Context: an optimization exercise on an open-source flow, tuned for small area, a short achievable clock period and few clock cycles per item. The choices shown serve that exercise and are no tape-out recipe.
At most, simulation tests tie the RTL to the original design; equivalence was not proved.
Some runs may be left out. An edit can pass the tests and still lose a function that they never use.
Only the layout flow was run in runs 1, 12 to 14 and 17 to 19; the RTL was not checked for function there.

File: flow/flow/run.sh
#!/bin/bash
set -euo pipefail
export BUFFER_PORTS_ARGS="-buffer_cell sky130_fd_sc_hd__buf_2"
bash standard.sh > standard.log 2>&1
File: flow/design.v
module sigmoid_unit (
    input  wire               clk,
    input  wire               rst,
    input  wire               in_valid,
    input  wire signed [15:0] net_in,
    output wire               out_valid,
    output wire signed [31:0] f_net,
    output wire signed [31:0] x,
    output wire signed [31:0] y,
    output wire signed [31:0] z
);
reg [15:0] net_q;
reg        v0;
always @(posedge clk) begin
    net_q <= net_in;
    v0    <= in_valid & ~rst;
end
wire        s0 = net_q[15];
wire [15:0] d0 = (net_q ^ {16{s0}}) + {15'd0, s0} + 16'd1000;
wire [10:0] tk9 = 11'd1953;
wire [10:0] df9;
wire        ge9;
pfx_row_h3_11_11 row9 (.t(tk9), .d(d0[10:0]), .hz(~|d0[15:11]), .ge(ge9), .r(df9));
wire [10:0] tr9 = df9;
wire [11:0] tk8 = {tr9, 1'b0};
wire [11:0] df8;
wire        ge8;
pfx_row_h3_12_12 row8 (.t(tk8), .d(d0[11:0]), .hz(~|d0[15:12]), .ge(ge8), .r(df8));
wire [11:0] tr8 = df8;
wire [12:0] tk7 = {tr8, 1'b0};
wire [12:0] df7;
wire        ge7;
pfx_row_h3_13_13 row7 (.t(tk7), .d(d0[12:0]), .hz(~|d0[15:13]), .ge(ge7), .r(df7));
wire [12:0] tr7 = df7;
wire [13:0] tk6 = {tr7, 1'b0};
wire [13:0] df6;
wire        ge6;
pfx_row_h3_14_14 row6 (.t(tk6), .d(d0[13:0]), .hz(~|d0[15:14]), .ge(ge6), .r(df6));
wire [13:0] tr6 = df6;
wire [14:0] tk5 = {tr6, 1'b1};
wire [14:0] df5;
wire        ge5;
pfx_row_h3_15_15 row5 (.t(tk5), .d(d0[14:0]), .hz(~|d0[15:15]), .ge(ge5), .r(df5));
wire [14:0] tr5 = df5;
reg [15:0] d1;
reg        s1;
reg        v1;
reg [14:0] t1;
reg        q9_1;
reg        q8_1;
reg        q7_1;
reg        q6_1;
reg        q5_1;
always @(posedge clk) begin
    d1 <= d0;
    s1 <= s0;
    v1 <= v0 & ~rst;
    t1 <= tr5;
    q9_1 <= ge9;
    q8_1 <= ge8;
    q7_1 <= ge7;
    q6_1 <= ge6;
    q5_1 <= ge5;
end
wire [15:0] tk4 = {t1, 1'b1};
wire [15:0] df4;
wire        ge4;
pfx_row_bk_16_16 row4 (.t(tk4), .d(d1[15:0]), .hz(1'b1), .ge(ge4), .r(df4));
wire [15:0] tr4 = df4;
wire [16:0] tk3 = {tr4, 1'b1};
wire [15:0] df3;
wire        ge3;
pfx_row_bk_17_16 row3 (.t(tk3), .d(d1[15:0]), .hz(1'b1), .ge(ge3), .r(df3));
wire [15:0] tr3 = df3;
wire [16:0] tk2 = {tr3, 1'b1};
wire [15:0] df2;
wire        ge2;
pfx_row_bk_17_16 row2 (.t(tk2), .d(d1[15:0]), .hz(1'b1), .ge(ge2), .r(df2));
wire [15:0] tr2 = df2;
wire [16:0] tk1 = {tr2, 1'b1};
wire [15:0] df1;
wire        ge1;
pfx_row_bk_17_16 row1 (.t(tk1), .d(d1[15:0]), .hz(1'b1), .ge(ge1), .r(df1));
wire [15:0] tr1 = df1;
wire [16:0] tk0 = {tr1, 1'b1};
wire [15:0] df0;
wire        ge0;
pfx_row_bk_17_16 row0 (.t(tk0), .d(d1[15:0]), .hz(1'b1), .ge(ge0), .r(df0));
wire [8:0]  qh = {q9_1, q8_1, q7_1, q6_1, q5_1, ge4, ge3, ge2, ge1};
wire        q0 = ge0;
wire [8:0] v;
wire [9:0] v_p, v_g;
assign v_g[0] = 1'b0; assign v_p[0] = 1'b0;
assign v_p[1] = (~qh[0]) ^ (1'b0); assign v_g[1] = (~qh[0]) & (1'b0);
assign v_p[2] = (~qh[1]) ^ (1'b0); assign v_g[2] = (~qh[1]) & (1'b0);
assign v_p[3] = (~qh[2]) ^ (1'b1); assign v_g[3] = (~qh[2]) & (1'b1);
assign v_p[4] = (~qh[3]) ^ (1'b0); assign v_g[4] = (~qh[3]) & (1'b0);
assign v_p[5] = (~qh[4]) ^ (1'b1); assign v_g[5] = (~qh[4]) & (1'b1);
assign v_p[6] = (~qh[5]) ^ (1'b1); assign v_g[6] = (~qh[5]) & (1'b1);
assign v_p[7] = (~qh[6]) ^ (1'b1); assign v_g[7] = (~qh[6]) & (1'b1);
assign v_p[8] = (~qh[7]) ^ (1'b1); assign v_g[8] = (~qh[7]) & (1'b1);
assign v_p[9] = (~qh[8]) ^ (1'b1); assign v_g[9] = (~qh[8]) & (1'b1);
wire v_g0_1 = v_g[1] | (v_p[1] & v_g[0]);
wire v_p0_1 = v_p[1] & v_p[0];
wire v_g0_3 = v_g[3] | (v_p[3] & v_g[2]);
wire v_p0_3 = v_p[3] & v_p[2];
wire v_g0_5 = v_g[5] | (v_p[5] & v_g[4]);
wire v_p0_5 = v_p[5] & v_p[4];
wire v_g0_7 = v_g[7] | (v_p[7] & v_g[6]);
wire v_p0_7 = v_p[7] & v_p[6];
wire v_g0_9 = v_g[9] | (v_p[9] & v_g[8]);
wire v_p0_9 = v_p[9] & v_p[8];
wire v_g1_2 = v_g[2] | (v_p[2] & v_g0_1);
wire v_p1_2 = v_p[2] & v_p0_1;
wire v_g1_3 = v_g0_3 | (v_p0_3 & v_g0_1);
wire v_p1_3 = v_p0_3 & v_p0_1;
wire v_g1_6 = v_g[6] | (v_p[6] & v_g0_5);
wire v_p1_6 = v_p[6] & v_p0_5;
wire v_g1_7 = v_g0_7 | (v_p0_7 & v_g0_5);
wire v_p1_7 = v_p0_7 & v_p0_5;
wire v_g2_4 = v_g[4] | (v_p[4] & v_g1_3);
wire v_p2_4 = v_p[4] & v_p1_3;
wire v_g2_5 = v_g0_5 | (v_p0_5 & v_g1_3);
wire v_p2_5 = v_p0_5 & v_p1_3;
wire v_g2_6 = v_g1_6 | (v_p1_6 & v_g1_3);
wire v_p2_6 = v_p1_6 & v_p1_3;
wire v_g2_7 = v_g1_7 | (v_p1_7 & v_g1_3);
wire v_p2_7 = v_p1_7 & v_p1_3;
wire v_g3_8 = v_g[8] | (v_p[8] & v_g2_7);
wire v_p3_8 = v_p[8] & v_p2_7;
wire v_g3_9 = v_g0_9 | (v_p0_9 & v_g2_7);
wire v_p3_9 = v_p0_9 & v_p2_7;
assign v[0] = v_p[1] ^ v_g[0];
assign v[1] = v_p[2] ^ v_g0_1;
assign v[2] = v_p[3] ^ v_g1_2;
assign v[3] = v_p[4] ^ v_g1_3;
assign v[4] = v_p[5] ^ v_g2_4;
assign v[5] = v_p[6] ^ v_g2_5;
assign v[6] = v_p[7] ^ v_g2_6;
assign v[7] = v_p[8] ^ v_g2_7;
assign v[8] = v_p[9] ^ v_g3_8;
wire [9:0] nv;
wire [10:0] nv_p, nv_g;
assign nv_g[0] = 1'b0; assign nv_p[0] = 1'b0;
assign nv_p[1] = (qh[0]) ^ (1'b1); assign nv_g[1] = (qh[0]) & (1'b1);
assign nv_p[2] = (qh[1]) ^ (1'b0); assign nv_g[2] = (qh[1]) & (1'b0);
assign nv_p[3] = (qh[2]) ^ (1'b1); assign nv_g[3] = (qh[2]) & (1'b1);
assign nv_p[4] = (qh[3]) ^ (1'b1); assign nv_g[4] = (qh[3]) & (1'b1);
assign nv_p[5] = (qh[4]) ^ (1'b0); assign nv_g[5] = (qh[4]) & (1'b0);
assign nv_p[6] = (qh[5]) ^ (1'b0); assign nv_g[6] = (qh[5]) & (1'b0);
assign nv_p[7] = (qh[6]) ^ (1'b0); assign nv_g[7] = (qh[6]) & (1'b0);
assign nv_p[8] = (qh[7]) ^ (1'b0); assign nv_g[8] = (qh[7]) & (1'b0);
assign nv_p[9] = (qh[8]) ^ (1'b0); assign nv_g[9] = (qh[8]) & (1'b0);
assign nv_p[10] = (1'b0) ^ (1'b1); assign nv_g[10] = (1'b0) & (1'b1);
wire nv_g0_1 = nv_g[1] | (nv_p[1] & nv_g[0]);
wire nv_p0_1 = nv_p[1] & nv_p[0];
wire nv_g0_3 = nv_g[3] | (nv_p[3] & nv_g[2]);
wire nv_p0_3 = nv_p[3] & nv_p[2];
wire nv_g0_5 = nv_g[5] | (nv_p[5] & nv_g[4]);
wire nv_p0_5 = nv_p[5] & nv_p[4];
wire nv_g0_7 = nv_g[7] | (nv_p[7] & nv_g[6]);
wire nv_p0_7 = nv_p[7] & nv_p[6];
wire nv_g0_9 = nv_g[9] | (nv_p[9] & nv_g[8]);
wire nv_p0_9 = nv_p[9] & nv_p[8];
wire nv_g1_2 = nv_g[2] | (nv_p[2] & nv_g0_1);
wire nv_p1_2 = nv_p[2] & nv_p0_1;
wire nv_g1_3 = nv_g0_3 | (nv_p0_3 & nv_g0_1);
wire nv_p1_3 = nv_p0_3 & nv_p0_1;
wire nv_g1_6 = nv_g[6] | (nv_p[6] & nv_g0_5);
wire nv_p1_6 = nv_p[6] & nv_p0_5;
wire nv_g1_7 = nv_g0_7 | (nv_p0_7 & nv_g0_5);
wire nv_p1_7 = nv_p0_7 & nv_p0_5;
wire nv_g1_10 = nv_g[10] | (nv_p[10] & nv_g0_9);
wire nv_p1_10 = nv_p[10] & nv_p0_9;
wire nv_g2_4 = nv_g[4] | (nv_p[4] & nv_g1_3);
wire nv_p2_4 = nv_p[4] & nv_p1_3;
wire nv_g2_5 = nv_g0_5 | (nv_p0_5 & nv_g1_3);
wire nv_p2_5 = nv_p0_5 & nv_p1_3;
wire nv_g2_6 = nv_g1_6 | (nv_p1_6 & nv_g1_3);
wire nv_p2_6 = nv_p1_6 & nv_p1_3;
wire nv_g2_7 = nv_g1_7 | (nv_p1_7 & nv_g1_3);
wire nv_p2_7 = nv_p1_7 & nv_p1_3;
wire nv_g3_8 = nv_g[8] | (nv_p[8] & nv_g2_7);
wire nv_p3_8 = nv_p[8] & nv_p2_7;
wire nv_g3_9 = nv_g0_9 | (nv_p0_9 & nv_g2_7);
wire nv_p3_9 = nv_p0_9 & nv_p2_7;
wire nv_g3_10 = nv_g1_10 | (nv_p1_10 & nv_g2_7);
wire nv_p3_10 = nv_p1_10 & nv_p2_7;
assign nv[0] = nv_p[1] ^ nv_g[0];
assign nv[1] = nv_p[2] ^ nv_g0_1;
assign nv[2] = nv_p[3] ^ nv_g1_2;
assign nv[3] = nv_p[4] ^ nv_g1_3;
assign nv[4] = nv_p[5] ^ nv_g2_4;
assign nv[5] = nv_p[6] ^ nv_g2_5;
assign nv[6] = nv_p[7] ^ nv_g2_6;
assign nv[7] = nv_p[8] ^ nv_g2_7;
assign nv[8] = nv_p[9] ^ nv_g3_8;
assign nv[9] = nv_p[10] ^ nv_g3_9;
wire [9:0] zp;
wire [10:0] zp_p, zp_g;
assign zp_g[0] = 1'b0; assign zp_p[0] = 1'b0;
assign zp_p[1] = (~qh[0]) ^ (1'b0); assign zp_g[1] = (~qh[0]) & (1'b0);
assign zp_p[2] = (~qh[1]) ^ (1'b0); assign zp_g[2] = (~qh[1]) & (1'b0);
assign zp_p[3] = (~qh[2]) ^ (1'b0); assign zp_g[3] = (~qh[2]) & (1'b0);
assign zp_p[4] = (~qh[3]) ^ (1'b1); assign zp_g[4] = (~qh[3]) & (1'b1);
assign zp_p[5] = (~qh[4]) ^ (1'b0); assign zp_g[5] = (~qh[4]) & (1'b0);
assign zp_p[6] = (~qh[5]) ^ (1'b1); assign zp_g[6] = (~qh[5]) & (1'b1);
assign zp_p[7] = (~qh[6]) ^ (1'b1); assign zp_g[7] = (~qh[6]) & (1'b1);
assign zp_p[8] = (~qh[7]) ^ (1'b1); assign zp_g[8] = (~qh[7]) & (1'b1);
assign zp_p[9] = (~qh[8]) ^ (1'b1); assign zp_g[9] = (~qh[8]) & (1'b1);
assign zp_p[10] = (1'b1) ^ (1'b1); assign zp_g[10] = (1'b1) & (1'b1);
wire zp_g0_1 = zp_g[1] | (zp_p[1] & zp_g[0]);
wire zp_p0_1 = zp_p[1] & zp_p[0];
wire zp_g0_3 = zp_g[3] | (zp_p[3] & zp_g[2]);
wire zp_p0_3 = zp_p[3] & zp_p[2];
wire zp_g0_5 = zp_g[5] | (zp_p[5] & zp_g[4]);
wire zp_p0_5 = zp_p[5] & zp_p[4];
wire zp_g0_7 = zp_g[7] | (zp_p[7] & zp_g[6]);
wire zp_p0_7 = zp_p[7] & zp_p[6];
wire zp_g0_9 = zp_g[9] | (zp_p[9] & zp_g[8]);
wire zp_p0_9 = zp_p[9] & zp_p[8];
wire zp_g1_2 = zp_g[2] | (zp_p[2] & zp_g0_1);
wire zp_p1_2 = zp_p[2] & zp_p0_1;
wire zp_g1_3 = zp_g0_3 | (zp_p0_3 & zp_g0_1);
wire zp_p1_3 = zp_p0_3 & zp_p0_1;
wire zp_g1_6 = zp_g[6] | (zp_p[6] & zp_g0_5);
wire zp_p1_6 = zp_p[6] & zp_p0_5;
wire zp_g1_7 = zp_g0_7 | (zp_p0_7 & zp_g0_5);
wire zp_p1_7 = zp_p0_7 & zp_p0_5;
wire zp_g1_10 = zp_g[10] | (zp_p[10] & zp_g0_9);
wire zp_p1_10 = zp_p[10] & zp_p0_9;
wire zp_g2_4 = zp_g[4] | (zp_p[4] & zp_g1_3);
wire zp_p2_4 = zp_p[4] & zp_p1_3;
wire zp_g2_5 = zp_g0_5 | (zp_p0_5 & zp_g1_3);
wire zp_p2_5 = zp_p0_5 & zp_p1_3;
wire zp_g2_6 = zp_g1_6 | (zp_p1_6 & zp_g1_3);
wire zp_p2_6 = zp_p1_6 & zp_p1_3;
wire zp_g2_7 = zp_g1_7 | (zp_p1_7 & zp_g1_3);
wire zp_p2_7 = zp_p1_7 & zp_p1_3;
wire zp_g3_8 = zp_g[8] | (zp_p[8] & zp_g2_7);
wire zp_p3_8 = zp_p[8] & zp_p2_7;
wire zp_g3_9 = zp_g0_9 | (zp_p0_9 & zp_g2_7);
wire zp_p3_9 = zp_p0_9 & zp_p2_7;
wire zp_g3_10 = zp_g1_10 | (zp_p1_10 & zp_g2_7);
wire zp_p3_10 = zp_p1_10 & zp_p2_7;
assign zp[0] = zp_p[1] ^ zp_g[0];
assign zp[1] = zp_p[2] ^ zp_g0_1;
assign zp[2] = zp_p[3] ^ zp_g1_2;
assign zp[3] = zp_p[4] ^ zp_g1_3;
assign zp[4] = zp_p[5] ^ zp_g2_4;
assign zp[5] = zp_p[6] ^ zp_g2_5;
assign zp[6] = zp_p[7] ^ zp_g2_6;
assign zp[7] = zp_p[8] ^ zp_g2_7;
assign zp[8] = zp_p[9] ^ zp_g3_8;
assign zp[9] = zp_p[10] ^ zp_g3_9;
wire [9:0] qh1;
wire [10:0] qh1_p, qh1_g;
assign qh1_g[0] = 1'b1; assign qh1_p[0] = 1'b0;
assign qh1_p[1] = (qh[0]) ^ (1'b0); assign qh1_g[1] = (qh[0]) & (1'b0);
assign qh1_p[2] = (qh[1]) ^ (1'b0); assign qh1_g[2] = (qh[1]) & (1'b0);
assign qh1_p[3] = (qh[2]) ^ (1'b0); assign qh1_g[3] = (qh[2]) & (1'b0);
assign qh1_p[4] = (qh[3]) ^ (1'b0); assign qh1_g[4] = (qh[3]) & (1'b0);
assign qh1_p[5] = (qh[4]) ^ (1'b0); assign qh1_g[5] = (qh[4]) & (1'b0);
assign qh1_p[6] = (qh[5]) ^ (1'b0); assign qh1_g[6] = (qh[5]) & (1'b0);
assign qh1_p[7] = (qh[6]) ^ (1'b0); assign qh1_g[7] = (qh[6]) & (1'b0);
assign qh1_p[8] = (qh[7]) ^ (1'b0); assign qh1_g[8] = (qh[7]) & (1'b0);
assign qh1_p[9] = (qh[8]) ^ (1'b0); assign qh1_g[9] = (qh[8]) & (1'b0);
assign qh1_p[10] = (1'b0) ^ (1'b0); assign qh1_g[10] = (1'b0) & (1'b0);
wire qh1_g0_1 = qh1_g[1] | (qh1_p[1] & qh1_g[0]);
wire qh1_p0_1 = qh1_p[1] & qh1_p[0];
wire qh1_g0_3 = qh1_g[3] | (qh1_p[3] & qh1_g[2]);
wire qh1_p0_3 = qh1_p[3] & qh1_p[2];
wire qh1_g0_5 = qh1_g[5] | (qh1_p[5] & qh1_g[4]);
wire qh1_p0_5 = qh1_p[5] & qh1_p[4];
wire qh1_g0_7 = qh1_g[7] | (qh1_p[7] & qh1_g[6]);
wire qh1_p0_7 = qh1_p[7] & qh1_p[6];
wire qh1_g0_9 = qh1_g[9] | (qh1_p[9] & qh1_g[8]);
wire qh1_p0_9 = qh1_p[9] & qh1_p[8];
wire qh1_g1_2 = qh1_g[2] | (qh1_p[2] & qh1_g0_1);
wire qh1_p1_2 = qh1_p[2] & qh1_p0_1;
wire qh1_g1_3 = qh1_g0_3 | (qh1_p0_3 & qh1_g0_1);
wire qh1_p1_3 = qh1_p0_3 & qh1_p0_1;
wire qh1_g1_6 = qh1_g[6] | (qh1_p[6] & qh1_g0_5);
wire qh1_p1_6 = qh1_p[6] & qh1_p0_5;
wire qh1_g1_7 = qh1_g0_7 | (qh1_p0_7 & qh1_g0_5);
wire qh1_p1_7 = qh1_p0_7 & qh1_p0_5;
wire qh1_g1_10 = qh1_g[10] | (qh1_p[10] & qh1_g0_9);
wire qh1_p1_10 = qh1_p[10] & qh1_p0_9;
wire qh1_g2_4 = qh1_g[4] | (qh1_p[4] & qh1_g1_3);
wire qh1_p2_4 = qh1_p[4] & qh1_p1_3;
wire qh1_g2_5 = qh1_g0_5 | (qh1_p0_5 & qh1_g1_3);
wire qh1_p2_5 = qh1_p0_5 & qh1_p1_3;
wire qh1_g2_6 = qh1_g1_6 | (qh1_p1_6 & qh1_g1_3);
wire qh1_p2_6 = qh1_p1_6 & qh1_p1_3;
wire qh1_g2_7 = qh1_g1_7 | (qh1_p1_7 & qh1_g1_3);
wire qh1_p2_7 = qh1_p1_7 & qh1_p1_3;
wire qh1_g3_8 = qh1_g[8] | (qh1_p[8] & qh1_g2_7);
wire qh1_p3_8 = qh1_p[8] & qh1_p2_7;
wire qh1_g3_9 = qh1_g0_9 | (qh1_p0_9 & qh1_g2_7);
wire qh1_p3_9 = qh1_p0_9 & qh1_p2_7;
wire qh1_g3_10 = qh1_g1_10 | (qh1_p1_10 & qh1_g2_7);
wire qh1_p3_10 = qh1_p1_10 & qh1_p2_7;
assign qh1[0] = qh1_p[1] ^ qh1_g[0];
assign qh1[1] = qh1_p[2] ^ qh1_g0_1;
assign qh1[2] = qh1_p[3] ^ qh1_g1_2;
assign qh1[3] = qh1_p[4] ^ qh1_g1_3;
assign qh1[4] = qh1_p[5] ^ qh1_g2_4;
assign qh1[5] = qh1_p[6] ^ qh1_g2_5;
assign qh1[6] = qh1_p[7] ^ qh1_g2_6;
assign qh1[7] = qh1_p[8] ^ qh1_g2_7;
assign qh1[8] = qh1_p[9] ^ qh1_g3_8;
assign qh1[9] = qh1_p[10] ^ qh1_g3_9;
wire [9:0]  yv  = s1 ? (q0 ? {nv[8:0], 1'b0} : {~v, 1'b1}) : {v, ~q0};
wire [9:0]  zv  = s1 ? (q0 ? qh1 : {1'b0, qh}) : zp;
wire        yneg0 = s1 & (d1 >= 16'd1002);
wire        yneg1 = s1 & (d1 != 16'd1001);
wire        yneg2 = s1 & ((|d1[15:10]) | (d1[9:0] >= 10'd1002));
wire        yneg3 = s1 & (d1[15:1] != 15'd500);
wire [15:0] nn;
wire [16:0] nn_p, nn_g;
assign nn_g[0] = 1'b0; assign nn_p[0] = 1'b0;
assign nn_p[1] = (d1[0] ^ s1) ^ (s1); assign nn_g[1] = (d1[0] ^ s1) & (s1);
assign nn_p[2] = (d1[1] ^ s1) ^ (1'b0); assign nn_g[2] = (d1[1] ^ s1) & (1'b0);
assign nn_p[3] = (d1[2] ^ s1) ^ (1'b0); assign nn_g[3] = (d1[2] ^ s1) & (1'b0);
assign nn_p[4] = (d1[3] ^ s1) ^ (1'b1); assign nn_g[4] = (d1[3] ^ s1) & (1'b1);
assign nn_p[5] = (d1[4] ^ s1) ^ (~s1); assign nn_g[5] = (d1[4] ^ s1) & (~s1);
assign nn_p[6] = (d1[5] ^ s1) ^ (s1); assign nn_g[6] = (d1[5] ^ s1) & (s1);
assign nn_p[7] = (d1[6] ^ s1) ^ (s1); assign nn_g[7] = (d1[6] ^ s1) & (s1);
assign nn_p[8] = (d1[7] ^ s1) ^ (s1); assign nn_g[8] = (d1[7] ^ s1) & (s1);
assign nn_p[9] = (d1[8] ^ s1) ^ (s1); assign nn_g[9] = (d1[8] ^ s1) & (s1);
assign nn_p[10] = (d1[9] ^ s1) ^ (s1); assign nn_g[10] = (d1[9] ^ s1) & (s1);
assign nn_p[11] = (d1[10] ^ s1) ^ (~s1); assign nn_g[11] = (d1[10] ^ s1) & (~s1);
assign nn_p[12] = (d1[11] ^ s1) ^ (~s1); assign nn_g[12] = (d1[11] ^ s1) & (~s1);
assign nn_p[13] = (d1[12] ^ s1) ^ (~s1); assign nn_g[13] = (d1[12] ^ s1) & (~s1);
assign nn_p[14] = (d1[13] ^ s1) ^ (~s1); assign nn_g[14] = (d1[13] ^ s1) & (~s1);
assign nn_p[15] = (d1[14] ^ s1) ^ (~s1); assign nn_g[15] = (d1[14] ^ s1) & (~s1);
assign nn_p[16] = (d1[15] ^ s1) ^ (~s1); assign nn_g[16] = (d1[15] ^ s1) & (~s1);
wire nn_g0_1 = nn_g[1] | (nn_p[1] & nn_g[0]);
wire nn_p0_1 = nn_p[1] & nn_p[0];
wire nn_g1_2 = nn_g[2] | (nn_p[2] & nn_g0_1);
wire nn_p1_2 = nn_p[2] & nn_p0_1;
wire nn_g2_3 = nn_g[3] | (nn_p[3] & nn_g1_2);
wire nn_p2_3 = nn_p[3] & nn_p1_2;
wire nn_g3_4 = nn_g[4] | (nn_p[4] & nn_g2_3);
wire nn_p3_4 = nn_p[4] & nn_p2_3;
wire nn_g4_5 = nn_g[5] | (nn_p[5] & nn_g3_4);
wire nn_p4_5 = nn_p[5] & nn_p3_4;
wire nn_g5_6 = nn_g[6] | (nn_p[6] & nn_g4_5);
wire nn_p5_6 = nn_p[6] & nn_p4_5;
wire nn_g6_7 = nn_g[7] | (nn_p[7] & nn_g5_6);
wire nn_p6_7 = nn_p[7] & nn_p5_6;
wire nn_g7_8 = nn_g[8] | (nn_p[8] & nn_g6_7);
wire nn_p7_8 = nn_p[8] & nn_p6_7;
wire nn_g8_9 = nn_g[9] | (nn_p[9] & nn_g7_8);
wire nn_p8_9 = nn_p[9] & nn_p7_8;
wire nn_g9_10 = nn_g[10] | (nn_p[10] & nn_g8_9);
wire nn_p9_10 = nn_p[10] & nn_p8_9;
wire nn_g10_11 = nn_g[11] | (nn_p[11] & nn_g9_10);
wire nn_p10_11 = nn_p[11] & nn_p9_10;
wire nn_g11_12 = nn_g[12] | (nn_p[12] & nn_g10_11);
wire nn_p11_12 = nn_p[12] & nn_p10_11;
wire nn_g12_13 = nn_g[13] | (nn_p[13] & nn_g11_12);
wire nn_p12_13 = nn_p[13] & nn_p11_12;
wire nn_g13_14 = nn_g[14] | (nn_p[14] & nn_g12_13);
wire nn_p13_14 = nn_p[14] & nn_p12_13;
wire nn_g14_15 = nn_g[15] | (nn_p[15] & nn_g13_14);
wire nn_p14_15 = nn_p[15] & nn_p13_14;
wire nn_g15_16 = nn_g[16] | (nn_p[16] & nn_g14_15);
wire nn_p15_16 = nn_p[16] & nn_p14_15;
assign nn[0] = nn_p[1] ^ nn_g[0];
assign nn[1] = nn_p[2] ^ nn_g0_1;
assign nn[2] = nn_p[3] ^ nn_g1_2;
assign nn[3] = nn_p[4] ^ nn_g2_3;
assign nn[4] = nn_p[5] ^ nn_g3_4;
assign nn[5] = nn_p[6] ^ nn_g4_5;
assign nn[6] = nn_p[7] ^ nn_g5_6;
assign nn[7] = nn_p[8] ^ nn_g6_7;
assign nn[8] = nn_p[9] ^ nn_g7_8;
assign nn[9] = nn_p[10] ^ nn_g8_9;
assign nn[10] = nn_p[11] ^ nn_g9_10;
assign nn[11] = nn_p[12] ^ nn_g10_11;
assign nn[12] = nn_p[13] ^ nn_g11_12;
assign nn[13] = nn_p[14] ^ nn_g12_13;
assign nn[14] = nn_p[15] ^ nn_g13_14;
assign nn[15] = nn_p[16] ^ nn_g14_15;
wire [21:0] n22  = {{6{s1}}, nn};
wire [21:0] x1;
wire [22:0] x1_p, x1_g;
assign x1_g[0] = 1'b0; assign x1_p[0] = 1'b0;
assign x1_p[1] = (n22[0]) ^ (1'b0); assign x1_g[1] = (n22[0]) & (1'b0);
assign x1_p[2] = (n22[1]) ^ (1'b0); assign x1_g[2] = (n22[1]) & (1'b0);
assign x1_p[3] = (n22[2]) ^ (1'b0); assign x1_g[3] = (n22[2]) & (1'b0);
assign x1_p[4] = (n22[3]) ^ (1'b0); assign x1_g[4] = (n22[3]) & (1'b0);
assign x1_p[5] = (n22[4]) ^ (1'b0); assign x1_g[5] = (n22[4]) & (1'b0);
assign x1_p[6] = (n22[5]) ^ (1'b0); assign x1_g[6] = (n22[5]) & (1'b0);
assign x1_p[7] = (n22[6]) ^ (1'b0); assign x1_g[7] = (n22[6]) & (1'b0);
assign x1_p[8] = (n22[7]) ^ (n22[0]); assign x1_g[8] = (n22[7]) & (n22[0]);
assign x1_p[9] = (n22[8]) ^ (n22[1]); assign x1_g[9] = (n22[8]) & (n22[1]);
assign x1_p[10] = (n22[9]) ^ (n22[2]); assign x1_g[10] = (n22[9]) & (n22[2]);
assign x1_p[11] = (n22[10]) ^ (n22[3]); assign x1_g[11] = (n22[10]) & (n22[3]);
assign x1_p[12] = (n22[11]) ^ (n22[4]); assign x1_g[12] = (n22[11]) & (n22[4]);
assign x1_p[13] = (n22[12]) ^ (n22[5]); assign x1_g[13] = (n22[12]) & (n22[5]);
assign x1_p[14] = (n22[13]) ^ (n22[6]); assign x1_g[14] = (n22[13]) & (n22[6]);
assign x1_p[15] = (n22[14]) ^ (n22[7]); assign x1_g[15] = (n22[14]) & (n22[7]);
assign x1_p[16] = (n22[15]) ^ (n22[8]); assign x1_g[16] = (n22[15]) & (n22[8]);
assign x1_p[17] = (n22[16]) ^ (n22[9]); assign x1_g[17] = (n22[16]) & (n22[9]);
assign x1_p[18] = (n22[17]) ^ (n22[10]); assign x1_g[18] = (n22[17]) & (n22[10]);
assign x1_p[19] = (n22[18]) ^ (n22[11]); assign x1_g[19] = (n22[18]) & (n22[11]);
assign x1_p[20] = (n22[19]) ^ (n22[12]); assign x1_g[20] = (n22[19]) & (n22[12]);
assign x1_p[21] = (n22[20]) ^ (n22[13]); assign x1_g[21] = (n22[20]) & (n22[13]);
assign x1_p[22] = (n22[21]) ^ (n22[14]); assign x1_g[22] = (n22[21]) & (n22[14]);
wire x1_g0_1 = x1_g[1] | (x1_p[1] & x1_g[0]);
wire x1_p0_1 = x1_p[1] & x1_p[0];
wire x1_g1_2 = x1_g[2] | (x1_p[2] & x1_g0_1);
wire x1_p1_2 = x1_p[2] & x1_p0_1;
wire x1_g2_3 = x1_g[3] | (x1_p[3] & x1_g1_2);
wire x1_p2_3 = x1_p[3] & x1_p1_2;
wire x1_g3_4 = x1_g[4] | (x1_p[4] & x1_g2_3);
wire x1_p3_4 = x1_p[4] & x1_p2_3;
wire x1_g4_5 = x1_g[5] | (x1_p[5] & x1_g3_4);
wire x1_p4_5 = x1_p[5] & x1_p3_4;
wire x1_g5_6 = x1_g[6] | (x1_p[6] & x1_g4_5);
wire x1_p5_6 = x1_p[6] & x1_p4_5;
wire x1_g6_7 = x1_g[7] | (x1_p[7] & x1_g5_6);
wire x1_p6_7 = x1_p[7] & x1_p5_6;
wire x1_g7_8 = x1_g[8] | (x1_p[8] & x1_g6_7);
wire x1_p7_8 = x1_p[8] & x1_p6_7;
wire x1_g8_9 = x1_g[9] | (x1_p[9] & x1_g7_8);
wire x1_p8_9 = x1_p[9] & x1_p7_8;
wire x1_g9_10 = x1_g[10] | (x1_p[10] & x1_g8_9);
wire x1_p9_10 = x1_p[10] & x1_p8_9;
wire x1_g10_11 = x1_g[11] | (x1_p[11] & x1_g9_10);
wire x1_p10_11 = x1_p[11] & x1_p9_10;
wire x1_g11_12 = x1_g[12] | (x1_p[12] & x1_g10_11);
wire x1_p11_12 = x1_p[12] & x1_p10_11;
wire x1_g12_13 = x1_g[13] | (x1_p[13] & x1_g11_12);
wire x1_p12_13 = x1_p[13] & x1_p11_12;
wire x1_g13_14 = x1_g[14] | (x1_p[14] & x1_g12_13);
wire x1_p13_14 = x1_p[14] & x1_p12_13;
wire x1_g14_15 = x1_g[15] | (x1_p[15] & x1_g13_14);
wire x1_p14_15 = x1_p[15] & x1_p13_14;
wire x1_g15_16 = x1_g[16] | (x1_p[16] & x1_g14_15);
wire x1_p15_16 = x1_p[16] & x1_p14_15;
wire x1_g16_17 = x1_g[17] | (x1_p[17] & x1_g15_16);
wire x1_p16_17 = x1_p[17] & x1_p15_16;
wire x1_g17_18 = x1_g[18] | (x1_p[18] & x1_g16_17);
wire x1_p17_18 = x1_p[18] & x1_p16_17;
wire x1_g18_19 = x1_g[19] | (x1_p[19] & x1_g17_18);
wire x1_p18_19 = x1_p[19] & x1_p17_18;
wire x1_g19_20 = x1_g[20] | (x1_p[20] & x1_g18_19);
wire x1_p19_20 = x1_p[20] & x1_p18_19;
wire x1_g20_21 = x1_g[21] | (x1_p[21] & x1_g19_20);
wire x1_p20_21 = x1_p[21] & x1_p19_20;
wire x1_g21_22 = x1_g[22] | (x1_p[22] & x1_g20_21);
wire x1_p21_22 = x1_p[22] & x1_p20_21;
assign x1[0] = x1_p[1] ^ x1_g[0];
assign x1[1] = x1_p[2] ^ x1_g0_1;
assign x1[2] = x1_p[3] ^ x1_g1_2;
assign x1[3] = x1_p[4] ^ x1_g2_3;
assign x1[4] = x1_p[5] ^ x1_g3_4;
assign x1[5] = x1_p[6] ^ x1_g4_5;
assign x1[6] = x1_p[7] ^ x1_g5_6;
assign x1[7] = x1_p[8] ^ x1_g6_7;
assign x1[8] = x1_p[9] ^ x1_g7_8;
assign x1[9] = x1_p[10] ^ x1_g8_9;
assign x1[10] = x1_p[11] ^ x1_g9_10;
assign x1[11] = x1_p[12] ^ x1_g10_11;
assign x1[12] = x1_p[13] ^ x1_g11_12;
assign x1[13] = x1_p[14] ^ x1_g12_13;
assign x1[14] = x1_p[15] ^ x1_g13_14;
assign x1[15] = x1_p[16] ^ x1_g14_15;
assign x1[16] = x1_p[17] ^ x1_g15_16;
assign x1[17] = x1_p[18] ^ x1_g16_17;
assign x1[18] = x1_p[19] ^ x1_g17_18;
assign x1[19] = x1_p[20] ^ x1_g18_19;
assign x1[20] = x1_p[21] ^ x1_g19_20;
assign x1[21] = x1_p[22] ^ x1_g20_21;
wire [21:0] xx;
wire [22:0] xx_p, xx_g;
assign xx_g[0] = 1'b1; assign xx_p[0] = 1'b0;
assign xx_p[1] = (x1[0]) ^ (1'b1); assign xx_g[1] = (x1[0]) & (1'b1);
assign xx_p[2] = (x1[1]) ^ (1'b1); assign xx_g[2] = (x1[1]) & (1'b1);
assign xx_p[3] = (x1[2]) ^ (~n22[0]); assign xx_g[3] = (x1[2]) & (~n22[0]);
assign xx_p[4] = (x1[3]) ^ (~n22[1]); assign xx_g[4] = (x1[3]) & (~n22[1]);
assign xx_p[5] = (x1[4]) ^ (~n22[2]); assign xx_g[5] = (x1[4]) & (~n22[2]);
assign xx_p[6] = (x1[5]) ^ (~n22[3]); assign xx_g[6] = (x1[5]) & (~n22[3]);
assign xx_p[7] = (x1[6]) ^ (~n22[4]); assign xx_g[7] = (x1[6]) & (~n22[4]);
assign xx_p[8] = (x1[7]) ^ (~n22[5]); assign xx_g[8] = (x1[7]) & (~n22[5]);
assign xx_p[9] = (x1[8]) ^ (~n22[6]); assign xx_g[9] = (x1[8]) & (~n22[6]);
assign xx_p[10] = (x1[9]) ^ (~n22[7]); assign xx_g[10] = (x1[9]) & (~n22[7]);
assign xx_p[11] = (x1[10]) ^ (~n22[8]); assign xx_g[11] = (x1[10]) & (~n22[8]);
assign xx_p[12] = (x1[11]) ^ (~n22[9]); assign xx_g[12] = (x1[11]) & (~n22[9]);
assign xx_p[13] = (x1[12]) ^ (~n22[10]); assign xx_g[13] = (x1[12]) & (~n22[10]);
assign xx_p[14] = (x1[13]) ^ (~n22[11]); assign xx_g[14] = (x1[13]) & (~n22[11]);
assign xx_p[15] = (x1[14]) ^ (~n22[12]); assign xx_g[15] = (x1[14]) & (~n22[12]);
assign xx_p[16] = (x1[15]) ^ (~n22[13]); assign xx_g[16] = (x1[15]) & (~n22[13]);
assign xx_p[17] = (x1[16]) ^ (~n22[14]); assign xx_g[17] = (x1[16]) & (~n22[14]);
assign xx_p[18] = (x1[17]) ^ (~n22[15]); assign xx_g[18] = (x1[17]) & (~n22[15]);
assign xx_p[19] = (x1[18]) ^ (~n22[16]); assign xx_g[19] = (x1[18]) & (~n22[16]);
assign xx_p[20] = (x1[19]) ^ (~n22[17]); assign xx_g[20] = (x1[19]) & (~n22[17]);
assign xx_p[21] = (x1[20]) ^ (~n22[18]); assign xx_g[21] = (x1[20]) & (~n22[18]);
assign xx_p[22] = (x1[21]) ^ (~n22[19]); assign xx_g[22] = (x1[21]) & (~n22[19]);
wire xx_g0_1 = xx_g[1] | (xx_p[1] & xx_g[0]);
wire xx_p0_1 = xx_p[1] & xx_p[0];
wire xx_g1_2 = xx_g[2] | (xx_p[2] & xx_g0_1);
wire xx_p1_2 = xx_p[2] & xx_p0_1;
wire xx_g2_3 = xx_g[3] | (xx_p[3] & xx_g1_2);
wire xx_p2_3 = xx_p[3] & xx_p1_2;
wire xx_g3_4 = xx_g[4] | (xx_p[4] & xx_g2_3);
wire xx_p3_4 = xx_p[4] & xx_p2_3;
wire xx_g4_5 = xx_g[5] | (xx_p[5] & xx_g3_4);
wire xx_p4_5 = xx_p[5] & xx_p3_4;
wire xx_g5_6 = xx_g[6] | (xx_p[6] & xx_g4_5);
wire xx_p5_6 = xx_p[6] & xx_p4_5;
wire xx_g6_7 = xx_g[7] | (xx_p[7] & xx_g5_6);
wire xx_p6_7 = xx_p[7] & xx_p5_6;
wire xx_g7_8 = xx_g[8] | (xx_p[8] & xx_g6_7);
wire xx_p7_8 = xx_p[8] & xx_p6_7;
wire xx_g8_9 = xx_g[9] | (xx_p[9] & xx_g7_8);
wire xx_p8_9 = xx_p[9] & xx_p7_8;
wire xx_g9_10 = xx_g[10] | (xx_p[10] & xx_g8_9);
wire xx_p9_10 = xx_p[10] & xx_p8_9;
wire xx_g10_11 = xx_g[11] | (xx_p[11] & xx_g9_10);
wire xx_p10_11 = xx_p[11] & xx_p9_10;
wire xx_g11_12 = xx_g[12] | (xx_p[12] & xx_g10_11);
wire xx_p11_12 = xx_p[12] & xx_p10_11;
wire xx_g12_13 = xx_g[13] | (xx_p[13] & xx_g11_12);
wire xx_p12_13 = xx_p[13] & xx_p11_12;
wire xx_g13_14 = xx_g[14] | (xx_p[14] & xx_g12_13);
wire xx_p13_14 = xx_p[14] & xx_p12_13;
wire xx_g14_15 = xx_g[15] | (xx_p[15] & xx_g13_14);
wire xx_p14_15 = xx_p[15] & xx_p13_14;
wire xx_g15_16 = xx_g[16] | (xx_p[16] & xx_g14_15);
wire xx_p15_16 = xx_p[16] & xx_p14_15;
wire xx_g16_17 = xx_g[17] | (xx_p[17] & xx_g15_16);
wire xx_p16_17 = xx_p[17] & xx_p15_16;
wire xx_g17_18 = xx_g[18] | (xx_p[18] & xx_g16_17);
wire xx_p17_18 = xx_p[18] & xx_p16_17;
wire xx_g18_19 = xx_g[19] | (xx_p[19] & xx_g17_18);
wire xx_p18_19 = xx_p[19] & xx_p17_18;
wire xx_g19_20 = xx_g[20] | (xx_p[20] & xx_g18_19);
wire xx_p19_20 = xx_p[20] & xx_p18_19;
wire xx_g20_21 = xx_g[21] | (xx_p[21] & xx_g19_20);
wire xx_p20_21 = xx_p[21] & xx_p19_20;
wire xx_g21_22 = xx_g[22] | (xx_p[22] & xx_g20_21);
wire xx_p21_22 = xx_p[22] & xx_p20_21;
assign xx[0] = xx_p[1] ^ xx_g[0];
assign xx[1] = xx_p[2] ^ xx_g0_1;
assign xx[2] = xx_p[3] ^ xx_g1_2;
assign xx[3] = xx_p[4] ^ xx_g2_3;
assign xx[4] = xx_p[5] ^ xx_g3_4;
assign xx[5] = xx_p[6] ^ xx_g4_5;
assign xx[6] = xx_p[7] ^ xx_g5_6;
assign xx[7] = xx_p[8] ^ xx_g6_7;
assign xx[8] = xx_p[9] ^ xx_g7_8;
assign xx[9] = xx_p[10] ^ xx_g8_9;
assign xx[10] = xx_p[11] ^ xx_g9_10;
assign xx[11] = xx_p[12] ^ xx_g10_11;
assign xx[12] = xx_p[13] ^ xx_g11_12;
assign xx[13] = xx_p[14] ^ xx_g12_13;
assign xx[14] = xx_p[15] ^ xx_g13_14;
assign xx[15] = xx_p[16] ^ xx_g14_15;
assign xx[16] = xx_p[17] ^ xx_g15_16;
assign xx[17] = xx_p[18] ^ xx_g16_17;
assign xx[18] = xx_p[19] ^ xx_g17_18;
assign xx[19] = xx_p[20] ^ xx_g18_19;
assign xx[20] = xx_p[21] ^ xx_g19_20;
assign xx[21] = xx_p[22] ^ xx_g20_21;
reg        vo;
reg [2:0] xs;
reg [3:0] ys;
reg [21:0] xr;
reg [9:0]  yr;
reg [9:0]  zr;
always @(posedge clk) begin
    vo <= v1 & ~rst;
    xs[0] <= s1;
    xs[1] <= s1 & (d1 != 16'd1000);
    xs[2] <= nn[15];
    ys[0] <= yneg0;
    ys[1] <= yneg1;
    ys[2] <= yneg2;
    ys[3] <= yneg3;
    xr <= xx;
    yr <= yv;
    zr <= zv;
end
assign out_valid = vo;
assign x     = {xs[0], xs[0], xs[0], xs[1], xs[1], xs[2], xs[2], xr, 3'b000};
assign y     = {ys[0], ys[0], ys[0], ys[0], ys[0], ys[0], ys[1], ys[1], ys[1], ys[1], ys[1], ys[2], ys[2], ys[2], ys[2], ys[2], ys[2], ys[3], ys[3], ys[3], ys[3], ys[3], yr};
assign z     = {21'd0, zr, yr[0]};
assign f_net = {22'd0, zr};
endmodule
module pfx_row_h3_11_11 (
    input  wire [10:0] t,
    input  wire [10:0] d,
    input  wire        hz,
    output wire        ge,
    output wire [10:0] r
);
wire [10:0] dd = d;
wire [10:0] p = ~(t ^ dd);    
wire [10:0] g = ~t & dd;      
wire g0_1 = g[1] | (p[1] & g[0]);
wire p0_1 = p[1] & p[0];
wire g0_4 = g[4] | (p[4] & g[3]);
wire p0_4 = p[4] & p[3];
wire g0_7 = g[7] | (p[7] & g[6]);
wire p0_7 = p[7] & p[6];
wire g0_10 = g[10] | (p[10] & g[9]);
wire p0_10 = p[10] & p[9];
wire g1_2 = g[2] | (p[2] & g0_1);
wire p1_2 = p[2] & p0_1;
wire g1_5 = g[5] | (p[5] & g0_4);
wire p1_5 = p[5] & p0_4;
wire g1_8 = g[8] | (p[8] & g0_7);
wire p1_8 = p[8] & p0_7;
wire g2_5 = g1_5 | (p1_5 & g1_2);
wire p2_5 = p1_5 & p1_2;
wire g3_8 = g1_8 | (p1_8 & g2_5);
wire p3_8 = p1_8 & p2_5;
wire g4_3 = g[3] | (p[3] & g1_2);
wire p4_3 = p[3] & p1_2;
wire g4_4 = g0_4 | (p0_4 & g1_2);
wire p4_4 = p0_4 & p1_2;
wire g4_6 = g[6] | (p[6] & g2_5);
wire p4_6 = p[6] & p2_5;
wire g4_7 = g0_7 | (p0_7 & g2_5);
wire p4_7 = p0_7 & p2_5;
wire g4_9 = g[9] | (p[9] & g3_8);
wire p4_9 = p[9] & p3_8;
wire g4_10 = g0_10 | (p0_10 & g3_8);
wire p4_10 = p0_10 & p3_8;
wire [10:0] bi = {g4_9, g3_8, g4_7, g4_6, g2_5, g4_4, g4_3, g1_2, g0_1, g[0], 1'b0};
assign ge = hz & ~g4_10;
wire [10:0] df = t ^ dd ^ bi;
assign r  = ge ? df[10:0] : t[10:0];
endmodule
module pfx_row_h3_12_12 (
    input  wire [11:0] t,
    input  wire [11:0] d,
    input  wire        hz,
    output wire        ge,
    output wire [11:0] r
);
wire [11:0] dd = d;
wire [11:0] p = ~(t ^ dd);    
wire [11:0] g = ~t & dd;      
wire g0_1 = g[1] | (p[1] & g[0]);
wire p0_1 = p[1] & p[0];
wire g0_4 = g[4] | (p[4] & g[3]);
wire p0_4 = p[4] & p[3];
wire g0_7 = g[7] | (p[7] & g[6]);
wire p0_7 = p[7] & p[6];
wire g0_10 = g[10] | (p[10] & g[9]);
wire p0_10 = p[10] & p[9];
wire g1_2 = g[2] | (p[2] & g0_1);
wire p1_2 = p[2] & p0_1;
wire g1_5 = g[5] | (p[5] & g0_4);
wire p1_5 = p[5] & p0_4;
wire g1_8 = g[8] | (p[8] & g0_7);
wire p1_8 = p[8] & p0_7;
wire g1_11 = g[11] | (p[11] & g0_10);
wire p1_11 = p[11] & p0_10;
wire g2_5 = g1_5 | (p1_5 & g1_2);
wire p2_5 = p1_5 & p1_2;
wire g2_11 = g1_11 | (p1_11 & g1_8);
wire p2_11 = p1_11 & p1_8;
wire g3_8 = g1_8 | (p1_8 & g2_5);
wire p3_8 = p1_8 & p2_5;
wire g3_11 = g2_11 | (p2_11 & g2_5);
wire p3_11 = p2_11 & p2_5;
wire g4_3 = g[3] | (p[3] & g1_2);
wire p4_3 = p[3] & p1_2;
wire g4_4 = g0_4 | (p0_4 & g1_2);
wire p4_4 = p0_4 & p1_2;
wire g4_6 = g[6] | (p[6] & g2_5);
wire p4_6 = p[6] & p2_5;
wire g4_7 = g0_7 | (p0_7 & g2_5);
wire p4_7 = p0_7 & p2_5;
wire g4_9 = g[9] | (p[9] & g3_8);
wire p4_9 = p[9] & p3_8;
wire g4_10 = g0_10 | (p0_10 & g3_8);
wire p4_10 = p0_10 & p3_8;
wire [11:0] bi = {g4_10, g4_9, g3_8, g4_7, g4_6, g2_5, g4_4, g4_3, g1_2, g0_1, g[0], 1'b0};
assign ge = hz & ~g3_11;
wire [11:0] df = t ^ dd ^ bi;
assign r  = ge ? df[11:0] : t[11:0];
endmodule
module pfx_row_h3_13_13 (
    input  wire [12:0] t,
    input  wire [12:0] d,
    input  wire        hz,
    output wire        ge,
    output wire [12:0] r
);
wire [12:0] dd = d;
wire [12:0] p = ~(t ^ dd);    
wire [12:0] g = ~t & dd;      
wire g0_1 = g[1] | (p[1] & g[0]);
wire p0_1 = p[1] & p[0];
wire g0_4 = g[4] | (p[4] & g[3]);
wire p0_4 = p[4] & p[3];
wire g0_7 = g[7] | (p[7] & g[6]);
wire p0_7 = p[7] & p[6];
wire g0_10 = g[10] | (p[10] & g[9]);
wire p0_10 = p[10] & p[9];
wire g1_2 = g[2] | (p[2] & g0_1);
wire p1_2 = p[2] & p0_1;
wire g1_5 = g[5] | (p[5] & g0_4);
wire p1_5 = p[5] & p0_4;
wire g1_8 = g[8] | (p[8] & g0_7);
wire p1_8 = p[8] & p0_7;
wire g1_11 = g[11] | (p[11] & g0_10);
wire p1_11 = p[11] & p0_10;
wire g2_5 = g1_5 | (p1_5 & g1_2);
wire p2_5 = p1_5 & p1_2;
wire g2_11 = g1_11 | (p1_11 & g1_8);
wire p2_11 = p1_11 & p1_8;
wire g3_8 = g1_8 | (p1_8 & g2_5);
wire p3_8 = p1_8 & p2_5;
wire g3_11 = g2_11 | (p2_11 & g2_5);
wire p3_11 = p2_11 & p2_5;
wire g4_3 = g[3] | (p[3] & g1_2);
wire p4_3 = p[3] & p1_2;
wire g4_4 = g0_4 | (p0_4 & g1_2);
wire p4_4 = p0_4 & p1_2;
wire g4_6 = g[6] | (p[6] & g2_5);
wire p4_6 = p[6] & p2_5;
wire g4_7 = g0_7 | (p0_7 & g2_5);
wire p4_7 = p0_7 & p2_5;
wire g4_9 = g[9] | (p[9] & g3_8);
wire p4_9 = p[9] & p3_8;
wire g4_10 = g0_10 | (p0_10 & g3_8);
wire p4_10 = p0_10 & p3_8;
wire g4_12 = g[12] | (p[12] & g3_11);
wire p4_12 = p[12] & p3_11;
wire [12:0] bi = {g3_11, g4_10, g4_9, g3_8, g4_7, g4_6, g2_5, g4_4, g4_3, g1_2, g0_1, g[0], 1'b0};
assign ge = hz & ~g4_12;
wire [12:0] df = t ^ dd ^ bi;
assign r  = ge ? df[12:0] : t[12:0];
endmodule
module pfx_row_h3_14_14 (
    input  wire [13:0] t,
    input  wire [13:0] d,
    input  wire        hz,
    output wire        ge,
    output wire [13:0] r
);
wire [13:0] dd = d;
wire [13:0] p = ~(t ^ dd);    
wire [13:0] g = ~t & dd;      
wire g0_1 = g[1] | (p[1] & g[0]);
wire p0_1 = p[1] & p[0];
wire g0_4 = g[4] | (p[4] & g[3]);
wire p0_4 = p[4] & p[3];
wire g0_7 = g[7] | (p[7] & g[6]);
wire p0_7 = p[7] & p[6];
wire g0_10 = g[10] | (p[10] & g[9]);
wire p0_10 = p[10] & p[9];
wire g0_13 = g[13] | (p[13] & g[12]);
wire p0_13 = p[13] & p[12];
wire g1_2 = g[2] | (p[2] & g0_1);
wire p1_2 = p[2] & p0_1;
wire g1_5 = g[5] | (p[5] & g0_4);
wire p1_5 = p[5] & p0_4;
wire g1_8 = g[8] | (p[8] & g0_7);
wire p1_8 = p[8] & p0_7;
wire g1_11 = g[11] | (p[11] & g0_10);
wire p1_11 = p[11] & p0_10;
wire g2_5 = g1_5 | (p1_5 & g1_2);
wire p2_5 = p1_5 & p1_2;
wire g2_11 = g1_11 | (p1_11 & g1_8);
wire p2_11 = p1_11 & p1_8;
wire g3_8 = g1_8 | (p1_8 & g2_5);
wire p3_8 = p1_8 & p2_5;
wire g3_11 = g2_11 | (p2_11 & g2_5);
wire p3_11 = p2_11 & p2_5;
wire g4_3 = g[3] | (p[3] & g1_2);
wire p4_3 = p[3] & p1_2;
wire g4_4 = g0_4 | (p0_4 & g1_2);
wire p4_4 = p0_4 & p1_2;
wire g4_6 = g[6] | (p[6] & g2_5);
wire p4_6 = p[6] & p2_5;
wire g4_7 = g0_7 | (p0_7 & g2_5);
wire p4_7 = p0_7 & p2_5;
wire g4_9 = g[9] | (p[9] & g3_8);
wire p4_9 = p[9] & p3_8;
wire g4_10 = g0_10 | (p0_10 & g3_8);
wire p4_10 = p0_10 & p3_8;
wire g4_12 = g[12] | (p[12] & g3_11);
wire p4_12 = p[12] & p3_11;
wire g4_13 = g0_13 | (p0_13 & g3_11);
wire p4_13 = p0_13 & p3_11;
wire [13:0] bi = {g4_12, g3_11, g4_10, g4_9, g3_8, g4_7, g4_6, g2_5, g4_4, g4_3, g1_2, g0_1, g[0], 1'b0};
assign ge = hz & ~g4_13;
wire [13:0] df = t ^ dd ^ bi;
assign r  = ge ? df[13:0] : t[13:0];
endmodule
module pfx_row_h3_15_15 (
    input  wire [14:0] t,
    input  wire [14:0] d,
    input  wire        hz,
    output wire        ge,
    output wire [14:0] r
);
wire [14:0] dd = d;
wire [14:0] p = ~(t ^ dd);    
wire [14:0] g = ~t & dd;      
wire g0_1 = g[1] | (p[1] & g[0]);
wire p0_1 = p[1] & p[0];
wire g0_4 = g[4] | (p[4] & g[3]);
wire p0_4 = p[4] & p[3];
wire g0_7 = g[7] | (p[7] & g[6]);
wire p0_7 = p[7] & p[6];
wire g0_10 = g[10] | (p[10] & g[9]);
wire p0_10 = p[10] & p[9];
wire g0_13 = g[13] | (p[13] & g[12]);
wire p0_13 = p[13] & p[12];
wire g1_2 = g[2] | (p[2] & g0_1);
wire p1_2 = p[2] & p0_1;
wire g1_5 = g[5] | (p[5] & g0_4);
wire p1_5 = p[5] & p0_4;
wire g1_8 = g[8] | (p[8] & g0_7);
wire p1_8 = p[8] & p0_7;
wire g1_11 = g[11] | (p[11] & g0_10);
wire p1_11 = p[11] & p0_10;
wire g1_14 = g[14] | (p[14] & g0_13);
wire p1_14 = p[14] & p0_13;
wire g2_5 = g1_5 | (p1_5 & g1_2);
wire p2_5 = p1_5 & p1_2;
wire g2_11 = g1_11 | (p1_11 & g1_8);
wire p2_11 = p1_11 & p1_8;
wire g3_8 = g1_8 | (p1_8 & g2_5);
wire p3_8 = p1_8 & p2_5;
wire g3_11 = g2_11 | (p2_11 & g2_5);
wire p3_11 = p2_11 & p2_5;
wire g4_14 = g1_14 | (p1_14 & g3_11);
wire p4_14 = p1_14 & p3_11;
wire g5_3 = g[3] | (p[3] & g1_2);
wire p5_3 = p[3] & p1_2;
wire g5_4 = g0_4 | (p0_4 & g1_2);
wire p5_4 = p0_4 & p1_2;
wire g5_6 = g[6] | (p[6] & g2_5);
wire p5_6 = p[6] & p2_5;
wire g5_7 = g0_7 | (p0_7 & g2_5);
wire p5_7 = p0_7 & p2_5;
wire g5_9 = g[9] | (p[9] & g3_8);
wire p5_9 = p[9] & p3_8;
wire g5_10 = g0_10 | (p0_10 & g3_8);
wire p5_10 = p0_10 & p3_8;
wire g5_12 = g[12] | (p[12] & g3_11);
wire p5_12 = p[12] & p3_11;
wire g5_13 = g0_13 | (p0_13 & g3_11);
wire p5_13 = p0_13 & p3_11;
wire [14:0] bi = {g5_13, g5_12, g3_11, g5_10, g5_9, g3_8, g5_7, g5_6, g2_5, g5_4, g5_3, g1_2, g0_1, g[0], 1'b0};
assign ge = hz & ~g4_14;
wire [14:0] df = t ^ dd ^ bi;
assign r  = ge ? df[14:0] : t[14:0];
endmodule
module pfx_row_bk_16_16 (
    input  wire [15:0] t,
    input  wire [15:0] d,
    input  wire        hz,
    output wire        ge,
    output wire [15:0] r
);
wire [15:0] dd = d;
wire [15:0] p = ~(t ^ dd);    
wire [15:0] g = ~t & dd;      
wire g0_1 = g[1] | (p[1] & g[0]);
wire p0_1 = p[1] & p[0];
wire g0_3 = g[3] | (p[3] & g[2]);
wire p0_3 = p[3] & p[2];
wire g0_5 = g[5] | (p[5] & g[4]);
wire p0_5 = p[5] & p[4];
wire g0_7 = g[7] | (p[7] & g[6]);
wire p0_7 = p[7] & p[6];
wire g0_9 = g[9] | (p[9] & g[8]);
wire p0_9 = p[9] & p[8];
wire g0_11 = g[11] | (p[11] & g[10]);
wire p0_11 = p[11] & p[10];
wire g0_13 = g[13] | (p[13] & g[12]);
wire p0_13 = p[13] & p[12];
wire g0_15 = g[15] | (p[15] & g[14]);
wire p0_15 = p[15] & p[14];
wire g1_3 = g0_3 | (p0_3 & g0_1);
wire p1_3 = p0_3 & p0_1;
wire g1_7 = g0_7 | (p0_7 & g0_5);
wire p1_7 = p0_7 & p0_5;
wire g1_11 = g0_11 | (p0_11 & g0_9);
wire p1_11 = p0_11 & p0_9;
wire g1_15 = g0_15 | (p0_15 & g0_13);
wire p1_15 = p0_15 & p0_13;
wire g2_7 = g1_7 | (p1_7 & g1_3);
wire p2_7 = p1_7 & p1_3;
wire g2_15 = g1_15 | (p1_15 & g1_11);
wire p2_15 = p1_15 & p1_11;
wire g3_15 = g2_15 | (p2_15 & g2_7);
wire p3_15 = p2_15 & p2_7;
wire g4_11 = g1_11 | (p1_11 & g2_7);
wire p4_11 = p1_11 & p2_7;
wire g5_5 = g0_5 | (p0_5 & g1_3);
wire p5_5 = p0_5 & p1_3;
wire g5_9 = g0_9 | (p0_9 & g2_7);
wire p5_9 = p0_9 & p2_7;
wire g5_13 = g0_13 | (p0_13 & g4_11);
wire p5_13 = p0_13 & p4_11;
wire g6_2 = g[2] | (p[2] & g0_1);
wire p6_2 = p[2] & p0_1;
wire g6_4 = g[4] | (p[4] & g1_3);
wire p6_4 = p[4] & p1_3;
wire g6_6 = g[6] | (p[6] & g5_5);
wire p6_6 = p[6] & p5_5;
wire g6_8 = g[8] | (p[8] & g2_7);
wire p6_8 = p[8] & p2_7;
wire g6_10 = g[10] | (p[10] & g5_9);
wire p6_10 = p[10] & p5_9;
wire g6_12 = g[12] | (p[12] & g4_11);
wire p6_12 = p[12] & p4_11;
wire g6_14 = g[14] | (p[14] & g5_13);
wire p6_14 = p[14] & p5_13;
wire [15:0] bi = {g6_14, g5_13, g6_12, g4_11, g6_10, g5_9, g6_8, g2_7, g6_6, g5_5, g6_4, g1_3, g6_2, g0_1, g[0], 1'b0};
assign ge = hz & ~g3_15;
wire [15:0] df = t ^ dd ^ bi;
assign r  = ge ? df[15:0] : t[15:0];
endmodule
module pfx_row_bk_17_16 (
    input  wire [16:0] t,
    input  wire [15:0] d,
    input  wire        hz,
    output wire        ge,
    output wire [15:0] r
);
wire [16:0] dd = {1'd0, d};
wire [16:0] p = ~(t ^ dd);    
wire [16:0] g = ~t & dd;      
wire g0_1 = g[1] | (p[1] & g[0]);
wire p0_1 = p[1] & p[0];
wire g0_3 = g[3] | (p[3] & g[2]);
wire p0_3 = p[3] & p[2];
wire g0_5 = g[5] | (p[5] & g[4]);
wire p0_5 = p[5] & p[4];
wire g0_7 = g[7] | (p[7] & g[6]);
wire p0_7 = p[7] & p[6];
wire g0_9 = g[9] | (p[9] & g[8]);
wire p0_9 = p[9] & p[8];
wire g0_11 = g[11] | (p[11] & g[10]);
wire p0_11 = p[11] & p[10];
wire g0_13 = g[13] | (p[13] & g[12]);
wire p0_13 = p[13] & p[12];
wire g0_15 = g[15] | (p[15] & g[14]);
wire p0_15 = p[15] & p[14];
wire g1_3 = g0_3 | (p0_3 & g0_1);
wire p1_3 = p0_3 & p0_1;
wire g1_7 = g0_7 | (p0_7 & g0_5);
wire p1_7 = p0_7 & p0_5;
wire g1_11 = g0_11 | (p0_11 & g0_9);
wire p1_11 = p0_11 & p0_9;
wire g1_15 = g0_15 | (p0_15 & g0_13);
wire p1_15 = p0_15 & p0_13;
wire g2_7 = g1_7 | (p1_7 & g1_3);
wire p2_7 = p1_7 & p1_3;
wire g2_15 = g1_15 | (p1_15 & g1_11);
wire p2_15 = p1_15 & p1_11;
wire g3_15 = g2_15 | (p2_15 & g2_7);
wire p3_15 = p2_15 & p2_7;
wire g4_11 = g1_11 | (p1_11 & g2_7);
wire p4_11 = p1_11 & p2_7;
wire g5_5 = g0_5 | (p0_5 & g1_3);
wire p5_5 = p0_5 & p1_3;
wire g5_9 = g0_9 | (p0_9 & g2_7);
wire p5_9 = p0_9 & p2_7;
wire g5_13 = g0_13 | (p0_13 & g4_11);
wire p5_13 = p0_13 & p4_11;
wire g6_2 = g[2] | (p[2] & g0_1);
wire p6_2 = p[2] & p0_1;
wire g6_4 = g[4] | (p[4] & g1_3);
wire p6_4 = p[4] & p1_3;
wire g6_6 = g[6] | (p[6] & g5_5);
wire p6_6 = p[6] & p5_5;
wire g6_8 = g[8] | (p[8] & g2_7);
wire p6_8 = p[8] & p2_7;
wire g6_10 = g[10] | (p[10] & g5_9);
wire p6_10 = p[10] & p5_9;
wire g6_12 = g[12] | (p[12] & g4_11);
wire p6_12 = p[12] & p4_11;
wire g6_14 = g[14] | (p[14] & g5_13);
wire p6_14 = p[14] & p5_13;
wire g6_16 = g[16] | (p[16] & g3_15);
wire p6_16 = p[16] & p3_15;
wire [16:0] bi = {g3_15, g6_14, g5_13, g6_12, g4_11, g6_10, g5_9, g6_8, g2_7, g6_6, g5_5, g6_4, g1_3, g6_2, g0_1, g[0], 1'b0};
assign ge = hz & ~g6_16;
wire [16:0] df = t ^ dd ^ bi;
assign r  = ge ? df[15:0] : t[15:0];
endmodule
File: flow/config.mk
export PLATFORM = sky130hd
export DESIGN_NAME = sigmoid_unit
export DESIGN_NICKNAME = sigmoid_unit
export VERILOG_FILES = /design/flow/design.v
export SDC_FILE = /design/flow/constraint.sdc
export NUM_CORES = 4
export LEC_CHECK = 0
export ABC_AREA = 1
export CAP_MARGIN = 20
export CORE_MARGIN = 2
export CORE_UTILIZATION = 40
export SLEW_MARGIN = 20
File: flow/constraint.sdc
create_clock -name core_clock -period 62.0 [get_ports {clk}]
set_input_delay 12.4000 -clock core_clock [delete_from_list [all_inputs] [get_ports {clk}]]
set_output_delay 12.4000 -clock core_clock [all_outputs]
set_load 0.01 [all_outputs]
File: flow/standard.sh
#!/bin/bash
# synth_recipe.tcl (not shown) runs the flow's synth.tcl, then flattens the netlist and writes it again
# the make line also repeats each setting of config.mk as NAME=value (left out here)
make -C /OpenROAD-flow-scripts/flow DESIGN_CONFIG=/design/flow/config.mk WORK_HOME=/design/flow/orfs CLKGATE_MAP_FILE= SYNTH_SCRIPT=/design/flow/synth_recipe.tcl "${@:-finish}"
**Run 1: supply voltage drop heat map**

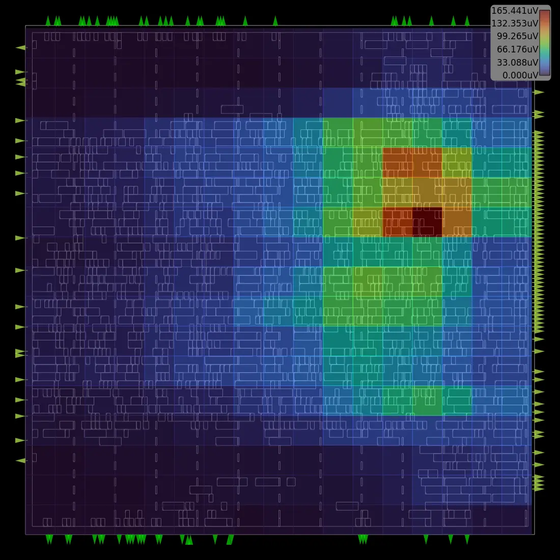

**Run 1: clock network drawn from the DEF**

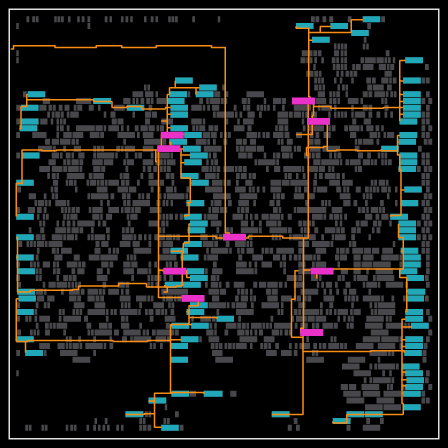
[magenta] clock drivers | count: 9
[orange] clock wires | length: 1560 microns
[cyan] flip-flops | count: 103
routed clock nets	10
flops lie	widely spread
worst clock skew: 0.0140 ns
Clock Latency Late Sink: 0.36 ns

**Run 1: placement by cell class**

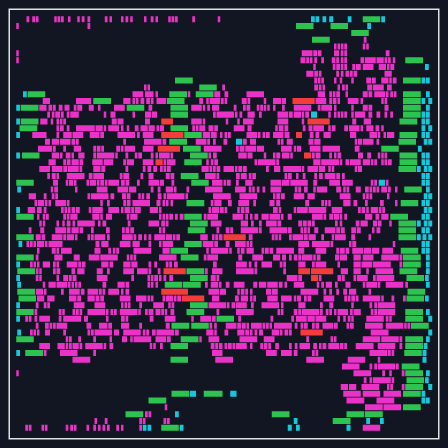
colour	class	cells
cyan	remaining buffers and delay cells	106
red	clock drivers and dummy loads	16
green	sequential cells	103
magenta	combinational and other logic	1280
site row count: 61
final instance area: 11900 sq um
CORE AREA: 27600 sq um
Seq/total area: 0.173

==> flow_summary.json, run 1 <==
{
  "gp_congestion": 0.862,
  "dpl.hpwl_microns": 18700,
  "drc": 0,
  "ant_nets": 0,
  "hp-class": "flop to flop",
  "synthArstFlopShare": 0,
  "cts_repair_resize_count": 0,
  "cts_hold_buf": 0,
  "nNetsFinal": 1739,
  "die_w_microns": 171,
  "grt_pass1_vias": 8292,
  "timing.hold.ws_ns": 0.405,
  "start_util": 0.404,
  "instances_no_fill": 1883,
  "min_period_ns": 13.28,
  "yosysUniqueCellTypes": 49,
  "slew_headroom": 0.481,
  "rr_endpoint": "zr[3]",
  "placed_cell_area_sq_um": 11600,
  "grt_max_degree": 47,
  "cts_tree": "yes",
  "worstPathMaxFanout": 6,
  "synth_xor_xnor_area_share": 0.0767,
  "maxSlewViolCount": 0,
  "worst_slew_pin_slew_ns": 0.773,
  "worstSetupPathDepth": 1,
  "synth_area_sq_um": 11200,
  "grt_overflow_total": 0,
  "nFillCells": 2830,
  "antenna_found_initial": 0,
  "setup_viol": 0,
  "area_growth_pct": 6.66,
  "cp_cell_sequence": "buf_2",
  "yosys-mux-area-fraction": 0,
  "cp_slowest_cell": "dfxtp_1",
  "hold_violations": 0,
  "ios": 148,
  "routedWlPerCell_microns": 11.8,
  "critPathTopFamily": "flip-flops",
  "status": "timing/DRC/antenna clean",
  "h-tree-depth": 3,
  "cts-root-buf": "clkbuf_16",
  "finalSetupTns_ns": 0,
  "drt-initial-drc-count": 291,
  "postCtsSetupBuffers": 0,
  "diodes": 0,
  "drive_above_1_share": 0.112,
  "io_buffers": 101,
  "r2r-start": "d1[2]",
  "track_usage": 0.160,
  "path_class": "flop to output pin",
  "worstPathRequired_ns": 49.60,
  "drv_cap": 0,
  "viasPerCell": 4.63,
  "period_share": 0.214,
  "grt_pass1_wl_microns": 37700,
  "synthSimpleGateAreaFrac": 0.210,
  "syn_area_per_cell_sq_um": 7.69,
  "die_h_microns": 171,
  "ys_seq_area_frac": 0.185,
  "holdPathEnd": "v1",
  "dp.cells": 1867,
  "cpPeakStageDelay_ns": 0.37
}
-- run 1: stage by stage --
step | utilization
after floorplan | -
after global placement | 0.419
after detailed placement | 0.419
after CTS | 0.430
after global routing | 0.431
final | 0.431
-- run 1: area by class of cell --
| class | count | area (sq um) | area share |
|---|---|---|---|
| multi-input combinational | 1087 | 7780 | 0.654 |
| sequential | 103 | 2060 | 0.173 |
| tap | 378 | 473 | 0.0397 |
| clock buffer | 11 | 253 | 0.0212 |
| clock inverter | 5 | 63.8 | 0.00536 |
| timing repair buffer | 106 | 543 | 0.0456 |
| inverter | 193 | 724 | 0.0609 |
-- run 1: synth_stat cells, types with 3 or more instances --
library cell | n | share of area
nand4_1 | 17 | 0.0095
a21oi_1 | 51 | 0.023
nor3_1 | 7 | 0.0031
a31oi_1 | 11 | 0.0062
o21ai_0 | 71 | 0.032
nor2_1 | 44 | 0.015
nand3_2 | 8 | 0.0072
clkbuf_1 | 15 | 0.0050
nand3b_1 | 3 | 0.0020
o21a_1 | 7 | 0.0047
buf_4 | 83 | 0.056
buf_2 | 7 | 0.0031
dfxtp_1 | 103 | 0.18
inv_2 | 8 | 0.0027
and2_1 | 3 | 0.0017
ha_1 | 140 | 0.16
nand2_2 | 10 | 0.0056
a21o_1 | 15 | 0.010
fa_1 | 80 | 0.14
nand2_1 | 357 | 0.12
xnor2_1 | 44 | 0.035
xor2_1 | 50 | 0.039
nand3_1 | 70 | 0.031
or2_2 | 6 | 0.0034
o21ai_1 | 25 | 0.011
inv_1 | 184 | 0.062
buf_1 | 4 | 0.0013
-- run 1: kinds of logic (layout without fill, tap and decap cells) --
kind of cell | Yosys count | count (layout)
xor+xnor | 96 | 96
simple gates | 536 | 536
other cells | 1 | 46
flops | 103 | 103
fa+ha+maj | 220 | 220
compound gates | 189 | 189
buf+inv | 305 | 315
-- run 1: sequential cells by signal (all words and copies together) (netlist names), 3 cells and up --
name,flops
xr,22
d1,16
net_q,16
t1,15
zr,10
yr,8
ys,4
xs,3
-- run 1: metal layers --
layer,vias to the layer above,global-route usage,share of wire,wire [microns]
met1,3926,0.194,0.47,10400
met3,20,0.0171,0.027,595
met2,150,0.295,0.48,10700
li1,4619,-,-,-
met5,-,0,0,0
met4,0,0.0505,0.020,445
-- run 1: worst register-to-register path, delay by kind of cell (launching register included) --
family | cells | cell delay (ns)
AND/OR/NAND/NOR | 27 | 4.09
AO/OA/AOI/OAI | 16 | 3.15
buffers and inverters | 10 | 2.55
adder cells (fa/ha/maj) | 5 | 1.59
flip-flops | 1 | 0.69
-- run 1: worst max-delay path by stage --
| stage | startpoint | endpoint | slack [ns] |
|---|---|---|---|
| 2_1_floorplan | ys[2] | y[16] | 49.03 |
| 3_3_place_gp | ys[0] | y[28] | 49.10 |
| 3_5_place_dp | ys[0] | y[30] | 49.09 |
| 4_1_cts | ys[0] | y[30] | 48.71 |
| 5_1_grt | d1[2] | zr[3] | 48.31 |
| 6_report | ys[0] | y[30] | 48.72 |
==> run 1 -> run 2 <==
--- a/flow/design.v
+++ b/flow/design.v
@@ -18,3 +18,3 @@
 wire        s0 = net_q[15];
-wire [15:0] d0 = (net_q ^ {16{s0}}) + {15'd0, s0} + 16'd1000;
+wire [15:0] d0 = ((net_q ^ {16{s0}}) + {15'd0, s0} + 16'd1000);
 wire [10:0] tk9 = 11'd1953;
--- a/flow/config.mk
+++ b/flow/config.mk
@@ -11,2 +11,4 @@
 export CORE_UTILIZATION = 40
+export CTS_CLUSTER_DIAMETER = 500
+export CTS_CLUSTER_SIZE = 100
 export SLEW_MARGIN = 20
**Run 2: signal wires on met1**

Cells faint in the background.
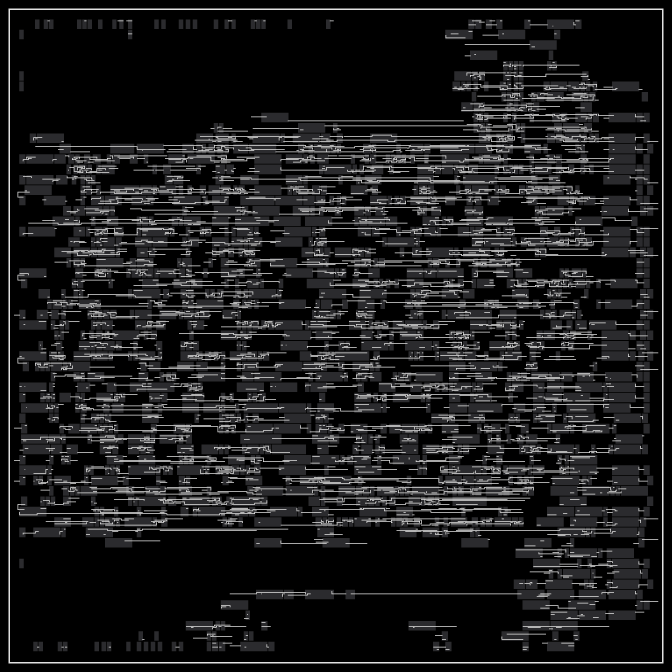
share of all routed wire	47%
wire length on this layer	10400 microns
longest straight run	49.2 microns
nets with wire on the layer	1558
main direction	horizontal
GR met1 Demand/Resource: 0.194
Total Wirelength: 22200 microns
Via Count: 8715

==> flow_summary.json, run 2 <==
{
  "status": "timing/DRC/antenna clean",
  "yosys.area.top_type_share": 0.185,
  "gp_congestion": 0.862,
  "ys_seq_area_frac": 0.185,
  "setup_viol": 0,
  "diodes": 0,
  "nNetsFinal": 1739,
  "start_util": 0.404,
  "synth_area_sq_um": 11200,
  "cts_repair_resize_count": 0,
  "cpPeakStageDelay_ns": 0.37,
  "clock_latency_ns": 0.36,
  "hold_violations": 0,
  "worst_slew_pin_slew_ns": 0.773,
  "cts-root-buf": "clkbuf_16",
  "largestRegisters": "xr (22), d1 (16), net_q (16)",
  "dpl.hpwl_microns": 18700,
  "period_share": 0.214,
  "drc": 0,
  "yosysUniqueCellTypes": 49,
  "area_growth_pct": 6.66,
  "grt_max_degree": 47,
  "largest_reg_flops": 22,
  "core_sq_um": 27600,
  "yosys-mux-area-fraction": 0,
  "drt-initial-drc-count": 291,
  "antenna_found_initial": 0,
  "cp_slowest_cell": "dfxtp_1",
  "path_class": "flop to output pin",
  "postCtsSetupBuffers": 0,
  "grt_pass1_vias": 8292,
  "critPathTopFamily": "flip-flops",
  "viasPerCell": 4.63,
  "cts_hold_buf": 0,
  "drive_above_1_share": 0.112,
  "routedWlPerCell_microns": 11.8,
  "slew_headroom": 0.481,
  "die_w_microns": 171,
  "finalSetupTns_ns": 0,
  "maxSlewViolCount": 0,
  "num_rows": 61,
  "cts_tree": "yes",
  "synthSimpleGateAreaFrac": 0.210,
  "worstPathRequired_ns": 49.60,
  "io_buffers": 101,
  "ys_top_cells_by_count": "nand2_1 (357), inv_1 (184), ha_1 (140)",
  "drv_cap": 0,
  "track_usage": 0.160,
  "ant_nets": 0,
  "worstPathMaxFanout": 6,
  "grt_overflow_total": 0,
  "hp-class": "flop to flop",
  "h-tree-depth": 3,
  "yosys.area.top_type": "dfxtp_1",
  "synth_xor_xnor_area_share": 0.0767,
  "syn_area_per_cell_sq_um": 7.69,
  "min_period_ns": 13.28,
  "die_h_microns": 171,
  "ios": 148,
  "yosys.cell_count.top_type": "nand2_1",
  "grt_pass1_wl_microns": 37700,
  "cp_cell_sequence": "buf_2"
}
Testbench counts for the RTL of run 2, summed over its fixed seeds: cycles 16,024, items 16,000.
**Run 2: layout detail**

Scale bar: 5 microns. Window x 118 to 138, y 33 to 53 microns. Cells in grey, sequential cells in the stronger grey; small squares are vias.
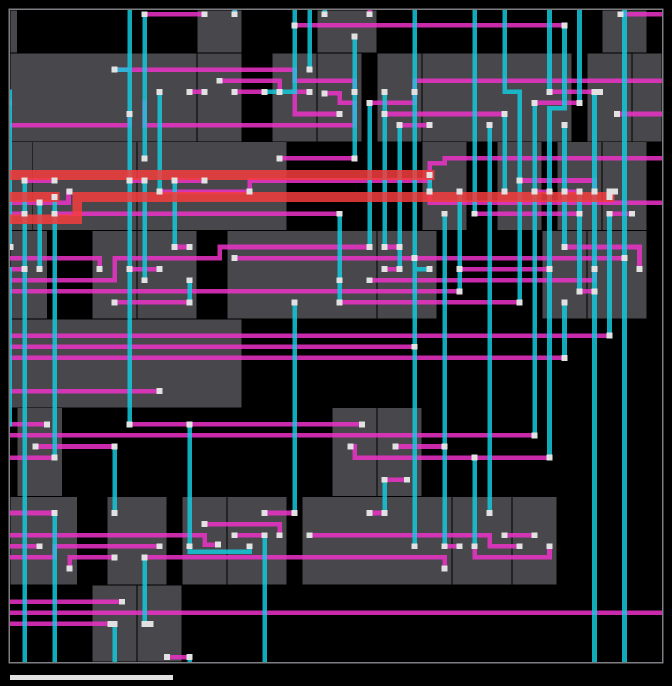
colour	layer
red	metal 3
magenta	metal 1
cyan	metal 2
sequential cells in the window	0
most frequent	nand2_1 (9), inv_1 (7), ha_1 (4)
cells with their middle in the window	32

[run 2: cell counts after synthesis]
Identical to the previous run, type by type.
[run 2: worst paths after layout]
path / from / to / slack (ns) / cells past startpoint
hold / removal: v0 / v1 / 0.41 / 2
setup reg to reg: d1[2] / zr[3] / 49.82 / 58
hold reg to reg: v0 / v1 / 0.41 / 2
setup / recovery: ys[0] / y[30] / 48.72 / 1
[run 2: tightest hold or removal path: stages (launching register included)]
cell	delay, ns
dfxtp_1	0.30
inv_1	0.04
nor2_1	0.03
[run 2: final cells by class]
type / count / area, sq um
clock buffers: 11 / 253
inverters: 193 / 724
fillers: 2830 / 15700
multi-input cells: 1087 / 7780
repair buffers: 106 / 543
well taps: 378 / 473
flip-flops and latches: 103 / 2060
clock inverters: 5 / 63.8
[run 2: cell families (layout without fill, tap and decap cells)]
logic type                 count (synthesis)  count (layout)
adders and majority gates                220             220
AOI/OAI and AO/OA                        189             189
xor gates and xnor gates                  96              96
DFF                                      103             103
other                                      1              46
and+or+nand+nor                          536             536
buffers and inverters                    305             315
[run 2: through the flow]
step | worst slack (ns) | hold slack, ns | cell area [sq um] | instances | util
CTS | 48.71 | 0.407 | 11900 | 1883 | 0.430
detailed placement | 49.09 | 0.396 | 11600 | 1867 | 0.419
global placement | 49.10 | 0.392 | 11600 | 1867 | 0.419
floorplan | 49.03 | 0.367 | 11300 | 1495 | -
finish | 48.72 | 0.405 | 11900 | 1883 | 0.431
global route | 48.31 | 0.444 | 11900 | 1883 | 0.431
[run 2: routing by layer]
metal	GRT usage	vias to the layer above	wire length [microns]
met4	0.0505	0	445
met3	0.0171	20	595
met1	0.194	3926	10400
met5	0	-	0
met2	0.295	150	10700
li1	-	4619	-
==> run 2 -> run 3 <==
==> flow/flow/run.sh (replaced) <==
#!/bin/bash
set -euo pipefail
export BUFFER_PORTS_ARGS="-buffer_cell sky130_fd_sc_hd__buf_1"
bash standard.sh > standard.log 2>&1
--- a/flow/config.mk
+++ b/flow/config.mk
@@ -11,4 +11,2 @@
 export CORE_UTILIZATION = 40
-export CTS_CLUSTER_DIAMETER = 500
-export CTS_CLUSTER_SIZE = 100
 export SLEW_MARGIN = 20
**Run 3: signal wires on met1**

Cells faint in the background.
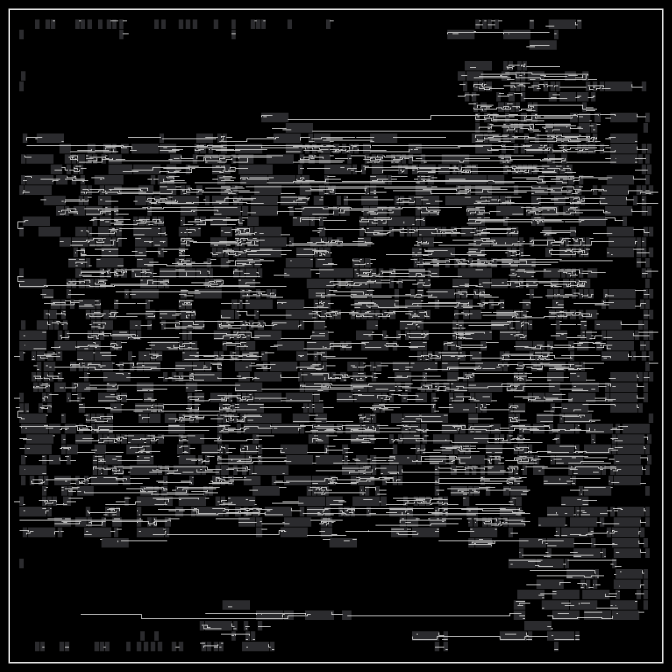
nets with wire on the layer	1541
share of all routed wire	46%
GR met1 Demand/Resource: 0.202
Via Count: 8784
Total Wirelength: 22300 microns

**Run 3: placement by cell class**

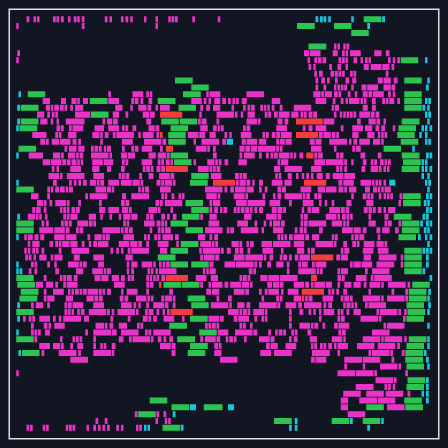
colour	class	cells
red	clock drivers and dummy loads	16
cyan	remaining buffers and delay cells	105
green	sequential cells	103
magenta	combinational and other logic	1280
Seq/total area: 0.176
final instance area: 11700 sq um

==> flow_summary.json, run 3 <==
{
  "area_growth_pct": 5.24,
  "instances_no_fill": 1882,
  "cp_cell_sequence": "buf_1",
  "min_period_ns": 13.30,
  "yosysUniqueCellTypes": 49,
  "slew_headroom": 0.450,
  "drive_above_1_share": 0.0426,
  "grt_pass1_wl_microns": 38600,
  "grt_pass1_vias": 8404,
  "die_h_microns": 171,
  "cts-root-buf": "clkbuf_16",
  "largest_reg_flops": 22,
  "r2r-start": "d1[3]",
  "max_flop_register": "xr",
  "hp-class": "flop to flop",
  "clock_latency_ns": 0.35,
  "finalSetupTns_ns": 0,
  "worstSetupPathDepth": 1,
  "dpl.hpwl_microns": 18900,
  "cts_hold_buf": 0,
  "setup_viol": 0,
  "cts_tree": "yes",
  "worstPathMaxFanout": 6,
  "cts_repair_resize_count": 0,
  "yosys.area.top_type_share": 0.185,
  "ios": 148,
  "worst_slew_pin_slew_ns": 0.819,
  "largestRegisters": "xr (22), d1 (16), net_q (16)",
  "critPathTopFamily": "flip-flops",
  "diodes": 0,
  "synth_area_leaders": "dfxtp_1 (18%), ha_1 (16%), fa_1 (14%), nand2_1 (12%), inv_1 (6.2%)",
  "drc": 0,
  "cp_slowest_cell": "dfxtp_1",
  "nNetsFinal": 1738,
  "drv_cap": 0,
  "hold_violations": 0,
  "gp_congestion": 0.878,
  "ys_seq_area_frac": 0.185,
  "maxSlewViolCount": 0,
  "placed_cell_area_sq_um": 11400,
  "r2r_slack_ns": 49.42,
  "worstPathRequired_ns": 49.60,
  "viasPerCell": 4.67,
  "rr_endpoint": "zr[3]",
  "yosys.cell_count.top_type": "nand2_1",
  "path_class": "flop to output pin",
  "ant_nets": 0,
  "grt_max_degree": 47,
  "synthArstFlopShare": 0,
  "core_sq_um": 27600,
  "synth_area_sq_um": 11200,
  "dp.cells": 1866,
  "cp-startpoint": "ys[0]",
  "syn_area_per_cell_sq_um": 7.69,
  "h-tree-depth": 3,
  "cpPeakStageDelay_ns": 0.39,
  "r2r_cells": 57,
  "ys_top_cells_by_count": "nand2_1 (357), inv_1 (184), ha_1 (140)",
  "drt-initial-drc-count": 295,
  "status": "timing/DRC/antenna clean",
  "track_usage": 0.162,
  "grt_overflow_total": 0,
  "die_w_microns": 171
}
**Run 3: supply voltage drop heat map**

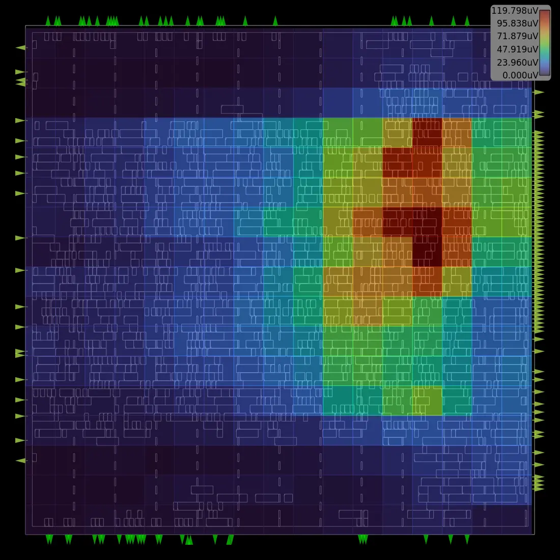

[run 3: cell counts after synthesis]
Identical to the previous run, type by type.
[run 3: layer usage]
layer	track usage	wire length [microns]
met3	0.0157	599
met1	0.202	10300
met5	0	0
met4	0.0457	376
met2	0.298	11000
[run 3: cell type report]
cell class              count  area [sq um]
clock inverters             4          55.1
flip-flops and latches    103          2060
clock buffers              12           236
multi-input cells        1087          7780
well taps                 378           473
fillers                  2867         15900
inverters                 193           724
repair buffers            105           409
[run 3: how the worst min path moves through the flow]
stage	to	slack (ns)	depth (start not counted)	startpoint
after floorplan	s1	0.37	0	net_q[15]
after global placement	v1	0.39	2	v0
after detailed placement	v1	0.40	2	v0
after CTS	v1	0.41	2	v0
after global routing	v1	0.43	2	v0
final	vo	0.41	2	v1
[run 3: metrics by stage]
| step | hold WS, ns | worst slack, ns |
|---|---|---|
| after global placement | 0.392 | 49.07 |
| final | 0.407 | 48.70 |
| after global routing | 0.429 | 47.82 |
| after floorplan | 0.367 | 49.03 |
| after detailed placement | 0.401 | 49.06 |
| after CTS | 0.413 | 48.68 |
[run 3: cell families after synthesis]
| kind of cell | count (synthesis) | share of synthesized area |
|---|---|---|
| simple gates | 536 | 0.210 |
| buf+inv | 305 | 0.134 |
| flops | 103 | 0.185 |
| fa+ha+maj | 220 | 0.301 |
| xor+xnor | 96 | 0.0767 |
| other cells | 1 | 0.000336 |
| compound gates | 189 | 0.0935 |
**Run 3: layout detail**

Scale bar: 5 microns. Window x 118 to 138, y 33 to 53 microns. Cells in grey, sequential cells in the stronger grey; small squares are vias.
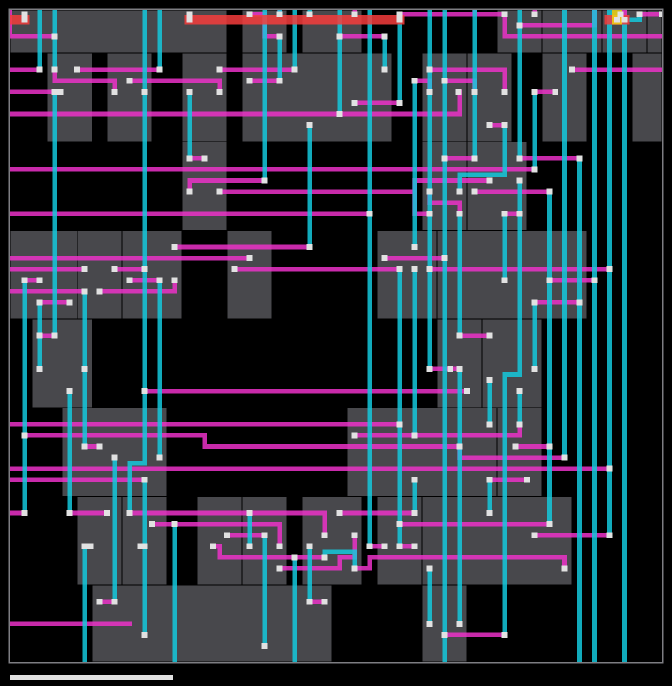

==> run 3 -> run 4 <==
==> flow/flow/run.sh (replaced) <==
#!/bin/bash
set -euo pipefail
export BUFFER_PORTS_ARGS="-buffer_cell sky130_fd_sc_hd__buf_1"

bash standard.sh > standard.log 2>&1
--- a/flow/config.mk
+++ b/flow/config.mk
@@ -11,2 +11,3 @@
 export CORE_UTILIZATION = 40
+export CTS_BUF_LIST = sky130_fd_sc_hd__clkbuf_4 sky130_fd_sc_hd__clkbuf_8
 export SLEW_MARGIN = 20
**Run 4: layout detail**

Scale bar: 5 microns. Window x 118 to 138, y 33 to 53 microns. Cells in grey, sequential cells in the stronger grey; small squares are vias.
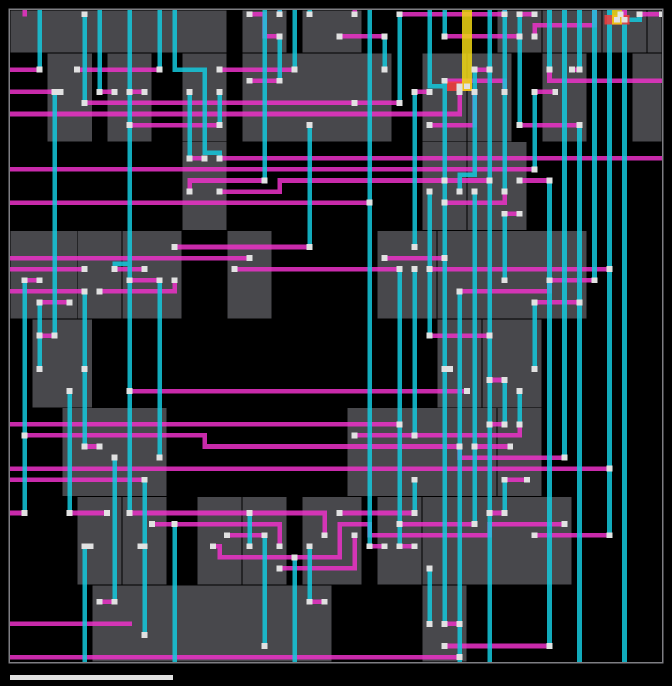
colour	layer
yellow	metal 4
cyan	metal 2
red	metal 3
magenta	metal 1
most frequent	nand2_1 (9), inv_1 (7), ha_1 (4)
cells with their middle in the window	30
sequential cells in the window	0

**Run 4: placement by cell class**

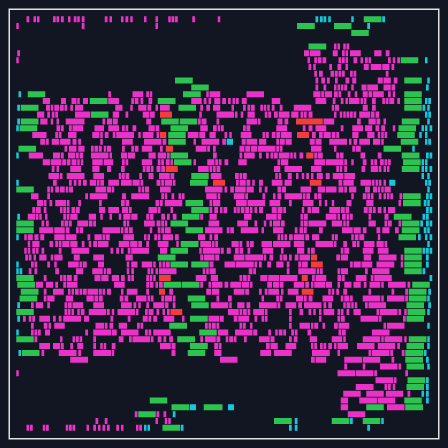
colour	class	cells
magenta	combinational and other logic	1280
cyan	remaining buffers and delay cells	105
green	sequential cells	103
red	clock drivers and dummy loads	16

**Run 4: supply voltage drop heat map**

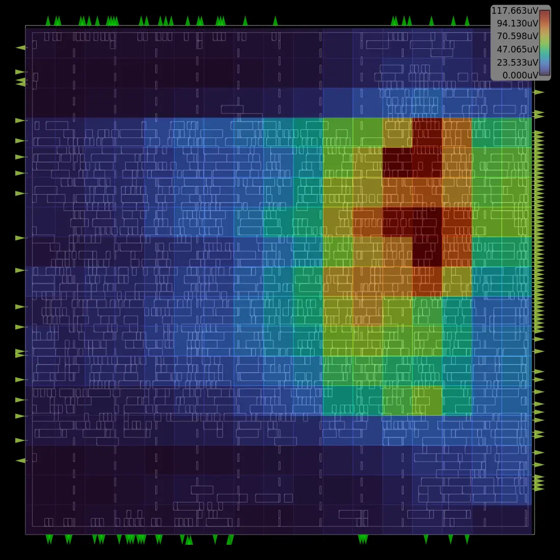

==> flow_summary.json, run 4 <==
{
  "status": "timing/DRC/antenna clean",
  "start_util": 0.404,
  "grt_pass1_vias": 8416,
  "cts-root-buf": "clkbuf_8",
  "cts_repair_resize_count": 0,
  "ios": 148,
  "critPathTopFamily": "flip-flops",
  "period_share": 0.215,
  "die_w_microns": 171,
  "h-tree-depth": 3,
  "drv_cap": 0,
  "setup_viol": 0,
  "track_usage": 0.162,
  "viasPerCell": 4.64,
  "synth_area_leaders": "dfxtp_1 (18%), ha_1 (16%), fa_1 (14%), nand2_1 (12%), inv_1 (6.2%)",
  "r2r_slack_ns": 49.43,
  "yosys.cell_count.top_type": "nand2_1",
  "area_growth_pct": 4.43,
  "yosysUniqueCellTypes": 49,
  "die_h_microns": 171,
  "ys_top_cells_by_count": "nand2_1 (357), inv_1 (184), ha_1 (140)",
  "num_rows": 61,
  "ys_seq_area_frac": 0.185,
  "nNetsFinal": 1738,
  "dpl.hpwl_microns": 18900,
  "largestRegisters": "xr (22), d1 (16), net_q (16)",
  "max_flop_register": "xr",
  "cp_slowest_cell": "dfxtp_1",
  "min_period_ns": 13.34,
  "slew_headroom": 0.433,
  "hold_violations": 0,
  "yosys.area.top_type_share": 0.185,
  "worstPathRequired_ns": 49.60,
  "grt_pass1_wl_microns": 38600,
  "yosys.area.top_type": "dfxtp_1",
  "hp-class": "flop to flop",
  "routedWlPerCell_microns": 11.8,
  "path_class": "flop to output pin",
  "clock_latency_ns": 0.39,
  "wirelength_microns": 22300,
  "maxSlewViolCount": 0,
  "syn_area_per_cell_sq_um": 7.69,
  "timing.hold.ws_ns": 0.412,
  "io_buffers": 101,
  "drt-initial-drc-count": 310,
  "finalClockSkew_ns": 0.0197,
  "cts_hold_buf": 0,
  "core_sq_um": 27600
}
-- run 4: changes by cell type in the layout (fill, tap and decap cells not counted) --
| cell | change |
|---|---|
| clkbuf_16 | -9 |
| clkbuf_8 | +9 |
| clkbuf_1 | -3 |
| clkbuf_4 | +3 |
-- run 4: kinds of logic after synthesis --
group	Yosys count	share of synthesized area
simple gates	536	0.210
buf+inv	305	0.134
fa+ha+maj	220	0.301
compound gates	189	0.0935
flops	103	0.185
xor+xnor	96	0.0767
other cells	1	0.000336
-- run 4: path summary, 6_finish.rpt --
| path | start | to | cells past startpoint |
|---|---|---|---|
| min | v1 | vo | 2 |
| max reg2reg | d1[2] | zr[3] | 57 |
| max | ys[0] | y[29] | 1 |
| min reg2reg | v1 | vo | 2 |
-- run 4: layout make-up --
| cell class | instances | area share |
|---|---|---|
| Clock inverter | 4 | 0.00473 |
| Multi-Input combinational cell | 1087 | 0.668 |
| Inverter | 193 | 0.0622 |
| Tap cell | 378 | 0.0406 |
| Timing Repair Buffer | 105 | 0.0351 |
| Sequential cell | 103 | 0.177 |
| Clock buffer | 12 | 0.0126 |
-- run 4: through the flow --
step,setup slack [ns],instance area (sq um),std cells
3_5_place_dp,49.06,11400,1866
6_report,48.66,11600,1882
5_1_grt,47.79,11600,1882
4_1_cts,48.63,11600,1882
2_1_floorplan,49.03,11300,1495
3_3_place_gp,49.07,11400,1866
-- run 4: metal layers --
metal / vias to the layer above / global-route usage / wire length (microns) / share of wire
li1: 4607 / - / - / -
met1: 3977 / 0.202 / 10200 / 0.46
met2: 132 / 0.298 / 10900 / 0.49
met3: 25 / 0.0157 / 752 / 0.034
met4: 0 / 0.0457 / 405 / 0.018
met5: - / 0 / 0 / 0
**Run 4: signal wires on met1**

Cells faint in the background.
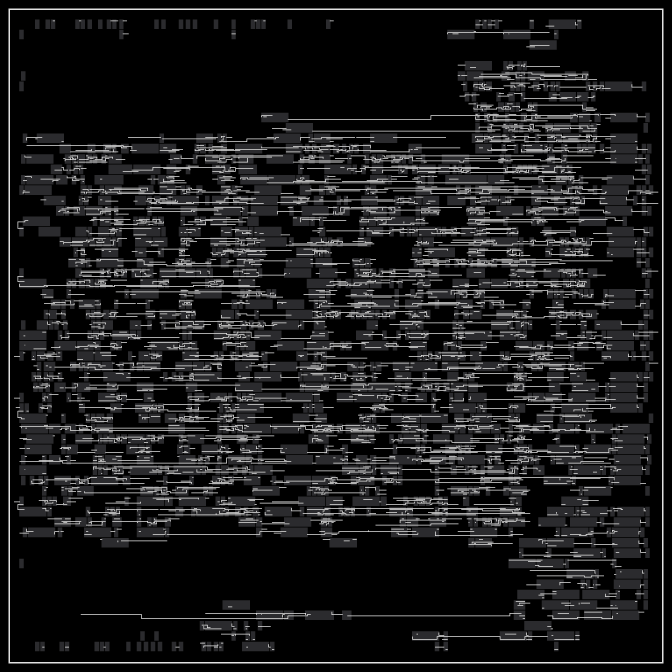

==> run 4 -> run 5 <==
==> flow/flow/run.sh (replaced) <==
#!/bin/bash
set -euo pipefail
export BUFFER_PORTS_ARGS="-buffer_cell sky130_fd_sc_hd__buf_1"
export SKIP_REPAIR_TIE_FANOUT=1
export SETUP_SLACK_MARGIN=48.9
bash standard.sh > standard.log 2>&1
**Run 5: signal wires on met1**

Cells faint in the background.
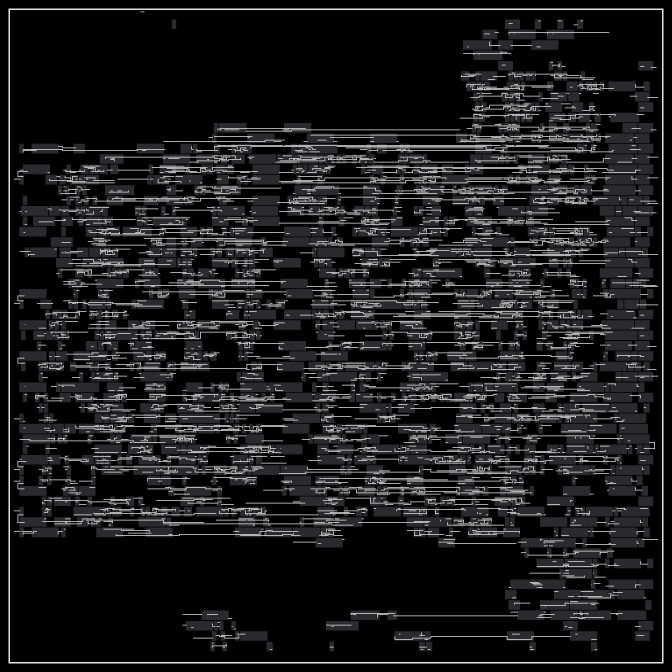
nets with wire on the layer	1546
wire length on this layer	10000 microns
longest straight run	56.6 microns
share of all routed wire	45%
main direction	horizontal
GR met1 Demand/Resource: 0.190
Via Count: 8694
Total Wirelength: 22400 microns

**Run 5: clock network drawn from the DEF**

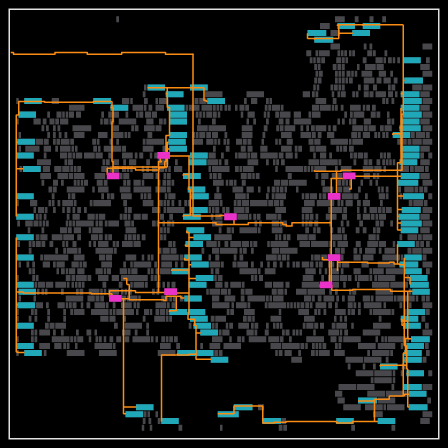
[cyan] flip-flops | count: 103
[magenta] clock drivers | count: 9
[orange] clock wires | length: 1550 microns
routed clock nets	10
worst clock skew: 0.0264 ns
Clock Latency Late Sink: 0.40 ns

**Run 5: placement by cell class**

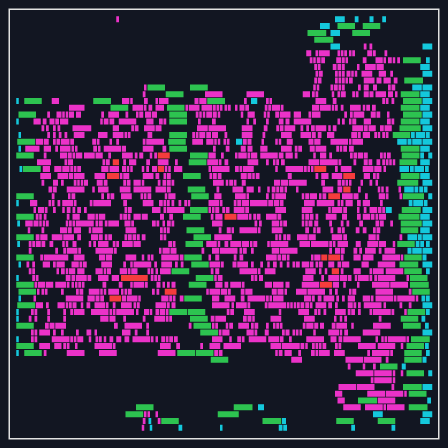
colour	class	cells
cyan	remaining buffers and delay cells	105
red	clock drivers and dummy loads	16
magenta	combinational and other logic	1236
green	sequential cells	103
final instance area: 11900 sq um
post-layout util: 0.432

==> flow_summary.json, run 5 <==
{
  "worstHoldStart": "v0",
  "drc": 0,
  "drive_above_1_share": 0.123,
  "syn_area_per_cell_sq_um": 7.69,
  "hold_violations": 0,
  "h-tree-depth": 3,
  "yosys.area.top_type": "dfxtp_1",
  "grt_overflow_total": 0,
  "synthArstFlopShare": 0,
  "cpPeakStageDelay_ns": 0.38,
  "fmax_ghz": 0.0753,
  "slew_headroom": 0.421,
  "dp_worst_setup_slack_ns": 48.96,
  "ys_top_cells_by_count": "nand2_1 (357), inv_1 (184), ha_1 (140)",
  "grt_max_degree": 47,
  "cp_slowest_cell": "dfxtp_4",
  "dpl.hpwl_microns": 18500,
  "max_flop_register": "xr",
  "maxSlewViolCount": 0,
  "largest_reg_flops": 22,
  "worstPathRequired_ns": 49.60,
  "min_period_ns": 13.28,
  "setup_viol": 0,
  "num_rows": 61,
  "hp-class": "flop to flop",
  "ant_nets": 0,
  "cp_cell_sequence": "buf_2",
  "dp.cells": 1821,
  "core_sq_um": 27600,
  "cts_tree": "yes",
  "holdPathEnd": "v1",
  "routedWlPerCell_microns": 12.2,
  "path_class": "flop to output pin",
  "finalSetupTns_ns": 0,
  "largestRegisters": "xr (22), d1 (16), net_q (16)",
  "yosys.area.top_type_share": 0.185,
  "status": "timing/DRC/antenna clean",
  "drv_cap": 0,
  "synth_area_sq_um": 11200,
  "diodes": 0,
  "die_h_microns": 171,
  "track_usage": 0.162,
  "synth_area_leaders": "dfxtp_1 (18%), ha_1 (16%), fa_1 (14%), nand2_1 (12%), inv_1 (6.2%)",
  "grt_pass1_vias": 8584,
  "instances_no_fill": 1838,
  "r2r_slack_ns": 50.31,
  "yosys.cell_count.top_type": "nand2_1",
  "critPathTopFamily": "flip-flops",
  "area_growth_pct": 7.00,
  "setup_ws_ns": 48.72,
  "viasPerCell": 4.73,
  "r2r-start": "net_q[15]",
  "cts_hold_buf": 0,
  "period_share": 0.214,
  "gp_congestion": 0.863,
  "die_w_microns": 171,
  "worst_slew_pin_slew_ns": 0.862,
  "yosysUniqueCellTypes": 49,
  "nNetsFinal": 1694,
  "io_buffers": 101,
  "rr_endpoint": "t1[13]",
  "nFillCells": 2777,
  "placed_cell_area_sq_um": 11300,
  "grt_pass1_wl_microns": 38400,
  "ios": 148,
  "worstPathMaxFanout": 6,
  "r2r_cells": 69
}
run 5: cell counts after synthesis:
No cell type changed its count.
run 5: layout make-up:
type	instances	area (sq um)	share of cell area
Inverter	193	736	0.0616
Timing Repair inverter	1	7.51	0.000629
Sequential cell	103	2110	0.177
Tap cell	378	473	0.0396
Clock inverter	4	55.1	0.00461
Clock buffer	12	153	0.0128
Multi-Input combinational cell	1042	7630	0.639
Timing Repair Buffer	105	776	0.0650
run 5: how the worst max path moves through the flow:
stage,startpoint,endpoint,slack [ns],cells after the start
floorplan,ys[2],y[16],49.03,1
global placement,ys[2],y[15],49.06,1
detailed placement,net_q[15],t1[13],48.96,69
CTS,ys[2],y[15],48.71,1
global route,ys[2],y[16],48.67,1
finish,ys[2],y[18],48.72,1
run 5: stage by stage:
stage               utilization  hold WS, ns
finish                    0.432        0.407
global route              0.432        0.435
CTS                       0.425        0.412
detailed placement        0.408        0.395
global placement          0.408        0.390
floorplan                     -        0.367
run 5: worst register-to-register path: cells and delay by family (launching register included):
family          cells  cell delay (ns)
xor+xnor            1             0.14
fa+ha+maj          10             3.49
simple gates       29             3.70
buf+inv            13             1.56
flops               1             0.55
compound gates     16             2.16
run 5: logic make-up (layout without fill, tap and decap cells):
group / count (synthesis) / after routing / share of synthesized area
DFF: 103 / 103 / 0.185
buffers and inverters: 305 / 315 / 0.134
and+or+nand+nor: 536 / 536 / 0.210
AOI/OAI and AO/OA: 189 / 189 / 0.0935
adders and majority gates: 220 / 220 / 0.301
other: 1 / 1 / 0.000336
xor gates and xnor gates: 96 / 96 / 0.0767
run 5: what timing repair did:
action,CTS,global route
setup endpoints to repair,83,117
setup buffers,0,0
gates resized for setup,123,39
gates cloned,0,1
run 5: layer usage:
metal / GRT usage / wire (microns)
met5: 0 / 0
met4: 0.0450 / 432
met3: 0.0238 / 755
met2: 0.304 / 11200
met1: 0.190 / 10000
**Run 5: layout detail**

Scale bar: 5 microns. Window x 118 to 138, y 33 to 53 microns. Cells in grey, sequential cells in the stronger grey; small squares are vias.
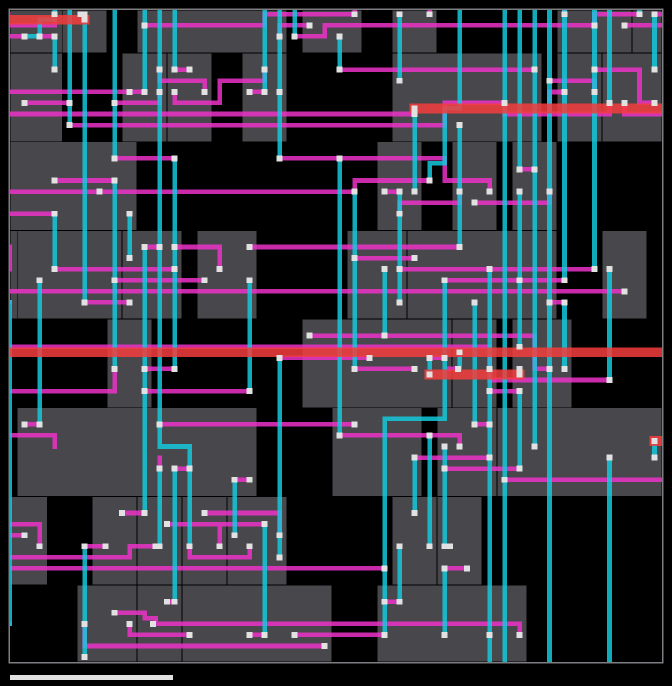

==> run 5 -> run 6 <==
==> flow/flow/run.sh (replaced) <==
#!/bin/bash
set -euo pipefail
export BUFFER_PORTS_ARGS="-buffer_cell sky130_fd_sc_hd__buf_1"
export SKIP_REPAIR_TIE_FANOUT=1
export SETUP_SLACK_MARGIN=49.3
bash standard.sh > standard.log 2>&1
**Run 6: layout detail**

Scale bar: 5 microns. Window x 118 to 138, y 33 to 53 microns. Cells in grey, sequential cells in the stronger grey; small squares are vias.
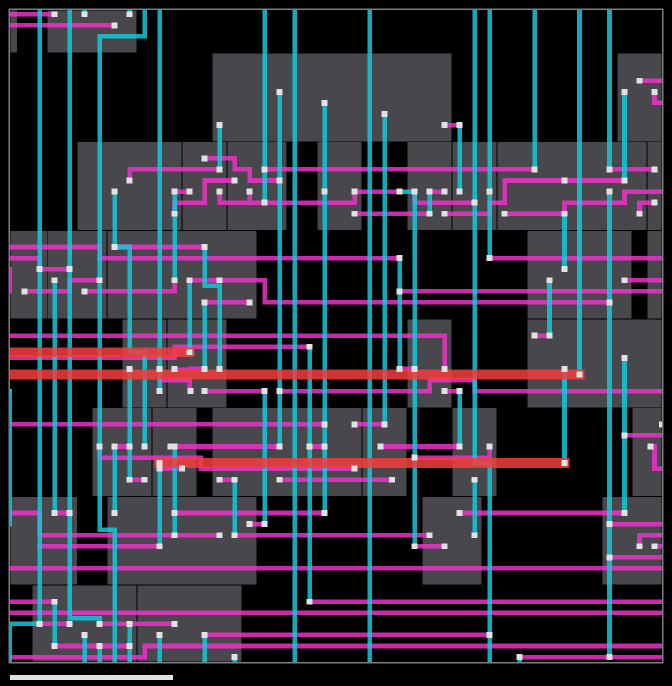
colour	layer
magenta	metal 1
red	metal 3
cyan	metal 2
cells with their middle in the window	28
most frequent	nand2_1 (9), ha_1 (4)
sequential cells in the window	0

**Run 6: supply voltage drop heat map**

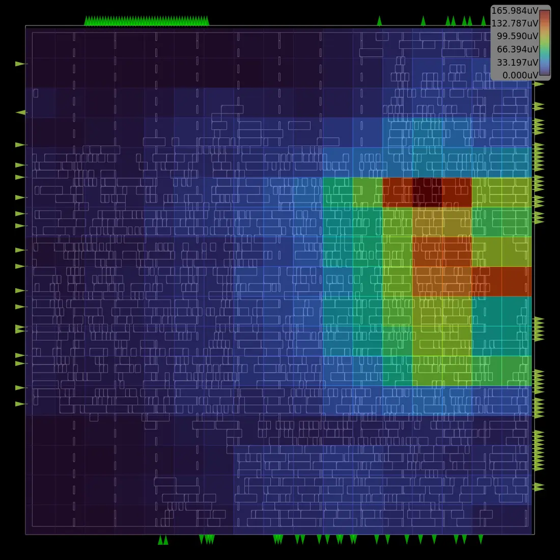

**Run 6: clock network drawn from the DEF**

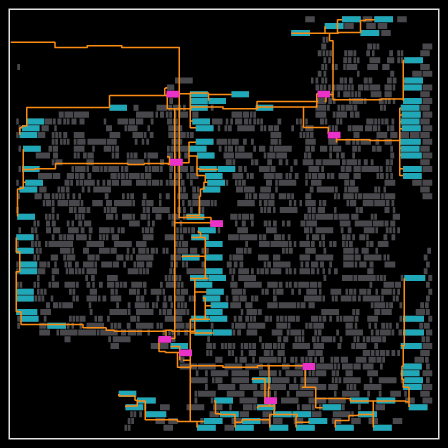
[orange] clock wires | length: 1530 microns
[cyan] flip-flops | count: 103
[magenta] clock drivers | count: 9
routed clock nets	10

==> flow_summary.json, run 6 <==
{
  "status": "timing/DRC/antenna clean",
  "cp_slowest_cell": "dfxtp_4",
  "num_rows": 61,
  "worstPathMaxFanout": 5,
  "grt_pass1_vias": 8434,
  "instances_no_fill": 1842,
  "slew_headroom": 0.452,
  "die_h_microns": 171,
  "diodes": 0,
  "maxSlewViolCount": 0,
  "ant_nets": 0,
  "core_sq_um": 27600,
  "clock_latency_ns": 0.41,
  "ys_top_cells_by_count": "nand2_1 (357), inv_1 (184), ha_1 (140)",
  "cts_sinks": 103,
  "dpl.hpwl_microns": 18800,
  "synthSimpleGateAreaFrac": 0.210,
  "setup_viol": 0,
  "worst_slew_pin_slew_ns": 0.817,
  "yosys.area.top_type_share": 0.185,
  "cts-root-buf": "clkbuf_8",
  "dp.cells": 1820,
  "cpPeakStageDelay_ns": 0.37,
  "drc": 0,
  "synthArstFlopShare": 0,
  "syn_inst": 1450,
  "antenna_found_initial": 0,
  "ios": 148,
  "drive_above_1_share": 0.144,
  "vias": 8717,
  "rsz0062_at_grt": "yes",
  "yosys.cell_count.top_type": "nand2_1",
  "track_usage": 0.167,
  "yosysUniqueCellTypes": 49,
  "synth_top_family_by_area": "adder cells",
  "h-tree-depth": 3,
  "synth_compound_area_frac": 0.0935,
  "drv_cap": 0,
  "wirelength_microns": 23000,
  "yosys-mux-area-fraction": 0,
  "syn_area_per_cell_sq_um": 7.69,
  "yosys.area.top_type": "dfxtp_1",
  "largestRegisters": "xr (22), d1 (16), net_q (16)",
  "cts_tree": "yes",
  "synthAdderAreaFrac": 0.301,
  "gp_congestion": 0.832,
  "hp-class": "flop to flop",
  "synthFlopType": "dfxtp_1",
  "synth_area_leaders": "dfxtp_1 (18%), ha_1 (16%), fa_1 (14%), nand2_1 (12%), inv_1 (6.2%)",
  "routedWlPerCell_microns": 12.5,
  "io_buffers": 101,
  "finalSetupTns_ns": 0,
  "viasPerCell": 4.73,
  "r2r_slack_ns": 50.57,
  "die_w_microns": 171,
  "grt_overflow_total": 0,
  "fmax_ghz": 0.0751,
  "ys_seq_area_frac": 0.185,
  "grt_max_degree": 47,
  "worstPathRequired_ns": 49.60,
  "hold_violations": 0,
  "nNetsFinal": 1698,
  "start_util": 0.404,
  "path_class": "flop to output pin",
  "cp_cell_sequence": "buf_4",
  "drt-initial-drc-count": 403,
  "grt_pass1_wl_microns": 39400,
  "area_growth_pct": 8.98,
  "finalClockSkew_ns": 0.0232,
  "synth_xor_xnor_area_share": 0.0767,
  "min_period_ns": 13.32,
  "critPathTopFamily": "flip-flops"
}
==> run 6: cell counts after synthesis <==
No cell type changed its count.
==> run 6: metal layers <==
metal	vias up	global-route usage	part of all wire
met5	-	0	0
met4	0	0.0427	0.017
met3	19	0.0222	0.032
met2	138	0.298	0.48
met1	3973	0.213	0.47
li1	4587	-	-
==> run 6: final timing paths <==
path          from     to  cells past startpoint
max          ys[3]  y[10]                      1
max reg2reg  d1[9]  zr[3]                     55
min             v1     vo                      2
min reg2reg     v1     vo                      2
==> run 6: final cells by class <==
type | instances | area, sq um
timing repair buffer | 108 | 947
inverter | 193 | 736
sequential | 103 | 2150
timing repair inverter | 2 | 12.5
tap | 378 | 473
clock inverter | 7 | 83.8
clock buffer | 9 | 124
fill | 2771 | 15500
multi-input combinational | 1042 | 7640
==> run 6: cells by family after synthesis <==
family                   Yosys count
other                              1
AO/OA/AOI/OAI                    189
AND/OR/NAND/NOR                  536
XOR/XNOR                          96
flip-flops                       103
buffers and inverters            305
adder cells (fa/ha/maj)          220
==> run 6: what timing repair did <==
item,4_1_cts,5_1_grt
hold buffers,0,0
endpoints found under the setup margin,99,117
setup buffers,0,4
cloned,0,2
resized for setup,144,18
pin swaps,0,2
==> run 6: worst reg2reg max path, delay by kind of cell, from the launching register on <==
kind            cells  cell delay (ns)
compound gates     20             4.11
flops               1             0.71
simple gates       21             3.36
fa+ha+maj           5             1.51
buf+inv             9             1.63
==> run 6: per-stage QoR <==
step	worst slack, ns	hold slack, ns	instance area (sq um)
6_report	48.68	0.405	12200
5_1_grt	48.62	0.424	12200
4_1_cts	48.67	0.411	12000
3_5_place_dp	49.03	0.393	11300
3_3_place_gp	49.11	0.392	11300
2_1_floorplan	49.12	0.367	11300
**Run 6: signal wires on met1**

Cells faint in the background.
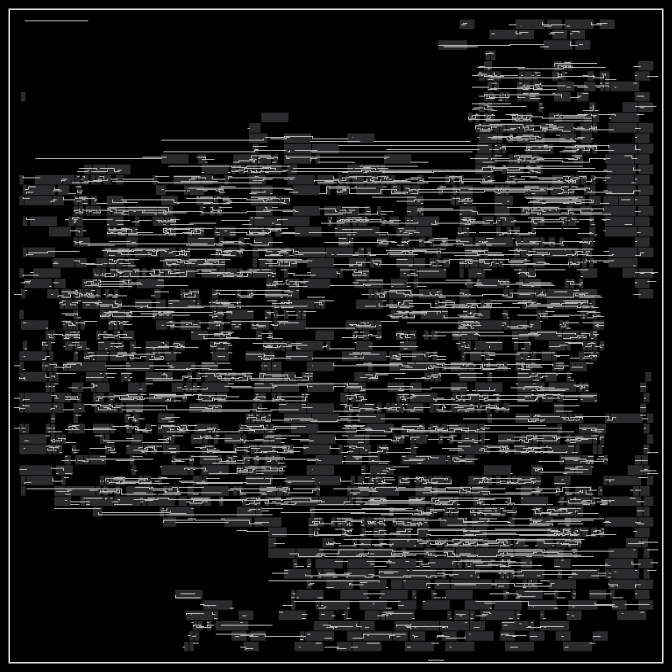

==> run 6 -> run 7 <==
==> flow/flow/run.sh (replaced) <==
#!/bin/bash
set -euo pipefail
export BUFFER_PORTS_ARGS="-buffer_cell sky130_fd_sc_hd__buf_1"
# one tie cell drives all constant outputs
export SKIP_REPAIR_TIE_FANOUT=1
bash standard.sh > standard.log 2>&1
**Run 7: signal wires on met1**

Cells faint in the background.
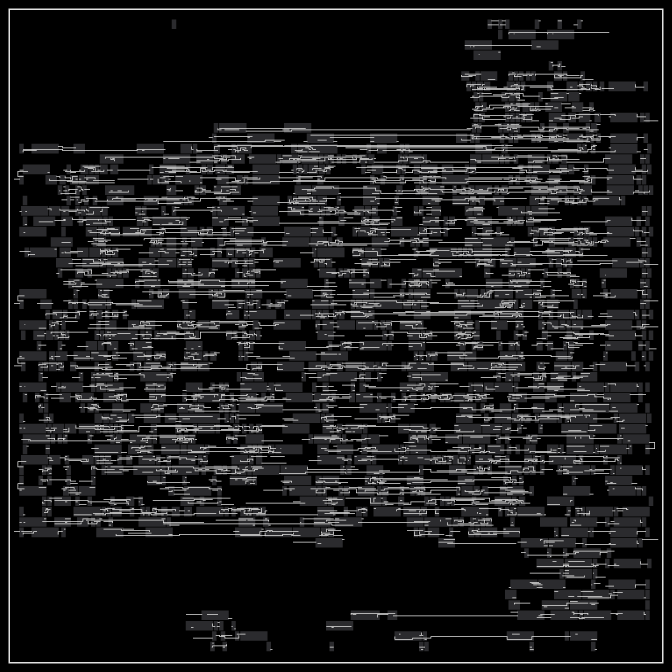
main direction	horizontal
longest straight run	57.5 microns
share of all routed wire	46%
wire length on this layer	9970 microns

**Run 7: supply voltage drop heat map**

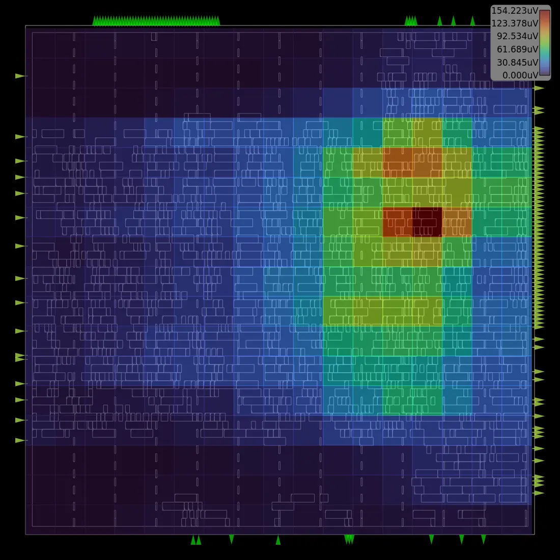

==> flow_summary.json, run 7 <==
{
  "status": "timing/DRC/antenna clean",
  "drc": 0,
  "cts_hold_buf": 0,
  "track_usage": 0.160,
  "worstPathRequired_ns": 49.60,
  "r2r-start": "net_q[15]",
  "core_sq_um": 27600,
  "grt_pass1_vias": 8480,
  "cp_slowest_cell": "dfxtp_1",
  "io_buffers": 101,
  "worst_slew_pin_slew_ns": 1.01,
  "finalInstanceArea_sq_um": 11500,
  "grt_overflow_total": 0,
  "area_growth_pct": 2.97,
  "cts_repair_resize_count": 0,
  "syn_area_per_cell_sq_um": 7.69,
  "cts_tree": "yes",
  "max_flop_register": "xr",
  "largestRegisters": "xr (22), d1 (16), net_q (16)",
  "setup_viol": 0,
  "yosys.area.top_type": "dfxtp_1",
  "nNetsFinal": 1693,
  "yosysUniqueCellTypes": 49,
  "path_class": "flop to output pin",
  "yosys.cell_count.top_type": "nand2_1",
  "synthFlopType": "dfxtp_1",
  "diodes": 0,
  "ys_seq_area_frac": 0.185,
  "grt_pass1_wl_microns": 38000,
  "instances_no_fill": 1837,
  "setup_ws_ns": 48.66,
  "drive_above_1_share": 0.0459,
  "largest_reg_flops": 22,
  "num_rows": 61,
  "ant_nets": 0,
  "hold_violations": 0,
  "synth_area_leaders": "dfxtp_1 (18%), ha_1 (16%), fa_1 (14%), nand2_1 (12%), inv_1 (6.2%)",
  "drt-initial-drc-count": 306,
  "worstHoldPathCells": 2,
  "wirelength_microns": 21800,
  "cts_sinks": 103,
  "cts-root-buf": "clkbuf_8",
  "cp_cell_sequence": "buf_1",
  "holdPathEnd": "v1"
}
**Run 7: clock network drawn from the DEF**

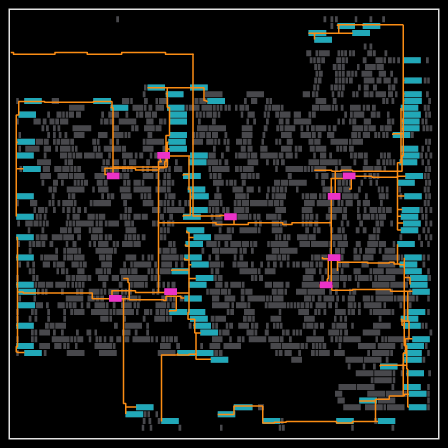
[magenta] clock drivers | count: 9
[cyan] flip-flops | count: 103
[orange] clock wires | length: 1560 microns
routed clock nets	10
flops lie	widely spread
worst clock skew: 0.0256 ns

==> run 7: cell counts after synthesis <==
No cell type changed its count.
==> run 7: worst max path at each step <==
stage,from,endpoint,slack (ns),cells past startpoint
floorplan,ys[2],y[16],49.03,1
global placement,ys[2],y[15],49.06,1
detailed placement,net_q[15],t1[13],48.96,69
CTS,ys[2],y[15],48.63,1
global route,net_q[15],t1[4],48.11,70
finish,ys[2],y[15],48.66,1
==> run 7: cell families after synthesis <==
group,synth area share
AND/OR/NAND/NOR,0.210
XOR/XNOR,0.0767
flip-flops,0.185
AO/OA/AOI/OAI,0.0935
buffers and inverters,0.134
other,0.000336
adder cells (fa/ha/maj),0.301
==> run 7: final cells by class <==
cell class,instances,area [sq um]
clock buffer,12,153
inverter,193,724
tap,378,473
multi-input combinational,1042,7610
sequential,103,2060
fill,2844,16100
timing repair buffer,105,409
clock inverter,4,55.1
==> run 7: layer usage <==
metal  track usage  up-vias  share of wire
met5             0        -              0
met4        0.0450        0          0.020
met3        0.0238       25          0.032
met2         0.298      141           0.49
met1         0.190     3888           0.46
li1              -     4562              -
**Run 7: placement by cell class**

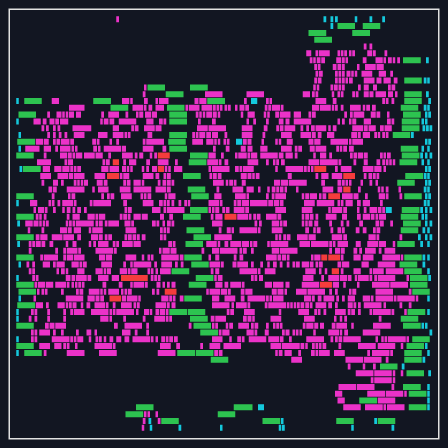

==> run 7 -> run 8 <==
--- a/flow/config.mk
+++ b/flow/config.mk
@@ -11,3 +11,2 @@
 export CORE_UTILIZATION = 40
-export CTS_BUF_LIST = sky130_fd_sc_hd__clkbuf_4 sky130_fd_sc_hd__clkbuf_8
 export SLEW_MARGIN = 20
**Run 8: placement by cell class**

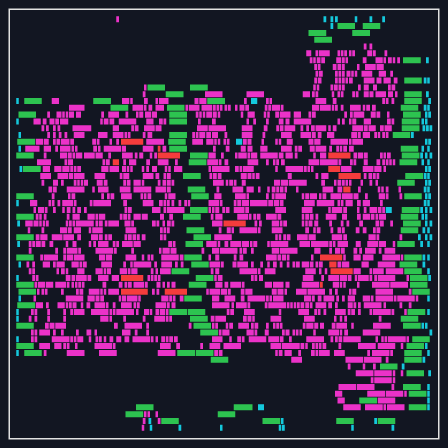
colour	class	cells
magenta	combinational and other logic	1235
green	sequential cells	103
red	clock drivers and dummy loads	16
cyan	remaining buffers and delay cells	105

**Run 8: supply voltage drop heat map**

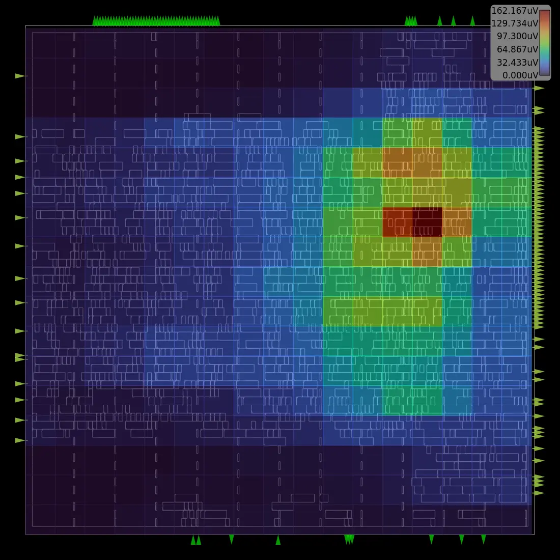

**Run 8: clock network drawn from the DEF**

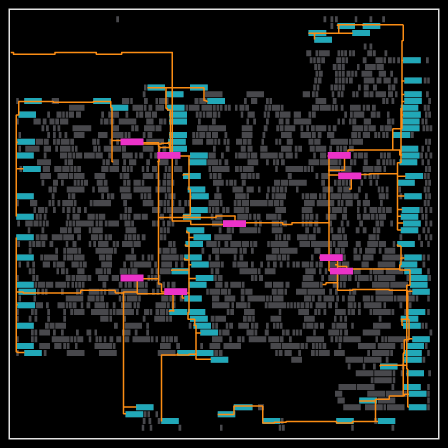
[orange] clock wires | length: 1490 microns
[cyan] flip-flops | count: 103
[magenta] clock drivers | count: 9
flops lie	widely spread
worst clock skew: 0.0177 ns
Clock Latency Late Sink: 0.36 ns

==> flow_summary.json, run 8 <==
{
  "yosys.cell_count.top_type": "nand2_1",
  "ant_nets": 0,
  "drive_above_1_share": 0.0446,
  "cts_sinks": 103,
  "worstPathMaxFanout": 6,
  "setup_ws_ns": 48.70,
  "viasPerCell": 4.69,
  "die_w_microns": 171,
  "slew_headroom": 0.327,
  "cpPeakStageDelay_ns": 0.39,
  "grt_pass1_wl_microns": 38000,
  "synth_area_sq_um": 11200,
  "path_class": "flop to output pin",
  "drv_cap": 0,
  "dp.cells": 1821,
  "hold_violations": 0,
  "max_flop_register": "xr",
  "dp_worst_setup_slack_ns": 48.96,
  "start_util": 0.404,
  "r2r_slack_ns": 49.58,
  "syn_inst": 1450,
  "min_period_ns": 13.30,
  "grt_pass1_vias": 8489,
  "period_share": 0.215,
  "rsz0062_at_grt": "no",
  "die_h_microns": 171,
  "yosysUniqueCellTypes": 49,
  "nNetsFinal": 1693,
  "syn_area_per_cell_sq_um": 7.69,
  "critPathTopFamily": "flip-flops",
  "cts_repair_resize_count": 0,
  "synthFlopType": "dfxtp_1",
  "instances_no_fill": 1837,
  "r2r_cells": 69,
  "status": "timing/DRC/antenna clean",
  "vias": 8616,
  "yosys.area.top_type": "dfxtp_1",
  "cts-root-buf": "clkbuf_16",
  "fmax_ghz": 0.0752,
  "area_growth_pct": 3.81,
  "worstPathRequired_ns": 49.60,
  "cts_tree": "yes",
  "timing.hold.ws_ns": 0.403,
  "grt_overflow_total": 0,
  "wirelength_microns": 21800,
  "grt_max_degree": 47,
  "r2r-start": "net_q[15]",
  "final_common_cell": "nand2_1",
  "track_usage": 0.160,
  "cp_cell_sequence": "buf_1",
  "num_rows": 61,
  "io_buffers": 101,
  "drc": 0,
  "largest_reg_flops": 22,
  "crit_end": "y[15]",
  "routedWlPerCell_microns": 11.8,
  "cts_inserted_buffers": 9,
  "antenna_found_initial": 0,
  "diodes": 0,
  "synthArstFlopShare": 0,
  "worstSetupPathDepth": 1,
  "postCtsSetupBuffers": 0,
  "ys_top_cells_by_count": "nand2_1 (357), inv_1 (184), ha_1 (140)",
  "worst_slew_pin_slew_ns": 1.01,
  "dpl.hpwl_microns": 18500,
  "ios": 148,
  "rr_endpoint": "t1[13]",
  "yosys.area.top_type_share": 0.185,
  "finalSetupTns_ns": 0,
  "gp_congestion": 0.863,
  "cp_slowest_cell": "dfxtp_1",
  "cp-startpoint": "ys[2]"
}
==> run 8: cells by family (layout without fill, tap and decap cells) <==
family / after synthesis / after routing / share of synthesized area
AO/OA/AOI/OAI: 189 / 189 / 0.0935
XOR/XNOR: 96 / 96 / 0.0767
adder cells (fa/ha/maj): 220 / 220 / 0.301
buffers and inverters: 305 / 314 / 0.134
flip-flops: 103 / 103 / 0.185
other: 1 / 1 / 0.000336
AND/OR/NAND/NOR: 536 / 536 / 0.210
==> run 8: how the worst min path moves through the flow <==
stage,start,end,slack [ns],cells after the start
after floorplan,net_q[15],s1,0.37,0
after global placement,v0,v1,0.39,2
after detailed placement,v0,v1,0.40,2
after CTS,v0,v1,0.41,2
after global routing,v0,v1,0.43,2
final,v0,v1,0.40,2
==> run 8: layer usage <==
| metal | vias to the layer above | part of all wire | wire length [microns] | global-route usage |
|---|---|---|---|---|
| met5 | - | 0 | 0 | 0 |
| met4 | 0 | 0.019 | 416 | 0.0475 |
| met3 | 21 | 0.032 | 707 | 0.0227 |
| met2 | 144 | 0.49 | 10700 | 0.298 |
| met1 | 3888 | 0.46 | 9980 | 0.189 |
| li1 | 4563 | - | - | - |
==> run 8: stage by stage <==
| step | instance area, sq um | utilization |
|---|---|---|
| after floorplan | 11200 | - |
| after global placement | 11300 | 0.408 |
| after detailed placement | 11300 | 0.408 |
| after CTS | 11600 | 0.419 |
| after global routing | 11600 | 0.419 |
| final | 11600 | 0.419 |
==> run 8: area by class of cell <==
cell class,count,area (sq um)
fillers,2847,16000
multi-input cells,1042,7610
flip-flops and latches,103,2060
inverters,193,724
well taps,378,473
repair buffers,105,409
clock buffers,12,246
clock inverters,4,55.1
**Run 8: signal wires on met1**

Cells faint in the background.
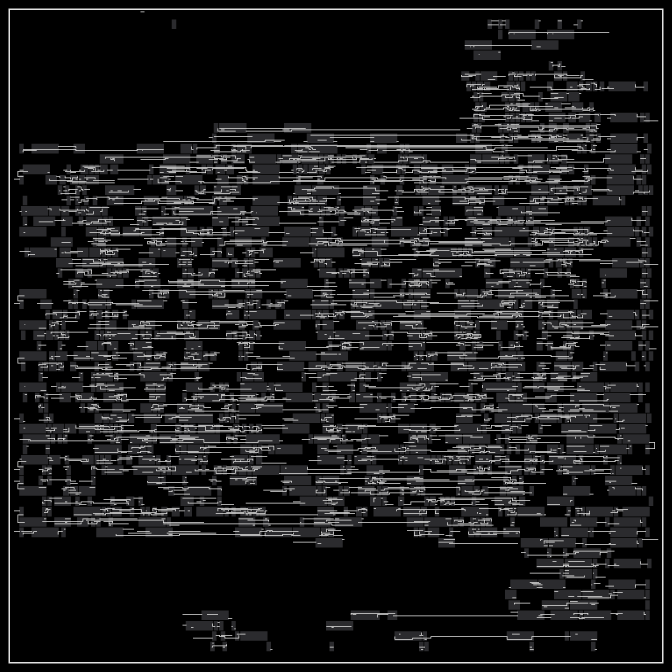

==> run 8 -> run 9 <==
--- a/flow/config.mk
+++ b/flow/config.mk
@@ -11,2 +11,3 @@
 export CORE_UTILIZATION = 40
+export CTS_BUF_LIST = sky130_fd_sc_hd__clkbuf_8
 export SLEW_MARGIN = 20
**Run 9: signal wires on met1**

Cells faint in the background.
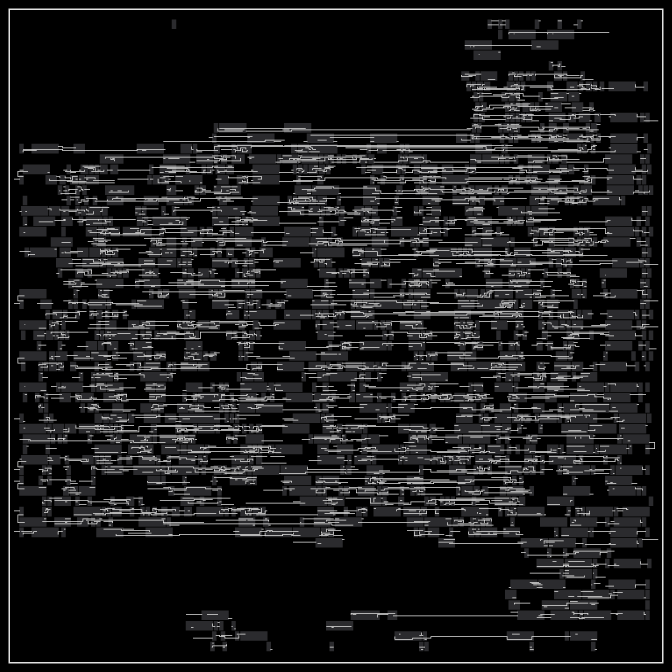
nets with wire on the layer	1528
main direction	horizontal
Total Wirelength: 21800 microns
GR met1 Demand/Resource: 0.190
Via Count: 8610

**Run 9: layout detail**

Scale bar: 5 microns. Window x 118 to 138, y 33 to 53 microns. Cells in grey, sequential cells in the stronger grey; small squares are vias.
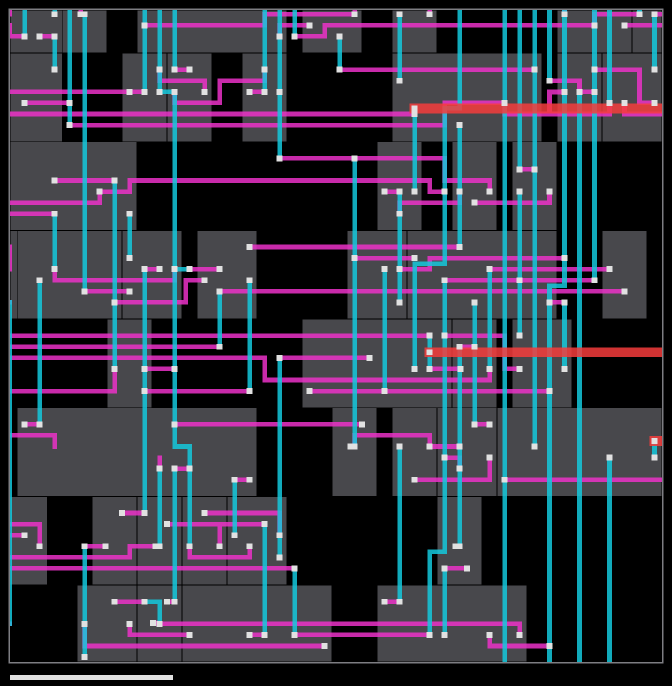
colour	layer
red	metal 3
magenta	metal 1
cyan	metal 2
cells with their middle in the window	35
sequential cells in the window	0
most frequent	nand2_1 (11), ha_1 (6), inv_1 (5)

**Run 9: placement by cell class**

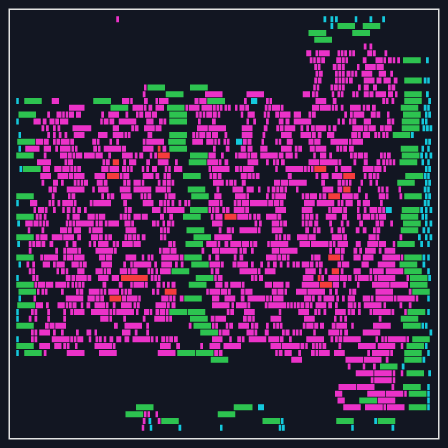
colour	class	cells
red	clock drivers and dummy loads	16
cyan	remaining buffers and delay cells	105
magenta	combinational and other logic	1235
green	sequential cells	103
final instance area: 11500 sq um
Seq/total area: 0.180
post-layout util: 0.415

==> flow_summary.json, run 9 <==
{
  "postCtsSetupBuffers": 0,
  "final_common_cell": "nand2_1",
  "rsz0062_at_grt": "no",
  "cp_slowest_cell": "dfxtp_1",
  "h-tree-depth": 3,
  "cts_tree": "yes",
  "drv_cap": 0,
  "gp_congestion": 0.863,
  "cts_inserted_buffers": 9,
  "timing.hold.ws_ns": 0.407,
  "grt_max_degree": 47,
  "cts_hold_buf": 0,
  "start_util": 0.404,
  "die_h_microns": 171,
  "cts-root-buf": "clkbuf_8",
  "dp.cells": 1821,
  "finalSetupTns_ns": 0,
  "worst_slew_pin_slew_ns": 1.01,
  "critPathTopFamily": "flip-flops",
  "period_share": 0.215,
  "synth_area_sq_um": 11200,
  "cp-end-kind": "output pin",
  "ios": 148,
  "yosys.cell_count.top_type": "nand2_1",
  "viasPerCell": 4.69,
  "ys_seq_area_frac": 0.185,
  "multiInputGateArea_sq_um": 7610,
  "syn_area_per_cell_sq_um": 7.69,
  "diodes": 0,
  "hp-class": "flop to flop",
  "max_flop_register": "xr",
  "antenna_found_initial": 0,
  "fmax_ghz": 0.0750,
  "dpl.hpwl_microns": 18500,
  "synth_area_leaders": "dfxtp_1 (18%), ha_1 (16%), fa_1 (14%), nand2_1 (12%), inv_1 (6.2%)",
  "core_sq_um": 27600,
  "hold_violations": 0,
  "drt-initial-drc-count": 338,
  "path_class": "flop to output pin",
  "nNetsFinal": 1693,
  "ant_nets": 0,
  "track_usage": 0.160,
  "largest_reg_flops": 22,
  "status": "timing/DRC/antenna clean",
  "largestRegisters": "xr (22), d1 (16), net_q (16)",
  "instances_no_fill": 1837,
  "clock_latency_ns": 0.40,
  "yosysUniqueCellTypes": 49,
  "synth-seq-cells": 103,
  "finalClockSkew_ns": 0.0242,
  "die_w_microns": 171,
  "ff_latch_area_sq_um": 2060,
  "r2r_slack_ns": 49.53,
  "synthFlopType": "dfxtp_1",
  "cpPeakStageDelay_ns": 0.40,
  "cts_repair_resize_count": 0,
  "yosys.area.top_type_share": 0.185,
  "synthArstFlopShare": 0,
  "setup_ws_ns": 48.66,
  "worstPathRequired_ns": 49.60,
  "drive_above_1_share": 0.0446,
  "num_rows": 61,
  "grt_pass1_wl_microns": 38000,
  "ys_top_cells_by_count": "nand2_1 (357), inv_1 (184), ha_1 (140)",
  "min_period_ns": 13.34,
  "cp_cell_sequence": "buf_1",
  "drc": 0
}
[run 9: worst register-to-register path, delay by kind of cell, from the launching register on]
kind	cells	cell delay, ns
AOI/OAI and AO/OA	16	2.25
xor gates and xnor gates	2	0.71
buffers and inverters	12	1.55
DFF	1	0.99
and+or+nand+nor	30	3.86
adders and majority gates	9	2.98
[run 9: logic make-up (layout without fill, tap and decap cells)]
group                    count (synthesis)  count (layout)  synth area share
buffers and inverters                  305             314             0.134
XOR/XNOR                                96              96            0.0767
AO/OA/AOI/OAI                          189             189            0.0935
flip-flops                             103             103             0.185
adder cells (fa/ha/maj)                220             220             0.301
AND/OR/NAND/NOR                        536             536             0.210
other                                    1               1          0.000336
[run 9: final cells by class]
class                           count  area share
Sequential cell                   103       0.180
Multi-Input combinational cell   1042       0.663
Timing Repair Buffer              105      0.0356
Tap cell                          378      0.0412
Clock inverter                      6     0.00545
Clock buffer                       10      0.0120
Inverter                          193      0.0631
[run 9: final timing paths]
kind              from      to  cells past startpoint
min                 v0      v1                      2
max reg2reg  net_q[15]  t1[13]                     69
min reg2reg         v0      v1                      2
max              ys[2]   y[15]                      1
[run 9: per-layer routing]
layer  GRT usage  routed length (microns)  up-vias
li1            -                        -     4565
met1       0.190                     9970     3882
met2       0.297                    10700      138
met3      0.0238                      724       25
met4      0.0450                      432        0
met5           0                        0        -
==> run 9 -> run 10 <==
--- a/flow/config.mk
+++ b/flow/config.mk
@@ -11,3 +11,3 @@
 export CORE_UTILIZATION = 40
-export CTS_BUF_LIST = sky130_fd_sc_hd__clkbuf_8
+export CTS_BUF_LIST = sky130_fd_sc_hd__clkbuf_2 sky130_fd_sc_hd__clkbuf_4 sky130_fd_sc_hd__clkbuf_8
 export SLEW_MARGIN = 20
**Run 10: layout detail**

Scale bar: 5 microns. Window x 118 to 138, y 33 to 53 microns. Cells in grey, sequential cells in the stronger grey; small squares are vias.
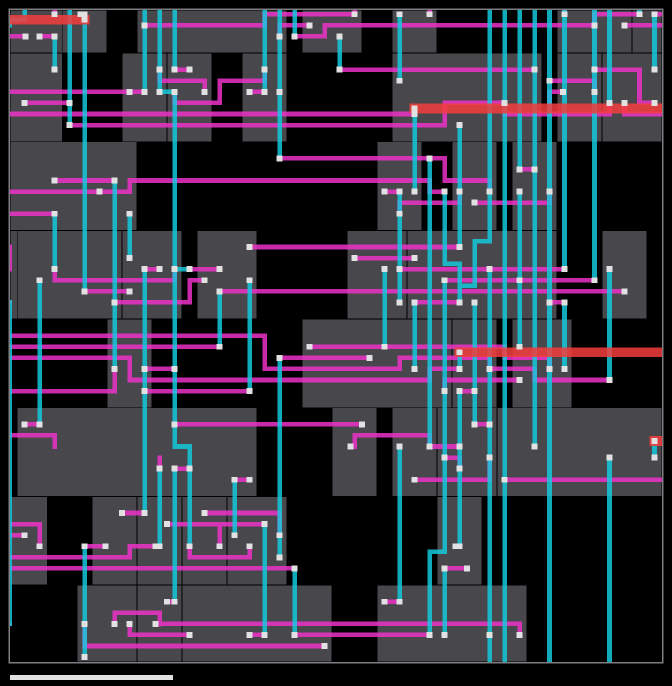
colour	layer
red	metal 3
cyan	metal 2
magenta	metal 1
cells with their middle in the window	35
sequential cells in the window	0
most frequent	nand2_1 (11), ha_1 (6), inv_1 (5)

==> flow_summary.json, run 10 <==
{
  "maxSlewViolCount": 0,
  "cp_cell_sequence": "buf_1",
  "cts-root-buf": "clkbuf_8",
  "r2r_cells": 69,
  "track_usage": 0.160,
  "worstHoldStart": "v0",
  "worst_slew_pin_slew_ns": 1.01,
  "path_class": "flop to output pin",
  "synthArstFlopShare": 0,
  "grt_pass1_wl_microns": 38000,
  "num_rows": 61,
  "antenna_found_initial": 0,
  "ant_nets": 0,
  "max_flop_register": "xr",
  "postCtsSetupBuffers": 0,
  "hp-class": "flop to flop",
  "worstPathRequired_ns": 49.60,
  "status": "timing/DRC/antenna clean",
  "grt_pass1_vias": 8480,
  "rr_endpoint": "t1[13]",
  "wirelength_microns": 21800,
  "cts_inserted_buffers": 9,
  "clock_latency_ns": 0.40,
  "synth-seq-cells": 103,
  "cp_slowest_cell": "dfxtp_1",
  "slew_headroom": 0.327,
  "drc": 0,
  "finalClockSkew_ns": 0.0256,
  "worstHoldPathCells": 2,
  "ys_top_cells_by_count": "nand2_1 (357), inv_1 (184), ha_1 (140)",
  "area_growth_pct": 2.97,
  "holdPathEnd": "v1",
  "core_sq_um": 27600,
  "grt_max_degree": 47,
  "cts_hold_buf": 0,
  "setup_viol": 0,
  "die_h_microns": 171,
  "diodes": 0,
  "period_share": 0.215,
  "yosys.area.top_type": "dfxtp_1",
  "synth_area_leaders": "dfxtp_1 (18%), ha_1 (16%), fa_1 (14%), nand2_1 (12%), inv_1 (6.2%)",
  "gp_congestion": 0.863,
  "drive_above_1_share": 0.0459,
  "largest_reg_flops": 22,
  "yosysUniqueCellTypes": 49,
  "syn_area_per_cell_sq_um": 7.69,
  "cts_repair_resize_count": 0,
  "cp-end-kind": "output pin",
  "grt_overflow_total": 0,
  "cts_tree": "yes",
  "viasPerCell": 4.69,
  "syn_inst": 1450,
  "drv_cap": 0,
  "r2r-start": "net_q[15]",
  "h-tree-depth": 3,
  "hold_violations": 0,
  "ios": 148,
  "largestRegisters": "xr (22), d1 (16), net_q (16)",
  "critPathTopFamily": "flip-flops",
  "ys_seq_area_frac": 0.185,
  "dpl.hpwl_microns": 18500,
  "cpPeakStageDelay_ns": 0.40,
  "start_util": 0.404
}
-- run 10: stage by stage --
step / worst slack (ns) / util / hold slack [ns] / cell area, sq um
5_1_grt: 48.11 / 0.416 / 0.435 / 11500
6_report: 48.66 / 0.416 / 0.407 / 11500
2_1_floorplan: 49.03 / - / 0.367 / 11200
4_1_cts: 48.63 / 0.415 / 0.412 / 11500
3_5_place_dp: 48.96 / 0.408 / 0.395 / 11300
3_3_place_gp: 49.06 / 0.408 / 0.390 / 11300
-- run 10: area by class of cell --
| type | instances | area [sq um] |
|---|---|---|
| clock buffers | 12 | 153 |
| clock inverters | 4 | 55.1 |
| fillers | 2844 | 16100 |
| inverters | 193 | 724 |
| multi-input cells | 1042 | 7610 |
| flip-flops and latches | 103 | 2060 |
| well taps | 378 | 473 |
| repair buffers | 105 | 409 |
-- run 10: metal layers --
metal	GRT usage	wire length (microns)	vias up
met5	0	0	-
met4	0.0450	432	0
met3	0.0238	691	25
met2	0.298	10700	141
met1	0.190	9970	3888
li1	-	-	4562
-- run 10: worst max-delay path by stage --
| stage | startpoint | endpoint | slack (ns) | cells past startpoint |
|---|---|---|---|---|
| 6_report | ys[2] | y[15] | 48.66 | 1 |
| 5_1_grt | net_q[15] | t1[4] | 48.11 | 70 |
| 4_1_cts | ys[2] | y[15] | 48.63 | 1 |
| 3_5_place_dp | net_q[15] | t1[13] | 48.96 | 69 |
| 3_3_place_gp | ys[2] | y[15] | 49.06 | 1 |
| 2_1_floorplan | ys[2] | y[16] | 49.03 | 1 |
-- run 10: kinds of logic (layout without fill, tap and decap cells) --
kind of cell	after synthesis	in the layout	share of synthesized area
other	1	1	0.000336
and+or+nand+nor	536	536	0.210
xor gates and xnor gates	96	96	0.0767
adders and majority gates	220	220	0.301
AOI/OAI and AO/OA	189	189	0.0935
DFF	103	103	0.185
buffers and inverters	305	314	0.134
-- run 10: worst reg2reg max path, delay by kind of cell (launching register included) --
| kind | cells | cell delay [ns] |
|---|---|---|
| AND/OR/NAND/NOR | 30 | 3.87 |
| adder cells (fa/ha/maj) | 9 | 2.97 |
| AO/OA/AOI/OAI | 16 | 2.24 |
| buffers and inverters | 12 | 1.54 |
| flip-flops | 1 | 1.00 |
| XOR/XNOR | 2 | 0.72 |
==> run 10 -> run 11 <==
--- a/flow/config.mk
+++ b/flow/config.mk
@@ -10,4 +10,4 @@
 export CORE_MARGIN = 2
-export CORE_UTILIZATION = 40
-export CTS_BUF_LIST = sky130_fd_sc_hd__clkbuf_2 sky130_fd_sc_hd__clkbuf_4 sky130_fd_sc_hd__clkbuf_8
+export CORE_UTILIZATION = 60
+export CTS_BUF_LIST = sky130_fd_sc_hd__clkbuf_4 sky130_fd_sc_hd__clkbuf_8
 export SLEW_MARGIN = 20
**Run 11: clock network drawn from the DEF**

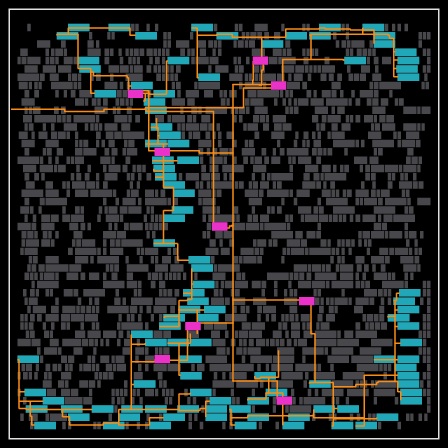
[magenta] clock drivers | count: 9
[orange] clock wires | length: 1350 microns
[cyan] flip-flops | count: 103
routed clock nets	10

**Run 11: supply voltage drop heat map**

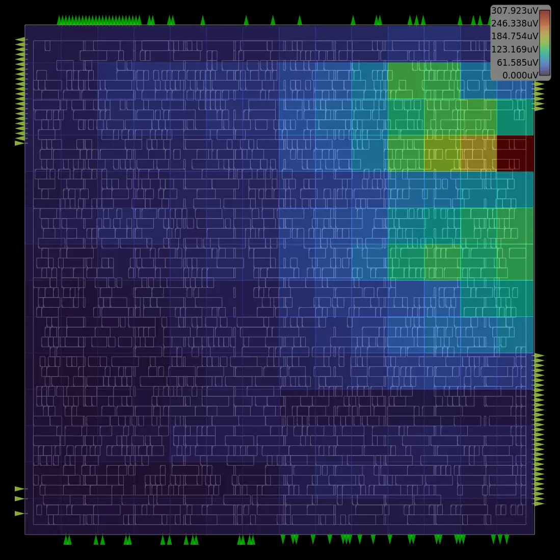

**Run 11: layout detail**

Scale bar: 5 microns. Window x 95 to 115, y 25 to 45 microns. Cells in grey, sequential cells in the stronger grey; small squares are vias.
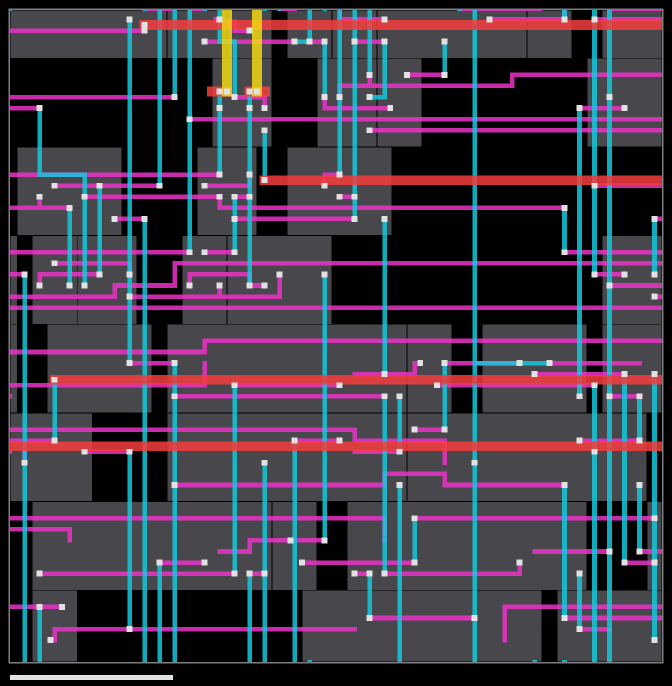
colour	layer
red	metal 3
cyan	metal 2
yellow	metal 4
magenta	metal 1
sequential cells in the window	0
cells with their middle in the window	31
most frequent	xor2_1 (6), fa_1 (6)

==> flow_summary.json, run 11 <==
{
  "nFillCells": 1743,
  "status": "timing/DRC/antenna clean",
  "dp.cells": 1674,
  "worstPathMaxFanout": 6,
  "cpPeakStageDelay_ns": 0.41,
  "period_share": 0.216,
  "ys_top_cells_by_count": "nand2_1 (357), inv_1 (184), ha_1 (140)",
  "grt_overflow_total": 0,
  "critPathTopFamily": "flip-flops",
  "crit_end": "y[30]",
  "fmax_ghz": 0.0747,
  "clock_latency_ns": 0.41,
  "worstPathRequired_ns": 49.60,
  "ant_nets": 0,
  "start_util": 0.617,
  "finalClockSkew_ns": 0.0206,
  "grt_pass1_wl_microns": 39800,
  "cts-root-buf": "clkbuf_8",
  "h-tree-depth": 3,
  "dpl.hpwl_microns": 19300,
  "largest_reg_flops": 22,
  "finalSetupTns_ns": 0,
  "final_common_cell": "nand2_1",
  "grt_max_degree": 47,
  "path_class": "flop to output pin",
  "synth_area_sq_um": 11200,
  "die_w_microns": 140,
  "synthFlopType": "dfxtp_1",
  "cp_slowest_cell": "dfxtp_1",
  "num_rows": 49,
  "r2r_cells": 68,
  "maxSlewViolCount": 0,
  "instances_no_fill": 1690,
  "drt-initial-drc-count": 333,
  "io_buffers": 101,
  "cts_repair_resize_count": 0,
  "r2r-start": "net_q[15]",
  "ios": 148,
  "yosys.cell_count.top_type": "nand2_1",
  "worstHoldStart": "v1",
  "max_flop_register": "xr",
  "worstHoldPathCells": 2,
  "rsz0062_at_grt": "no",
  "die_h_microns": 140,
  "timing.hold.ws_ns": 0.416,
  "diodes": 0,
  "cp-startpoint": "ys[0]",
  "track_usage": 0.251,
  "drive_above_1_share": 0.0465,
  "syn_inst": 1450,
  "wirelength_microns": 23300,
  "ys_seq_area_frac": 0.185,
  "hold_violations": 0,
  "synth_area_leaders": "dfxtp_1 (18%), ha_1 (16%), fa_1 (14%), nand2_1 (12%), inv_1 (6.2%)",
  "cts_inserted_buffers": 9,
  "gp_congestion": 0.863,
  "grt_pass1_vias": 8330,
  "yosys.area.top_type": "dfxtp_1",
  "core_sq_um": 18100,
  "postCtsSetupBuffers": 0,
  "worstSetupPathDepth": 1,
  "yosys.area.top_type_share": 0.185,
  "drv_cap": 0,
  "r2r_slack_ns": 49.57,
  "cp_cell_sequence": "buf_1",
  "viasPerCell": 5.20,
  "cts_hold_buf": 0,
  "cp-end-kind": "output pin",
  "min_period_ns": 13.38,
  "worst_slew_pin_slew_ns": 1.10,
  "synthArstFlopShare": 0,
  "setup_viol": 0,
  "syn_area_per_cell_sq_um": 7.69,
  "rr_endpoint": "t1[10]",
  "slew_headroom": 0.266,
  "hp-class": "flop to flop"
}
## run 11: kinds of logic (layout without fill, tap and decap cells)
kind of cell | count (synthesis) | after routing | synth area share
fa+ha+maj | 220 | 220 | 0.301
other cells | 1 | 1 | 0.000336
compound gates | 189 | 189 | 0.0935
xor+xnor | 96 | 96 | 0.0767
simple gates | 536 | 536 | 0.210
buf+inv | 305 | 316 | 0.134
flops | 103 | 103 | 0.185
## run 11: worst reg2reg max path, delay by kind of cell, from the launching register on
kind                     cells  cell delay, ns
AO/OA/AOI/OAI               15            2.14
XOR/XNOR                     1            0.89
adder cells (fa/ha/maj)      8            2.55
buffers and inverters       12            1.51
flip-flops                   1            0.92
AND/OR/NAND/NOR             32            4.31
## run 11: per-layer routing
layer,wire [microns],up-vias,GRT usage,share of wire
met3,1070,31,0.0448,0.046
met1,10900,3989,0.331,0.47
li1,-,4570,-,-
met5,0,-,0,0
met2,10800,195,0.424,0.46
met4,502,0,0.0723,0.022
## run 11: through the flow
step	setup slack [ns]	instance area, sq um	util
after global placement	49.07	11100	0.614
final	48.62	11300	0.626
after floorplan	49.03	11200	-
after global routing	48.13	11300	0.626
after CTS	48.59	11300	0.626
after detailed placement	49.06	11100	0.614
## run 11: final cells by class
type                    count  area (sq um)  area share
clock buffers               9           124      0.0109
inverters                 193           724      0.0640
repair buffers            107           424      0.0375
multi-input cells        1042          7600       0.672
flip-flops and latches    103          2060       0.182
clock inverters             7          93.8     0.00829
well taps                 229           287      0.0253
## run 11: how the worst min path moves through the flow
stage / to / slack (ns)
5_1_grt: vo / 0.44
3_3_place_gp: v1 / 0.40
6_report: vo / 0.42
4_1_cts: vo / 0.42
3_5_place_dp: vo / 0.40
2_1_floorplan: s1 / 0.37
**Run 11: signal wires on met1**

Cells faint in the background.
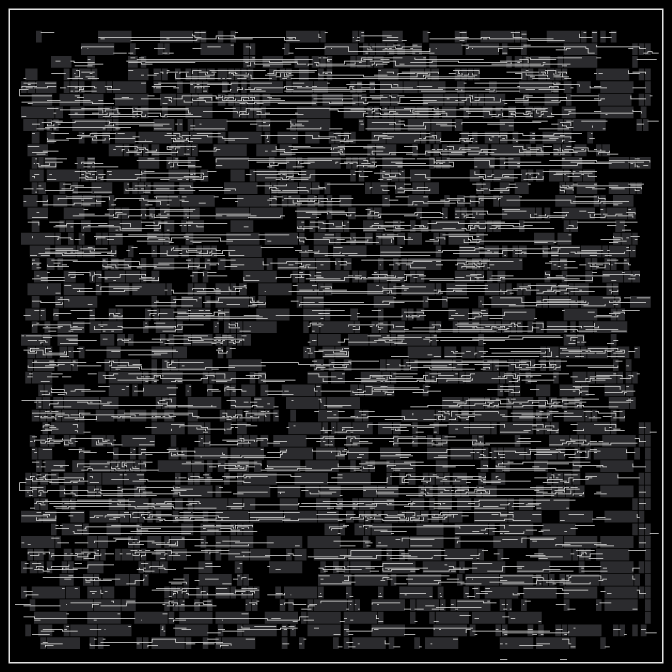

==> run 11 -> run 12 <==
--- a/flow/design.v
+++ b/flow/design.v
@@ -318,2 +318,4 @@
 wire        yneg3 = s1 & (d1[15:1] != 15'd500);
+wire        yneg4 = s1 & (d1 > 16'd1001);
+wire        yneg5 = s1 & ((|d1[15:11]) | (d1[10:0] > 11'd1001));
 wire [15:0] nn;
@@ -570,3 +572,3 @@
 reg [2:0] xs;
-reg [3:0] ys;
+reg [5:0] ys;
 reg [21:0] xr;
@@ -583,2 +585,4 @@
     ys[3] <= yneg3;
+    ys[4] <= yneg4;
+    ys[5] <= yneg5;
     xr <= xx;
@@ -589,3 +593,3 @@
 assign x     = {xs[0], xs[0], xs[0], xs[1], xs[1], xs[2], xs[2], xr, 3'b000};
-assign y     = {ys[0], ys[0], ys[0], ys[0], ys[0], ys[0], ys[1], ys[1], ys[1], ys[1], ys[1], ys[2], ys[2], ys[2], ys[2], ys[2], ys[2], ys[3], ys[3], ys[3], ys[3], ys[3], yr};
+assign y     = {ys[0], ys[0], ys[0], ys[0], ys[1], ys[1], ys[1], ys[1], ys[2], ys[2], ys[2], ys[3], ys[3], ys[3], ys[3], ys[4], ys[4], ys[4], ys[4], ys[5], ys[5], ys[5], yr};
 assign z     = {21'd0, zr, yr[0]};
--- a/flow/config.mk
+++ b/flow/config.mk
@@ -10,3 +10,3 @@
 export CORE_MARGIN = 2
-export CORE_UTILIZATION = 60
+export CORE_UTILIZATION = 40
 export CTS_BUF_LIST = sky130_fd_sc_hd__clkbuf_4 sky130_fd_sc_hd__clkbuf_8
**Run 12: signal wires on met1**

Cells faint in the background.
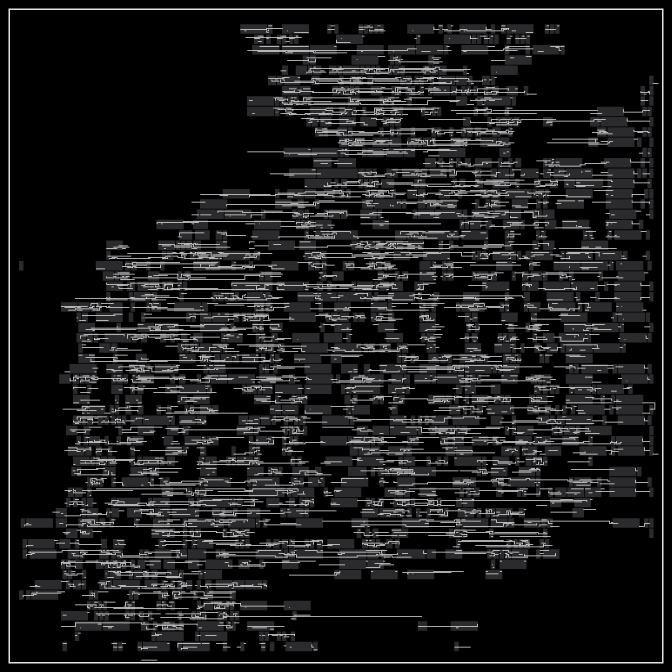
main direction	horizontal
longest straight run	52.4 microns
share of all routed wire	46%
nets with wire on the layer	1570
wire length on this layer	10600 microns
Total Wirelength: 22900 microns
Via Count: 8816

**Run 12: supply voltage drop heat map**

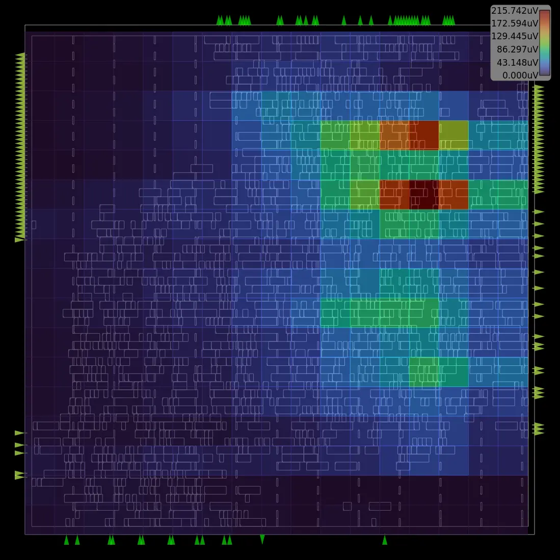

==> flow_summary.json, run 12 <==
{
  "synth-seq-cells": 105,
  "h-tree-depth": 3,
  "max_flop_register": "xr",
  "worst_slew_pin_slew_ns": 0.913,
  "cp_slowest_cell": "dfxtp_1",
  "dpl.hpwl_microns": 19100,
  "dp_worst_setup_slack_ns": 49.08,
  "track_usage": 0.166,
  "dp.cells": 1850,
  "yosys.area.top_type_share": 0.185,
  "cts_repair_resize_count": 0,
  "ios": 148,
  "grt_max_degree": 52,
  "status": "timing/DRC/antenna clean",
  "syn_inst": 1477,
  "ant_nets": 0,
  "cts_tree": "yes",
  "yosysUniqueCellTypes": 48,
  "start_util": 0.407,
  "cts_inserted_buffers": 9,
  "finalClockSkew_ns": 0.0178,
  "hold_violations": 0,
  "io_buffers": 101,
  "instances_no_fill": 1865,
  "num_rows": 61,
  "ys_seq_area_frac": 0.185,
  "setup_viol": 0,
  "grt_overflow_total": 0,
  "drc": 0,
  "cpPeakStageDelay_ns": 0.37,
  "synth_area_leaders": "dfxtp_1 (19%), ha_1 (15%), fa_1 (14%), nand2_1 (12%), inv_1 (6.1%)",
  "cp-end-kind": "output pin",
  "min_period_ns": 13.33,
  "syn_area_per_cell_sq_um": 7.67,
  "grt_pass1_wl_microns": 40000,
  "largest_reg_flops": 22,
  "die_h_microns": 172,
  "nNetsFinal": 1722,
  "cts_sinks": 105,
  "yosys.cell_count.top_type": "nand2_1",
  "grt_pass1_vias": 8652,
  "slew_headroom": 0.385,
  "maxSlewViolCount": 0,
  "finalSetupTns_ns": 0,
  "postCtsSetupBuffers": 0,
  "nFillCells": 2863,
  "critPathTopFamily": "flip-flops"
}
**Run 12: placement by cell class**

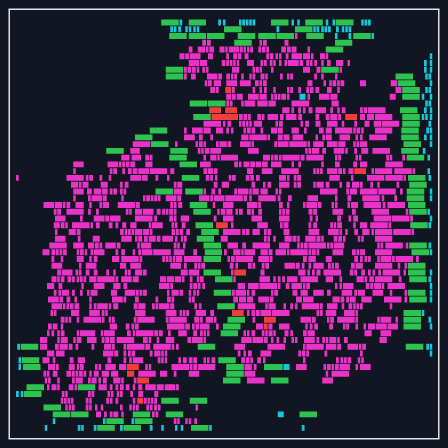
colour	class	cells
cyan	remaining buffers and delay cells	104
green	sequential cells	105
magenta	combinational and other logic	1263
red	clock drivers and dummy loads	15
CORE AREA: 27900 sq um
Seq/total area: 0.180
final instance area: 11700 sq um
post-layout util: 0.419

-- run 12: per-layer routing --
metal | global-route usage | up-vias | share of wire
met5 | 0 | - | 0
met4 | 0.0530 | 0 | 0.027
met3 | 0.0220 | 33 | 0.025
met2 | 0.300 | 113 | 0.48
met1 | 0.203 | 3996 | 0.46
li1 | - | 4674 | -
-- run 12: final timing paths --
path | from | end | slack [ns] | depth (start not counted)
worst max-delay path | ys[0] | y[28] | 48.67 | 1
worst min-delay path | v0 | v1 | 0.41 | 2
worst max register to register | net_q[15] | t1[13] | 49.41 | 69
worst min register to register | v0 | v1 | 0.41 | 2
-- run 12: cells by family (layout without fill, tap and decap cells) --
group,after synthesis,in the layout,synth area share
compound gates,199,199,0.0988
xor+xnor,95,95,0.0734
fa+ha+maj,220,220,0.296
buf+inv,301,311,0.129
flops,105,105,0.185
mux,1,1,0.000883
other cells,1,1,0.000331
simple gates,555,555,0.216
-- run 12: area by class of cell --
cell class	count	area (sq um)	share of cell area
clock buffer	11	145	0.0124
clock inverter	4	51.3	0.00440
inverter	192	721	0.0618
multi-input combinational	1071	7770	0.666
sequential	105	2100	0.180
tap	378	473	0.0406
timing repair buffer	104	402	0.0344
-- run 12: per-stage QoR --
step	cell area [sq um]	utilization
after detailed placement	11500	0.412
final	11700	0.419
after global placement	11500	0.412
after floorplan	11300	-
after global routing	11700	0.419
after CTS	11700	0.419
**Run 12: layout detail**

Scale bar: 5 microns. Window x 119 to 139, y 33 to 53 microns. Cells in grey, sequential cells in the stronger grey; small squares are vias.
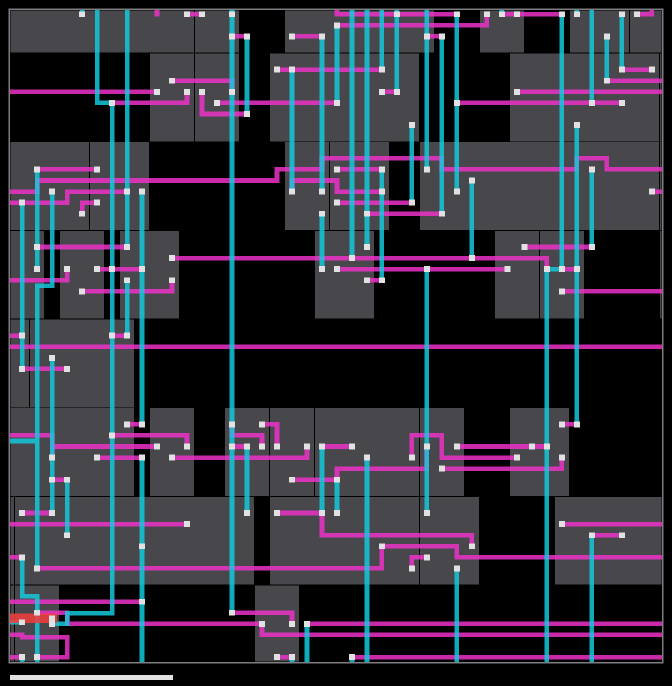

==> run 12 -> run 13 <==
--- a/flow/design.v
+++ b/flow/design.v
@@ -87,3 +87,3 @@
 wire        ge0;
-pfx_row_bk_17_16 row0 (.t(tk0), .d(d1[15:0]), .hz(1'b1), .ge(ge0), .r(df0));
+pfx_row_h3_17_16 row0 (.t(tk0), .d(d1[15:0]), .hz(1'b1), .ge(ge0), .r(df0));
 wire [8:0]  qh = {q9_1, q8_1, q7_1, q6_1, q5_1, ge4, ge3, ge2, ge1};
@@ -318,4 +318,2 @@
 wire        yneg3 = s1 & (d1[15:1] != 15'd500);
-wire        yneg4 = s1 & (d1 > 16'd1001);
-wire        yneg5 = s1 & ((|d1[15:11]) | (d1[10:0] > 11'd1001));
 wire [15:0] nn;
@@ -572,3 +570,3 @@
 reg [2:0] xs;
-reg [5:0] ys;
+reg [3:0] ys;
 reg [21:0] xr;
@@ -585,4 +583,2 @@
     ys[3] <= yneg3;
-    ys[4] <= yneg4;
-    ys[5] <= yneg5;
     xr <= xx;
@@ -593,3 +589,3 @@
 assign x     = {xs[0], xs[0], xs[0], xs[1], xs[1], xs[2], xs[2], xr, 3'b000};
-assign y     = {ys[0], ys[0], ys[0], ys[0], ys[1], ys[1], ys[1], ys[1], ys[2], ys[2], ys[2], ys[3], ys[3], ys[3], ys[3], ys[4], ys[4], ys[4], ys[4], ys[5], ys[5], ys[5], yr};
+assign y     = {ys[0], ys[0], ys[0], ys[0], ys[0], ys[0], ys[1], ys[1], ys[1], ys[1], ys[1], ys[2], ys[2], ys[2], ys[2], ys[2], ys[2], ys[3], ys[3], ys[3], ys[3], ys[3], yr};
 assign z     = {21'd0, zr, yr[0]};
@@ -998,2 +994,69 @@
 wire [16:0] df = t ^ dd ^ bi;
+assign r  = ge ? df[15:0] : t[15:0];
+endmodule
+module pfx_row_h3_17_16 (
+    input  wire [16:0] t,
+    input  wire [15:0] d,
+    input  wire        hz,
+    output wire        ge,
+    output wire [15:0] r
+);
+wire [16:0] dd = {1'd0, d};
+wire [16:0] p = ~(t ^ dd);    
+wire [16:0] g = ~t & dd;      
+wire g0_1 = g[1] | (p[1] & g[0]);
+wire p0_1 = p[1] & p[0];
+wire g0_4 = g[4] | (p[4] & g[3]);
+wire p0_4 = p[4] & p[3];
+wire g0_7 = g[7] | (p[7] & g[6]);
+wire p0_7 = p[7] & p[6];
+wire g0_10 = g[10] | (p[10] & g[9]);
+wire p0_10 = p[10] & p[9];
+wire g0_13 = g[13] | (p[13] & g[12]);
+wire p0_13 = p[13] & p[12];
+wire g0_16 = g[16] | (p[16] & g[15]);
+wire p0_16 = p[16] & p[15];
+wire g1_2 = g[2] | (p[2] & g0_1);
+wire p1_2 = p[2] & p0_1;
+wire g1_5 = g[5] | (p[5] & g0_4);
+wire p1_5 = p[5] & p0_4;
+wire g1_8 = g[8] | (p[8] & g0_7);
+wire p1_8 = p[8] & p0_7;
+wire g1_11 = g[11] | (p[11] & g0_10);
+wire p1_11 = p[11] & p0_10;
+wire g1_14 = g[14] | (p[14] & g0_13);
+wire p1_14 = p[14] & p0_13;
+wire g2_5 = g1_5 | (p1_5 & g1_2);
+wire p2_5 = p1_5 & p1_2;
+wire g2_11 = g1_11 | (p1_11 & g1_8);
+wire p2_11 = p1_11 & p1_8;
+wire g3_8 = g1_8 | (p1_8 & g2_5);
+wire p3_8 = p1_8 & p2_5;
+wire g3_11 = g2_11 | (p2_11 & g2_5);
+wire p3_11 = p2_11 & p2_5;
+wire g4_14 = g1_14 | (p1_14 & g3_11);
+wire p4_14 = p1_14 & p3_11;
+wire g5_3 = g[3] | (p[3] & g1_2);
+wire p5_3 = p[3] & p1_2;
+wire g5_4 = g0_4 | (p0_4 & g1_2);
+wire p5_4 = p0_4 & p1_2;
+wire g5_6 = g[6] | (p[6] & g2_5);
+wire p5_6 = p[6] & p2_5;
+wire g5_7 = g0_7 | (p0_7 & g2_5);
+wire p5_7 = p0_7 & p2_5;
+wire g5_9 = g[9] | (p[9] & g3_8);
+wire p5_9 = p[9] & p3_8;
+wire g5_10 = g0_10 | (p0_10 & g3_8);
+wire p5_10 = p0_10 & p3_8;
+wire g5_12 = g[12] | (p[12] & g3_11);
+wire p5_12 = p[12] & p3_11;
+wire g5_13 = g0_13 | (p0_13 & g3_11);
+wire p5_13 = p0_13 & p3_11;
+wire g5_15 = g[15] | (p[15] & g4_14);
+wire p5_15 = p[15] & p4_14;
+wire g5_16 = g0_16 | (p0_16 & g4_14);
+wire p5_16 = p0_16 & p4_14;
+wire [16:0] bi = {g5_15, g4_14, g5_13, g5_12, g3_11, g5_10, g5_9, g3_8, g5_7, g5_6, g2_5, g5_4, g5_3, g1_2, g0_1, g[0], 1'b0};
+assign ge = hz & ~g5_16;
+wire [16:0] df = t ^ dd ^ bi;
 assign r  = ge ? df[15:0] : t[15:0];
**Run 13: layout detail**

Scale bar: 5 microns. Window x 120 to 140, y 33 to 53 microns. Cells in grey, sequential cells in the stronger grey; small squares are vias.
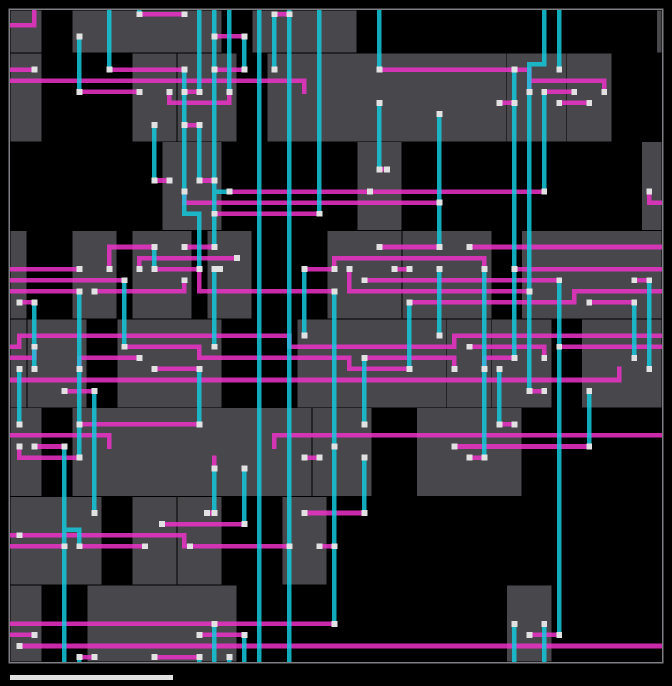
colour	layer
magenta	metal 1
cyan	metal 2
cells with their middle in the window	29
sequential cells in the window	0
most frequent	nand2_1 (6), o21ai_0 (6)

**Run 13: signal wires on met1**

Cells faint in the background.
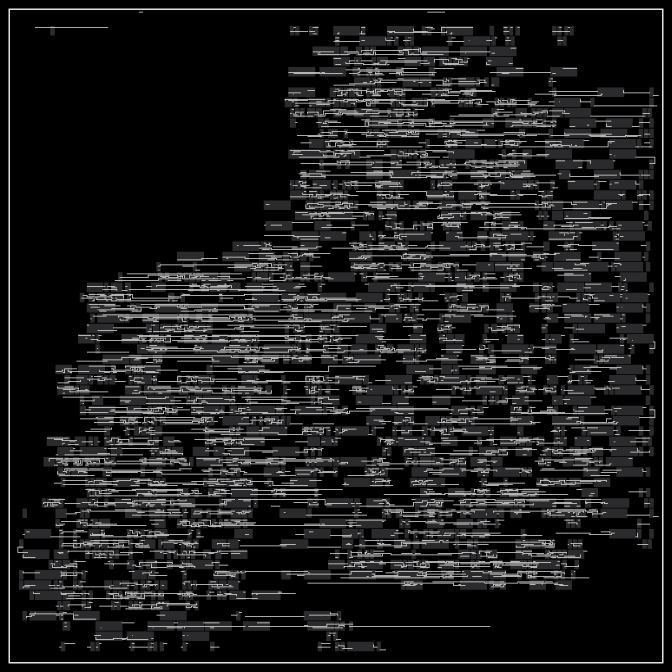
wire length on this layer	11400 microns
longest straight run	40.0 microns
Total Wirelength: 24500 microns
Via Count: 9091

**Run 13: clock network drawn from the DEF**

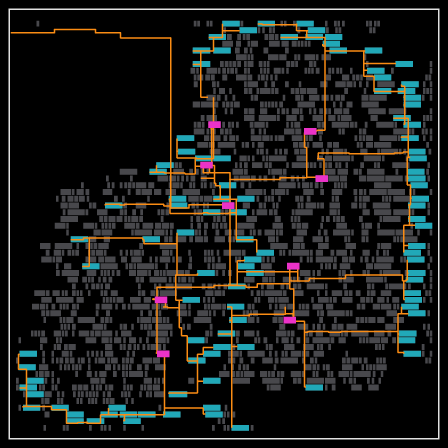
[magenta] clock drivers | count: 9
[orange] clock wires | length: 1600 microns
[cyan] flip-flops | count: 103
routed clock nets	10
flops lie	widely spread
Clock Latency Late Sink: 0.40 ns
worst clock skew: 0.0181 ns

==> flow_summary.json, run 13 <==
{
  "largest_reg_flops": 22,
  "drc": 0,
  "syn_inst": 1520,
  "cp-startpoint": "ys[0]",
  "cp-end-kind": "output pin",
  "ios": 148,
  "viasPerCell": 4.77,
  "cts_inserted_buffers": 9,
  "drv_cap": 0,
  "antenna_found_initial": 0,
  "setup_viol": 0,
  "io_buffers": 101,
  "grt_pass1_wl_microns": 42100,
  "cp_slowest_cell": "dfxtp_1",
  "r2r_slack_ns": 49.42,
  "path_class": "flop to output pin",
  "start_kind": "flop",
  "postCtsSetupBuffers": 0,
  "cts_tree": "yes",
  "diodes": 0,
  "placed_cell_area_sq_um": 11500,
  "r2r_cells": 59,
  "layout_common_cells": "nand2_1 (363), inv_1 (219), ha_1 (140)",
  "synth_area_sq_um": 11400,
  "yosys.area.top_type_share": 0.181,
  "nFillCells": 2910,
  "cpPeakStageDelay_ns": 0.41,
  "grt_max_degree": 47,
  "final_core_util": 0.418,
  "yosysUniqueCellTypes": 47,
  "min_period_ns": 13.37,
  "period_share": 0.216,
  "routedWlPerCell_microns": 12.8,
  "die_w_microns": 173,
  "dpl.hpwl_microns": 20500,
  "largestRegisters": "xr (22), d1 (16), net_q (16)",
  "cts_hold_buf": 0,
  "finalSetupTns_ns": 0,
  "synth_edf_count": 0,
  "hp-class": "flop to flop",
  "ant_nets": 0,
  "track_usage": 0.171,
  "clock_path_buffers": 2,
  "synthArstFlopShare": 0,
  "maxSlewViolCount": 0,
  "h-tree-depth": 3,
  "syn_area_per_cell_sq_um": 7.50,
  "r2r-start": "d1[9]",
  "ys_top_cells_by_count": "nand2_1 (363), inv_1 (219), ha_1 (140)",
  "slew_headroom": 0.408,
  "num_rows": 61,
  "yosys.cell_count.top_type": "nand2_1",
  "die_h_microns": 173,
  "drt_pass1_iterations": 5,
  "cp.arrival_ns": 0.97,
  "gp_congestion": 0.873,
  "crit_end": "y[28]",
  "area_growth_pct": 2.57,
  "hold_violations": 0,
  "yosys.area.top_type": "dfxtp_1",
  "cts.clk_slew.worst_paths_ns": 0.12,
  "worst_slew_pin_slew_ns": 0.882,
  "nNetsFinal": 1763,
  "dieArea_sq_um": 29800,
  "finalInstanceArea_sq_um": 11700,
  "grt_overflow_total": 0,
  "worstPathMaxFanout": 6,
  "cts-root-buf": "clkbuf_8",
  "status": "timing/DRC/antenna clean",
  "yosys_warnings": 1,
  "worstSetupPathDepth": 1,
  "final_common_cell": "nand2_1",
  "fmax_ghz": 0.0748,
  "synth_area_leaders": "dfxtp_1 (18%), ha_1 (15%), fa_1 (14%), nand2_1 (12%), inv_1 (7.2%)",
  "cts_sinks": 103,
  "core_sq_um": 27900,
  "rsz0062_at_grt": "no",
  "synthFlopType": "dfxtp_1",
  "start_util": 0.408,
  "ys_seq_area_frac": 0.181,
  "worstPathRequired_ns": 49.60,
  "drt-initial-drc-count": 513,
  "rr_endpoint": "zr[2]",
  "cts_repair_resize_count": 0,
  "synth-seq-cells": 103,
  "drive_above_1_share": 0.0425,
  "critPathTopFamily": "flip-flops",
  "cp.buffers_inverters": 1,
  "cp_cell_sequence": "buf_1",
  "max_flop_register": "xr",
  "grt_pass1_vias": 8703
}
==> run 13: area by class of cell <==
| cell class | count | area (sq um) | share of cell area |
|---|---|---|---|
| well taps | 378 | 473 | 0.0405 |
| clock buffers | 9 | 124 | 0.0106 |
| repair buffers | 106 | 417 | 0.0357 |
| inverters | 226 | 851 | 0.0728 |
| flip-flops and latches | 103 | 2060 | 0.177 |
| multi-input cells | 1078 | 7700 | 0.659 |
| clock inverters | 6 | 55.1 | 0.00471 |
==> run 13: worst min path at each step <==
stage                     to  startpoint  slack, ns  cells after the start
final                     vo          v1       0.39                      2
after global routing      vo          v1       0.42                      2
after CTS                 vo          v1       0.40                      2
after detailed placement  vo          v1       0.40                      2
after global placement    v1          v0       0.39                      2
after floorplan           s1   net_q[15]       0.37                      0
==> run 13: logic make-up (layout without fill, tap and decap cells) <==
logic type,after synthesis,in the layout,synth area share
other,1,1,0.000329
xor gates and xnor gates,91,91,0.0706
buffers and inverters,339,347,0.143
adders and majority gates,220,220,0.294
and+or+nand+nor,575,575,0.218
DFF,103,103,0.181
AOI/OAI and AO/OA,191,191,0.0930
==> run 13: layer usage <==
layer  routed length (microns)  vias up  share of wire  track usage
met5                         0        -              0            0
met4                       523        0          0.021       0.0491
met3                       868       25          0.035       0.0198
met2                     11700      166           0.48        0.306
met1                     11400     4140           0.47        0.217
li1                          -     4760              -            -
==> run 13: per-stage QoR <==
stage	hold WS, ns	worst slack [ns]	cells
final	0.393	48.63	1906
after global routing	0.417	47.98	1906
after CTS	0.402	48.59	1906
after detailed placement	0.400	49.05	1891
after global placement	0.390	49.06	1891
after floorplan	0.367	49.03	1520
==> run 13: worst register-to-register path: cells and delay by family, from the launching register on <==
family | cells | cell delay, ns
AO/OA/AOI/OAI | 9 | 2.15
AND/OR/NAND/NOR | 38 | 5.50
flip-flops | 1 | 0.68
adder cells (fa/ha/maj) | 5 | 1.65
buffers and inverters | 7 | 2.52
**Run 13: placement by cell class**

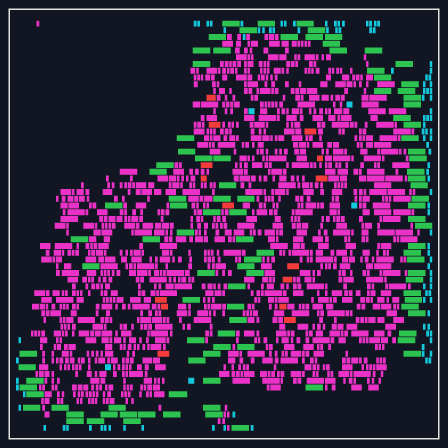

==> run 13 -> run 14 <==
--- a/flow/design.v
+++ b/flow/design.v
@@ -22,3 +22,3 @@
 wire        ge9;
-pfx_row_h3_11_11 row9 (.t(tk9), .d(d0[10:0]), .hz(~|d0[15:11]), .ge(ge9), .r(df9));
+pfx_row_rc_11_11 row9 (.t(tk9), .d(d0[10:0]), .hz(~|d0[15:11]), .ge(ge9), .r(df9));
 wire [10:0] tr9 = df9;
@@ -87,3 +87,3 @@
 wire        ge0;
-pfx_row_h3_17_16 row0 (.t(tk0), .d(d1[15:0]), .hz(1'b1), .ge(ge0), .r(df0));
+pfx_row_bk_17_16 row0 (.t(tk0), .d(d1[15:0]), .hz(1'b1), .ge(ge0), .r(df0));
 wire [8:0]  qh = {q9_1, q8_1, q7_1, q6_1, q5_1, ge4, ge3, ge2, ge1};
@@ -593,3 +593,3 @@
 endmodule
-module pfx_row_h3_11_11 (
+module pfx_row_rc_11_11 (
     input  wire [10:0] t,
@@ -605,32 +605,22 @@
 wire p0_1 = p[1] & p[0];
-wire g0_4 = g[4] | (p[4] & g[3]);
-wire p0_4 = p[4] & p[3];
-wire g0_7 = g[7] | (p[7] & g[6]);
-wire p0_7 = p[7] & p[6];
-wire g0_10 = g[10] | (p[10] & g[9]);
-wire p0_10 = p[10] & p[9];
 wire g1_2 = g[2] | (p[2] & g0_1);
 wire p1_2 = p[2] & p0_1;
-wire g1_5 = g[5] | (p[5] & g0_4);
-wire p1_5 = p[5] & p0_4;
-wire g1_8 = g[8] | (p[8] & g0_7);
-wire p1_8 = p[8] & p0_7;
-wire g2_5 = g1_5 | (p1_5 & g1_2);
-wire p2_5 = p1_5 & p1_2;
-wire g3_8 = g1_8 | (p1_8 & g2_5);
-wire p3_8 = p1_8 & p2_5;
-wire g4_3 = g[3] | (p[3] & g1_2);
-wire p4_3 = p[3] & p1_2;
-wire g4_4 = g0_4 | (p0_4 & g1_2);
-wire p4_4 = p0_4 & p1_2;
-wire g4_6 = g[6] | (p[6] & g2_5);
-wire p4_6 = p[6] & p2_5;
-wire g4_7 = g0_7 | (p0_7 & g2_5);
-wire p4_7 = p0_7 & p2_5;
-wire g4_9 = g[9] | (p[9] & g3_8);
-wire p4_9 = p[9] & p3_8;
-wire g4_10 = g0_10 | (p0_10 & g3_8);
-wire p4_10 = p0_10 & p3_8;
-wire [10:0] bi = {g4_9, g3_8, g4_7, g4_6, g2_5, g4_4, g4_3, g1_2, g0_1, g[0], 1'b0};
-assign ge = hz & ~g4_10;
+wire g2_3 = g[3] | (p[3] & g1_2);
+wire p2_3 = p[3] & p1_2;
+wire g3_4 = g[4] | (p[4] & g2_3);
+wire p3_4 = p[4] & p2_3;
+wire g4_5 = g[5] | (p[5] & g3_4);
+wire p4_5 = p[5] & p3_4;
+wire g5_6 = g[6] | (p[6] & g4_5);
+wire p5_6 = p[6] & p4_5;
+wire g6_7 = g[7] | (p[7] & g5_6);
+wire p6_7 = p[7] & p5_6;
+wire g7_8 = g[8] | (p[8] & g6_7);
+wire p7_8 = p[8] & p6_7;
+wire g8_9 = g[9] | (p[9] & g7_8);
+wire p8_9 = p[9] & p7_8;
+wire g9_10 = g[10] | (p[10] & g8_9);
+wire p9_10 = p[10] & p8_9;
+wire [10:0] bi = {g8_9, g7_8, g6_7, g5_6, g4_5, g3_4, g2_3, g1_2, g0_1, g[0], 1'b0};
+assign ge = hz & ~g9_10;
 wire [10:0] df = t ^ dd ^ bi;
@@ -994,69 +984,2 @@
 wire [16:0] df = t ^ dd ^ bi;
-assign r  = ge ? df[15:0] : t[15:0];
-endmodule
-module pfx_row_h3_17_16 (
-    input  wire [16:0] t,
-    input  wire [15:0] d,
-    input  wire        hz,
-    output wire        ge,
-    output wire [15:0] r
-);
-wire [16:0] dd = {1'd0, d};
-wire [16:0] p = ~(t ^ dd);    
-wire [16:0] g = ~t & dd;      
-wire g0_1 = g[1] | (p[1] & g[0]);
-wire p0_1 = p[1] & p[0];
-wire g0_4 = g[4] | (p[4] & g[3]);
-wire p0_4 = p[4] & p[3];
-wire g0_7 = g[7] | (p[7] & g[6]);
-wire p0_7 = p[7] & p[6];
-wire g0_10 = g[10] | (p[10] & g[9]);
-wire p0_10 = p[10] & p[9];
-wire g0_13 = g[13] | (p[13] & g[12]);
-wire p0_13 = p[13] & p[12];
-wire g0_16 = g[16] | (p[16] & g[15]);
-wire p0_16 = p[16] & p[15];
-wire g1_2 = g[2] | (p[2] & g0_1);
-wire p1_2 = p[2] & p0_1;
-wire g1_5 = g[5] | (p[5] & g0_4);
-wire p1_5 = p[5] & p0_4;
-wire g1_8 = g[8] | (p[8] & g0_7);
-wire p1_8 = p[8] & p0_7;
-wire g1_11 = g[11] | (p[11] & g0_10);
-wire p1_11 = p[11] & p0_10;
-wire g1_14 = g[14] | (p[14] & g0_13);
-wire p1_14 = p[14] & p0_13;
-wire g2_5 = g1_5 | (p1_5 & g1_2);
-wire p2_5 = p1_5 & p1_2;
-wire g2_11 = g1_11 | (p1_11 & g1_8);
-wire p2_11 = p1_11 & p1_8;
-wire g3_8 = g1_8 | (p1_8 & g2_5);
-wire p3_8 = p1_8 & p2_5;
-wire g3_11 = g2_11 | (p2_11 & g2_5);
-wire p3_11 = p2_11 & p2_5;
-wire g4_14 = g1_14 | (p1_14 & g3_11);
-wire p4_14 = p1_14 & p3_11;
-wire g5_3 = g[3] | (p[3] & g1_2);
-wire p5_3 = p[3] & p1_2;
-wire g5_4 = g0_4 | (p0_4 & g1_2);
-wire p5_4 = p0_4 & p1_2;
-wire g5_6 = g[6] | (p[6] & g2_5);
-wire p5_6 = p[6] & p2_5;
-wire g5_7 = g0_7 | (p0_7 & g2_5);
-wire p5_7 = p0_7 & p2_5;
-wire g5_9 = g[9] | (p[9] & g3_8);
-wire p5_9 = p[9] & p3_8;
-wire g5_10 = g0_10 | (p0_10 & g3_8);
-wire p5_10 = p0_10 & p3_8;
-wire g5_12 = g[12] | (p[12] & g3_11);
-wire p5_12 = p[12] & p3_11;
-wire g5_13 = g0_13 | (p0_13 & g3_11);
-wire p5_13 = p0_13 & p3_11;
-wire g5_15 = g[15] | (p[15] & g4_14);
-wire p5_15 = p[15] & p4_14;
-wire g5_16 = g0_16 | (p0_16 & g4_14);
-wire p5_16 = p0_16 & p4_14;
-wire [16:0] bi = {g5_15, g4_14, g5_13, g5_12, g3_11, g5_10, g5_9, g3_8, g5_7, g5_6, g2_5, g5_4, g5_3, g1_2, g0_1, g[0], 1'b0};
-assign ge = hz & ~g5_16;
-wire [16:0] df = t ^ dd ^ bi;
 assign r  = ge ? df[15:0] : t[15:0];
==> flow/flow/run.sh (replaced) <==
#!/bin/bash
set -euo pipefail
export BUFFER_PORTS_ARGS="-buffer_cell sky130_fd_sc_hd__buf_1"
bash standard.sh > standard.log 2>&1
--- a/flow/config.mk
+++ b/flow/config.mk
@@ -11,3 +11,2 @@
 export CORE_UTILIZATION = 40
-export CTS_BUF_LIST = sky130_fd_sc_hd__clkbuf_4 sky130_fd_sc_hd__clkbuf_8
 export SLEW_MARGIN = 20
**Run 14: placement by cell class**

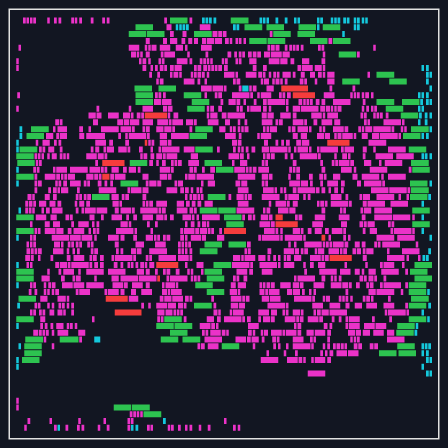
colour	class	cells
red	clock drivers and dummy loads	16
magenta	combinational and other logic	1298
green	sequential cells	103
cyan	remaining buffers and delay cells	103

**Run 14: supply voltage drop heat map**

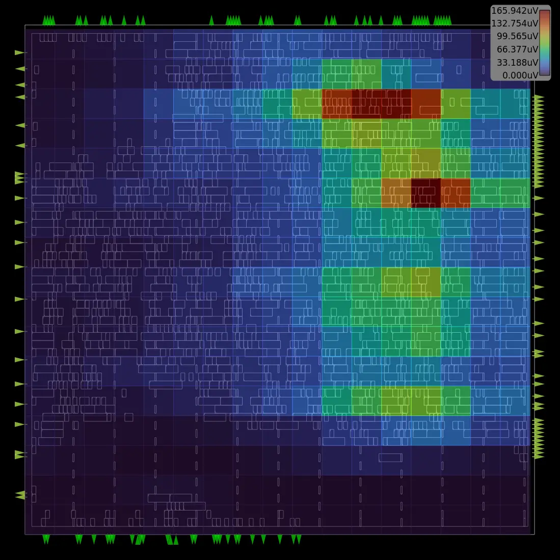

**Run 14: clock network drawn from the DEF**

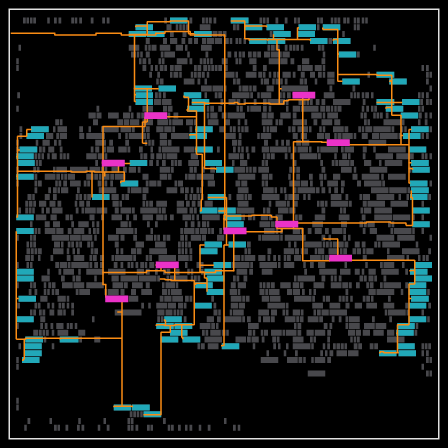
[orange] clock wires | length: 1640 microns
[cyan] flip-flops | count: 103
[magenta] clock drivers | count: 9
flops lie	widely spread

==> flow_summary.json, run 14 <==
{
  "drt_pass1_iterations": 5,
  "worst_slew_pin_slew_ns": 0.774,
  "vias": 8857,
  "yosys_warnings": 1,
  "die_h_microns": 171,
  "layout_common_cells": "nand2_1 (356), inv_1 (189), ha_1 (144)",
  "die_w_microns": 171,
  "drv_cap": 0,
  "cts_tree": "yes",
  "hold_violations": 0,
  "grt_pass1_vias": 8969,
  "yosys.area.top_type": "dfxtp_1",
  "grt_max_degree": 51,
  "ff_latch_area_sq_um": 2060,
  "start_kind": "flop",
  "synth_edf_count": 0,
  "cp_cell_sequence": "buf_1",
  "worstPathRequired_ns": 49.60,
  "status": "timing/DRC/antenna clean",
  "yosys.cell_count.top_type": "nand2_1",
  "largestRegisters": "xr (22), d1 (16), net_q (16)",
  "cts_sinks": 103,
  "dpl.hpwl_microns": 19700,
  "routedWlPerCell_microns": 12.3,
  "cp-end-kind": "output pin",
  "synthFlopType": "dfxtp_1",
  "synthArstFlopShare": 0,
  "worstPathMaxFanout": 6,
  "start_util": 0.405,
  "drive_above_1_share": 0.0507,
  "io_buffers": 101,
  "synth_area_leaders": "dfxtp_1 (18%), ha_1 (16%), fa_1 (14%), nand2_1 (12%), inv_1 (6.3%)",
  "area_growth_pct": 5.08,
  "synth-seq-cells": 103,
  "diodes": 0,
  "yosys.area.top_type_share": 0.184,
  "syn_area_per_cell_sq_um": 7.64,
  "grt_pass1_wl_microns": 40900,
  "hp-class": "flop to flop",
  "finalClockSkew_ns": 0.00925,
  "cts-root-buf": "clkbuf_16",
  "fmax_ghz": 0.0750,
  "finalSetupTns_ns": 0,
  "ys_top_cells_by_count": "nand2_1 (356), inv_1 (189), ha_1 (144)",
  "min_period_ns": 13.34,
  "largest_reg_flops": 22,
  "syn_inst": 1468,
  "nFillCells": 2833,
  "drt-initial-drc-count": 308,
  "track_usage": 0.172,
  "antenna_found_initial": 0,
  "ys_seq_area_frac": 0.184,
  "cp.buffers_inverters": 1,
  "multiInputGateArea_sq_um": 7800,
  "cts.clk_slew.worst_paths_ns": 0.07,
  "final_common_cell": "nand2_1",
  "setup_viol": 0,
  "cts_repair_resize_count": 0,
  "ant_nets": 0,
  "yosysUniqueCellTypes": 49,
  "ios": 148,
  "final_core_util": 0.426,
  "cp_slowest_cell": "dfxtp_1",
  "cpPeakStageDelay_ns": 0.40,
  "gp_congestion": 0.840,
  "drc": 0,
  "num_rows": 61,
  "max_flop_register": "xr",
  "cts_hold_buf": 0
}
[run 14: cell count changes after synthesis, sizes merged, moves of 4 or more]
cell | before | now
nor3 | 11 | 6
nand3 | 91 | 84
a31oi | 13 | 9
nand2 | 379 | 372
a21oi | 45 | 51
xnor2 | 40 | 32
ha | 140 | 144
o21ai | 102 | 109
inv | 224 | 197
[run 14: path summary, 6_finish.rpt]
kind	to	from	slack, ns	cells after the start
worst max-delay path	y[19]	ys[2]	48.66	1
worst min-delay path	vo	v1	0.41	2
worst max register to register	t1[10]	net_q[15]	48.83	69
worst min register to register	vo	v1	0.41	2
[run 14: logic make-up after synthesis]
family | Yosys count | synth area share
adders and majority gates | 224 | 0.303
DFF | 103 | 0.184
other | 1 | 0.000334
AOI/OAI and AO/OA | 196 | 0.0995
buffers and inverters | 311 | 0.136
and+or+nand+nor | 551 | 0.213
muxes | 1 | 0.000892
xor gates and xnor gates | 81 | 0.0632
[run 14: area by class of cell]
class                           instances  share of cell area
Multi-Input combinational cell       1099               0.661
Timing Repair Buffer                  103              0.0334
Clock buffer                           11              0.0197
Clock inverter                          5             0.00700
Inverter                              199              0.0636
Sequential cell                       103               0.175
Tap cell                              378              0.0401
[run 14: per-layer routing]
metal,part of all wire,vias to the layer above,wire (microns),global-route usage
met1,0.45,4012,10500,0.203
met4,0.023,0,549,0.0619
met5,0,-,0,0
met3,0.031,35,733,0.0265
met2,0.50,143,11600,0.314
li1,-,4667,-,-
[run 14: per-stage QoR]
step / area, sq um / setup slack [ns] / hold slack, ns / cells
2_1_floorplan: 11400 / 49.03 / 0.367 / 1513
3_3_place_gp: 11500 / 49.06 / 0.391 / 1882
3_5_place_dp: 11500 / 48.76 / 0.399 / 1882
4_1_cts: 11800 / 48.64 / 0.412 / 1898
5_1_grt: 11800 / 47.40 / 0.424 / 1898
6_report: 11800 / 48.66 / 0.408 / 1898
**Run 14: signal wires on met1**

Cells faint in the background.
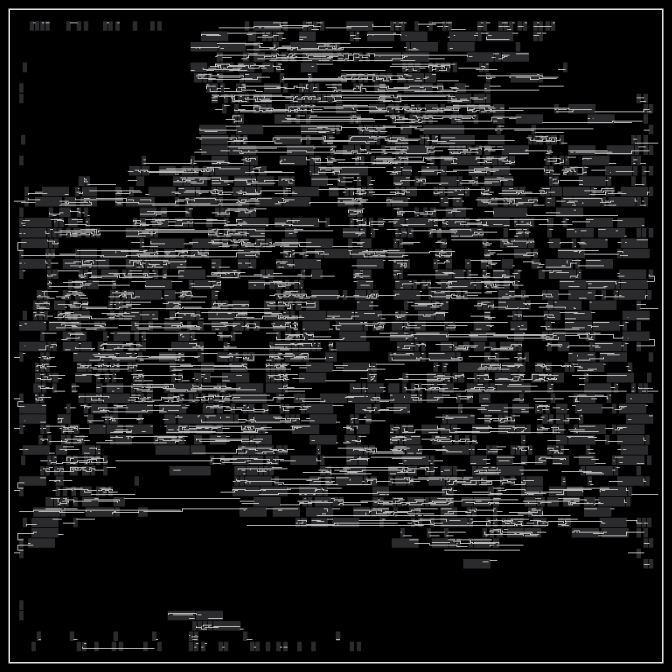

==> run 14 -> run 15 <==
--- a/flow/design.v
+++ b/flow/design.v
@@ -22,3 +22,3 @@
 wire        ge9;
-pfx_row_rc_11_11 row9 (.t(tk9), .d(d0[10:0]), .hz(~|d0[15:11]), .ge(ge9), .r(df9));
+pfx_row_h3_11_11 row9 (.t(tk9), .d(d0[10:0]), .hz(~|d0[15:11]), .ge(ge9), .r(df9));
 wire [10:0] tr9 = df9;
@@ -593,3 +593,3 @@
 endmodule
-module pfx_row_rc_11_11 (
+module pfx_row_h3_11_11 (
     input  wire [10:0] t,
@@ -605,22 +605,32 @@
 wire p0_1 = p[1] & p[0];
+wire g0_4 = g[4] | (p[4] & g[3]);
+wire p0_4 = p[4] & p[3];
+wire g0_7 = g[7] | (p[7] & g[6]);
+wire p0_7 = p[7] & p[6];
+wire g0_10 = g[10] | (p[10] & g[9]);
+wire p0_10 = p[10] & p[9];
 wire g1_2 = g[2] | (p[2] & g0_1);
 wire p1_2 = p[2] & p0_1;
-wire g2_3 = g[3] | (p[3] & g1_2);
-wire p2_3 = p[3] & p1_2;
-wire g3_4 = g[4] | (p[4] & g2_3);
-wire p3_4 = p[4] & p2_3;
-wire g4_5 = g[5] | (p[5] & g3_4);
-wire p4_5 = p[5] & p3_4;
-wire g5_6 = g[6] | (p[6] & g4_5);
-wire p5_6 = p[6] & p4_5;
-wire g6_7 = g[7] | (p[7] & g5_6);
-wire p6_7 = p[7] & p5_6;
-wire g7_8 = g[8] | (p[8] & g6_7);
-wire p7_8 = p[8] & p6_7;
-wire g8_9 = g[9] | (p[9] & g7_8);
-wire p8_9 = p[9] & p7_8;
-wire g9_10 = g[10] | (p[10] & g8_9);
-wire p9_10 = p[10] & p8_9;
-wire [10:0] bi = {g8_9, g7_8, g6_7, g5_6, g4_5, g3_4, g2_3, g1_2, g0_1, g[0], 1'b0};
-assign ge = hz & ~g9_10;
+wire g1_5 = g[5] | (p[5] & g0_4);
+wire p1_5 = p[5] & p0_4;
+wire g1_8 = g[8] | (p[8] & g0_7);
+wire p1_8 = p[8] & p0_7;
+wire g2_5 = g1_5 | (p1_5 & g1_2);
+wire p2_5 = p1_5 & p1_2;
+wire g3_8 = g1_8 | (p1_8 & g2_5);
+wire p3_8 = p1_8 & p2_5;
+wire g4_3 = g[3] | (p[3] & g1_2);
+wire p4_3 = p[3] & p1_2;
+wire g4_4 = g0_4 | (p0_4 & g1_2);
+wire p4_4 = p0_4 & p1_2;
+wire g4_6 = g[6] | (p[6] & g2_5);
+wire p4_6 = p[6] & p2_5;
+wire g4_7 = g0_7 | (p0_7 & g2_5);
+wire p4_7 = p0_7 & p2_5;
+wire g4_9 = g[9] | (p[9] & g3_8);
+wire p4_9 = p[9] & p3_8;
+wire g4_10 = g0_10 | (p0_10 & g3_8);
+wire p4_10 = p0_10 & p3_8;
+wire [10:0] bi = {g4_9, g3_8, g4_7, g4_6, g2_5, g4_4, g4_3, g1_2, g0_1, g[0], 1'b0};
+assign ge = hz & ~g4_10;
 wire [10:0] df = t ^ dd ^ bi;
==> flow/flow/run.sh (replaced) <==
#!/bin/bash
set -euo pipefail
export BUFFER_PORTS_ARGS="-buffer_cell sky130_fd_sc_hd__buf_1"
# one tie cell drives all constant outputs
export SKIP_REPAIR_TIE_FANOUT=1
# stronger flip-flops where one drives several output buffers
export POST_GLOBAL_PLACE_TCL=$PWD/flow/upsize_out_ff.tcl UPSIZE_FF4_MIN=4 UPSIZE_FF2_MIN=2
bash standard.sh > standard.log 2>&1
==> flow/flow/upsize_out_ff.tcl (new file) <==
# Give the flip-flops that drive several output-port buffers (the copies of
# the sign bits, and the z bits that also drive f_net) a stronger drive.
set block [ord::get_db_block]
set n_up 0
foreach inst [$block getInsts] {
  if {[[$inst getMaster] getName] ne "sky130_fd_sc_hd__dfxtp_1"} { continue }
  set q [$inst findITerm Q]
  set net [$q getNet]
  if {$net eq "NULL"} { continue }
  set nout 0
  foreach it [$net getITerms] {
    if {[string match "output*" [[$it getInst] getName]]} { incr nout }
  }
  if {$nout >= $::env(UPSIZE_FF4_MIN)} {
    replace_cell [$inst getName] sky130_fd_sc_hd__dfxtp_4
    incr n_up
  } elseif {$nout >= $::env(UPSIZE_FF2_MIN)} {
    replace_cell [$inst getName] sky130_fd_sc_hd__dfxtp_2
    incr n_up
  }
}
puts "upsize_out_ff: resized $n_up flip-flops"
--- a/flow/config.mk
+++ b/flow/config.mk
@@ -11,2 +11,3 @@
 export CORE_UTILIZATION = 40
+export CTS_BUF_LIST = sky130_fd_sc_hd__clkbuf_4 sky130_fd_sc_hd__clkbuf_8
 export SLEW_MARGIN = 20
**Run 15: signal wires on met1**

Cells faint in the background.
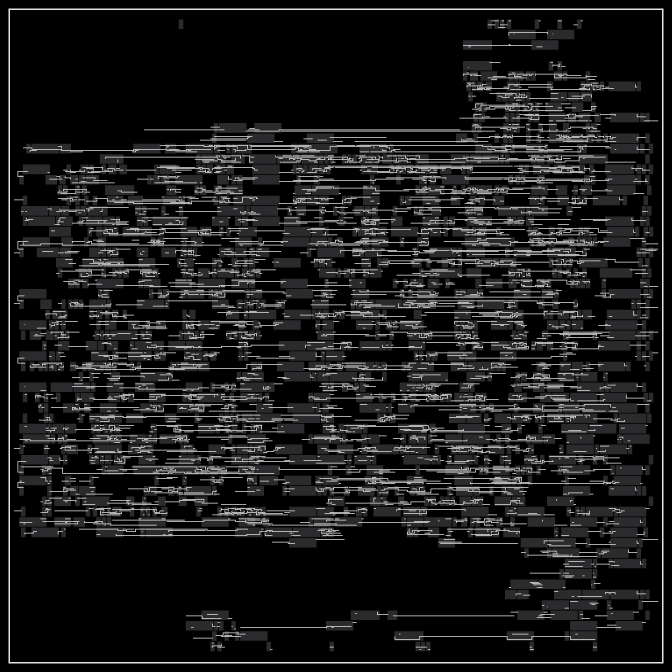
nets with wire on the layer	1531
share of all routed wire	46%
main direction	horizontal
longest straight run	56.1 microns

**Run 15: supply voltage drop heat map**

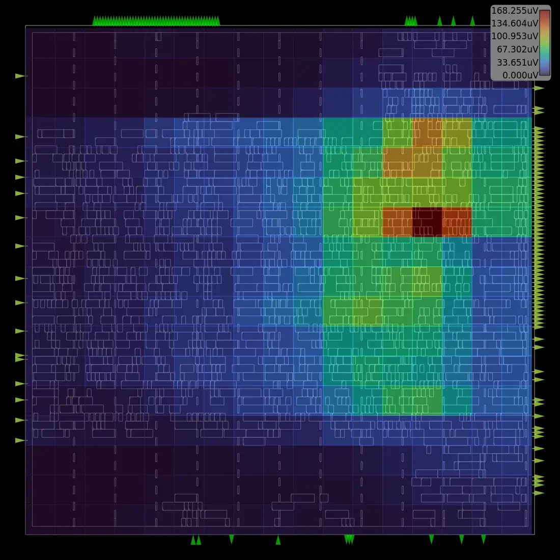

**Run 15: placement by cell class**

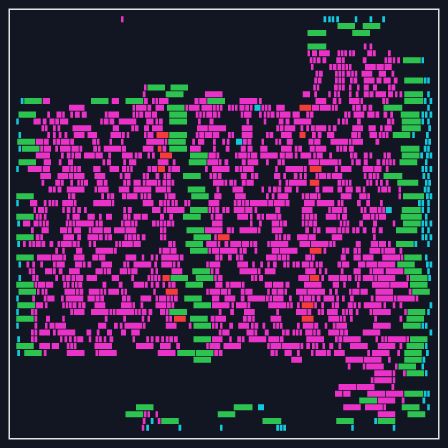
colour	class	cells
red	clock drivers and dummy loads	16
magenta	combinational and other logic	1235
cyan	remaining buffers and delay cells	105
green	sequential cells	103

==> flow_summary.json, run 15 <==
{
  "path_class": "flop to output pin",
  "grt_overflow_total": 0,
  "hold_violations": 0,
  "worst_slew_pin_slew_ns": 1.01,
  "slew_headroom": 0.327,
  "synthFlopType": "dfxtp_1",
  "drive_above_1_share": 0.0583,
  "final_common_cell": "nand2_1",
  "h-tree-depth": 3,
  "routedWlPerCell_microns": 11.9,
  "diodes": 0,
  "synth_area_leaders": "dfxtp_1 (18%), ha_1 (16%), fa_1 (14%), nand2_1 (12%), inv_1 (6.2%)",
  "start_util": 0.404,
  "nFillCells": 2844,
  "clock_path_buffers": 2,
  "grt_max_degree": 47,
  "min_period_ns": 13.30,
  "setup_viol": 0,
  "antenna_found_initial": 0,
  "finalSetupTns_ns": 0,
  "track_usage": 0.162,
  "drt_pass1_iterations": 4,
  "die_w_microns": 171,
  "cts_sinks": 103,
  "grt_pass1_vias": 8540,
  "postCtsSetupBuffers": 0,
  "synth-seq-cells": 103,
  "rsz0062_at_grt": "no",
  "clock_latency_ns": 0.40,
  "ant_nets": 0,
  "yosys_warnings": 1,
  "ys_seq_area_frac": 0.185,
  "dpl.hpwl_microns": 18500,
  "cts_hold_buf": 0,
  "ys_top_cells_by_count": "nand2_1 (357), inv_1 (184), ha_1 (140)",
  "yosys.area.top_type_share": 0.185,
  "cts_tree": "yes",
  "yosysUniqueCellTypes": 49,
  "io_buffers": 101,
  "critPathTopFamily": "flip-flops",
  "cp_slowest_cell": "dfxtp_4",
  "cp-end-kind": "output pin",
  "synth_edf_count": 0,
  "drt-initial-drc-count": 323,
  "finalClockSkew_ns": 0.0235,
  "cp_cell_sequence": "buf_1",
  "area_growth_pct": 3.11,
  "drv_cap": 0,
  "yosys.area.top_type": "dfxtp_1",
  "max_flop_register": "xr",
  "fmax_ghz": 0.0752,
  "maxSlewViolCount": 0,
  "cts-root-buf": "clkbuf_8",
  "wirelength_microns": 21800,
  "worstPathRequired_ns": 49.60,
  "final_core_util": 0.416,
  "drc": 0,
  "period_share": 0.215,
  "cp.arrival_ns": 0.90,
  "num_rows": 61,
  "syn_inst": 1450,
  "status": "timing/DRC/antenna clean",
  "largest_reg_flops": 22,
  "nNetsFinal": 1693,
  "vias": 8665,
  "worstPathMaxFanout": 6,
  "core_sq_um": 27600,
  "dieArea_sq_um": 29200,
  "yosys.cell_count.top_type": "nand2_1",
  "syn_area_per_cell_sq_um": 7.69,
  "ios": 148,
  "cpPeakStageDelay_ns": 0.37,
  "cp.buffers_inverters": 1,
  "start_kind": "flop",
  "cts.clk_slew.worst_paths_ns": 0.12,
  "grt_pass1_wl_microns": 38500,
  "cts_inserted_buffers": 9,
  "layout_common_cells": "nand2_1 (357), inv_1 (184), ha_1 (140)",
  "hp-class": "flop to flop",
  "synthArstFlopShare": 0,
  "largestRegisters": "xr (22), d1 (16), net_q (16)",
  "viasPerCell": 4.72,
  "cts_repair_resize_count": 0,
  "die_h_microns": 171,
  "synth_area_sq_um": 11200
}
Testbench counts for the RTL of run 15, summed over its fixed seeds: cycles 16,024, items 16,000.
-- run 15: path summary, 6_finish.rpt --
kind	depth (start not counted)	to	from	slack [ns]
min reg2reg	2	v1	v0	0.41
max	1	y[16]	ys[2]	48.70
min	2	v1	v0	0.41
max reg2reg	69	t1[13]	net_q[15]	49.55
-- run 15: through the flow --
stage / std cells / area (sq um) / hold slack (ns) / setup WS, ns
after floorplan: 1450 / 11200 / 0.367 / 49.03
after global placement: 1821 / 11300 / 0.390 / 49.06
after detailed placement: 1821 / 11300 / 0.395 / 48.94
after CTS: 1837 / 11500 / 0.413 / 48.67
after global routing: 1837 / 11500 / 0.434 / 48.13
final: 1837 / 11500 / 0.410 / 48.70
-- run 15: final cells by class --
type | count | area (sq um) | area share
Multi-Input combinational cell | 1042 | 7610 | 0.662
Sequential cell | 103 | 2100 | 0.182
Inverter | 193 | 724 | 0.0630
Tap cell | 378 | 473 | 0.0411
Timing Repair Buffer | 105 | 409 | 0.0356
Clock buffer | 10 | 138 | 0.0120
Clock inverter | 6 | 52.6 | 0.00457
-- run 15: cell families (layout without fill, tap and decap cells) --
family / Yosys count / in the layout / synth area share
and+or+nand+nor: 536 / 536 / 0.210
DFF: 103 / 103 / 0.185
AOI/OAI and AO/OA: 189 / 189 / 0.0935
buffers and inverters: 305 / 314 / 0.134
other: 1 / 1 / 0.000336
xor gates and xnor gates: 96 / 96 / 0.0767
adders and majority gates: 220 / 220 / 0.301
-- run 15: per-layer routing --
layer  track usage  routed length, microns  part of all wire  up-vias
li1              -                       -                 -     4566
met1         0.195                   10100              0.46     3945
met2         0.295                   10600              0.48      128
met3        0.0173                     645             0.030       26
met4        0.0575                     529             0.024        0
met5             0                       0                 0        -
**Run 15: clock network drawn from the DEF**

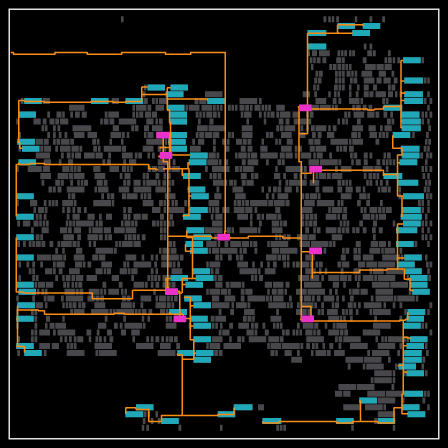

==> run 15 -> run 16 <==
--- a/flow/flow/run.sh
+++ b/flow/flow/run.sh
@@ -6,3 +6,3 @@
 # stronger flip-flops where one drives several output buffers
-export POST_GLOBAL_PLACE_TCL=$PWD/flow/upsize_out_ff.tcl UPSIZE_FF4_MIN=4 UPSIZE_FF2_MIN=2
+export POST_GLOBAL_PLACE_TCL=$PWD/flow/upsize_out_ff.tcl UPSIZE_FF4_MIN=4 UPSIZE_FF2_MIN=99
 bash standard.sh > standard.log 2>&1
**Run 16: clock network drawn from the DEF**

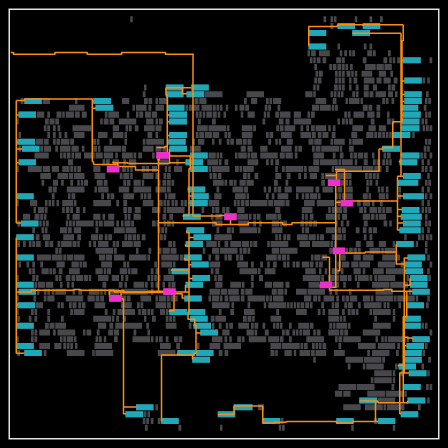
[orange] clock wires | length: 1570 microns
[cyan] flip-flops | count: 103
[magenta] clock drivers | count: 9
flops lie	widely spread
routed clock nets	10

**Run 16: placement by cell class**

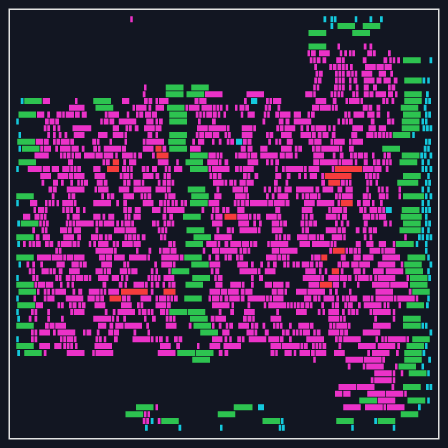
colour	class	cells
green	sequential cells	103
magenta	combinational and other logic	1235
red	clock drivers and dummy loads	16
cyan	remaining buffers and delay cells	105
post-layout util: 0.418
CORE AREA: 27600 sq um

==> flow_summary.json, run 16 <==
{
  "cts-root-buf": "clkbuf_8",
  "cp_cell_sequence": "buf_1",
  "cts_tree": "yes",
  "worstPathRequired_ns": 49.60,
  "critPathTopFamily": "flip-flops",
  "dp.cells": 1821,
  "path_class": "flop to output pin",
  "synthFlopType": "dfxtp_1",
  "track_usage": 0.161,
  "cp-startpoint": "ys[2]",
  "ys_top_cells_by_count": "nand2_1 (357), inv_1 (184), ha_1 (140)",
  "finalClockSkew_ns": 0.0228,
  "clock_latency_ns": 0.40,
  "wirelength_microns": 21800,
  "max_flop_register": "xr",
  "worstHoldStart": "v0",
  "yosys.area.top_type": "dfxtp_1",
  "syn_area_per_cell_sq_um": 7.69,
  "cts.clk_slew.worst_paths_ns": 0.11,
  "viasPerCell": 4.69,
  "cp.arrival_ns": 0.91,
  "layout_common_cells": "nand2_1 (357), inv_1 (184), ha_1 (140)",
  "die_h_microns": 171,
  "cp-end-kind": "output pin",
  "drv_cap": 0,
  "ios": 148,
  "worstSetupPathDepth": 1,
  "setup_viol": 0,
  "yosys.cell_count.top_type": "nand2_1",
  "worst_slew_pin_slew_ns": 0.994,
  "ys_seq_area_frac": 0.185,
  "hp-class": "flop to flop",
  "die_w_microns": 171,
  "status": "timing/DRC/antenna clean",
  "nNetsFinal": 1693,
  "cts_hold_buf": 0,
  "fmax_ghz": 0.0751,
  "antenna_found_initial": 0,
  "dpl.hpwl_microns": 18500,
  "instances_no_fill": 1837,
  "ant_nets": 0,
  "holdPathEnd": "v1",
  "postCtsSetupBuffers": 0,
  "dieArea_sq_um": 29200,
  "worstPathMaxFanout": 6,
  "clock_path_buffers": 2,
  "largestRegisters": "xr (22), d1 (16), net_q (16)",
  "r2r-start": "net_q[15]",
  "drive_above_1_share": 0.0487,
  "finalSetupTns_ns": 0,
  "h-tree-depth": 3
}
**Run 16: signal wires on met1**

Cells faint in the background.
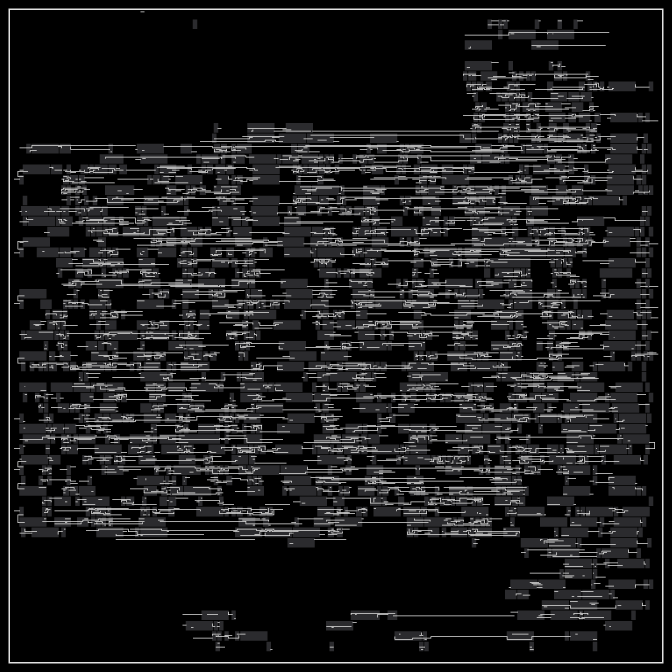
wire length on this layer	9970 microns
nets with wire on the layer	1525
longest straight run	50.6 microns
GR met1 Demand/Resource: 0.192
Via Count: 8607

## run 16: cell families after synthesis
logic type,Yosys count,share of synthesized area
flip-flops,103,0.185
AO/OA/AOI/OAI,189,0.0935
AND/OR/NAND/NOR,536,0.210
buffers and inverters,305,0.134
adder cells (fa/ha/maj),220,0.301
other,1,0.000336
XOR/XNOR,96,0.0767
## run 16: area by class of cell
class	instances	area, sq um
fill	2832	16100
sequential	103	2080
clock buffer	11	139
tap	378	473
timing repair buffer	105	409
multi-input combinational	1042	7610
clock inverter	5	106
inverter	193	724
## run 16: worst max path at each step
stage / slack [ns] / to
floorplan: 49.03 / y[16]
global placement: 49.06 / y[15]
detailed placement: 48.95 / t1[13]
CTS: 48.66 / y[15]
global route: 48.11 / t1[4]
finish: 48.69 / y[15]
## run 16: metrics by stage
step,setup WS [ns],cell area [sq um],utilization,hold WS (ns)
final,48.69,11500,0.418,0.407
after global routing,48.11,11500,0.418,0.435
after CTS,48.66,11500,0.417,0.411
after detailed placement,48.95,11300,0.409,0.395
after global placement,49.06,11300,0.408,0.390
after floorplan,49.03,11200,-,0.367
## run 16: routing by layer
layer	vias up	global-route usage	wire length, microns
met5	-	0	0
met4	0	0.0431	409
met3	25	0.0238	778
met2	133	0.300	10700
met1	3880	0.192	9970
li1	4569	-	-
**Run 16: supply voltage drop heat map**

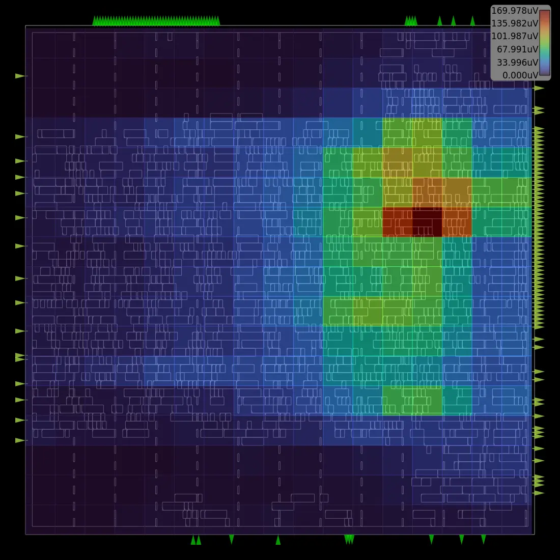

==> run 16 -> run 17 <==
--- a/flow/design.v
+++ b/flow/design.v
@@ -39,7 +39,2 @@
 wire [13:0] tr6 = df6;
-wire [14:0] tk5 = {tr6, 1'b1};
-wire [14:0] df5;
-wire        ge5;
-pfx_row_h3_15_15 row5 (.t(tk5), .d(d0[14:0]), .hz(~|d0[15:15]), .ge(ge5), .r(df5));
-wire [14:0] tr5 = df5;
 reg [15:0] d1;
@@ -47,3 +42,3 @@
 reg        v1;
-reg [14:0] t1;
+reg [13:0] t1;
 reg        q9_1;
@@ -52,3 +47,2 @@
 reg        q6_1;
-reg        q5_1;
 always @(posedge clk) begin
@@ -57,3 +51,3 @@
     v1 <= v0 & ~rst;
-    t1 <= tr5;
+    t1 <= tr6;
     q9_1 <= ge9;
@@ -62,5 +56,9 @@
     q6_1 <= ge6;
-    q5_1 <= ge5;
 end
-wire [15:0] tk4 = {t1, 1'b1};
+wire [14:0] tk5 = {t1, 1'b1};
+wire [14:0] df5;
+wire        ge5;
+pfx_row_bk_15_15 row5 (.t(tk5), .d(d1[14:0]), .hz(~|d1[15:15]), .ge(ge5), .r(df5));
+wire [14:0] tr5 = df5;
+wire [15:0] tk4 = {tr5, 1'b1};
 wire [15:0] df4;
@@ -88,3 +86,3 @@
 pfx_row_bk_17_16 row0 (.t(tk0), .d(d1[15:0]), .hz(1'b1), .ge(ge0), .r(df0));
-wire [8:0]  qh = {q9_1, q8_1, q7_1, q6_1, q5_1, ge4, ge3, ge2, ge1};
+wire [8:0]  qh = {q9_1, q8_1, q7_1, q6_1, ge5, ge4, ge3, ge2, ge1};
 wire        q0 = ge0;
@@ -799,3 +797,3 @@
 endmodule
-module pfx_row_h3_15_15 (
+module pfx_row_bk_15_15 (
     input  wire [14:0] t,
@@ -811,48 +809,46 @@
 wire p0_1 = p[1] & p[0];
-wire g0_4 = g[4] | (p[4] & g[3]);
-wire p0_4 = p[4] & p[3];
+wire g0_3 = g[3] | (p[3] & g[2]);
+wire p0_3 = p[3] & p[2];
+wire g0_5 = g[5] | (p[5] & g[4]);
+wire p0_5 = p[5] & p[4];
 wire g0_7 = g[7] | (p[7] & g[6]);
 wire p0_7 = p[7] & p[6];
-wire g0_10 = g[10] | (p[10] & g[9]);
-wire p0_10 = p[10] & p[9];
+wire g0_9 = g[9] | (p[9] & g[8]);
+wire p0_9 = p[9] & p[8];
+wire g0_11 = g[11] | (p[11] & g[10]);
+wire p0_11 = p[11] & p[10];
 wire g0_13 = g[13] | (p[13] & g[12]);
 wire p0_13 = p[13] & p[12];
-wire g1_2 = g[2] | (p[2] & g0_1);
-wire p1_2 = p[2] & p0_1;
-wire g1_5 = g[5] | (p[5] & g0_4);
-wire p1_5 = p[5] & p0_4;
-wire g1_8 = g[8] | (p[8] & g0_7);
-wire p1_8 = p[8] & p0_7;
-wire g1_11 = g[11] | (p[11] & g0_10);
-wire p1_11 = p[11] & p0_10;
-wire g1_14 = g[14] | (p[14] & g0_13);
-wire p1_14 = p[14] & p0_13;
-wire g2_5 = g1_5 | (p1_5 & g1_2);
-wire p2_5 = p1_5 & p1_2;
-wire g2_11 = g1_11 | (p1_11 & g1_8);
-wire p2_11 = p1_11 & p1_8;
-wire g3_8 = g1_8 | (p1_8 & g2_5);
-wire p3_8 = p1_8 & p2_5;
-wire g3_11 = g2_11 | (p2_11 & g2_5);
-wire p3_11 = p2_11 & p2_5;
-wire g4_14 = g1_14 | (p1_14 & g3_11);
-wire p4_14 = p1_14 & p3_11;
-wire g5_3 = g[3] | (p[3] & g1_2);
-wire p5_3 = p[3] & p1_2;
-wire g5_4 = g0_4 | (p0_4 & g1_2);
-wire p5_4 = p0_4 & p1_2;
-wire g5_6 = g[6] | (p[6] & g2_5);
-wire p5_6 = p[6] & p2_5;
-wire g5_7 = g0_7 | (p0_7 & g2_5);
-wire p5_7 = p0_7 & p2_5;
-wire g5_9 = g[9] | (p[9] & g3_8);
-wire p5_9 = p[9] & p3_8;
-wire g5_10 = g0_10 | (p0_10 & g3_8);
-wire p5_10 = p0_10 & p3_8;
+wire g1_3 = g0_3 | (p0_3 & g0_1);
+wire p1_3 = p0_3 & p0_1;
+wire g1_7 = g0_7 | (p0_7 & g0_5);
+wire p1_7 = p0_7 & p0_5;
+wire g1_11 = g0_11 | (p0_11 & g0_9);
+wire p1_11 = p0_11 & p0_9;
+wire g2_7 = g1_7 | (p1_7 & g1_3);
+wire p2_7 = p1_7 & p1_3;
+wire g3_11 = g1_11 | (p1_11 & g2_7);
+wire p3_11 = p1_11 & p2_7;
+wire g4_5 = g0_5 | (p0_5 & g1_3);
+wire p4_5 = p0_5 & p1_3;
+wire g4_9 = g0_9 | (p0_9 & g2_7);
+wire p4_9 = p0_9 & p2_7;
+wire g4_13 = g0_13 | (p0_13 & g3_11);
+wire p4_13 = p0_13 & p3_11;
+wire g5_2 = g[2] | (p[2] & g0_1);
+wire p5_2 = p[2] & p0_1;
+wire g5_4 = g[4] | (p[4] & g1_3);
+wire p5_4 = p[4] & p1_3;
+wire g5_6 = g[6] | (p[6] & g4_5);
+wire p5_6 = p[6] & p4_5;
+wire g5_8 = g[8] | (p[8] & g2_7);
+wire p5_8 = p[8] & p2_7;
+wire g5_10 = g[10] | (p[10] & g4_9);
+wire p5_10 = p[10] & p4_9;
 wire g5_12 = g[12] | (p[12] & g3_11);
 wire p5_12 = p[12] & p3_11;
-wire g5_13 = g0_13 | (p0_13 & g3_11);
-wire p5_13 = p0_13 & p3_11;
-wire [14:0] bi = {g5_13, g5_12, g3_11, g5_10, g5_9, g3_8, g5_7, g5_6, g2_5, g5_4, g5_3, g1_2, g0_1, g[0], 1'b0};
-assign ge = hz & ~g4_14;
+wire g5_14 = g[14] | (p[14] & g4_13);
+wire p5_14 = p[14] & p4_13;
+wire [14:0] bi = {g4_13, g5_12, g3_11, g5_10, g4_9, g5_8, g2_7, g5_6, g4_5, g5_4, g1_3, g5_2, g0_1, g[0], 1'b0};
+assign ge = hz & ~g5_14;
 wire [14:0] df = t ^ dd ^ bi;
==> flow/flow/run.sh (replaced) <==
#!/bin/bash
set -euo pipefail
export BUFFER_PORTS_ARGS="-buffer_cell sky130_fd_sc_hd__buf_1"
bash standard.sh > standard.log 2>&1
--- a/flow/config.mk
+++ b/flow/config.mk
@@ -11,3 +11,2 @@
 export CORE_UTILIZATION = 40
-export CTS_BUF_LIST = sky130_fd_sc_hd__clkbuf_4 sky130_fd_sc_hd__clkbuf_8
 export SLEW_MARGIN = 20
removed: flow/flow/upsize_out_ff.tcl
**Run 17: supply voltage drop heat map**

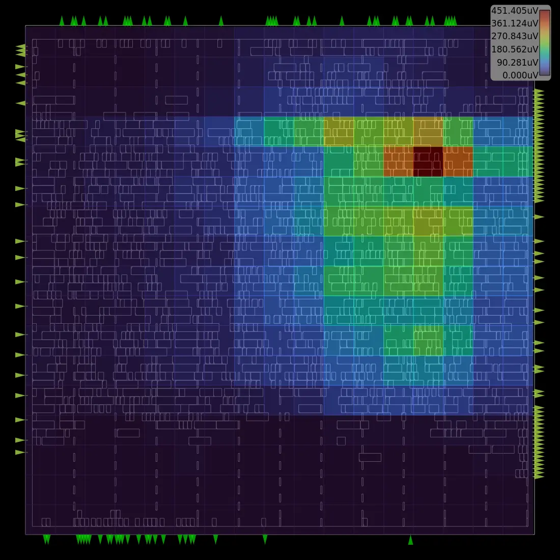

**Run 17: placement by cell class**

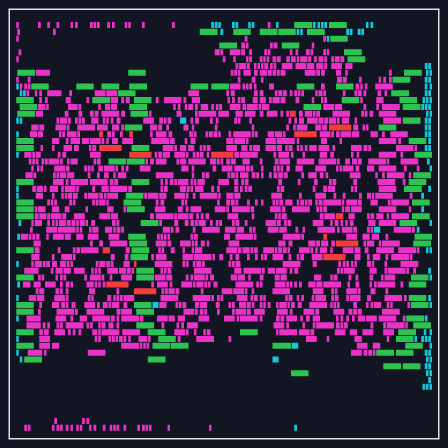
colour	class	cells
magenta	combinational and other logic	1257
green	sequential cells	101
cyan	remaining buffers and delay cells	106
red	clock drivers and dummy loads	16

==> flow_summary.json, run 17 <==
{
  "start_util": 0.409,
  "hp-class": "flop to flop",
  "syn_inst": 1425,
  "cts_sinks": 101,
  "cp.arrival_ns": 14.91,
  "worstPathRequired_ns": 62.30,
  "io_buffers": 101,
  "worst_slew_pin_slew_ns": 0.766,
  "routedWlPerCell_microns": 12.0,
  "final_common_cell": "nand2_1",
  "largestRegisters": "xr (22), d1 (16), net_q (16)",
  "ys_seq_area_frac": 0.182,
  "nFillCells": 2737,
  "grt_overflow_total": 0,
  "dieArea_sq_um": 29100,
  "finalSetupTns_ns": 0,
  "postCtsSetupBuffers": 0,
  "path_class": "flop to flop",
  "drc": 0,
  "setup_ws_ns": 47.39,
  "cts_hold_buf": 0,
  "synthFlopType": "dfxtp_1",
  "status": "timing/DRC/antenna clean",
  "grt_pass1_vias": 8460,
  "worstPathMaxFanout": 31,
  "yosys.area.top_type_share": 0.182,
  "grt_max_degree": 48,
  "wirelength_microns": 22200,
  "dpl.hpwl_microns": 18900,
  "yosys_warnings": 1,
  "diodes": 0,
  "cpPeakStageDelay_ns": 0.72,
  "maxSlewViolCount": 0,
  "ant_nets": 0,
  "ios": 148,
  "clock_latency_ns": 0.36,
  "layout_common_cells": "nand2_1 (339), inv_1 (164), ha_1 (139)",
  "yosys.area.top_type": "dfxtp_1",
  "h-tree-depth": 3,
  "cts_inserted_buffers": 9,
  "drv_cap": 0
}
**Run 17: clock network drawn from the DEF**

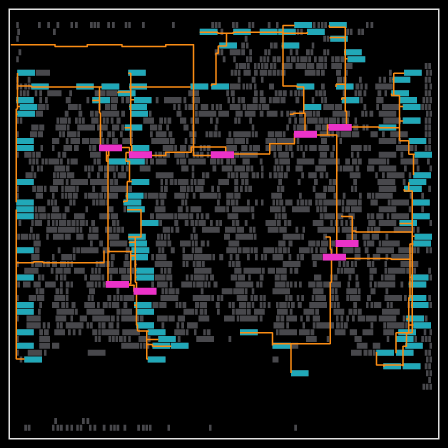
[magenta] clock drivers | count: 9
[cyan] flip-flops | count: 101
[orange] clock wires | length: 1440 microns
flops lie	widely spread

run 17: cell types whose count changed in the layout (fill, tap and decap cells not counted), moves of 9 or more:
cell and delta:
conb_1 +45, clkbuf_8 -9, nor2_1 +20, clkbuf_16 +9, nand2_1 -18, inv_1 -20
o21ai_0 -12
run 17: final timing paths:
| path | from | to | slack (ns) | depth (start not counted) |
|---|---|---|---|---|
| worst max-delay path | d1[2] | zr[2] | 47.39 | 69 |
| worst max register to register | d1[2] | zr[2] | 47.39 | 69 |
| worst min register to register | v0 | v1 | 0.41 | 2 |
| worst min-delay path | v0 | v1 | 0.41 | 2 |
run 17: routing by layer:
layer	global-route usage	wire (microns)
met1	0.203	10400
met3	0.0185	489
met2	0.301	11000
met5	0	0
met4	0.0312	260
run 17: area by class of cell:
cell class              count  area (sq um)  area share
multi-input cells        1079          7810       0.670
flip-flops and latches    101          2020       0.174
inverters                 178           671      0.0575
well taps                 372           465      0.0399
repair buffers            106           417      0.0358
clock buffers              10           229      0.0196
clock inverters             6          40.0     0.00344
run 17: logic make-up after synthesis:
family | Yosys count
AND/OR/NAND/NOR | 541
AO/OA/AOI/OAI | 168
flip-flops | 101
buffers and inverters | 290
adder cells (fa/ha/maj) | 222
XOR/XNOR | 101
multiplexers | 1
other | 1
run 17: metrics by stage:
step | utilization | std cells | hold slack (ns) | cell area (sq um)
after detailed placement | 0.420 | 1836 | 0.400 | 11400
after global routing | 0.430 | 1852 | 0.429 | 11700
after floorplan | - | 1470 | 0.367 | 11300
final | 0.430 | 1852 | 0.406 | 11700
after CTS | 0.430 | 1852 | 0.411 | 11700
after global placement | 0.420 | 1836 | 0.394 | 11400
run 17: worst max-delay path, delay by kind of cell, from the launching register on:
family,cells,cell delay (ns)
AND/OR/NAND/NOR,41,5.53
buffers and inverters,6,2.20
AO/OA/AOI/OAI,15,3.67
flip-flops,1,0.72
adder cells (fa/ha/maj),7,2.36
**Run 17: layout detail**

Scale bar: 5 microns. Window x 118 to 138, y 33 to 53 microns. Cells in grey, sequential cells in the stronger grey; small squares are vias.
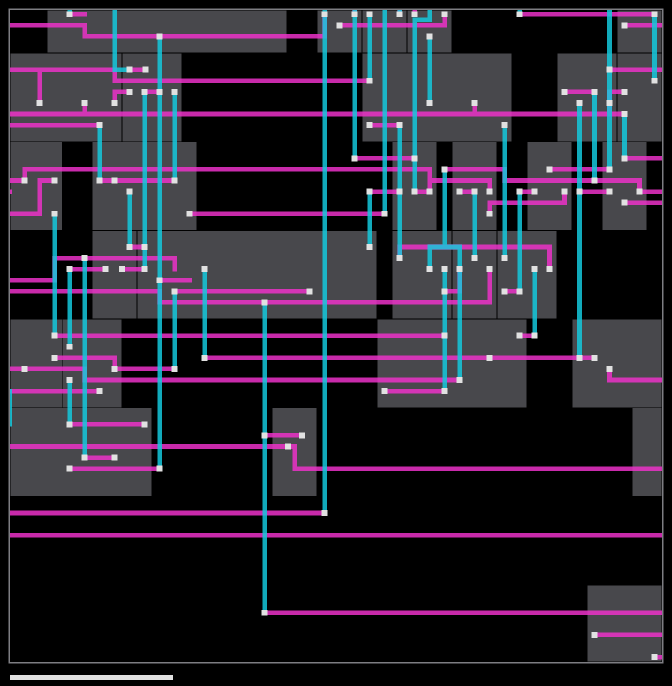

==> run 17 -> run 18 <==
--- a/flow/design.v
+++ b/flow/design.v
@@ -37,4 +37,9 @@
 wire        ge6;
-pfx_row_h3_14_14 row6 (.t(tk6), .d(d0[13:0]), .hz(~|d0[15:14]), .ge(ge6), .r(df6));
+pfx_row_h4_14_14 row6 (.t(tk6), .d(d0[13:0]), .hz(~|d0[15:14]), .ge(ge6), .r(df6));
 wire [13:0] tr6 = df6;
+wire [14:0] tk5 = {tr6, 1'b1};
+wire [14:0] df5;
+wire        ge5;
+pfx_row_h4_15_15 row5 (.t(tk5), .d(d0[14:0]), .hz(~|d0[15:15]), .ge(ge5), .r(df5));
+wire [14:0] tr5 = df5;
 reg [15:0] d1;
@@ -42,3 +47,3 @@
 reg        v1;
-reg [13:0] t1;
+reg [14:0] t1;
 reg        q9_1;
@@ -47,2 +52,3 @@
 reg        q6_1;
+reg        q5_1;
 always @(posedge clk) begin
@@ -51,3 +57,3 @@
     v1 <= v0 & ~rst;
-    t1 <= tr6;
+    t1 <= tr5;
     q9_1 <= ge9;
@@ -56,9 +62,5 @@
     q6_1 <= ge6;
+    q5_1 <= ge5;
 end
-wire [14:0] tk5 = {t1, 1'b1};
-wire [14:0] df5;
-wire        ge5;
-pfx_row_bk_15_15 row5 (.t(tk5), .d(d1[14:0]), .hz(~|d1[15:15]), .ge(ge5), .r(df5));
-wire [14:0] tr5 = df5;
-wire [15:0] tk4 = {tr5, 1'b1};
+wire [15:0] tk4 = {t1, 1'b1};
 wire [15:0] df4;
@@ -80,3 +82,3 @@
 wire        ge1;
-pfx_row_bk_17_16 row1 (.t(tk1), .d(d1[15:0]), .hz(1'b1), .ge(ge1), .r(df1));
+pfx_row_h4_17_16 row1 (.t(tk1), .d(d1[15:0]), .hz(1'b1), .ge(ge1), .r(df1));
 wire [15:0] tr1 = df1;
@@ -85,4 +87,4 @@
 wire        ge0;
-pfx_row_bk_17_16 row0 (.t(tk0), .d(d1[15:0]), .hz(1'b1), .ge(ge0), .r(df0));
-wire [8:0]  qh = {q9_1, q8_1, q7_1, q6_1, ge5, ge4, ge3, ge2, ge1};
+pfx_row_h4_17_16 row0 (.t(tk0), .d(d1[15:0]), .hz(1'b1), .ge(ge0), .r(df0));
+wire [8:0]  qh = {q9_1, q8_1, q7_1, q6_1, q5_1, ge4, ge3, ge2, ge1};
 wire        q0 = ge0;
@@ -740,3 +742,3 @@
 endmodule
-module pfx_row_h3_14_14 (
+module pfx_row_h4_14_14 (
     input  wire [13:0] t,
@@ -752,8 +754,6 @@
 wire p0_1 = p[1] & p[0];
-wire g0_4 = g[4] | (p[4] & g[3]);
-wire p0_4 = p[4] & p[3];
-wire g0_7 = g[7] | (p[7] & g[6]);
-wire p0_7 = p[7] & p[6];
-wire g0_10 = g[10] | (p[10] & g[9]);
-wire p0_10 = p[10] & p[9];
+wire g0_5 = g[5] | (p[5] & g[4]);
+wire p0_5 = p[5] & p[4];
+wire g0_9 = g[9] | (p[9] & g[8]);
+wire p0_9 = p[9] & p[8];
 wire g0_13 = g[13] | (p[13] & g[12]);
@@ -762,34 +762,34 @@
 wire p1_2 = p[2] & p0_1;
-wire g1_5 = g[5] | (p[5] & g0_4);
-wire p1_5 = p[5] & p0_4;
-wire g1_8 = g[8] | (p[8] & g0_7);
-wire p1_8 = p[8] & p0_7;
-wire g1_11 = g[11] | (p[11] & g0_10);
-wire p1_11 = p[11] & p0_10;
-wire g2_5 = g1_5 | (p1_5 & g1_2);
-wire p2_5 = p1_5 & p1_2;
-wire g2_11 = g1_11 | (p1_11 & g1_8);
-wire p2_11 = p1_11 & p1_8;
-wire g3_8 = g1_8 | (p1_8 & g2_5);
-wire p3_8 = p1_8 & p2_5;
-wire g3_11 = g2_11 | (p2_11 & g2_5);
-wire p3_11 = p2_11 & p2_5;
-wire g4_3 = g[3] | (p[3] & g1_2);
-wire p4_3 = p[3] & p1_2;
-wire g4_4 = g0_4 | (p0_4 & g1_2);
-wire p4_4 = p0_4 & p1_2;
-wire g4_6 = g[6] | (p[6] & g2_5);
-wire p4_6 = p[6] & p2_5;
-wire g4_7 = g0_7 | (p0_7 & g2_5);
-wire p4_7 = p0_7 & p2_5;
-wire g4_9 = g[9] | (p[9] & g3_8);
-wire p4_9 = p[9] & p3_8;
-wire g4_10 = g0_10 | (p0_10 & g3_8);
-wire p4_10 = p0_10 & p3_8;
-wire g4_12 = g[12] | (p[12] & g3_11);
-wire p4_12 = p[12] & p3_11;
-wire g4_13 = g0_13 | (p0_13 & g3_11);
-wire p4_13 = p0_13 & p3_11;
-wire [13:0] bi = {g4_12, g3_11, g4_10, g4_9, g3_8, g4_7, g4_6, g2_5, g4_4, g4_3, g1_2, g0_1, g[0], 1'b0};
-assign ge = hz & ~g4_13;
+wire g1_6 = g[6] | (p[6] & g0_5);
+wire p1_6 = p[6] & p0_5;
+wire g1_10 = g[10] | (p[10] & g0_9);
+wire p1_10 = p[10] & p0_9;
+wire g2_3 = g[3] | (p[3] & g1_2);
+wire p2_3 = p[3] & p1_2;
+wire g2_7 = g[7] | (p[7] & g1_6);
+wire p2_7 = p[7] & p1_6;
+wire g2_11 = g[11] | (p[11] & g1_10);
+wire p2_11 = p[11] & p1_10;
+wire g3_7 = g2_7 | (p2_7 & g2_3);
+wire p3_7 = p2_7 & p2_3;
+wire g4_11 = g2_11 | (p2_11 & g3_7);
+wire p4_11 = p2_11 & p3_7;
+wire g5_4 = g[4] | (p[4] & g2_3);
+wire p5_4 = p[4] & p2_3;
+wire g5_5 = g0_5 | (p0_5 & g2_3);
+wire p5_5 = p0_5 & p2_3;
+wire g5_6 = g1_6 | (p1_6 & g2_3);
+wire p5_6 = p1_6 & p2_3;
+wire g5_8 = g[8] | (p[8] & g3_7);
+wire p5_8 = p[8] & p3_7;
+wire g5_9 = g0_9 | (p0_9 & g3_7);
+wire p5_9 = p0_9 & p3_7;
+wire g5_10 = g1_10 | (p1_10 & g3_7);
+wire p5_10 = p1_10 & p3_7;
+wire g5_12 = g[12] | (p[12] & g4_11);
+wire p5_12 = p[12] & p4_11;
+wire g5_13 = g0_13 | (p0_13 & g4_11);
+wire p5_13 = p0_13 & p4_11;
+wire [13:0] bi = {g5_12, g4_11, g5_10, g5_9, g5_8, g3_7, g5_6, g5_5, g5_4, g2_3, g1_2, g0_1, g[0], 1'b0};
+assign ge = hz & ~g5_13;
 wire [13:0] df = t ^ dd ^ bi;
@@ -797,3 +797,3 @@
 endmodule
-module pfx_row_bk_15_15 (
+module pfx_row_h4_15_15 (
     input  wire [14:0] t,
@@ -809,45 +809,45 @@
 wire p0_1 = p[1] & p[0];
-wire g0_3 = g[3] | (p[3] & g[2]);
-wire p0_3 = p[3] & p[2];
 wire g0_5 = g[5] | (p[5] & g[4]);
 wire p0_5 = p[5] & p[4];
-wire g0_7 = g[7] | (p[7] & g[6]);
-wire p0_7 = p[7] & p[6];
 wire g0_9 = g[9] | (p[9] & g[8]);
 wire p0_9 = p[9] & p[8];
-wire g0_11 = g[11] | (p[11] & g[10]);
-wire p0_11 = p[11] & p[10];
 wire g0_13 = g[13] | (p[13] & g[12]);
 wire p0_13 = p[13] & p[12];
-wire g1_3 = g0_3 | (p0_3 & g0_1);
-wire p1_3 = p0_3 & p0_1;
-wire g1_7 = g0_7 | (p0_7 & g0_5);
-wire p1_7 = p0_7 & p0_5;
-wire g1_11 = g0_11 | (p0_11 & g0_9);
-wire p1_11 = p0_11 & p0_9;
-wire g2_7 = g1_7 | (p1_7 & g1_3);
-wire p2_7 = p1_7 & p1_3;
-wire g3_11 = g1_11 | (p1_11 & g2_7);
-wire p3_11 = p1_11 & p2_7;
-wire g4_5 = g0_5 | (p0_5 & g1_3);
-wire p4_5 = p0_5 & p1_3;
-wire g4_9 = g0_9 | (p0_9 & g2_7);
-wire p4_9 = p0_9 & p2_7;
-wire g4_13 = g0_13 | (p0_13 & g3_11);
-wire p4_13 = p0_13 & p3_11;
-wire g5_2 = g[2] | (p[2] & g0_1);
-wire p5_2 = p[2] & p0_1;
-wire g5_4 = g[4] | (p[4] & g1_3);
-wire p5_4 = p[4] & p1_3;
-wire g5_6 = g[6] | (p[6] & g4_5);
-wire p5_6 = p[6] & p4_5;
-wire g5_8 = g[8] | (p[8] & g2_7);
-wire p5_8 = p[8] & p2_7;
-wire g5_10 = g[10] | (p[10] & g4_9);
-wire p5_10 = p[10] & p4_9;
-wire g5_12 = g[12] | (p[12] & g3_11);
-wire p5_12 = p[12] & p3_11;
-wire g5_14 = g[14] | (p[14] & g4_13);
-wire p5_14 = p[14] & p4_13;
-wire [14:0] bi = {g4_13, g5_12, g3_11, g5_10, g4_9, g5_8, g2_7, g5_6, g4_5, g5_4, g1_3, g5_2, g0_1, g[0], 1'b0};
+wire g1_2 = g[2] | (p[2] & g0_1);
+wire p1_2 = p[2] & p0_1;
+wire g1_6 = g[6] | (p[6] & g0_5);
+wire p1_6 = p[6] & p0_5;
+wire g1_10 = g[10] | (p[10] & g0_9);
+wire p1_10 = p[10] & p0_9;
+wire g1_14 = g[14] | (p[14] & g0_13);
+wire p1_14 = p[14] & p0_13;
+wire g2_3 = g[3] | (p[3] & g1_2);
+wire p2_3 = p[3] & p1_2;
+wire g2_7 = g[7] | (p[7] & g1_6);
+wire p2_7 = p[7] & p1_6;
+wire g2_11 = g[11] | (p[11] & g1_10);
+wire p2_11 = p[11] & p1_10;
+wire g3_7 = g2_7 | (p2_7 & g2_3);
+wire p3_7 = p2_7 & p2_3;
+wire g4_11 = g2_11 | (p2_11 & g3_7);
+wire p4_11 = p2_11 & p3_7;
+wire g5_4 = g[4] | (p[4] & g2_3);
+wire p5_4 = p[4] & p2_3;
+wire g5_5 = g0_5 | (p0_5 & g2_3);
+wire p5_5 = p0_5 & p2_3;
+wire g5_6 = g1_6 | (p1_6 & g2_3);
+wire p5_6 = p1_6 & p2_3;
+wire g5_8 = g[8] | (p[8] & g3_7);
+wire p5_8 = p[8] & p3_7;
+wire g5_9 = g0_9 | (p0_9 & g3_7);
+wire p5_9 = p0_9 & p3_7;
+wire g5_10 = g1_10 | (p1_10 & g3_7);
+wire p5_10 = p1_10 & p3_7;
+wire g5_12 = g[12] | (p[12] & g4_11);
+wire p5_12 = p[12] & p4_11;
+wire g5_13 = g0_13 | (p0_13 & g4_11);
+wire p5_13 = p0_13 & p4_11;
+wire g5_14 = g1_14 | (p1_14 & g4_11);
+wire p5_14 = p1_14 & p4_11;
+wire [14:0] bi = {g5_13, g5_12, g4_11, g5_10, g5_9, g5_8, g3_7, g5_6, g5_5, g5_4, g2_3, g1_2, g0_1, g[0], 1'b0};
 assign ge = hz & ~g5_14;
@@ -990,2 +990,69 @@
 wire [16:0] df = t ^ dd ^ bi;
+assign r  = ge ? df[15:0] : t[15:0];
+endmodule
+module pfx_row_h4_17_16 (
+    input  wire [16:0] t,
+    input  wire [15:0] d,
+    input  wire        hz,
+    output wire        ge,
+    output wire [15:0] r
+);
+wire [16:0] dd = {1'd0, d};
+wire [16:0] p = ~(t ^ dd);    
+wire [16:0] g = ~t & dd;      
+wire g0_1 = g[1] | (p[1] & g[0]);
+wire p0_1 = p[1] & p[0];
+wire g0_5 = g[5] | (p[5] & g[4]);
+wire p0_5 = p[5] & p[4];
+wire g0_9 = g[9] | (p[9] & g[8]);
+wire p0_9 = p[9] & p[8];
+wire g0_13 = g[13] | (p[13] & g[12]);
+wire p0_13 = p[13] & p[12];
+wire g1_2 = g[2] | (p[2] & g0_1);
+wire p1_2 = p[2] & p0_1;
+wire g1_6 = g[6] | (p[6] & g0_5);
+wire p1_6 = p[6] & p0_5;
+wire g1_10 = g[10] | (p[10] & g0_9);
+wire p1_10 = p[10] & p0_9;
+wire g1_14 = g[14] | (p[14] & g0_13);
+wire p1_14 = p[14] & p0_13;
+wire g2_3 = g[3] | (p[3] & g1_2);
+wire p2_3 = p[3] & p1_2;
+wire g2_7 = g[7] | (p[7] & g1_6);
+wire p2_7 = p[7] & p1_6;
+wire g2_11 = g[11] | (p[11] & g1_10);
+wire p2_11 = p[11] & p1_10;
+wire g2_15 = g[15] | (p[15] & g1_14);
+wire p2_15 = p[15] & p1_14;
+wire g3_7 = g2_7 | (p2_7 & g2_3);
+wire p3_7 = p2_7 & p2_3;
+wire g3_15 = g2_15 | (p2_15 & g2_11);
+wire p3_15 = p2_15 & p2_11;
+wire g4_11 = g2_11 | (p2_11 & g3_7);
+wire p4_11 = p2_11 & p3_7;
+wire g4_15 = g3_15 | (p3_15 & g3_7);
+wire p4_15 = p3_15 & p3_7;
+wire g5_4 = g[4] | (p[4] & g2_3);
+wire p5_4 = p[4] & p2_3;
+wire g5_5 = g0_5 | (p0_5 & g2_3);
+wire p5_5 = p0_5 & p2_3;
+wire g5_6 = g1_6 | (p1_6 & g2_3);
+wire p5_6 = p1_6 & p2_3;
+wire g5_8 = g[8] | (p[8] & g3_7);
+wire p5_8 = p[8] & p3_7;
+wire g5_9 = g0_9 | (p0_9 & g3_7);
+wire p5_9 = p0_9 & p3_7;
+wire g5_10 = g1_10 | (p1_10 & g3_7);
+wire p5_10 = p1_10 & p3_7;
+wire g5_12 = g[12] | (p[12] & g4_11);
+wire p5_12 = p[12] & p4_11;
+wire g5_13 = g0_13 | (p0_13 & g4_11);
+wire p5_13 = p0_13 & p4_11;
+wire g5_14 = g1_14 | (p1_14 & g4_11);
+wire p5_14 = p1_14 & p4_11;
+wire g5_16 = g[16] | (p[16] & g4_15);
+wire p5_16 = p[16] & p4_15;
+wire [16:0] bi = {g4_15, g5_14, g5_13, g5_12, g4_11, g5_10, g5_9, g5_8, g3_7, g5_6, g5_5, g5_4, g2_3, g1_2, g0_1, g[0], 1'b0};
+assign ge = hz & ~g5_16;
+wire [16:0] df = t ^ dd ^ bi;
 assign r  = ge ? df[15:0] : t[15:0];
**Run 18: layout detail**

Scale bar: 5 microns. Window x 119 to 139, y 33 to 53 microns. Cells in grey, sequential cells in the stronger grey; small squares are vias.
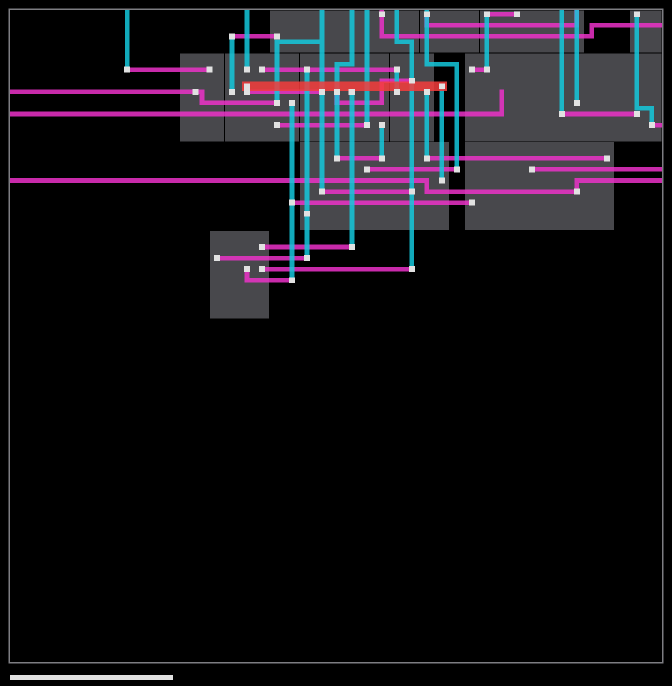
colour	layer
magenta	metal 1
cyan	metal 2
red	metal 3
most frequent	ha_1 (2)
sequential cells in the window	0
cells with their middle in the window	8

**Run 18: clock network drawn from the DEF**

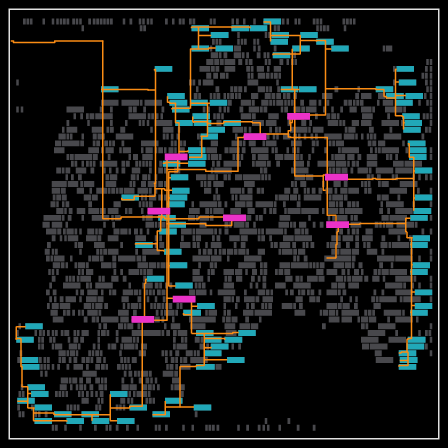
[orange] clock wires | length: 1550 microns
[cyan] flip-flops | count: 103
[magenta] clock drivers | count: 9
routed clock nets	10
flops lie	widely spread
worst clock skew: 0.0117 ns

**Run 18: supply voltage drop heat map**

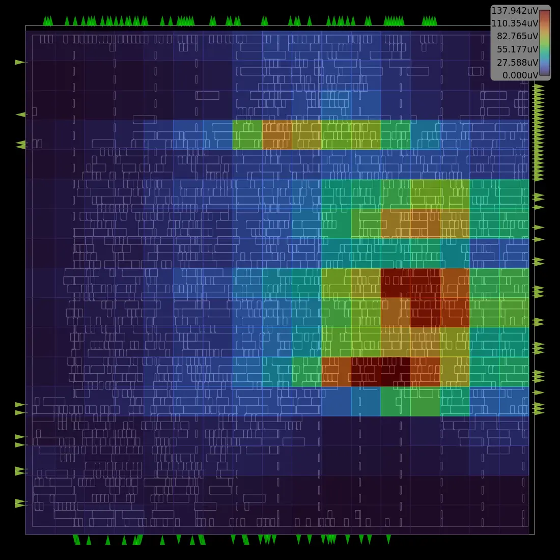

==> flow_summary.json, run 18 <==
{
  "status": "timing/DRC/antenna clean",
  "timing.hold.ws_ns": 0.409,
  "worstHoldStart": "v0",
  "period_share": 0.239,
  "drive_above_1_share": 0.0467,
  "cts_tree": "yes",
  "yosys-mux-area-fraction": 0.00178,
  "synthFlopType": "dfxtp_1",
  "yosys_warnings": 1,
  "dieArea_sq_um": 29500,
  "drt_pass1_iterations": 5,
  "ys_seq_area_frac": 0.183,
  "vias": 8933,
  "num_rows": 61,
  "synth_area_sq_um": 11300,
  "io_buffers": 101,
  "cp-startpoint": "net_q[15]",
  "cts-root-buf": "clkbuf_16",
  "clock_latency_ns": 0.36,
  "cp.buffers_inverters": 13,
  "antenna_found_initial": 0,
  "ios": 148,
  "grt_overflow_total": 0,
  "cpPeakStageDelay_ns": 0.88,
  "synthArstFlopShare": 0,
  "wirelength_microns": 24000,
  "ant_nets": 0,
  "synth_compound_area_frac": 0.0889,
  "worst_slew_pin_slew_ns": 0.883,
  "cts_sinks": 103,
  "synthAdderAreaFrac": 0.288,
  "cts_hold_buf": 0,
  "critPathTopFamily": "simple AND/OR/NAND/NOR gates",
  "dp.cells": 1903,
  "h-tree-depth": 3,
  "start_util": 0.406,
  "grt_max_degree": 42,
  "postCtsSetupBuffers": 0,
  "yosysUniqueCellTypes": 50,
  "area_growth_pct": 5.28,
  "cts.clk_slew.worst_paths_ns": 0.08,
  "largestRegisters": "xr (22), d1 (16), net_q (16)",
  "die_w_microns": 172,
  "core_sq_um": 27800,
  "synthSimpleGateAreaFrac": 0.219,
  "slew_headroom": 0.410
}
run 18: cell types whose count changed after synthesis, sizes merged, moves of 4 or more:
| cell | delta |
|---|---|
| nor3 | +10 |
| fa | -5 |
| a21o | -4 |
| or2 | -5 |
| nand4 | +10 |
| nand3b | -4 |
| xor2 | +19 |
| o21ai | +15 |
| ha | -4 |
| nand2 | +22 |
| inv | +37 |
| xnor2 | -21 |
| nand3 | -14 |
run 18: worst paths after layout:
check        cells after the start  slack, ns      to
max                             74      47.19  t1[13]
max reg2reg                     74      47.19  t1[13]
min reg2reg                      2       0.41      v1
min                              2       0.41      v1
run 18: per-layer routing:
metal	wire, microns	track usage	part of all wire	vias up
li1	-	-	-	4690
met1	10800	0.202	0.45	4084
met2	12200	0.316	0.51	132
met3	580	0.0243	0.024	27
met4	514	0.0533	0.021	0
met5	0	0	0	-
run 18: area by class of cell:
type,instances,area (sq um),share of cell area
multi-input cells,1102,7790,0.656
inverters,216,811,0.0683
clock inverters,5,87.6,0.00738
well taps,378,473,0.0398
flip-flops and latches,103,2060,0.174
repair buffers,104,402,0.0338
clock buffers,11,243,0.0205
run 18: cell families (layout without fill, tap and decap cells):
| kind of cell | Yosys count | after routing |
|---|---|---|
| muxes | 2 | 2 |
| adders and majority gates | 213 | 213 |
| AOI/OAI and AO/OA | 178 | 178 |
| DFF | 103 | 103 |
| buffers and inverters | 330 | 336 |
| xor gates and xnor gates | 99 | 99 |
| other | 1 | 46 |
| and+or+nand+nor | 564 | 564 |
run 18: worst min-delay path, stage by stage, from the launching register on:
cell     delay [ns]
dfxtp_1        0.30
inv_1          0.04
nor2_1         0.03
run 18: stage by stage:
step	utilization
after floorplan	-
after detailed placement	0.415
after global placement	0.415
after CTS	0.427
final	0.427
after global routing	0.427
**Run 18: signal wires on met1**

Cells faint in the background.
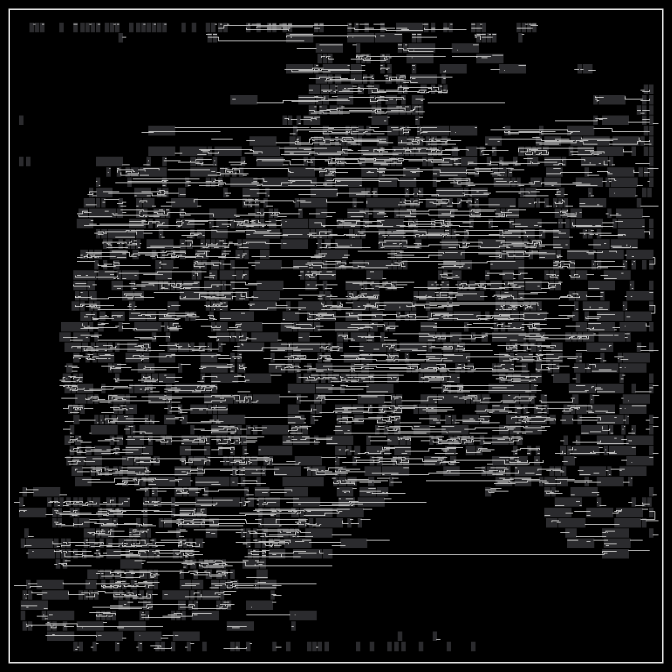

--- run 19: outline of the changes from run 18 ---
flow/design.v: 1059 -> 984 lines; modules unchanged: 3
  sigmoid_unit: edited, 593 -> 593 lines
  pfx_row_h4_11_11: new, 45 lines
  pfx_row_h4_12_12: new, 49 lines
  pfx_row_h4_13_13: new, 51 lines
  pfx_row_h4_16_16: new, 65 lines
  removed: pfx_row_h3_11_11, pfx_row_h3_12_12, pfx_row_h3_13_13, pfx_row_bk_16_16, pfx_row_bk_17_16
==> module pfx_row_h4_11_11 as of run 19 <==
module pfx_row_h4_11_11 (
    input  wire [10:0] t,
    input  wire [10:0] d,
    input  wire        hz,
    output wire        ge,
    output wire [10:0] r
);
wire [10:0] dd = d;
wire [10:0] p = ~(t ^ dd);    
wire [10:0] g = ~t & dd;      
wire g0_1 = g[1] | (p[1] & g[0]);
wire p0_1 = p[1] & p[0];
wire g0_5 = g[5] | (p[5] & g[4]);
wire p0_5 = p[5] & p[4];
wire g0_9 = g[9] | (p[9] & g[8]);
wire p0_9 = p[9] & p[8];
wire g1_2 = g[2] | (p[2] & g0_1);
wire p1_2 = p[2] & p0_1;
wire g1_6 = g[6] | (p[6] & g0_5);
wire p1_6 = p[6] & p0_5;
wire g1_10 = g[10] | (p[10] & g0_9);
wire p1_10 = p[10] & p0_9;
wire g2_3 = g[3] | (p[3] & g1_2);
wire p2_3 = p[3] & p1_2;
wire g2_7 = g[7] | (p[7] & g1_6);
wire p2_7 = p[7] & p1_6;
wire g3_7 = g2_7 | (p2_7 & g2_3);
wire p3_7 = p2_7 & p2_3;
wire g4_4 = g[4] | (p[4] & g2_3);
wire p4_4 = p[4] & p2_3;
wire g4_5 = g0_5 | (p0_5 & g2_3);
wire p4_5 = p0_5 & p2_3;
wire g4_6 = g1_6 | (p1_6 & g2_3);
wire p4_6 = p1_6 & p2_3;
wire g4_8 = g[8] | (p[8] & g3_7);
wire p4_8 = p[8] & p3_7;
wire g4_9 = g0_9 | (p0_9 & g3_7);
wire p4_9 = p0_9 & p3_7;
wire g4_10 = g1_10 | (p1_10 & g3_7);
wire p4_10 = p1_10 & p3_7;
wire [10:0] bi = {g4_9, g4_8, g3_7, g4_6, g4_5, g4_4, g2_3, g1_2, g0_1, g[0], 1'b0};
assign ge = hz & ~g4_10;
wire [10:0] df = t ^ dd ^ bi;
assign r  = ge ? df[10:0] : t[10:0];
endmodule
==> module pfx_row_h4_12_12 as of run 19 <==
module pfx_row_h4_12_12 (
    input  wire [11:0] t,
    input  wire [11:0] d,
    input  wire        hz,
    output wire        ge,
    output wire [11:0] r
);
wire [11:0] dd = d;
wire [11:0] p = ~(t ^ dd);    
wire [11:0] g = ~t & dd;      
wire g0_1 = g[1] | (p[1] & g[0]);
wire p0_1 = p[1] & p[0];
wire g0_5 = g[5] | (p[5] & g[4]);
wire p0_5 = p[5] & p[4];
wire g0_9 = g[9] | (p[9] & g[8]);
wire p0_9 = p[9] & p[8];
wire g1_2 = g[2] | (p[2] & g0_1);
wire p1_2 = p[2] & p0_1;
wire g1_6 = g[6] | (p[6] & g0_5);
wire p1_6 = p[6] & p0_5;
wire g1_10 = g[10] | (p[10] & g0_9);
wire p1_10 = p[10] & p0_9;
wire g2_3 = g[3] | (p[3] & g1_2);
wire p2_3 = p[3] & p1_2;
wire g2_7 = g[7] | (p[7] & g1_6);
wire p2_7 = p[7] & p1_6;
wire g2_11 = g[11] | (p[11] & g1_10);
wire p2_11 = p[11] & p1_10;
wire g3_7 = g2_7 | (p2_7 & g2_3);
wire p3_7 = p2_7 & p2_3;
wire g4_11 = g2_11 | (p2_11 & g3_7);
wire p4_11 = p2_11 & p3_7;
wire g5_4 = g[4] | (p[4] & g2_3);
wire p5_4 = p[4] & p2_3;
wire g5_5 = g0_5 | (p0_5 & g2_3);
wire p5_5 = p0_5 & p2_3;
wire g5_6 = g1_6 | (p1_6 & g2_3);
wire p5_6 = p1_6 & p2_3;
wire g5_8 = g[8] | (p[8] & g3_7);
wire p5_8 = p[8] & p3_7;
wire g5_9 = g0_9 | (p0_9 & g3_7);
wire p5_9 = p0_9 & p3_7;
wire g5_10 = g1_10 | (p1_10 & g3_7);
wire p5_10 = p1_10 & p3_7;
wire [11:0] bi = {g5_10, g5_9, g5_8, g3_7, g5_6, g5_5, g5_4, g2_3, g1_2, g0_1, g[0], 1'b0};
assign ge = hz & ~g4_11;
wire [11:0] df = t ^ dd ^ bi;
assign r  = ge ? df[11:0] : t[11:0];
endmodule
**Run 19: signal wires on met1**

Cells faint in the background.
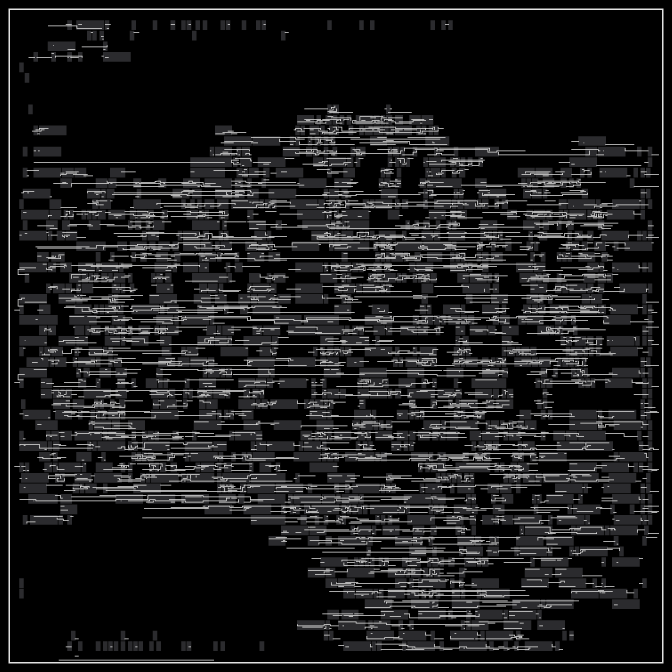
share of all routed wire	49%
nets with wire on the layer	1478
main direction	horizontal

**Run 19: layout detail**

Scale bar: 5 microns. Window x 116 to 136, y 32 to 52 microns. Cells in grey, sequential cells in the stronger grey; small squares are vias.
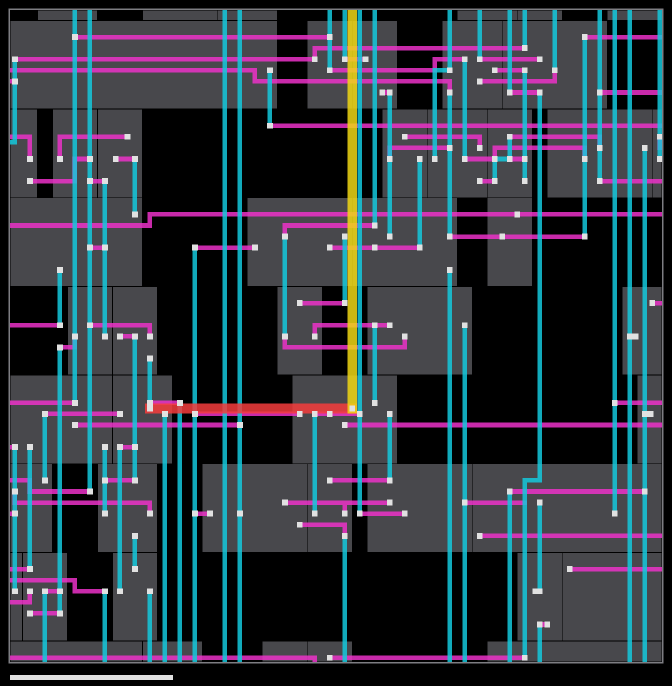
colour	layer
red	metal 3
cyan	metal 2
yellow	metal 4
magenta	metal 1
sequential cells in the window	0
cells with their middle in the window	33
most frequent	nand2_1 (9), inv_1 (6), xor2_1 (5)

==> flow_summary.json, run 19 <==
{
  "cts-root-buf": "clkbuf_16",
  "synth_edf_count": 0,
  "synth_compound_area_frac": 0.0953,
  "dpl.hpwl_microns": 17900,
  "layout_common_cells": "nand2_1 (280), inv_1 (181), ha_1 (128)",
  "ios": 148,
  "drc": 0,
  "dp.cells": 1750,
  "yosys.area.top_type_share": 0.191,
  "largestRegisters": "xr (22), d1 (16), net_q (16)",
  "synth_area_sq_um": 10800,
  "synth_area_leaders": "dfxtp_1 (19%), ha_1 (15%), fa_1 (14%), nand2_1 (9.7%), inv_1 (6.3%)",
  "worstPathRequired_ns": 62.25,
  "yosys.cell_count.top_type": "nand2_1",
  "yosys-mux-area-fraction": 0.00555,
  "worstPathMaxFanout": 25,
  "cts_inserted_buffers": 9,
  "path_class": "flop to flop",
  "final_core_util": 0.427,
  "drive_above_1_share": 0.0646,
  "synthArstFlopShare": 0,
  "cp-end-kind": "flop",
  "cts.clk_slew.worst_paths_ns": 0.08,
  "cp.buffers_inverters": 24,
  "grt_overflow_total": 0,
  "track_usage": 0.159,
  "num_rows": 60,
  "synth-seq-cells": 103,
  "slew_headroom": 0.276,
  "r2r_slack_ns": 47.23,
  "dp_worst_setup_slack_ns": 46.72,
  "viasPerCell": 4.68,
  "cp_slowest_cell": "dfxtp_2",
  "grt_pass1_vias": 7775,
  "crit_end": "t1[4]",
  "area_growth_pct": 5.39,
  "drt_pass1_iterations": 4,
  "wirelength_microns": 21500,
  "grt_max_degree": 47,
  "synth_xor_xnor_area_share": 0.0977,
  "period_share": 0.238,
  "syn_area_per_cell_sq_um": 7.91,
  "routedWlPerCell_microns": 12.2,
  "status": "timing/DRC/antenna clean",
  "ys_seq_area_frac": 0.191,
  "ys_top_cells_by_count": "nand2_1 (280), inv_1 (181), ha_1 (128)",
  "min_period_ns": 14.77,
  "hold_violations": 0,
  "synth_top_family_by_area": "adder cells",
  "final_common_cell": "nand2_1",
  "nNetsFinal": 1640,
  "antenna_found_initial": 0,
  "drv_cap": 0,
  "io_buffers": 101,
  "yosysUniqueCellTypes": 54,
  "start_kind": "flop",
  "gp_congestion": 0.827,
  "cts_sinks": 103,
  "start_util": 0.405,
  "finalClockSkew_ns": 0.0161,
  "hp-class": "flop to flop",
  "postCtsSetupBuffers": 0,
  "grt_pass1_wl_microns": 37000,
  "vias": 8264,
  "setup_ws_ns": 47.23,
  "fmax_ghz": 0.0677,
  "cp.arrival_ns": 15.02,
  "cts_tree": "yes",
  "ant_nets": 0,
  "h-tree-depth": 3,
  "clock_path_buffers": 2,
  "synthAdderAreaFrac": 0.283,
  "core_sq_um": 26700,
  "setup_viol": 0,
  "worstSetupPathDepth": 94,
  "rr_endpoint": "t1[4]",
  "instances_no_fill": 1766,
  "max_flop_register": "xr",
  "r2r_cells": 94,
  "synthFlopType": "dfxtp_1",
  "dieArea_sq_um": 28400,
  "largest_reg_flops": 22,
  "cp-startpoint": "net_q[15]",
  "r2r-start": "net_q[15]",
  "die_w_microns": 168,
  "cts_repair_resize_count": 0,
  "yosys.area.top_type": "dfxtp_1",
  "critPathTopFamily": "adder cells",
  "clock_latency_ns": 0.37,
  "worst_slew_pin_slew_ns": 1.08,
  "yosys_warnings": 1,
  "syn_inst": 1369,
  "cpPeakStageDelay_ns": 0.71,
  "drt-initial-drc-count": 278
}
**Run 19: supply voltage drop heat map**

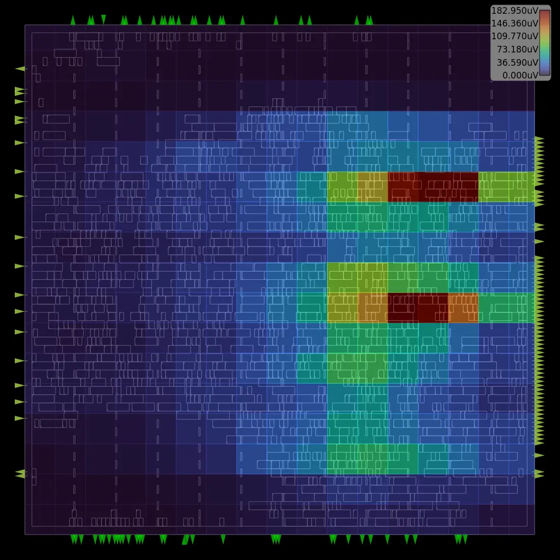

==> run 19: logic make-up after synthesis <==
kind of cell / Yosys count
xor+xnor: 116
compound gates: 175
flops: 103
simple gates: 466
other cells: 1
buf+inv: 301
mux: 6
fa+ha+maj: 201
==> run 19: worst min-delay path by stage <==
stage	start	cells after the start	slack, ns	to
detailed placement	v1	2	0.40	vo
floorplan	net_q[15]	0	0.37	s1
CTS	v1	2	0.41	vo
finish	v1	2	0.41	vo
global route	v1	2	0.42	vo
global placement	v0	2	0.39	v1
==> run 19: layer usage <==
| metal | vias up | track usage | part of all wire |
|---|---|---|---|
| met2 | 148 | 0.277 | 0.47 |
| met1 | 3766 | 0.209 | 0.49 |
| li1 | 4329 | - | - |
| met4 | 0 | 0.0401 | 0.012 |
| met5 | - | 0 | 0 |
| met3 | 21 | 0.0217 | 0.029 |
==> run 19: cell type report <==
type,count,area (sq um)
Fill cell,2719,15300
Multi-Input combinational cell,1010,7450
Sequential cell,103,2060
Inverter,189,712
Tap cell,341,427
Timing Repair Buffer,107,424
Clock buffer,9,225
Clock inverter,7,103
==> run 19: metrics by stage <==
step,instance area [sq um],hold slack (ns)
floorplan,11000,0.367
global placement,11100,0.390
detailed placement,11100,0.399
CTS,11400,0.411
global route,11400,0.417
finish,11400,0.407
==> run 19: worst register-to-register path: cells and delay by family, from the launching register on <==
family	cells	cell delay, ns
adder cells (fa/ha/maj)	16	4.88
AO/OA/AOI/OAI	21	2.67
AND/OR/NAND/NOR	32	3.09
buffers and inverters	24	2.80
XOR/XNOR	1	0.49
flip-flops	1	0.71

==> afterwards: timing with drivers on the ports <==
The flow's constraints put no driver on any port. The routed layouts listed below were extracted and timed again, unchanged, in two steps. Step 1: set_driving_cell puts a clkbuf_16 on clk and a buf_2 on each other input, an assumption about the parent block. Step 2 also shifts input and output timing later by t, the mid clock arrival at the registers, as if the neighbouring blocks saw the same clock. a / b / c = ideal / step 1 / step 2; a / b = the first two.
run | t (ns) | setup WS [ns] | hold slack, ns | clock arrival spread, ns | slew at the worst register clock pin (ns)
run 1 | 0.403 | 48.725 / 48.677 / 49.080 | 0.405 / 0.405 / 0.405 | 0.015 / 0.015 | 0.08 / 0.08
run 2 | 0.403 | 48.725 / 48.677 / 49.080 | 0.405 / 0.405 / 0.405 | 0.015 / 0.015 | 0.08 / 0.08
run 3 | 0.390 | 48.695 / 48.654 / 49.043 | 0.407 / 0.407 / 0.407 | 0.013 / 0.013 | 0.08 / 0.08
run 4 | 0.416 | 48.658 / 48.621 / 49.037 | 0.412 / 0.412 / 0.412 | 0.020 / 0.020 | 0.11 / 0.11
run 5 | 0.424 | 48.717 / 48.677 / 49.101 | 0.407 / 0.407 / 0.407 | 0.026 / 0.026 | 0.11 / 0.11
run 6 | 0.442 | 48.681 / 48.640 / 49.082 | 0.405 / 0.405 / 0.405 | 0.024 / 0.024 | 0.12 / 0.12
run 7 | 0.424 | 48.659 / 48.619 / 49.043 | 0.407 / 0.407 / 0.407 | 0.026 / 0.026 | 0.11 / 0.11
run 8 | 0.396 | 48.697 / 48.651 / 49.047 | 0.403 / 0.403 / 0.403 | 0.017 / 0.018 | 0.08 / 0.08
run 9 | 0.423 | 48.658 / 48.618 / 49.042 | 0.407 / 0.407 / 0.407 | 0.025 / 0.025 | 0.11 / 0.11
run 10 | 0.424 | 48.659 / 48.619 / 49.043 | 0.407 / 0.407 / 0.407 | 0.026 / 0.026 | 0.11 / 0.11
run 11 | 0.434 | 48.616 / 48.581 / 49.015 | 0.416 / 0.416 / 0.416 | 0.021 / 0.021 | 0.13 / 0.13
run 12 | 0.418 | 48.675 / 48.640 / 49.058 | 0.414 / 0.414 / 0.414 | 0.018 / 0.018 | 0.11 / 0.11
run 13 | 0.431 | 48.630 / 48.589 / 49.020 | 0.393 / 0.393 / 0.393 | 0.018 / 0.018 | 0.12 / 0.12
run 14 | 0.410 | 48.663 / 48.614 / 48.835 | 0.408 / 0.408 / 0.408 | 0.010 / 0.009 | 0.07 / 0.07
run 15 | 0.432 | 48.696 / 48.653 / 49.085 | 0.410 / 0.410 / 0.410 | 0.023 / 0.024 | 0.12 / 0.12
run 16 | 0.424 | 48.690 / 48.650 / 49.075 | 0.407 / 0.407 / 0.407 | 0.023 / 0.023 | 0.11 / 0.11
run 17 | 0.396 | 47.392 / 47.392 / 47.392 | 0.406 / 0.406 / 0.406 | 0.013 / 0.012 | 0.08 / 0.08
run 18 | 0.403 | 47.194 / 47.194 / 47.194 | 0.409 / 0.409 / 0.409 | 0.011 / 0.012 | 0.08 / 0.08
run 19 | 0.402 | 47.234 / 47.234 / 47.234 | 0.407 / 0.407 / 0.407 | 0.018 / 0.018 | 0.08 / 0.08
After both steps setup and hold are still met in every run listed.
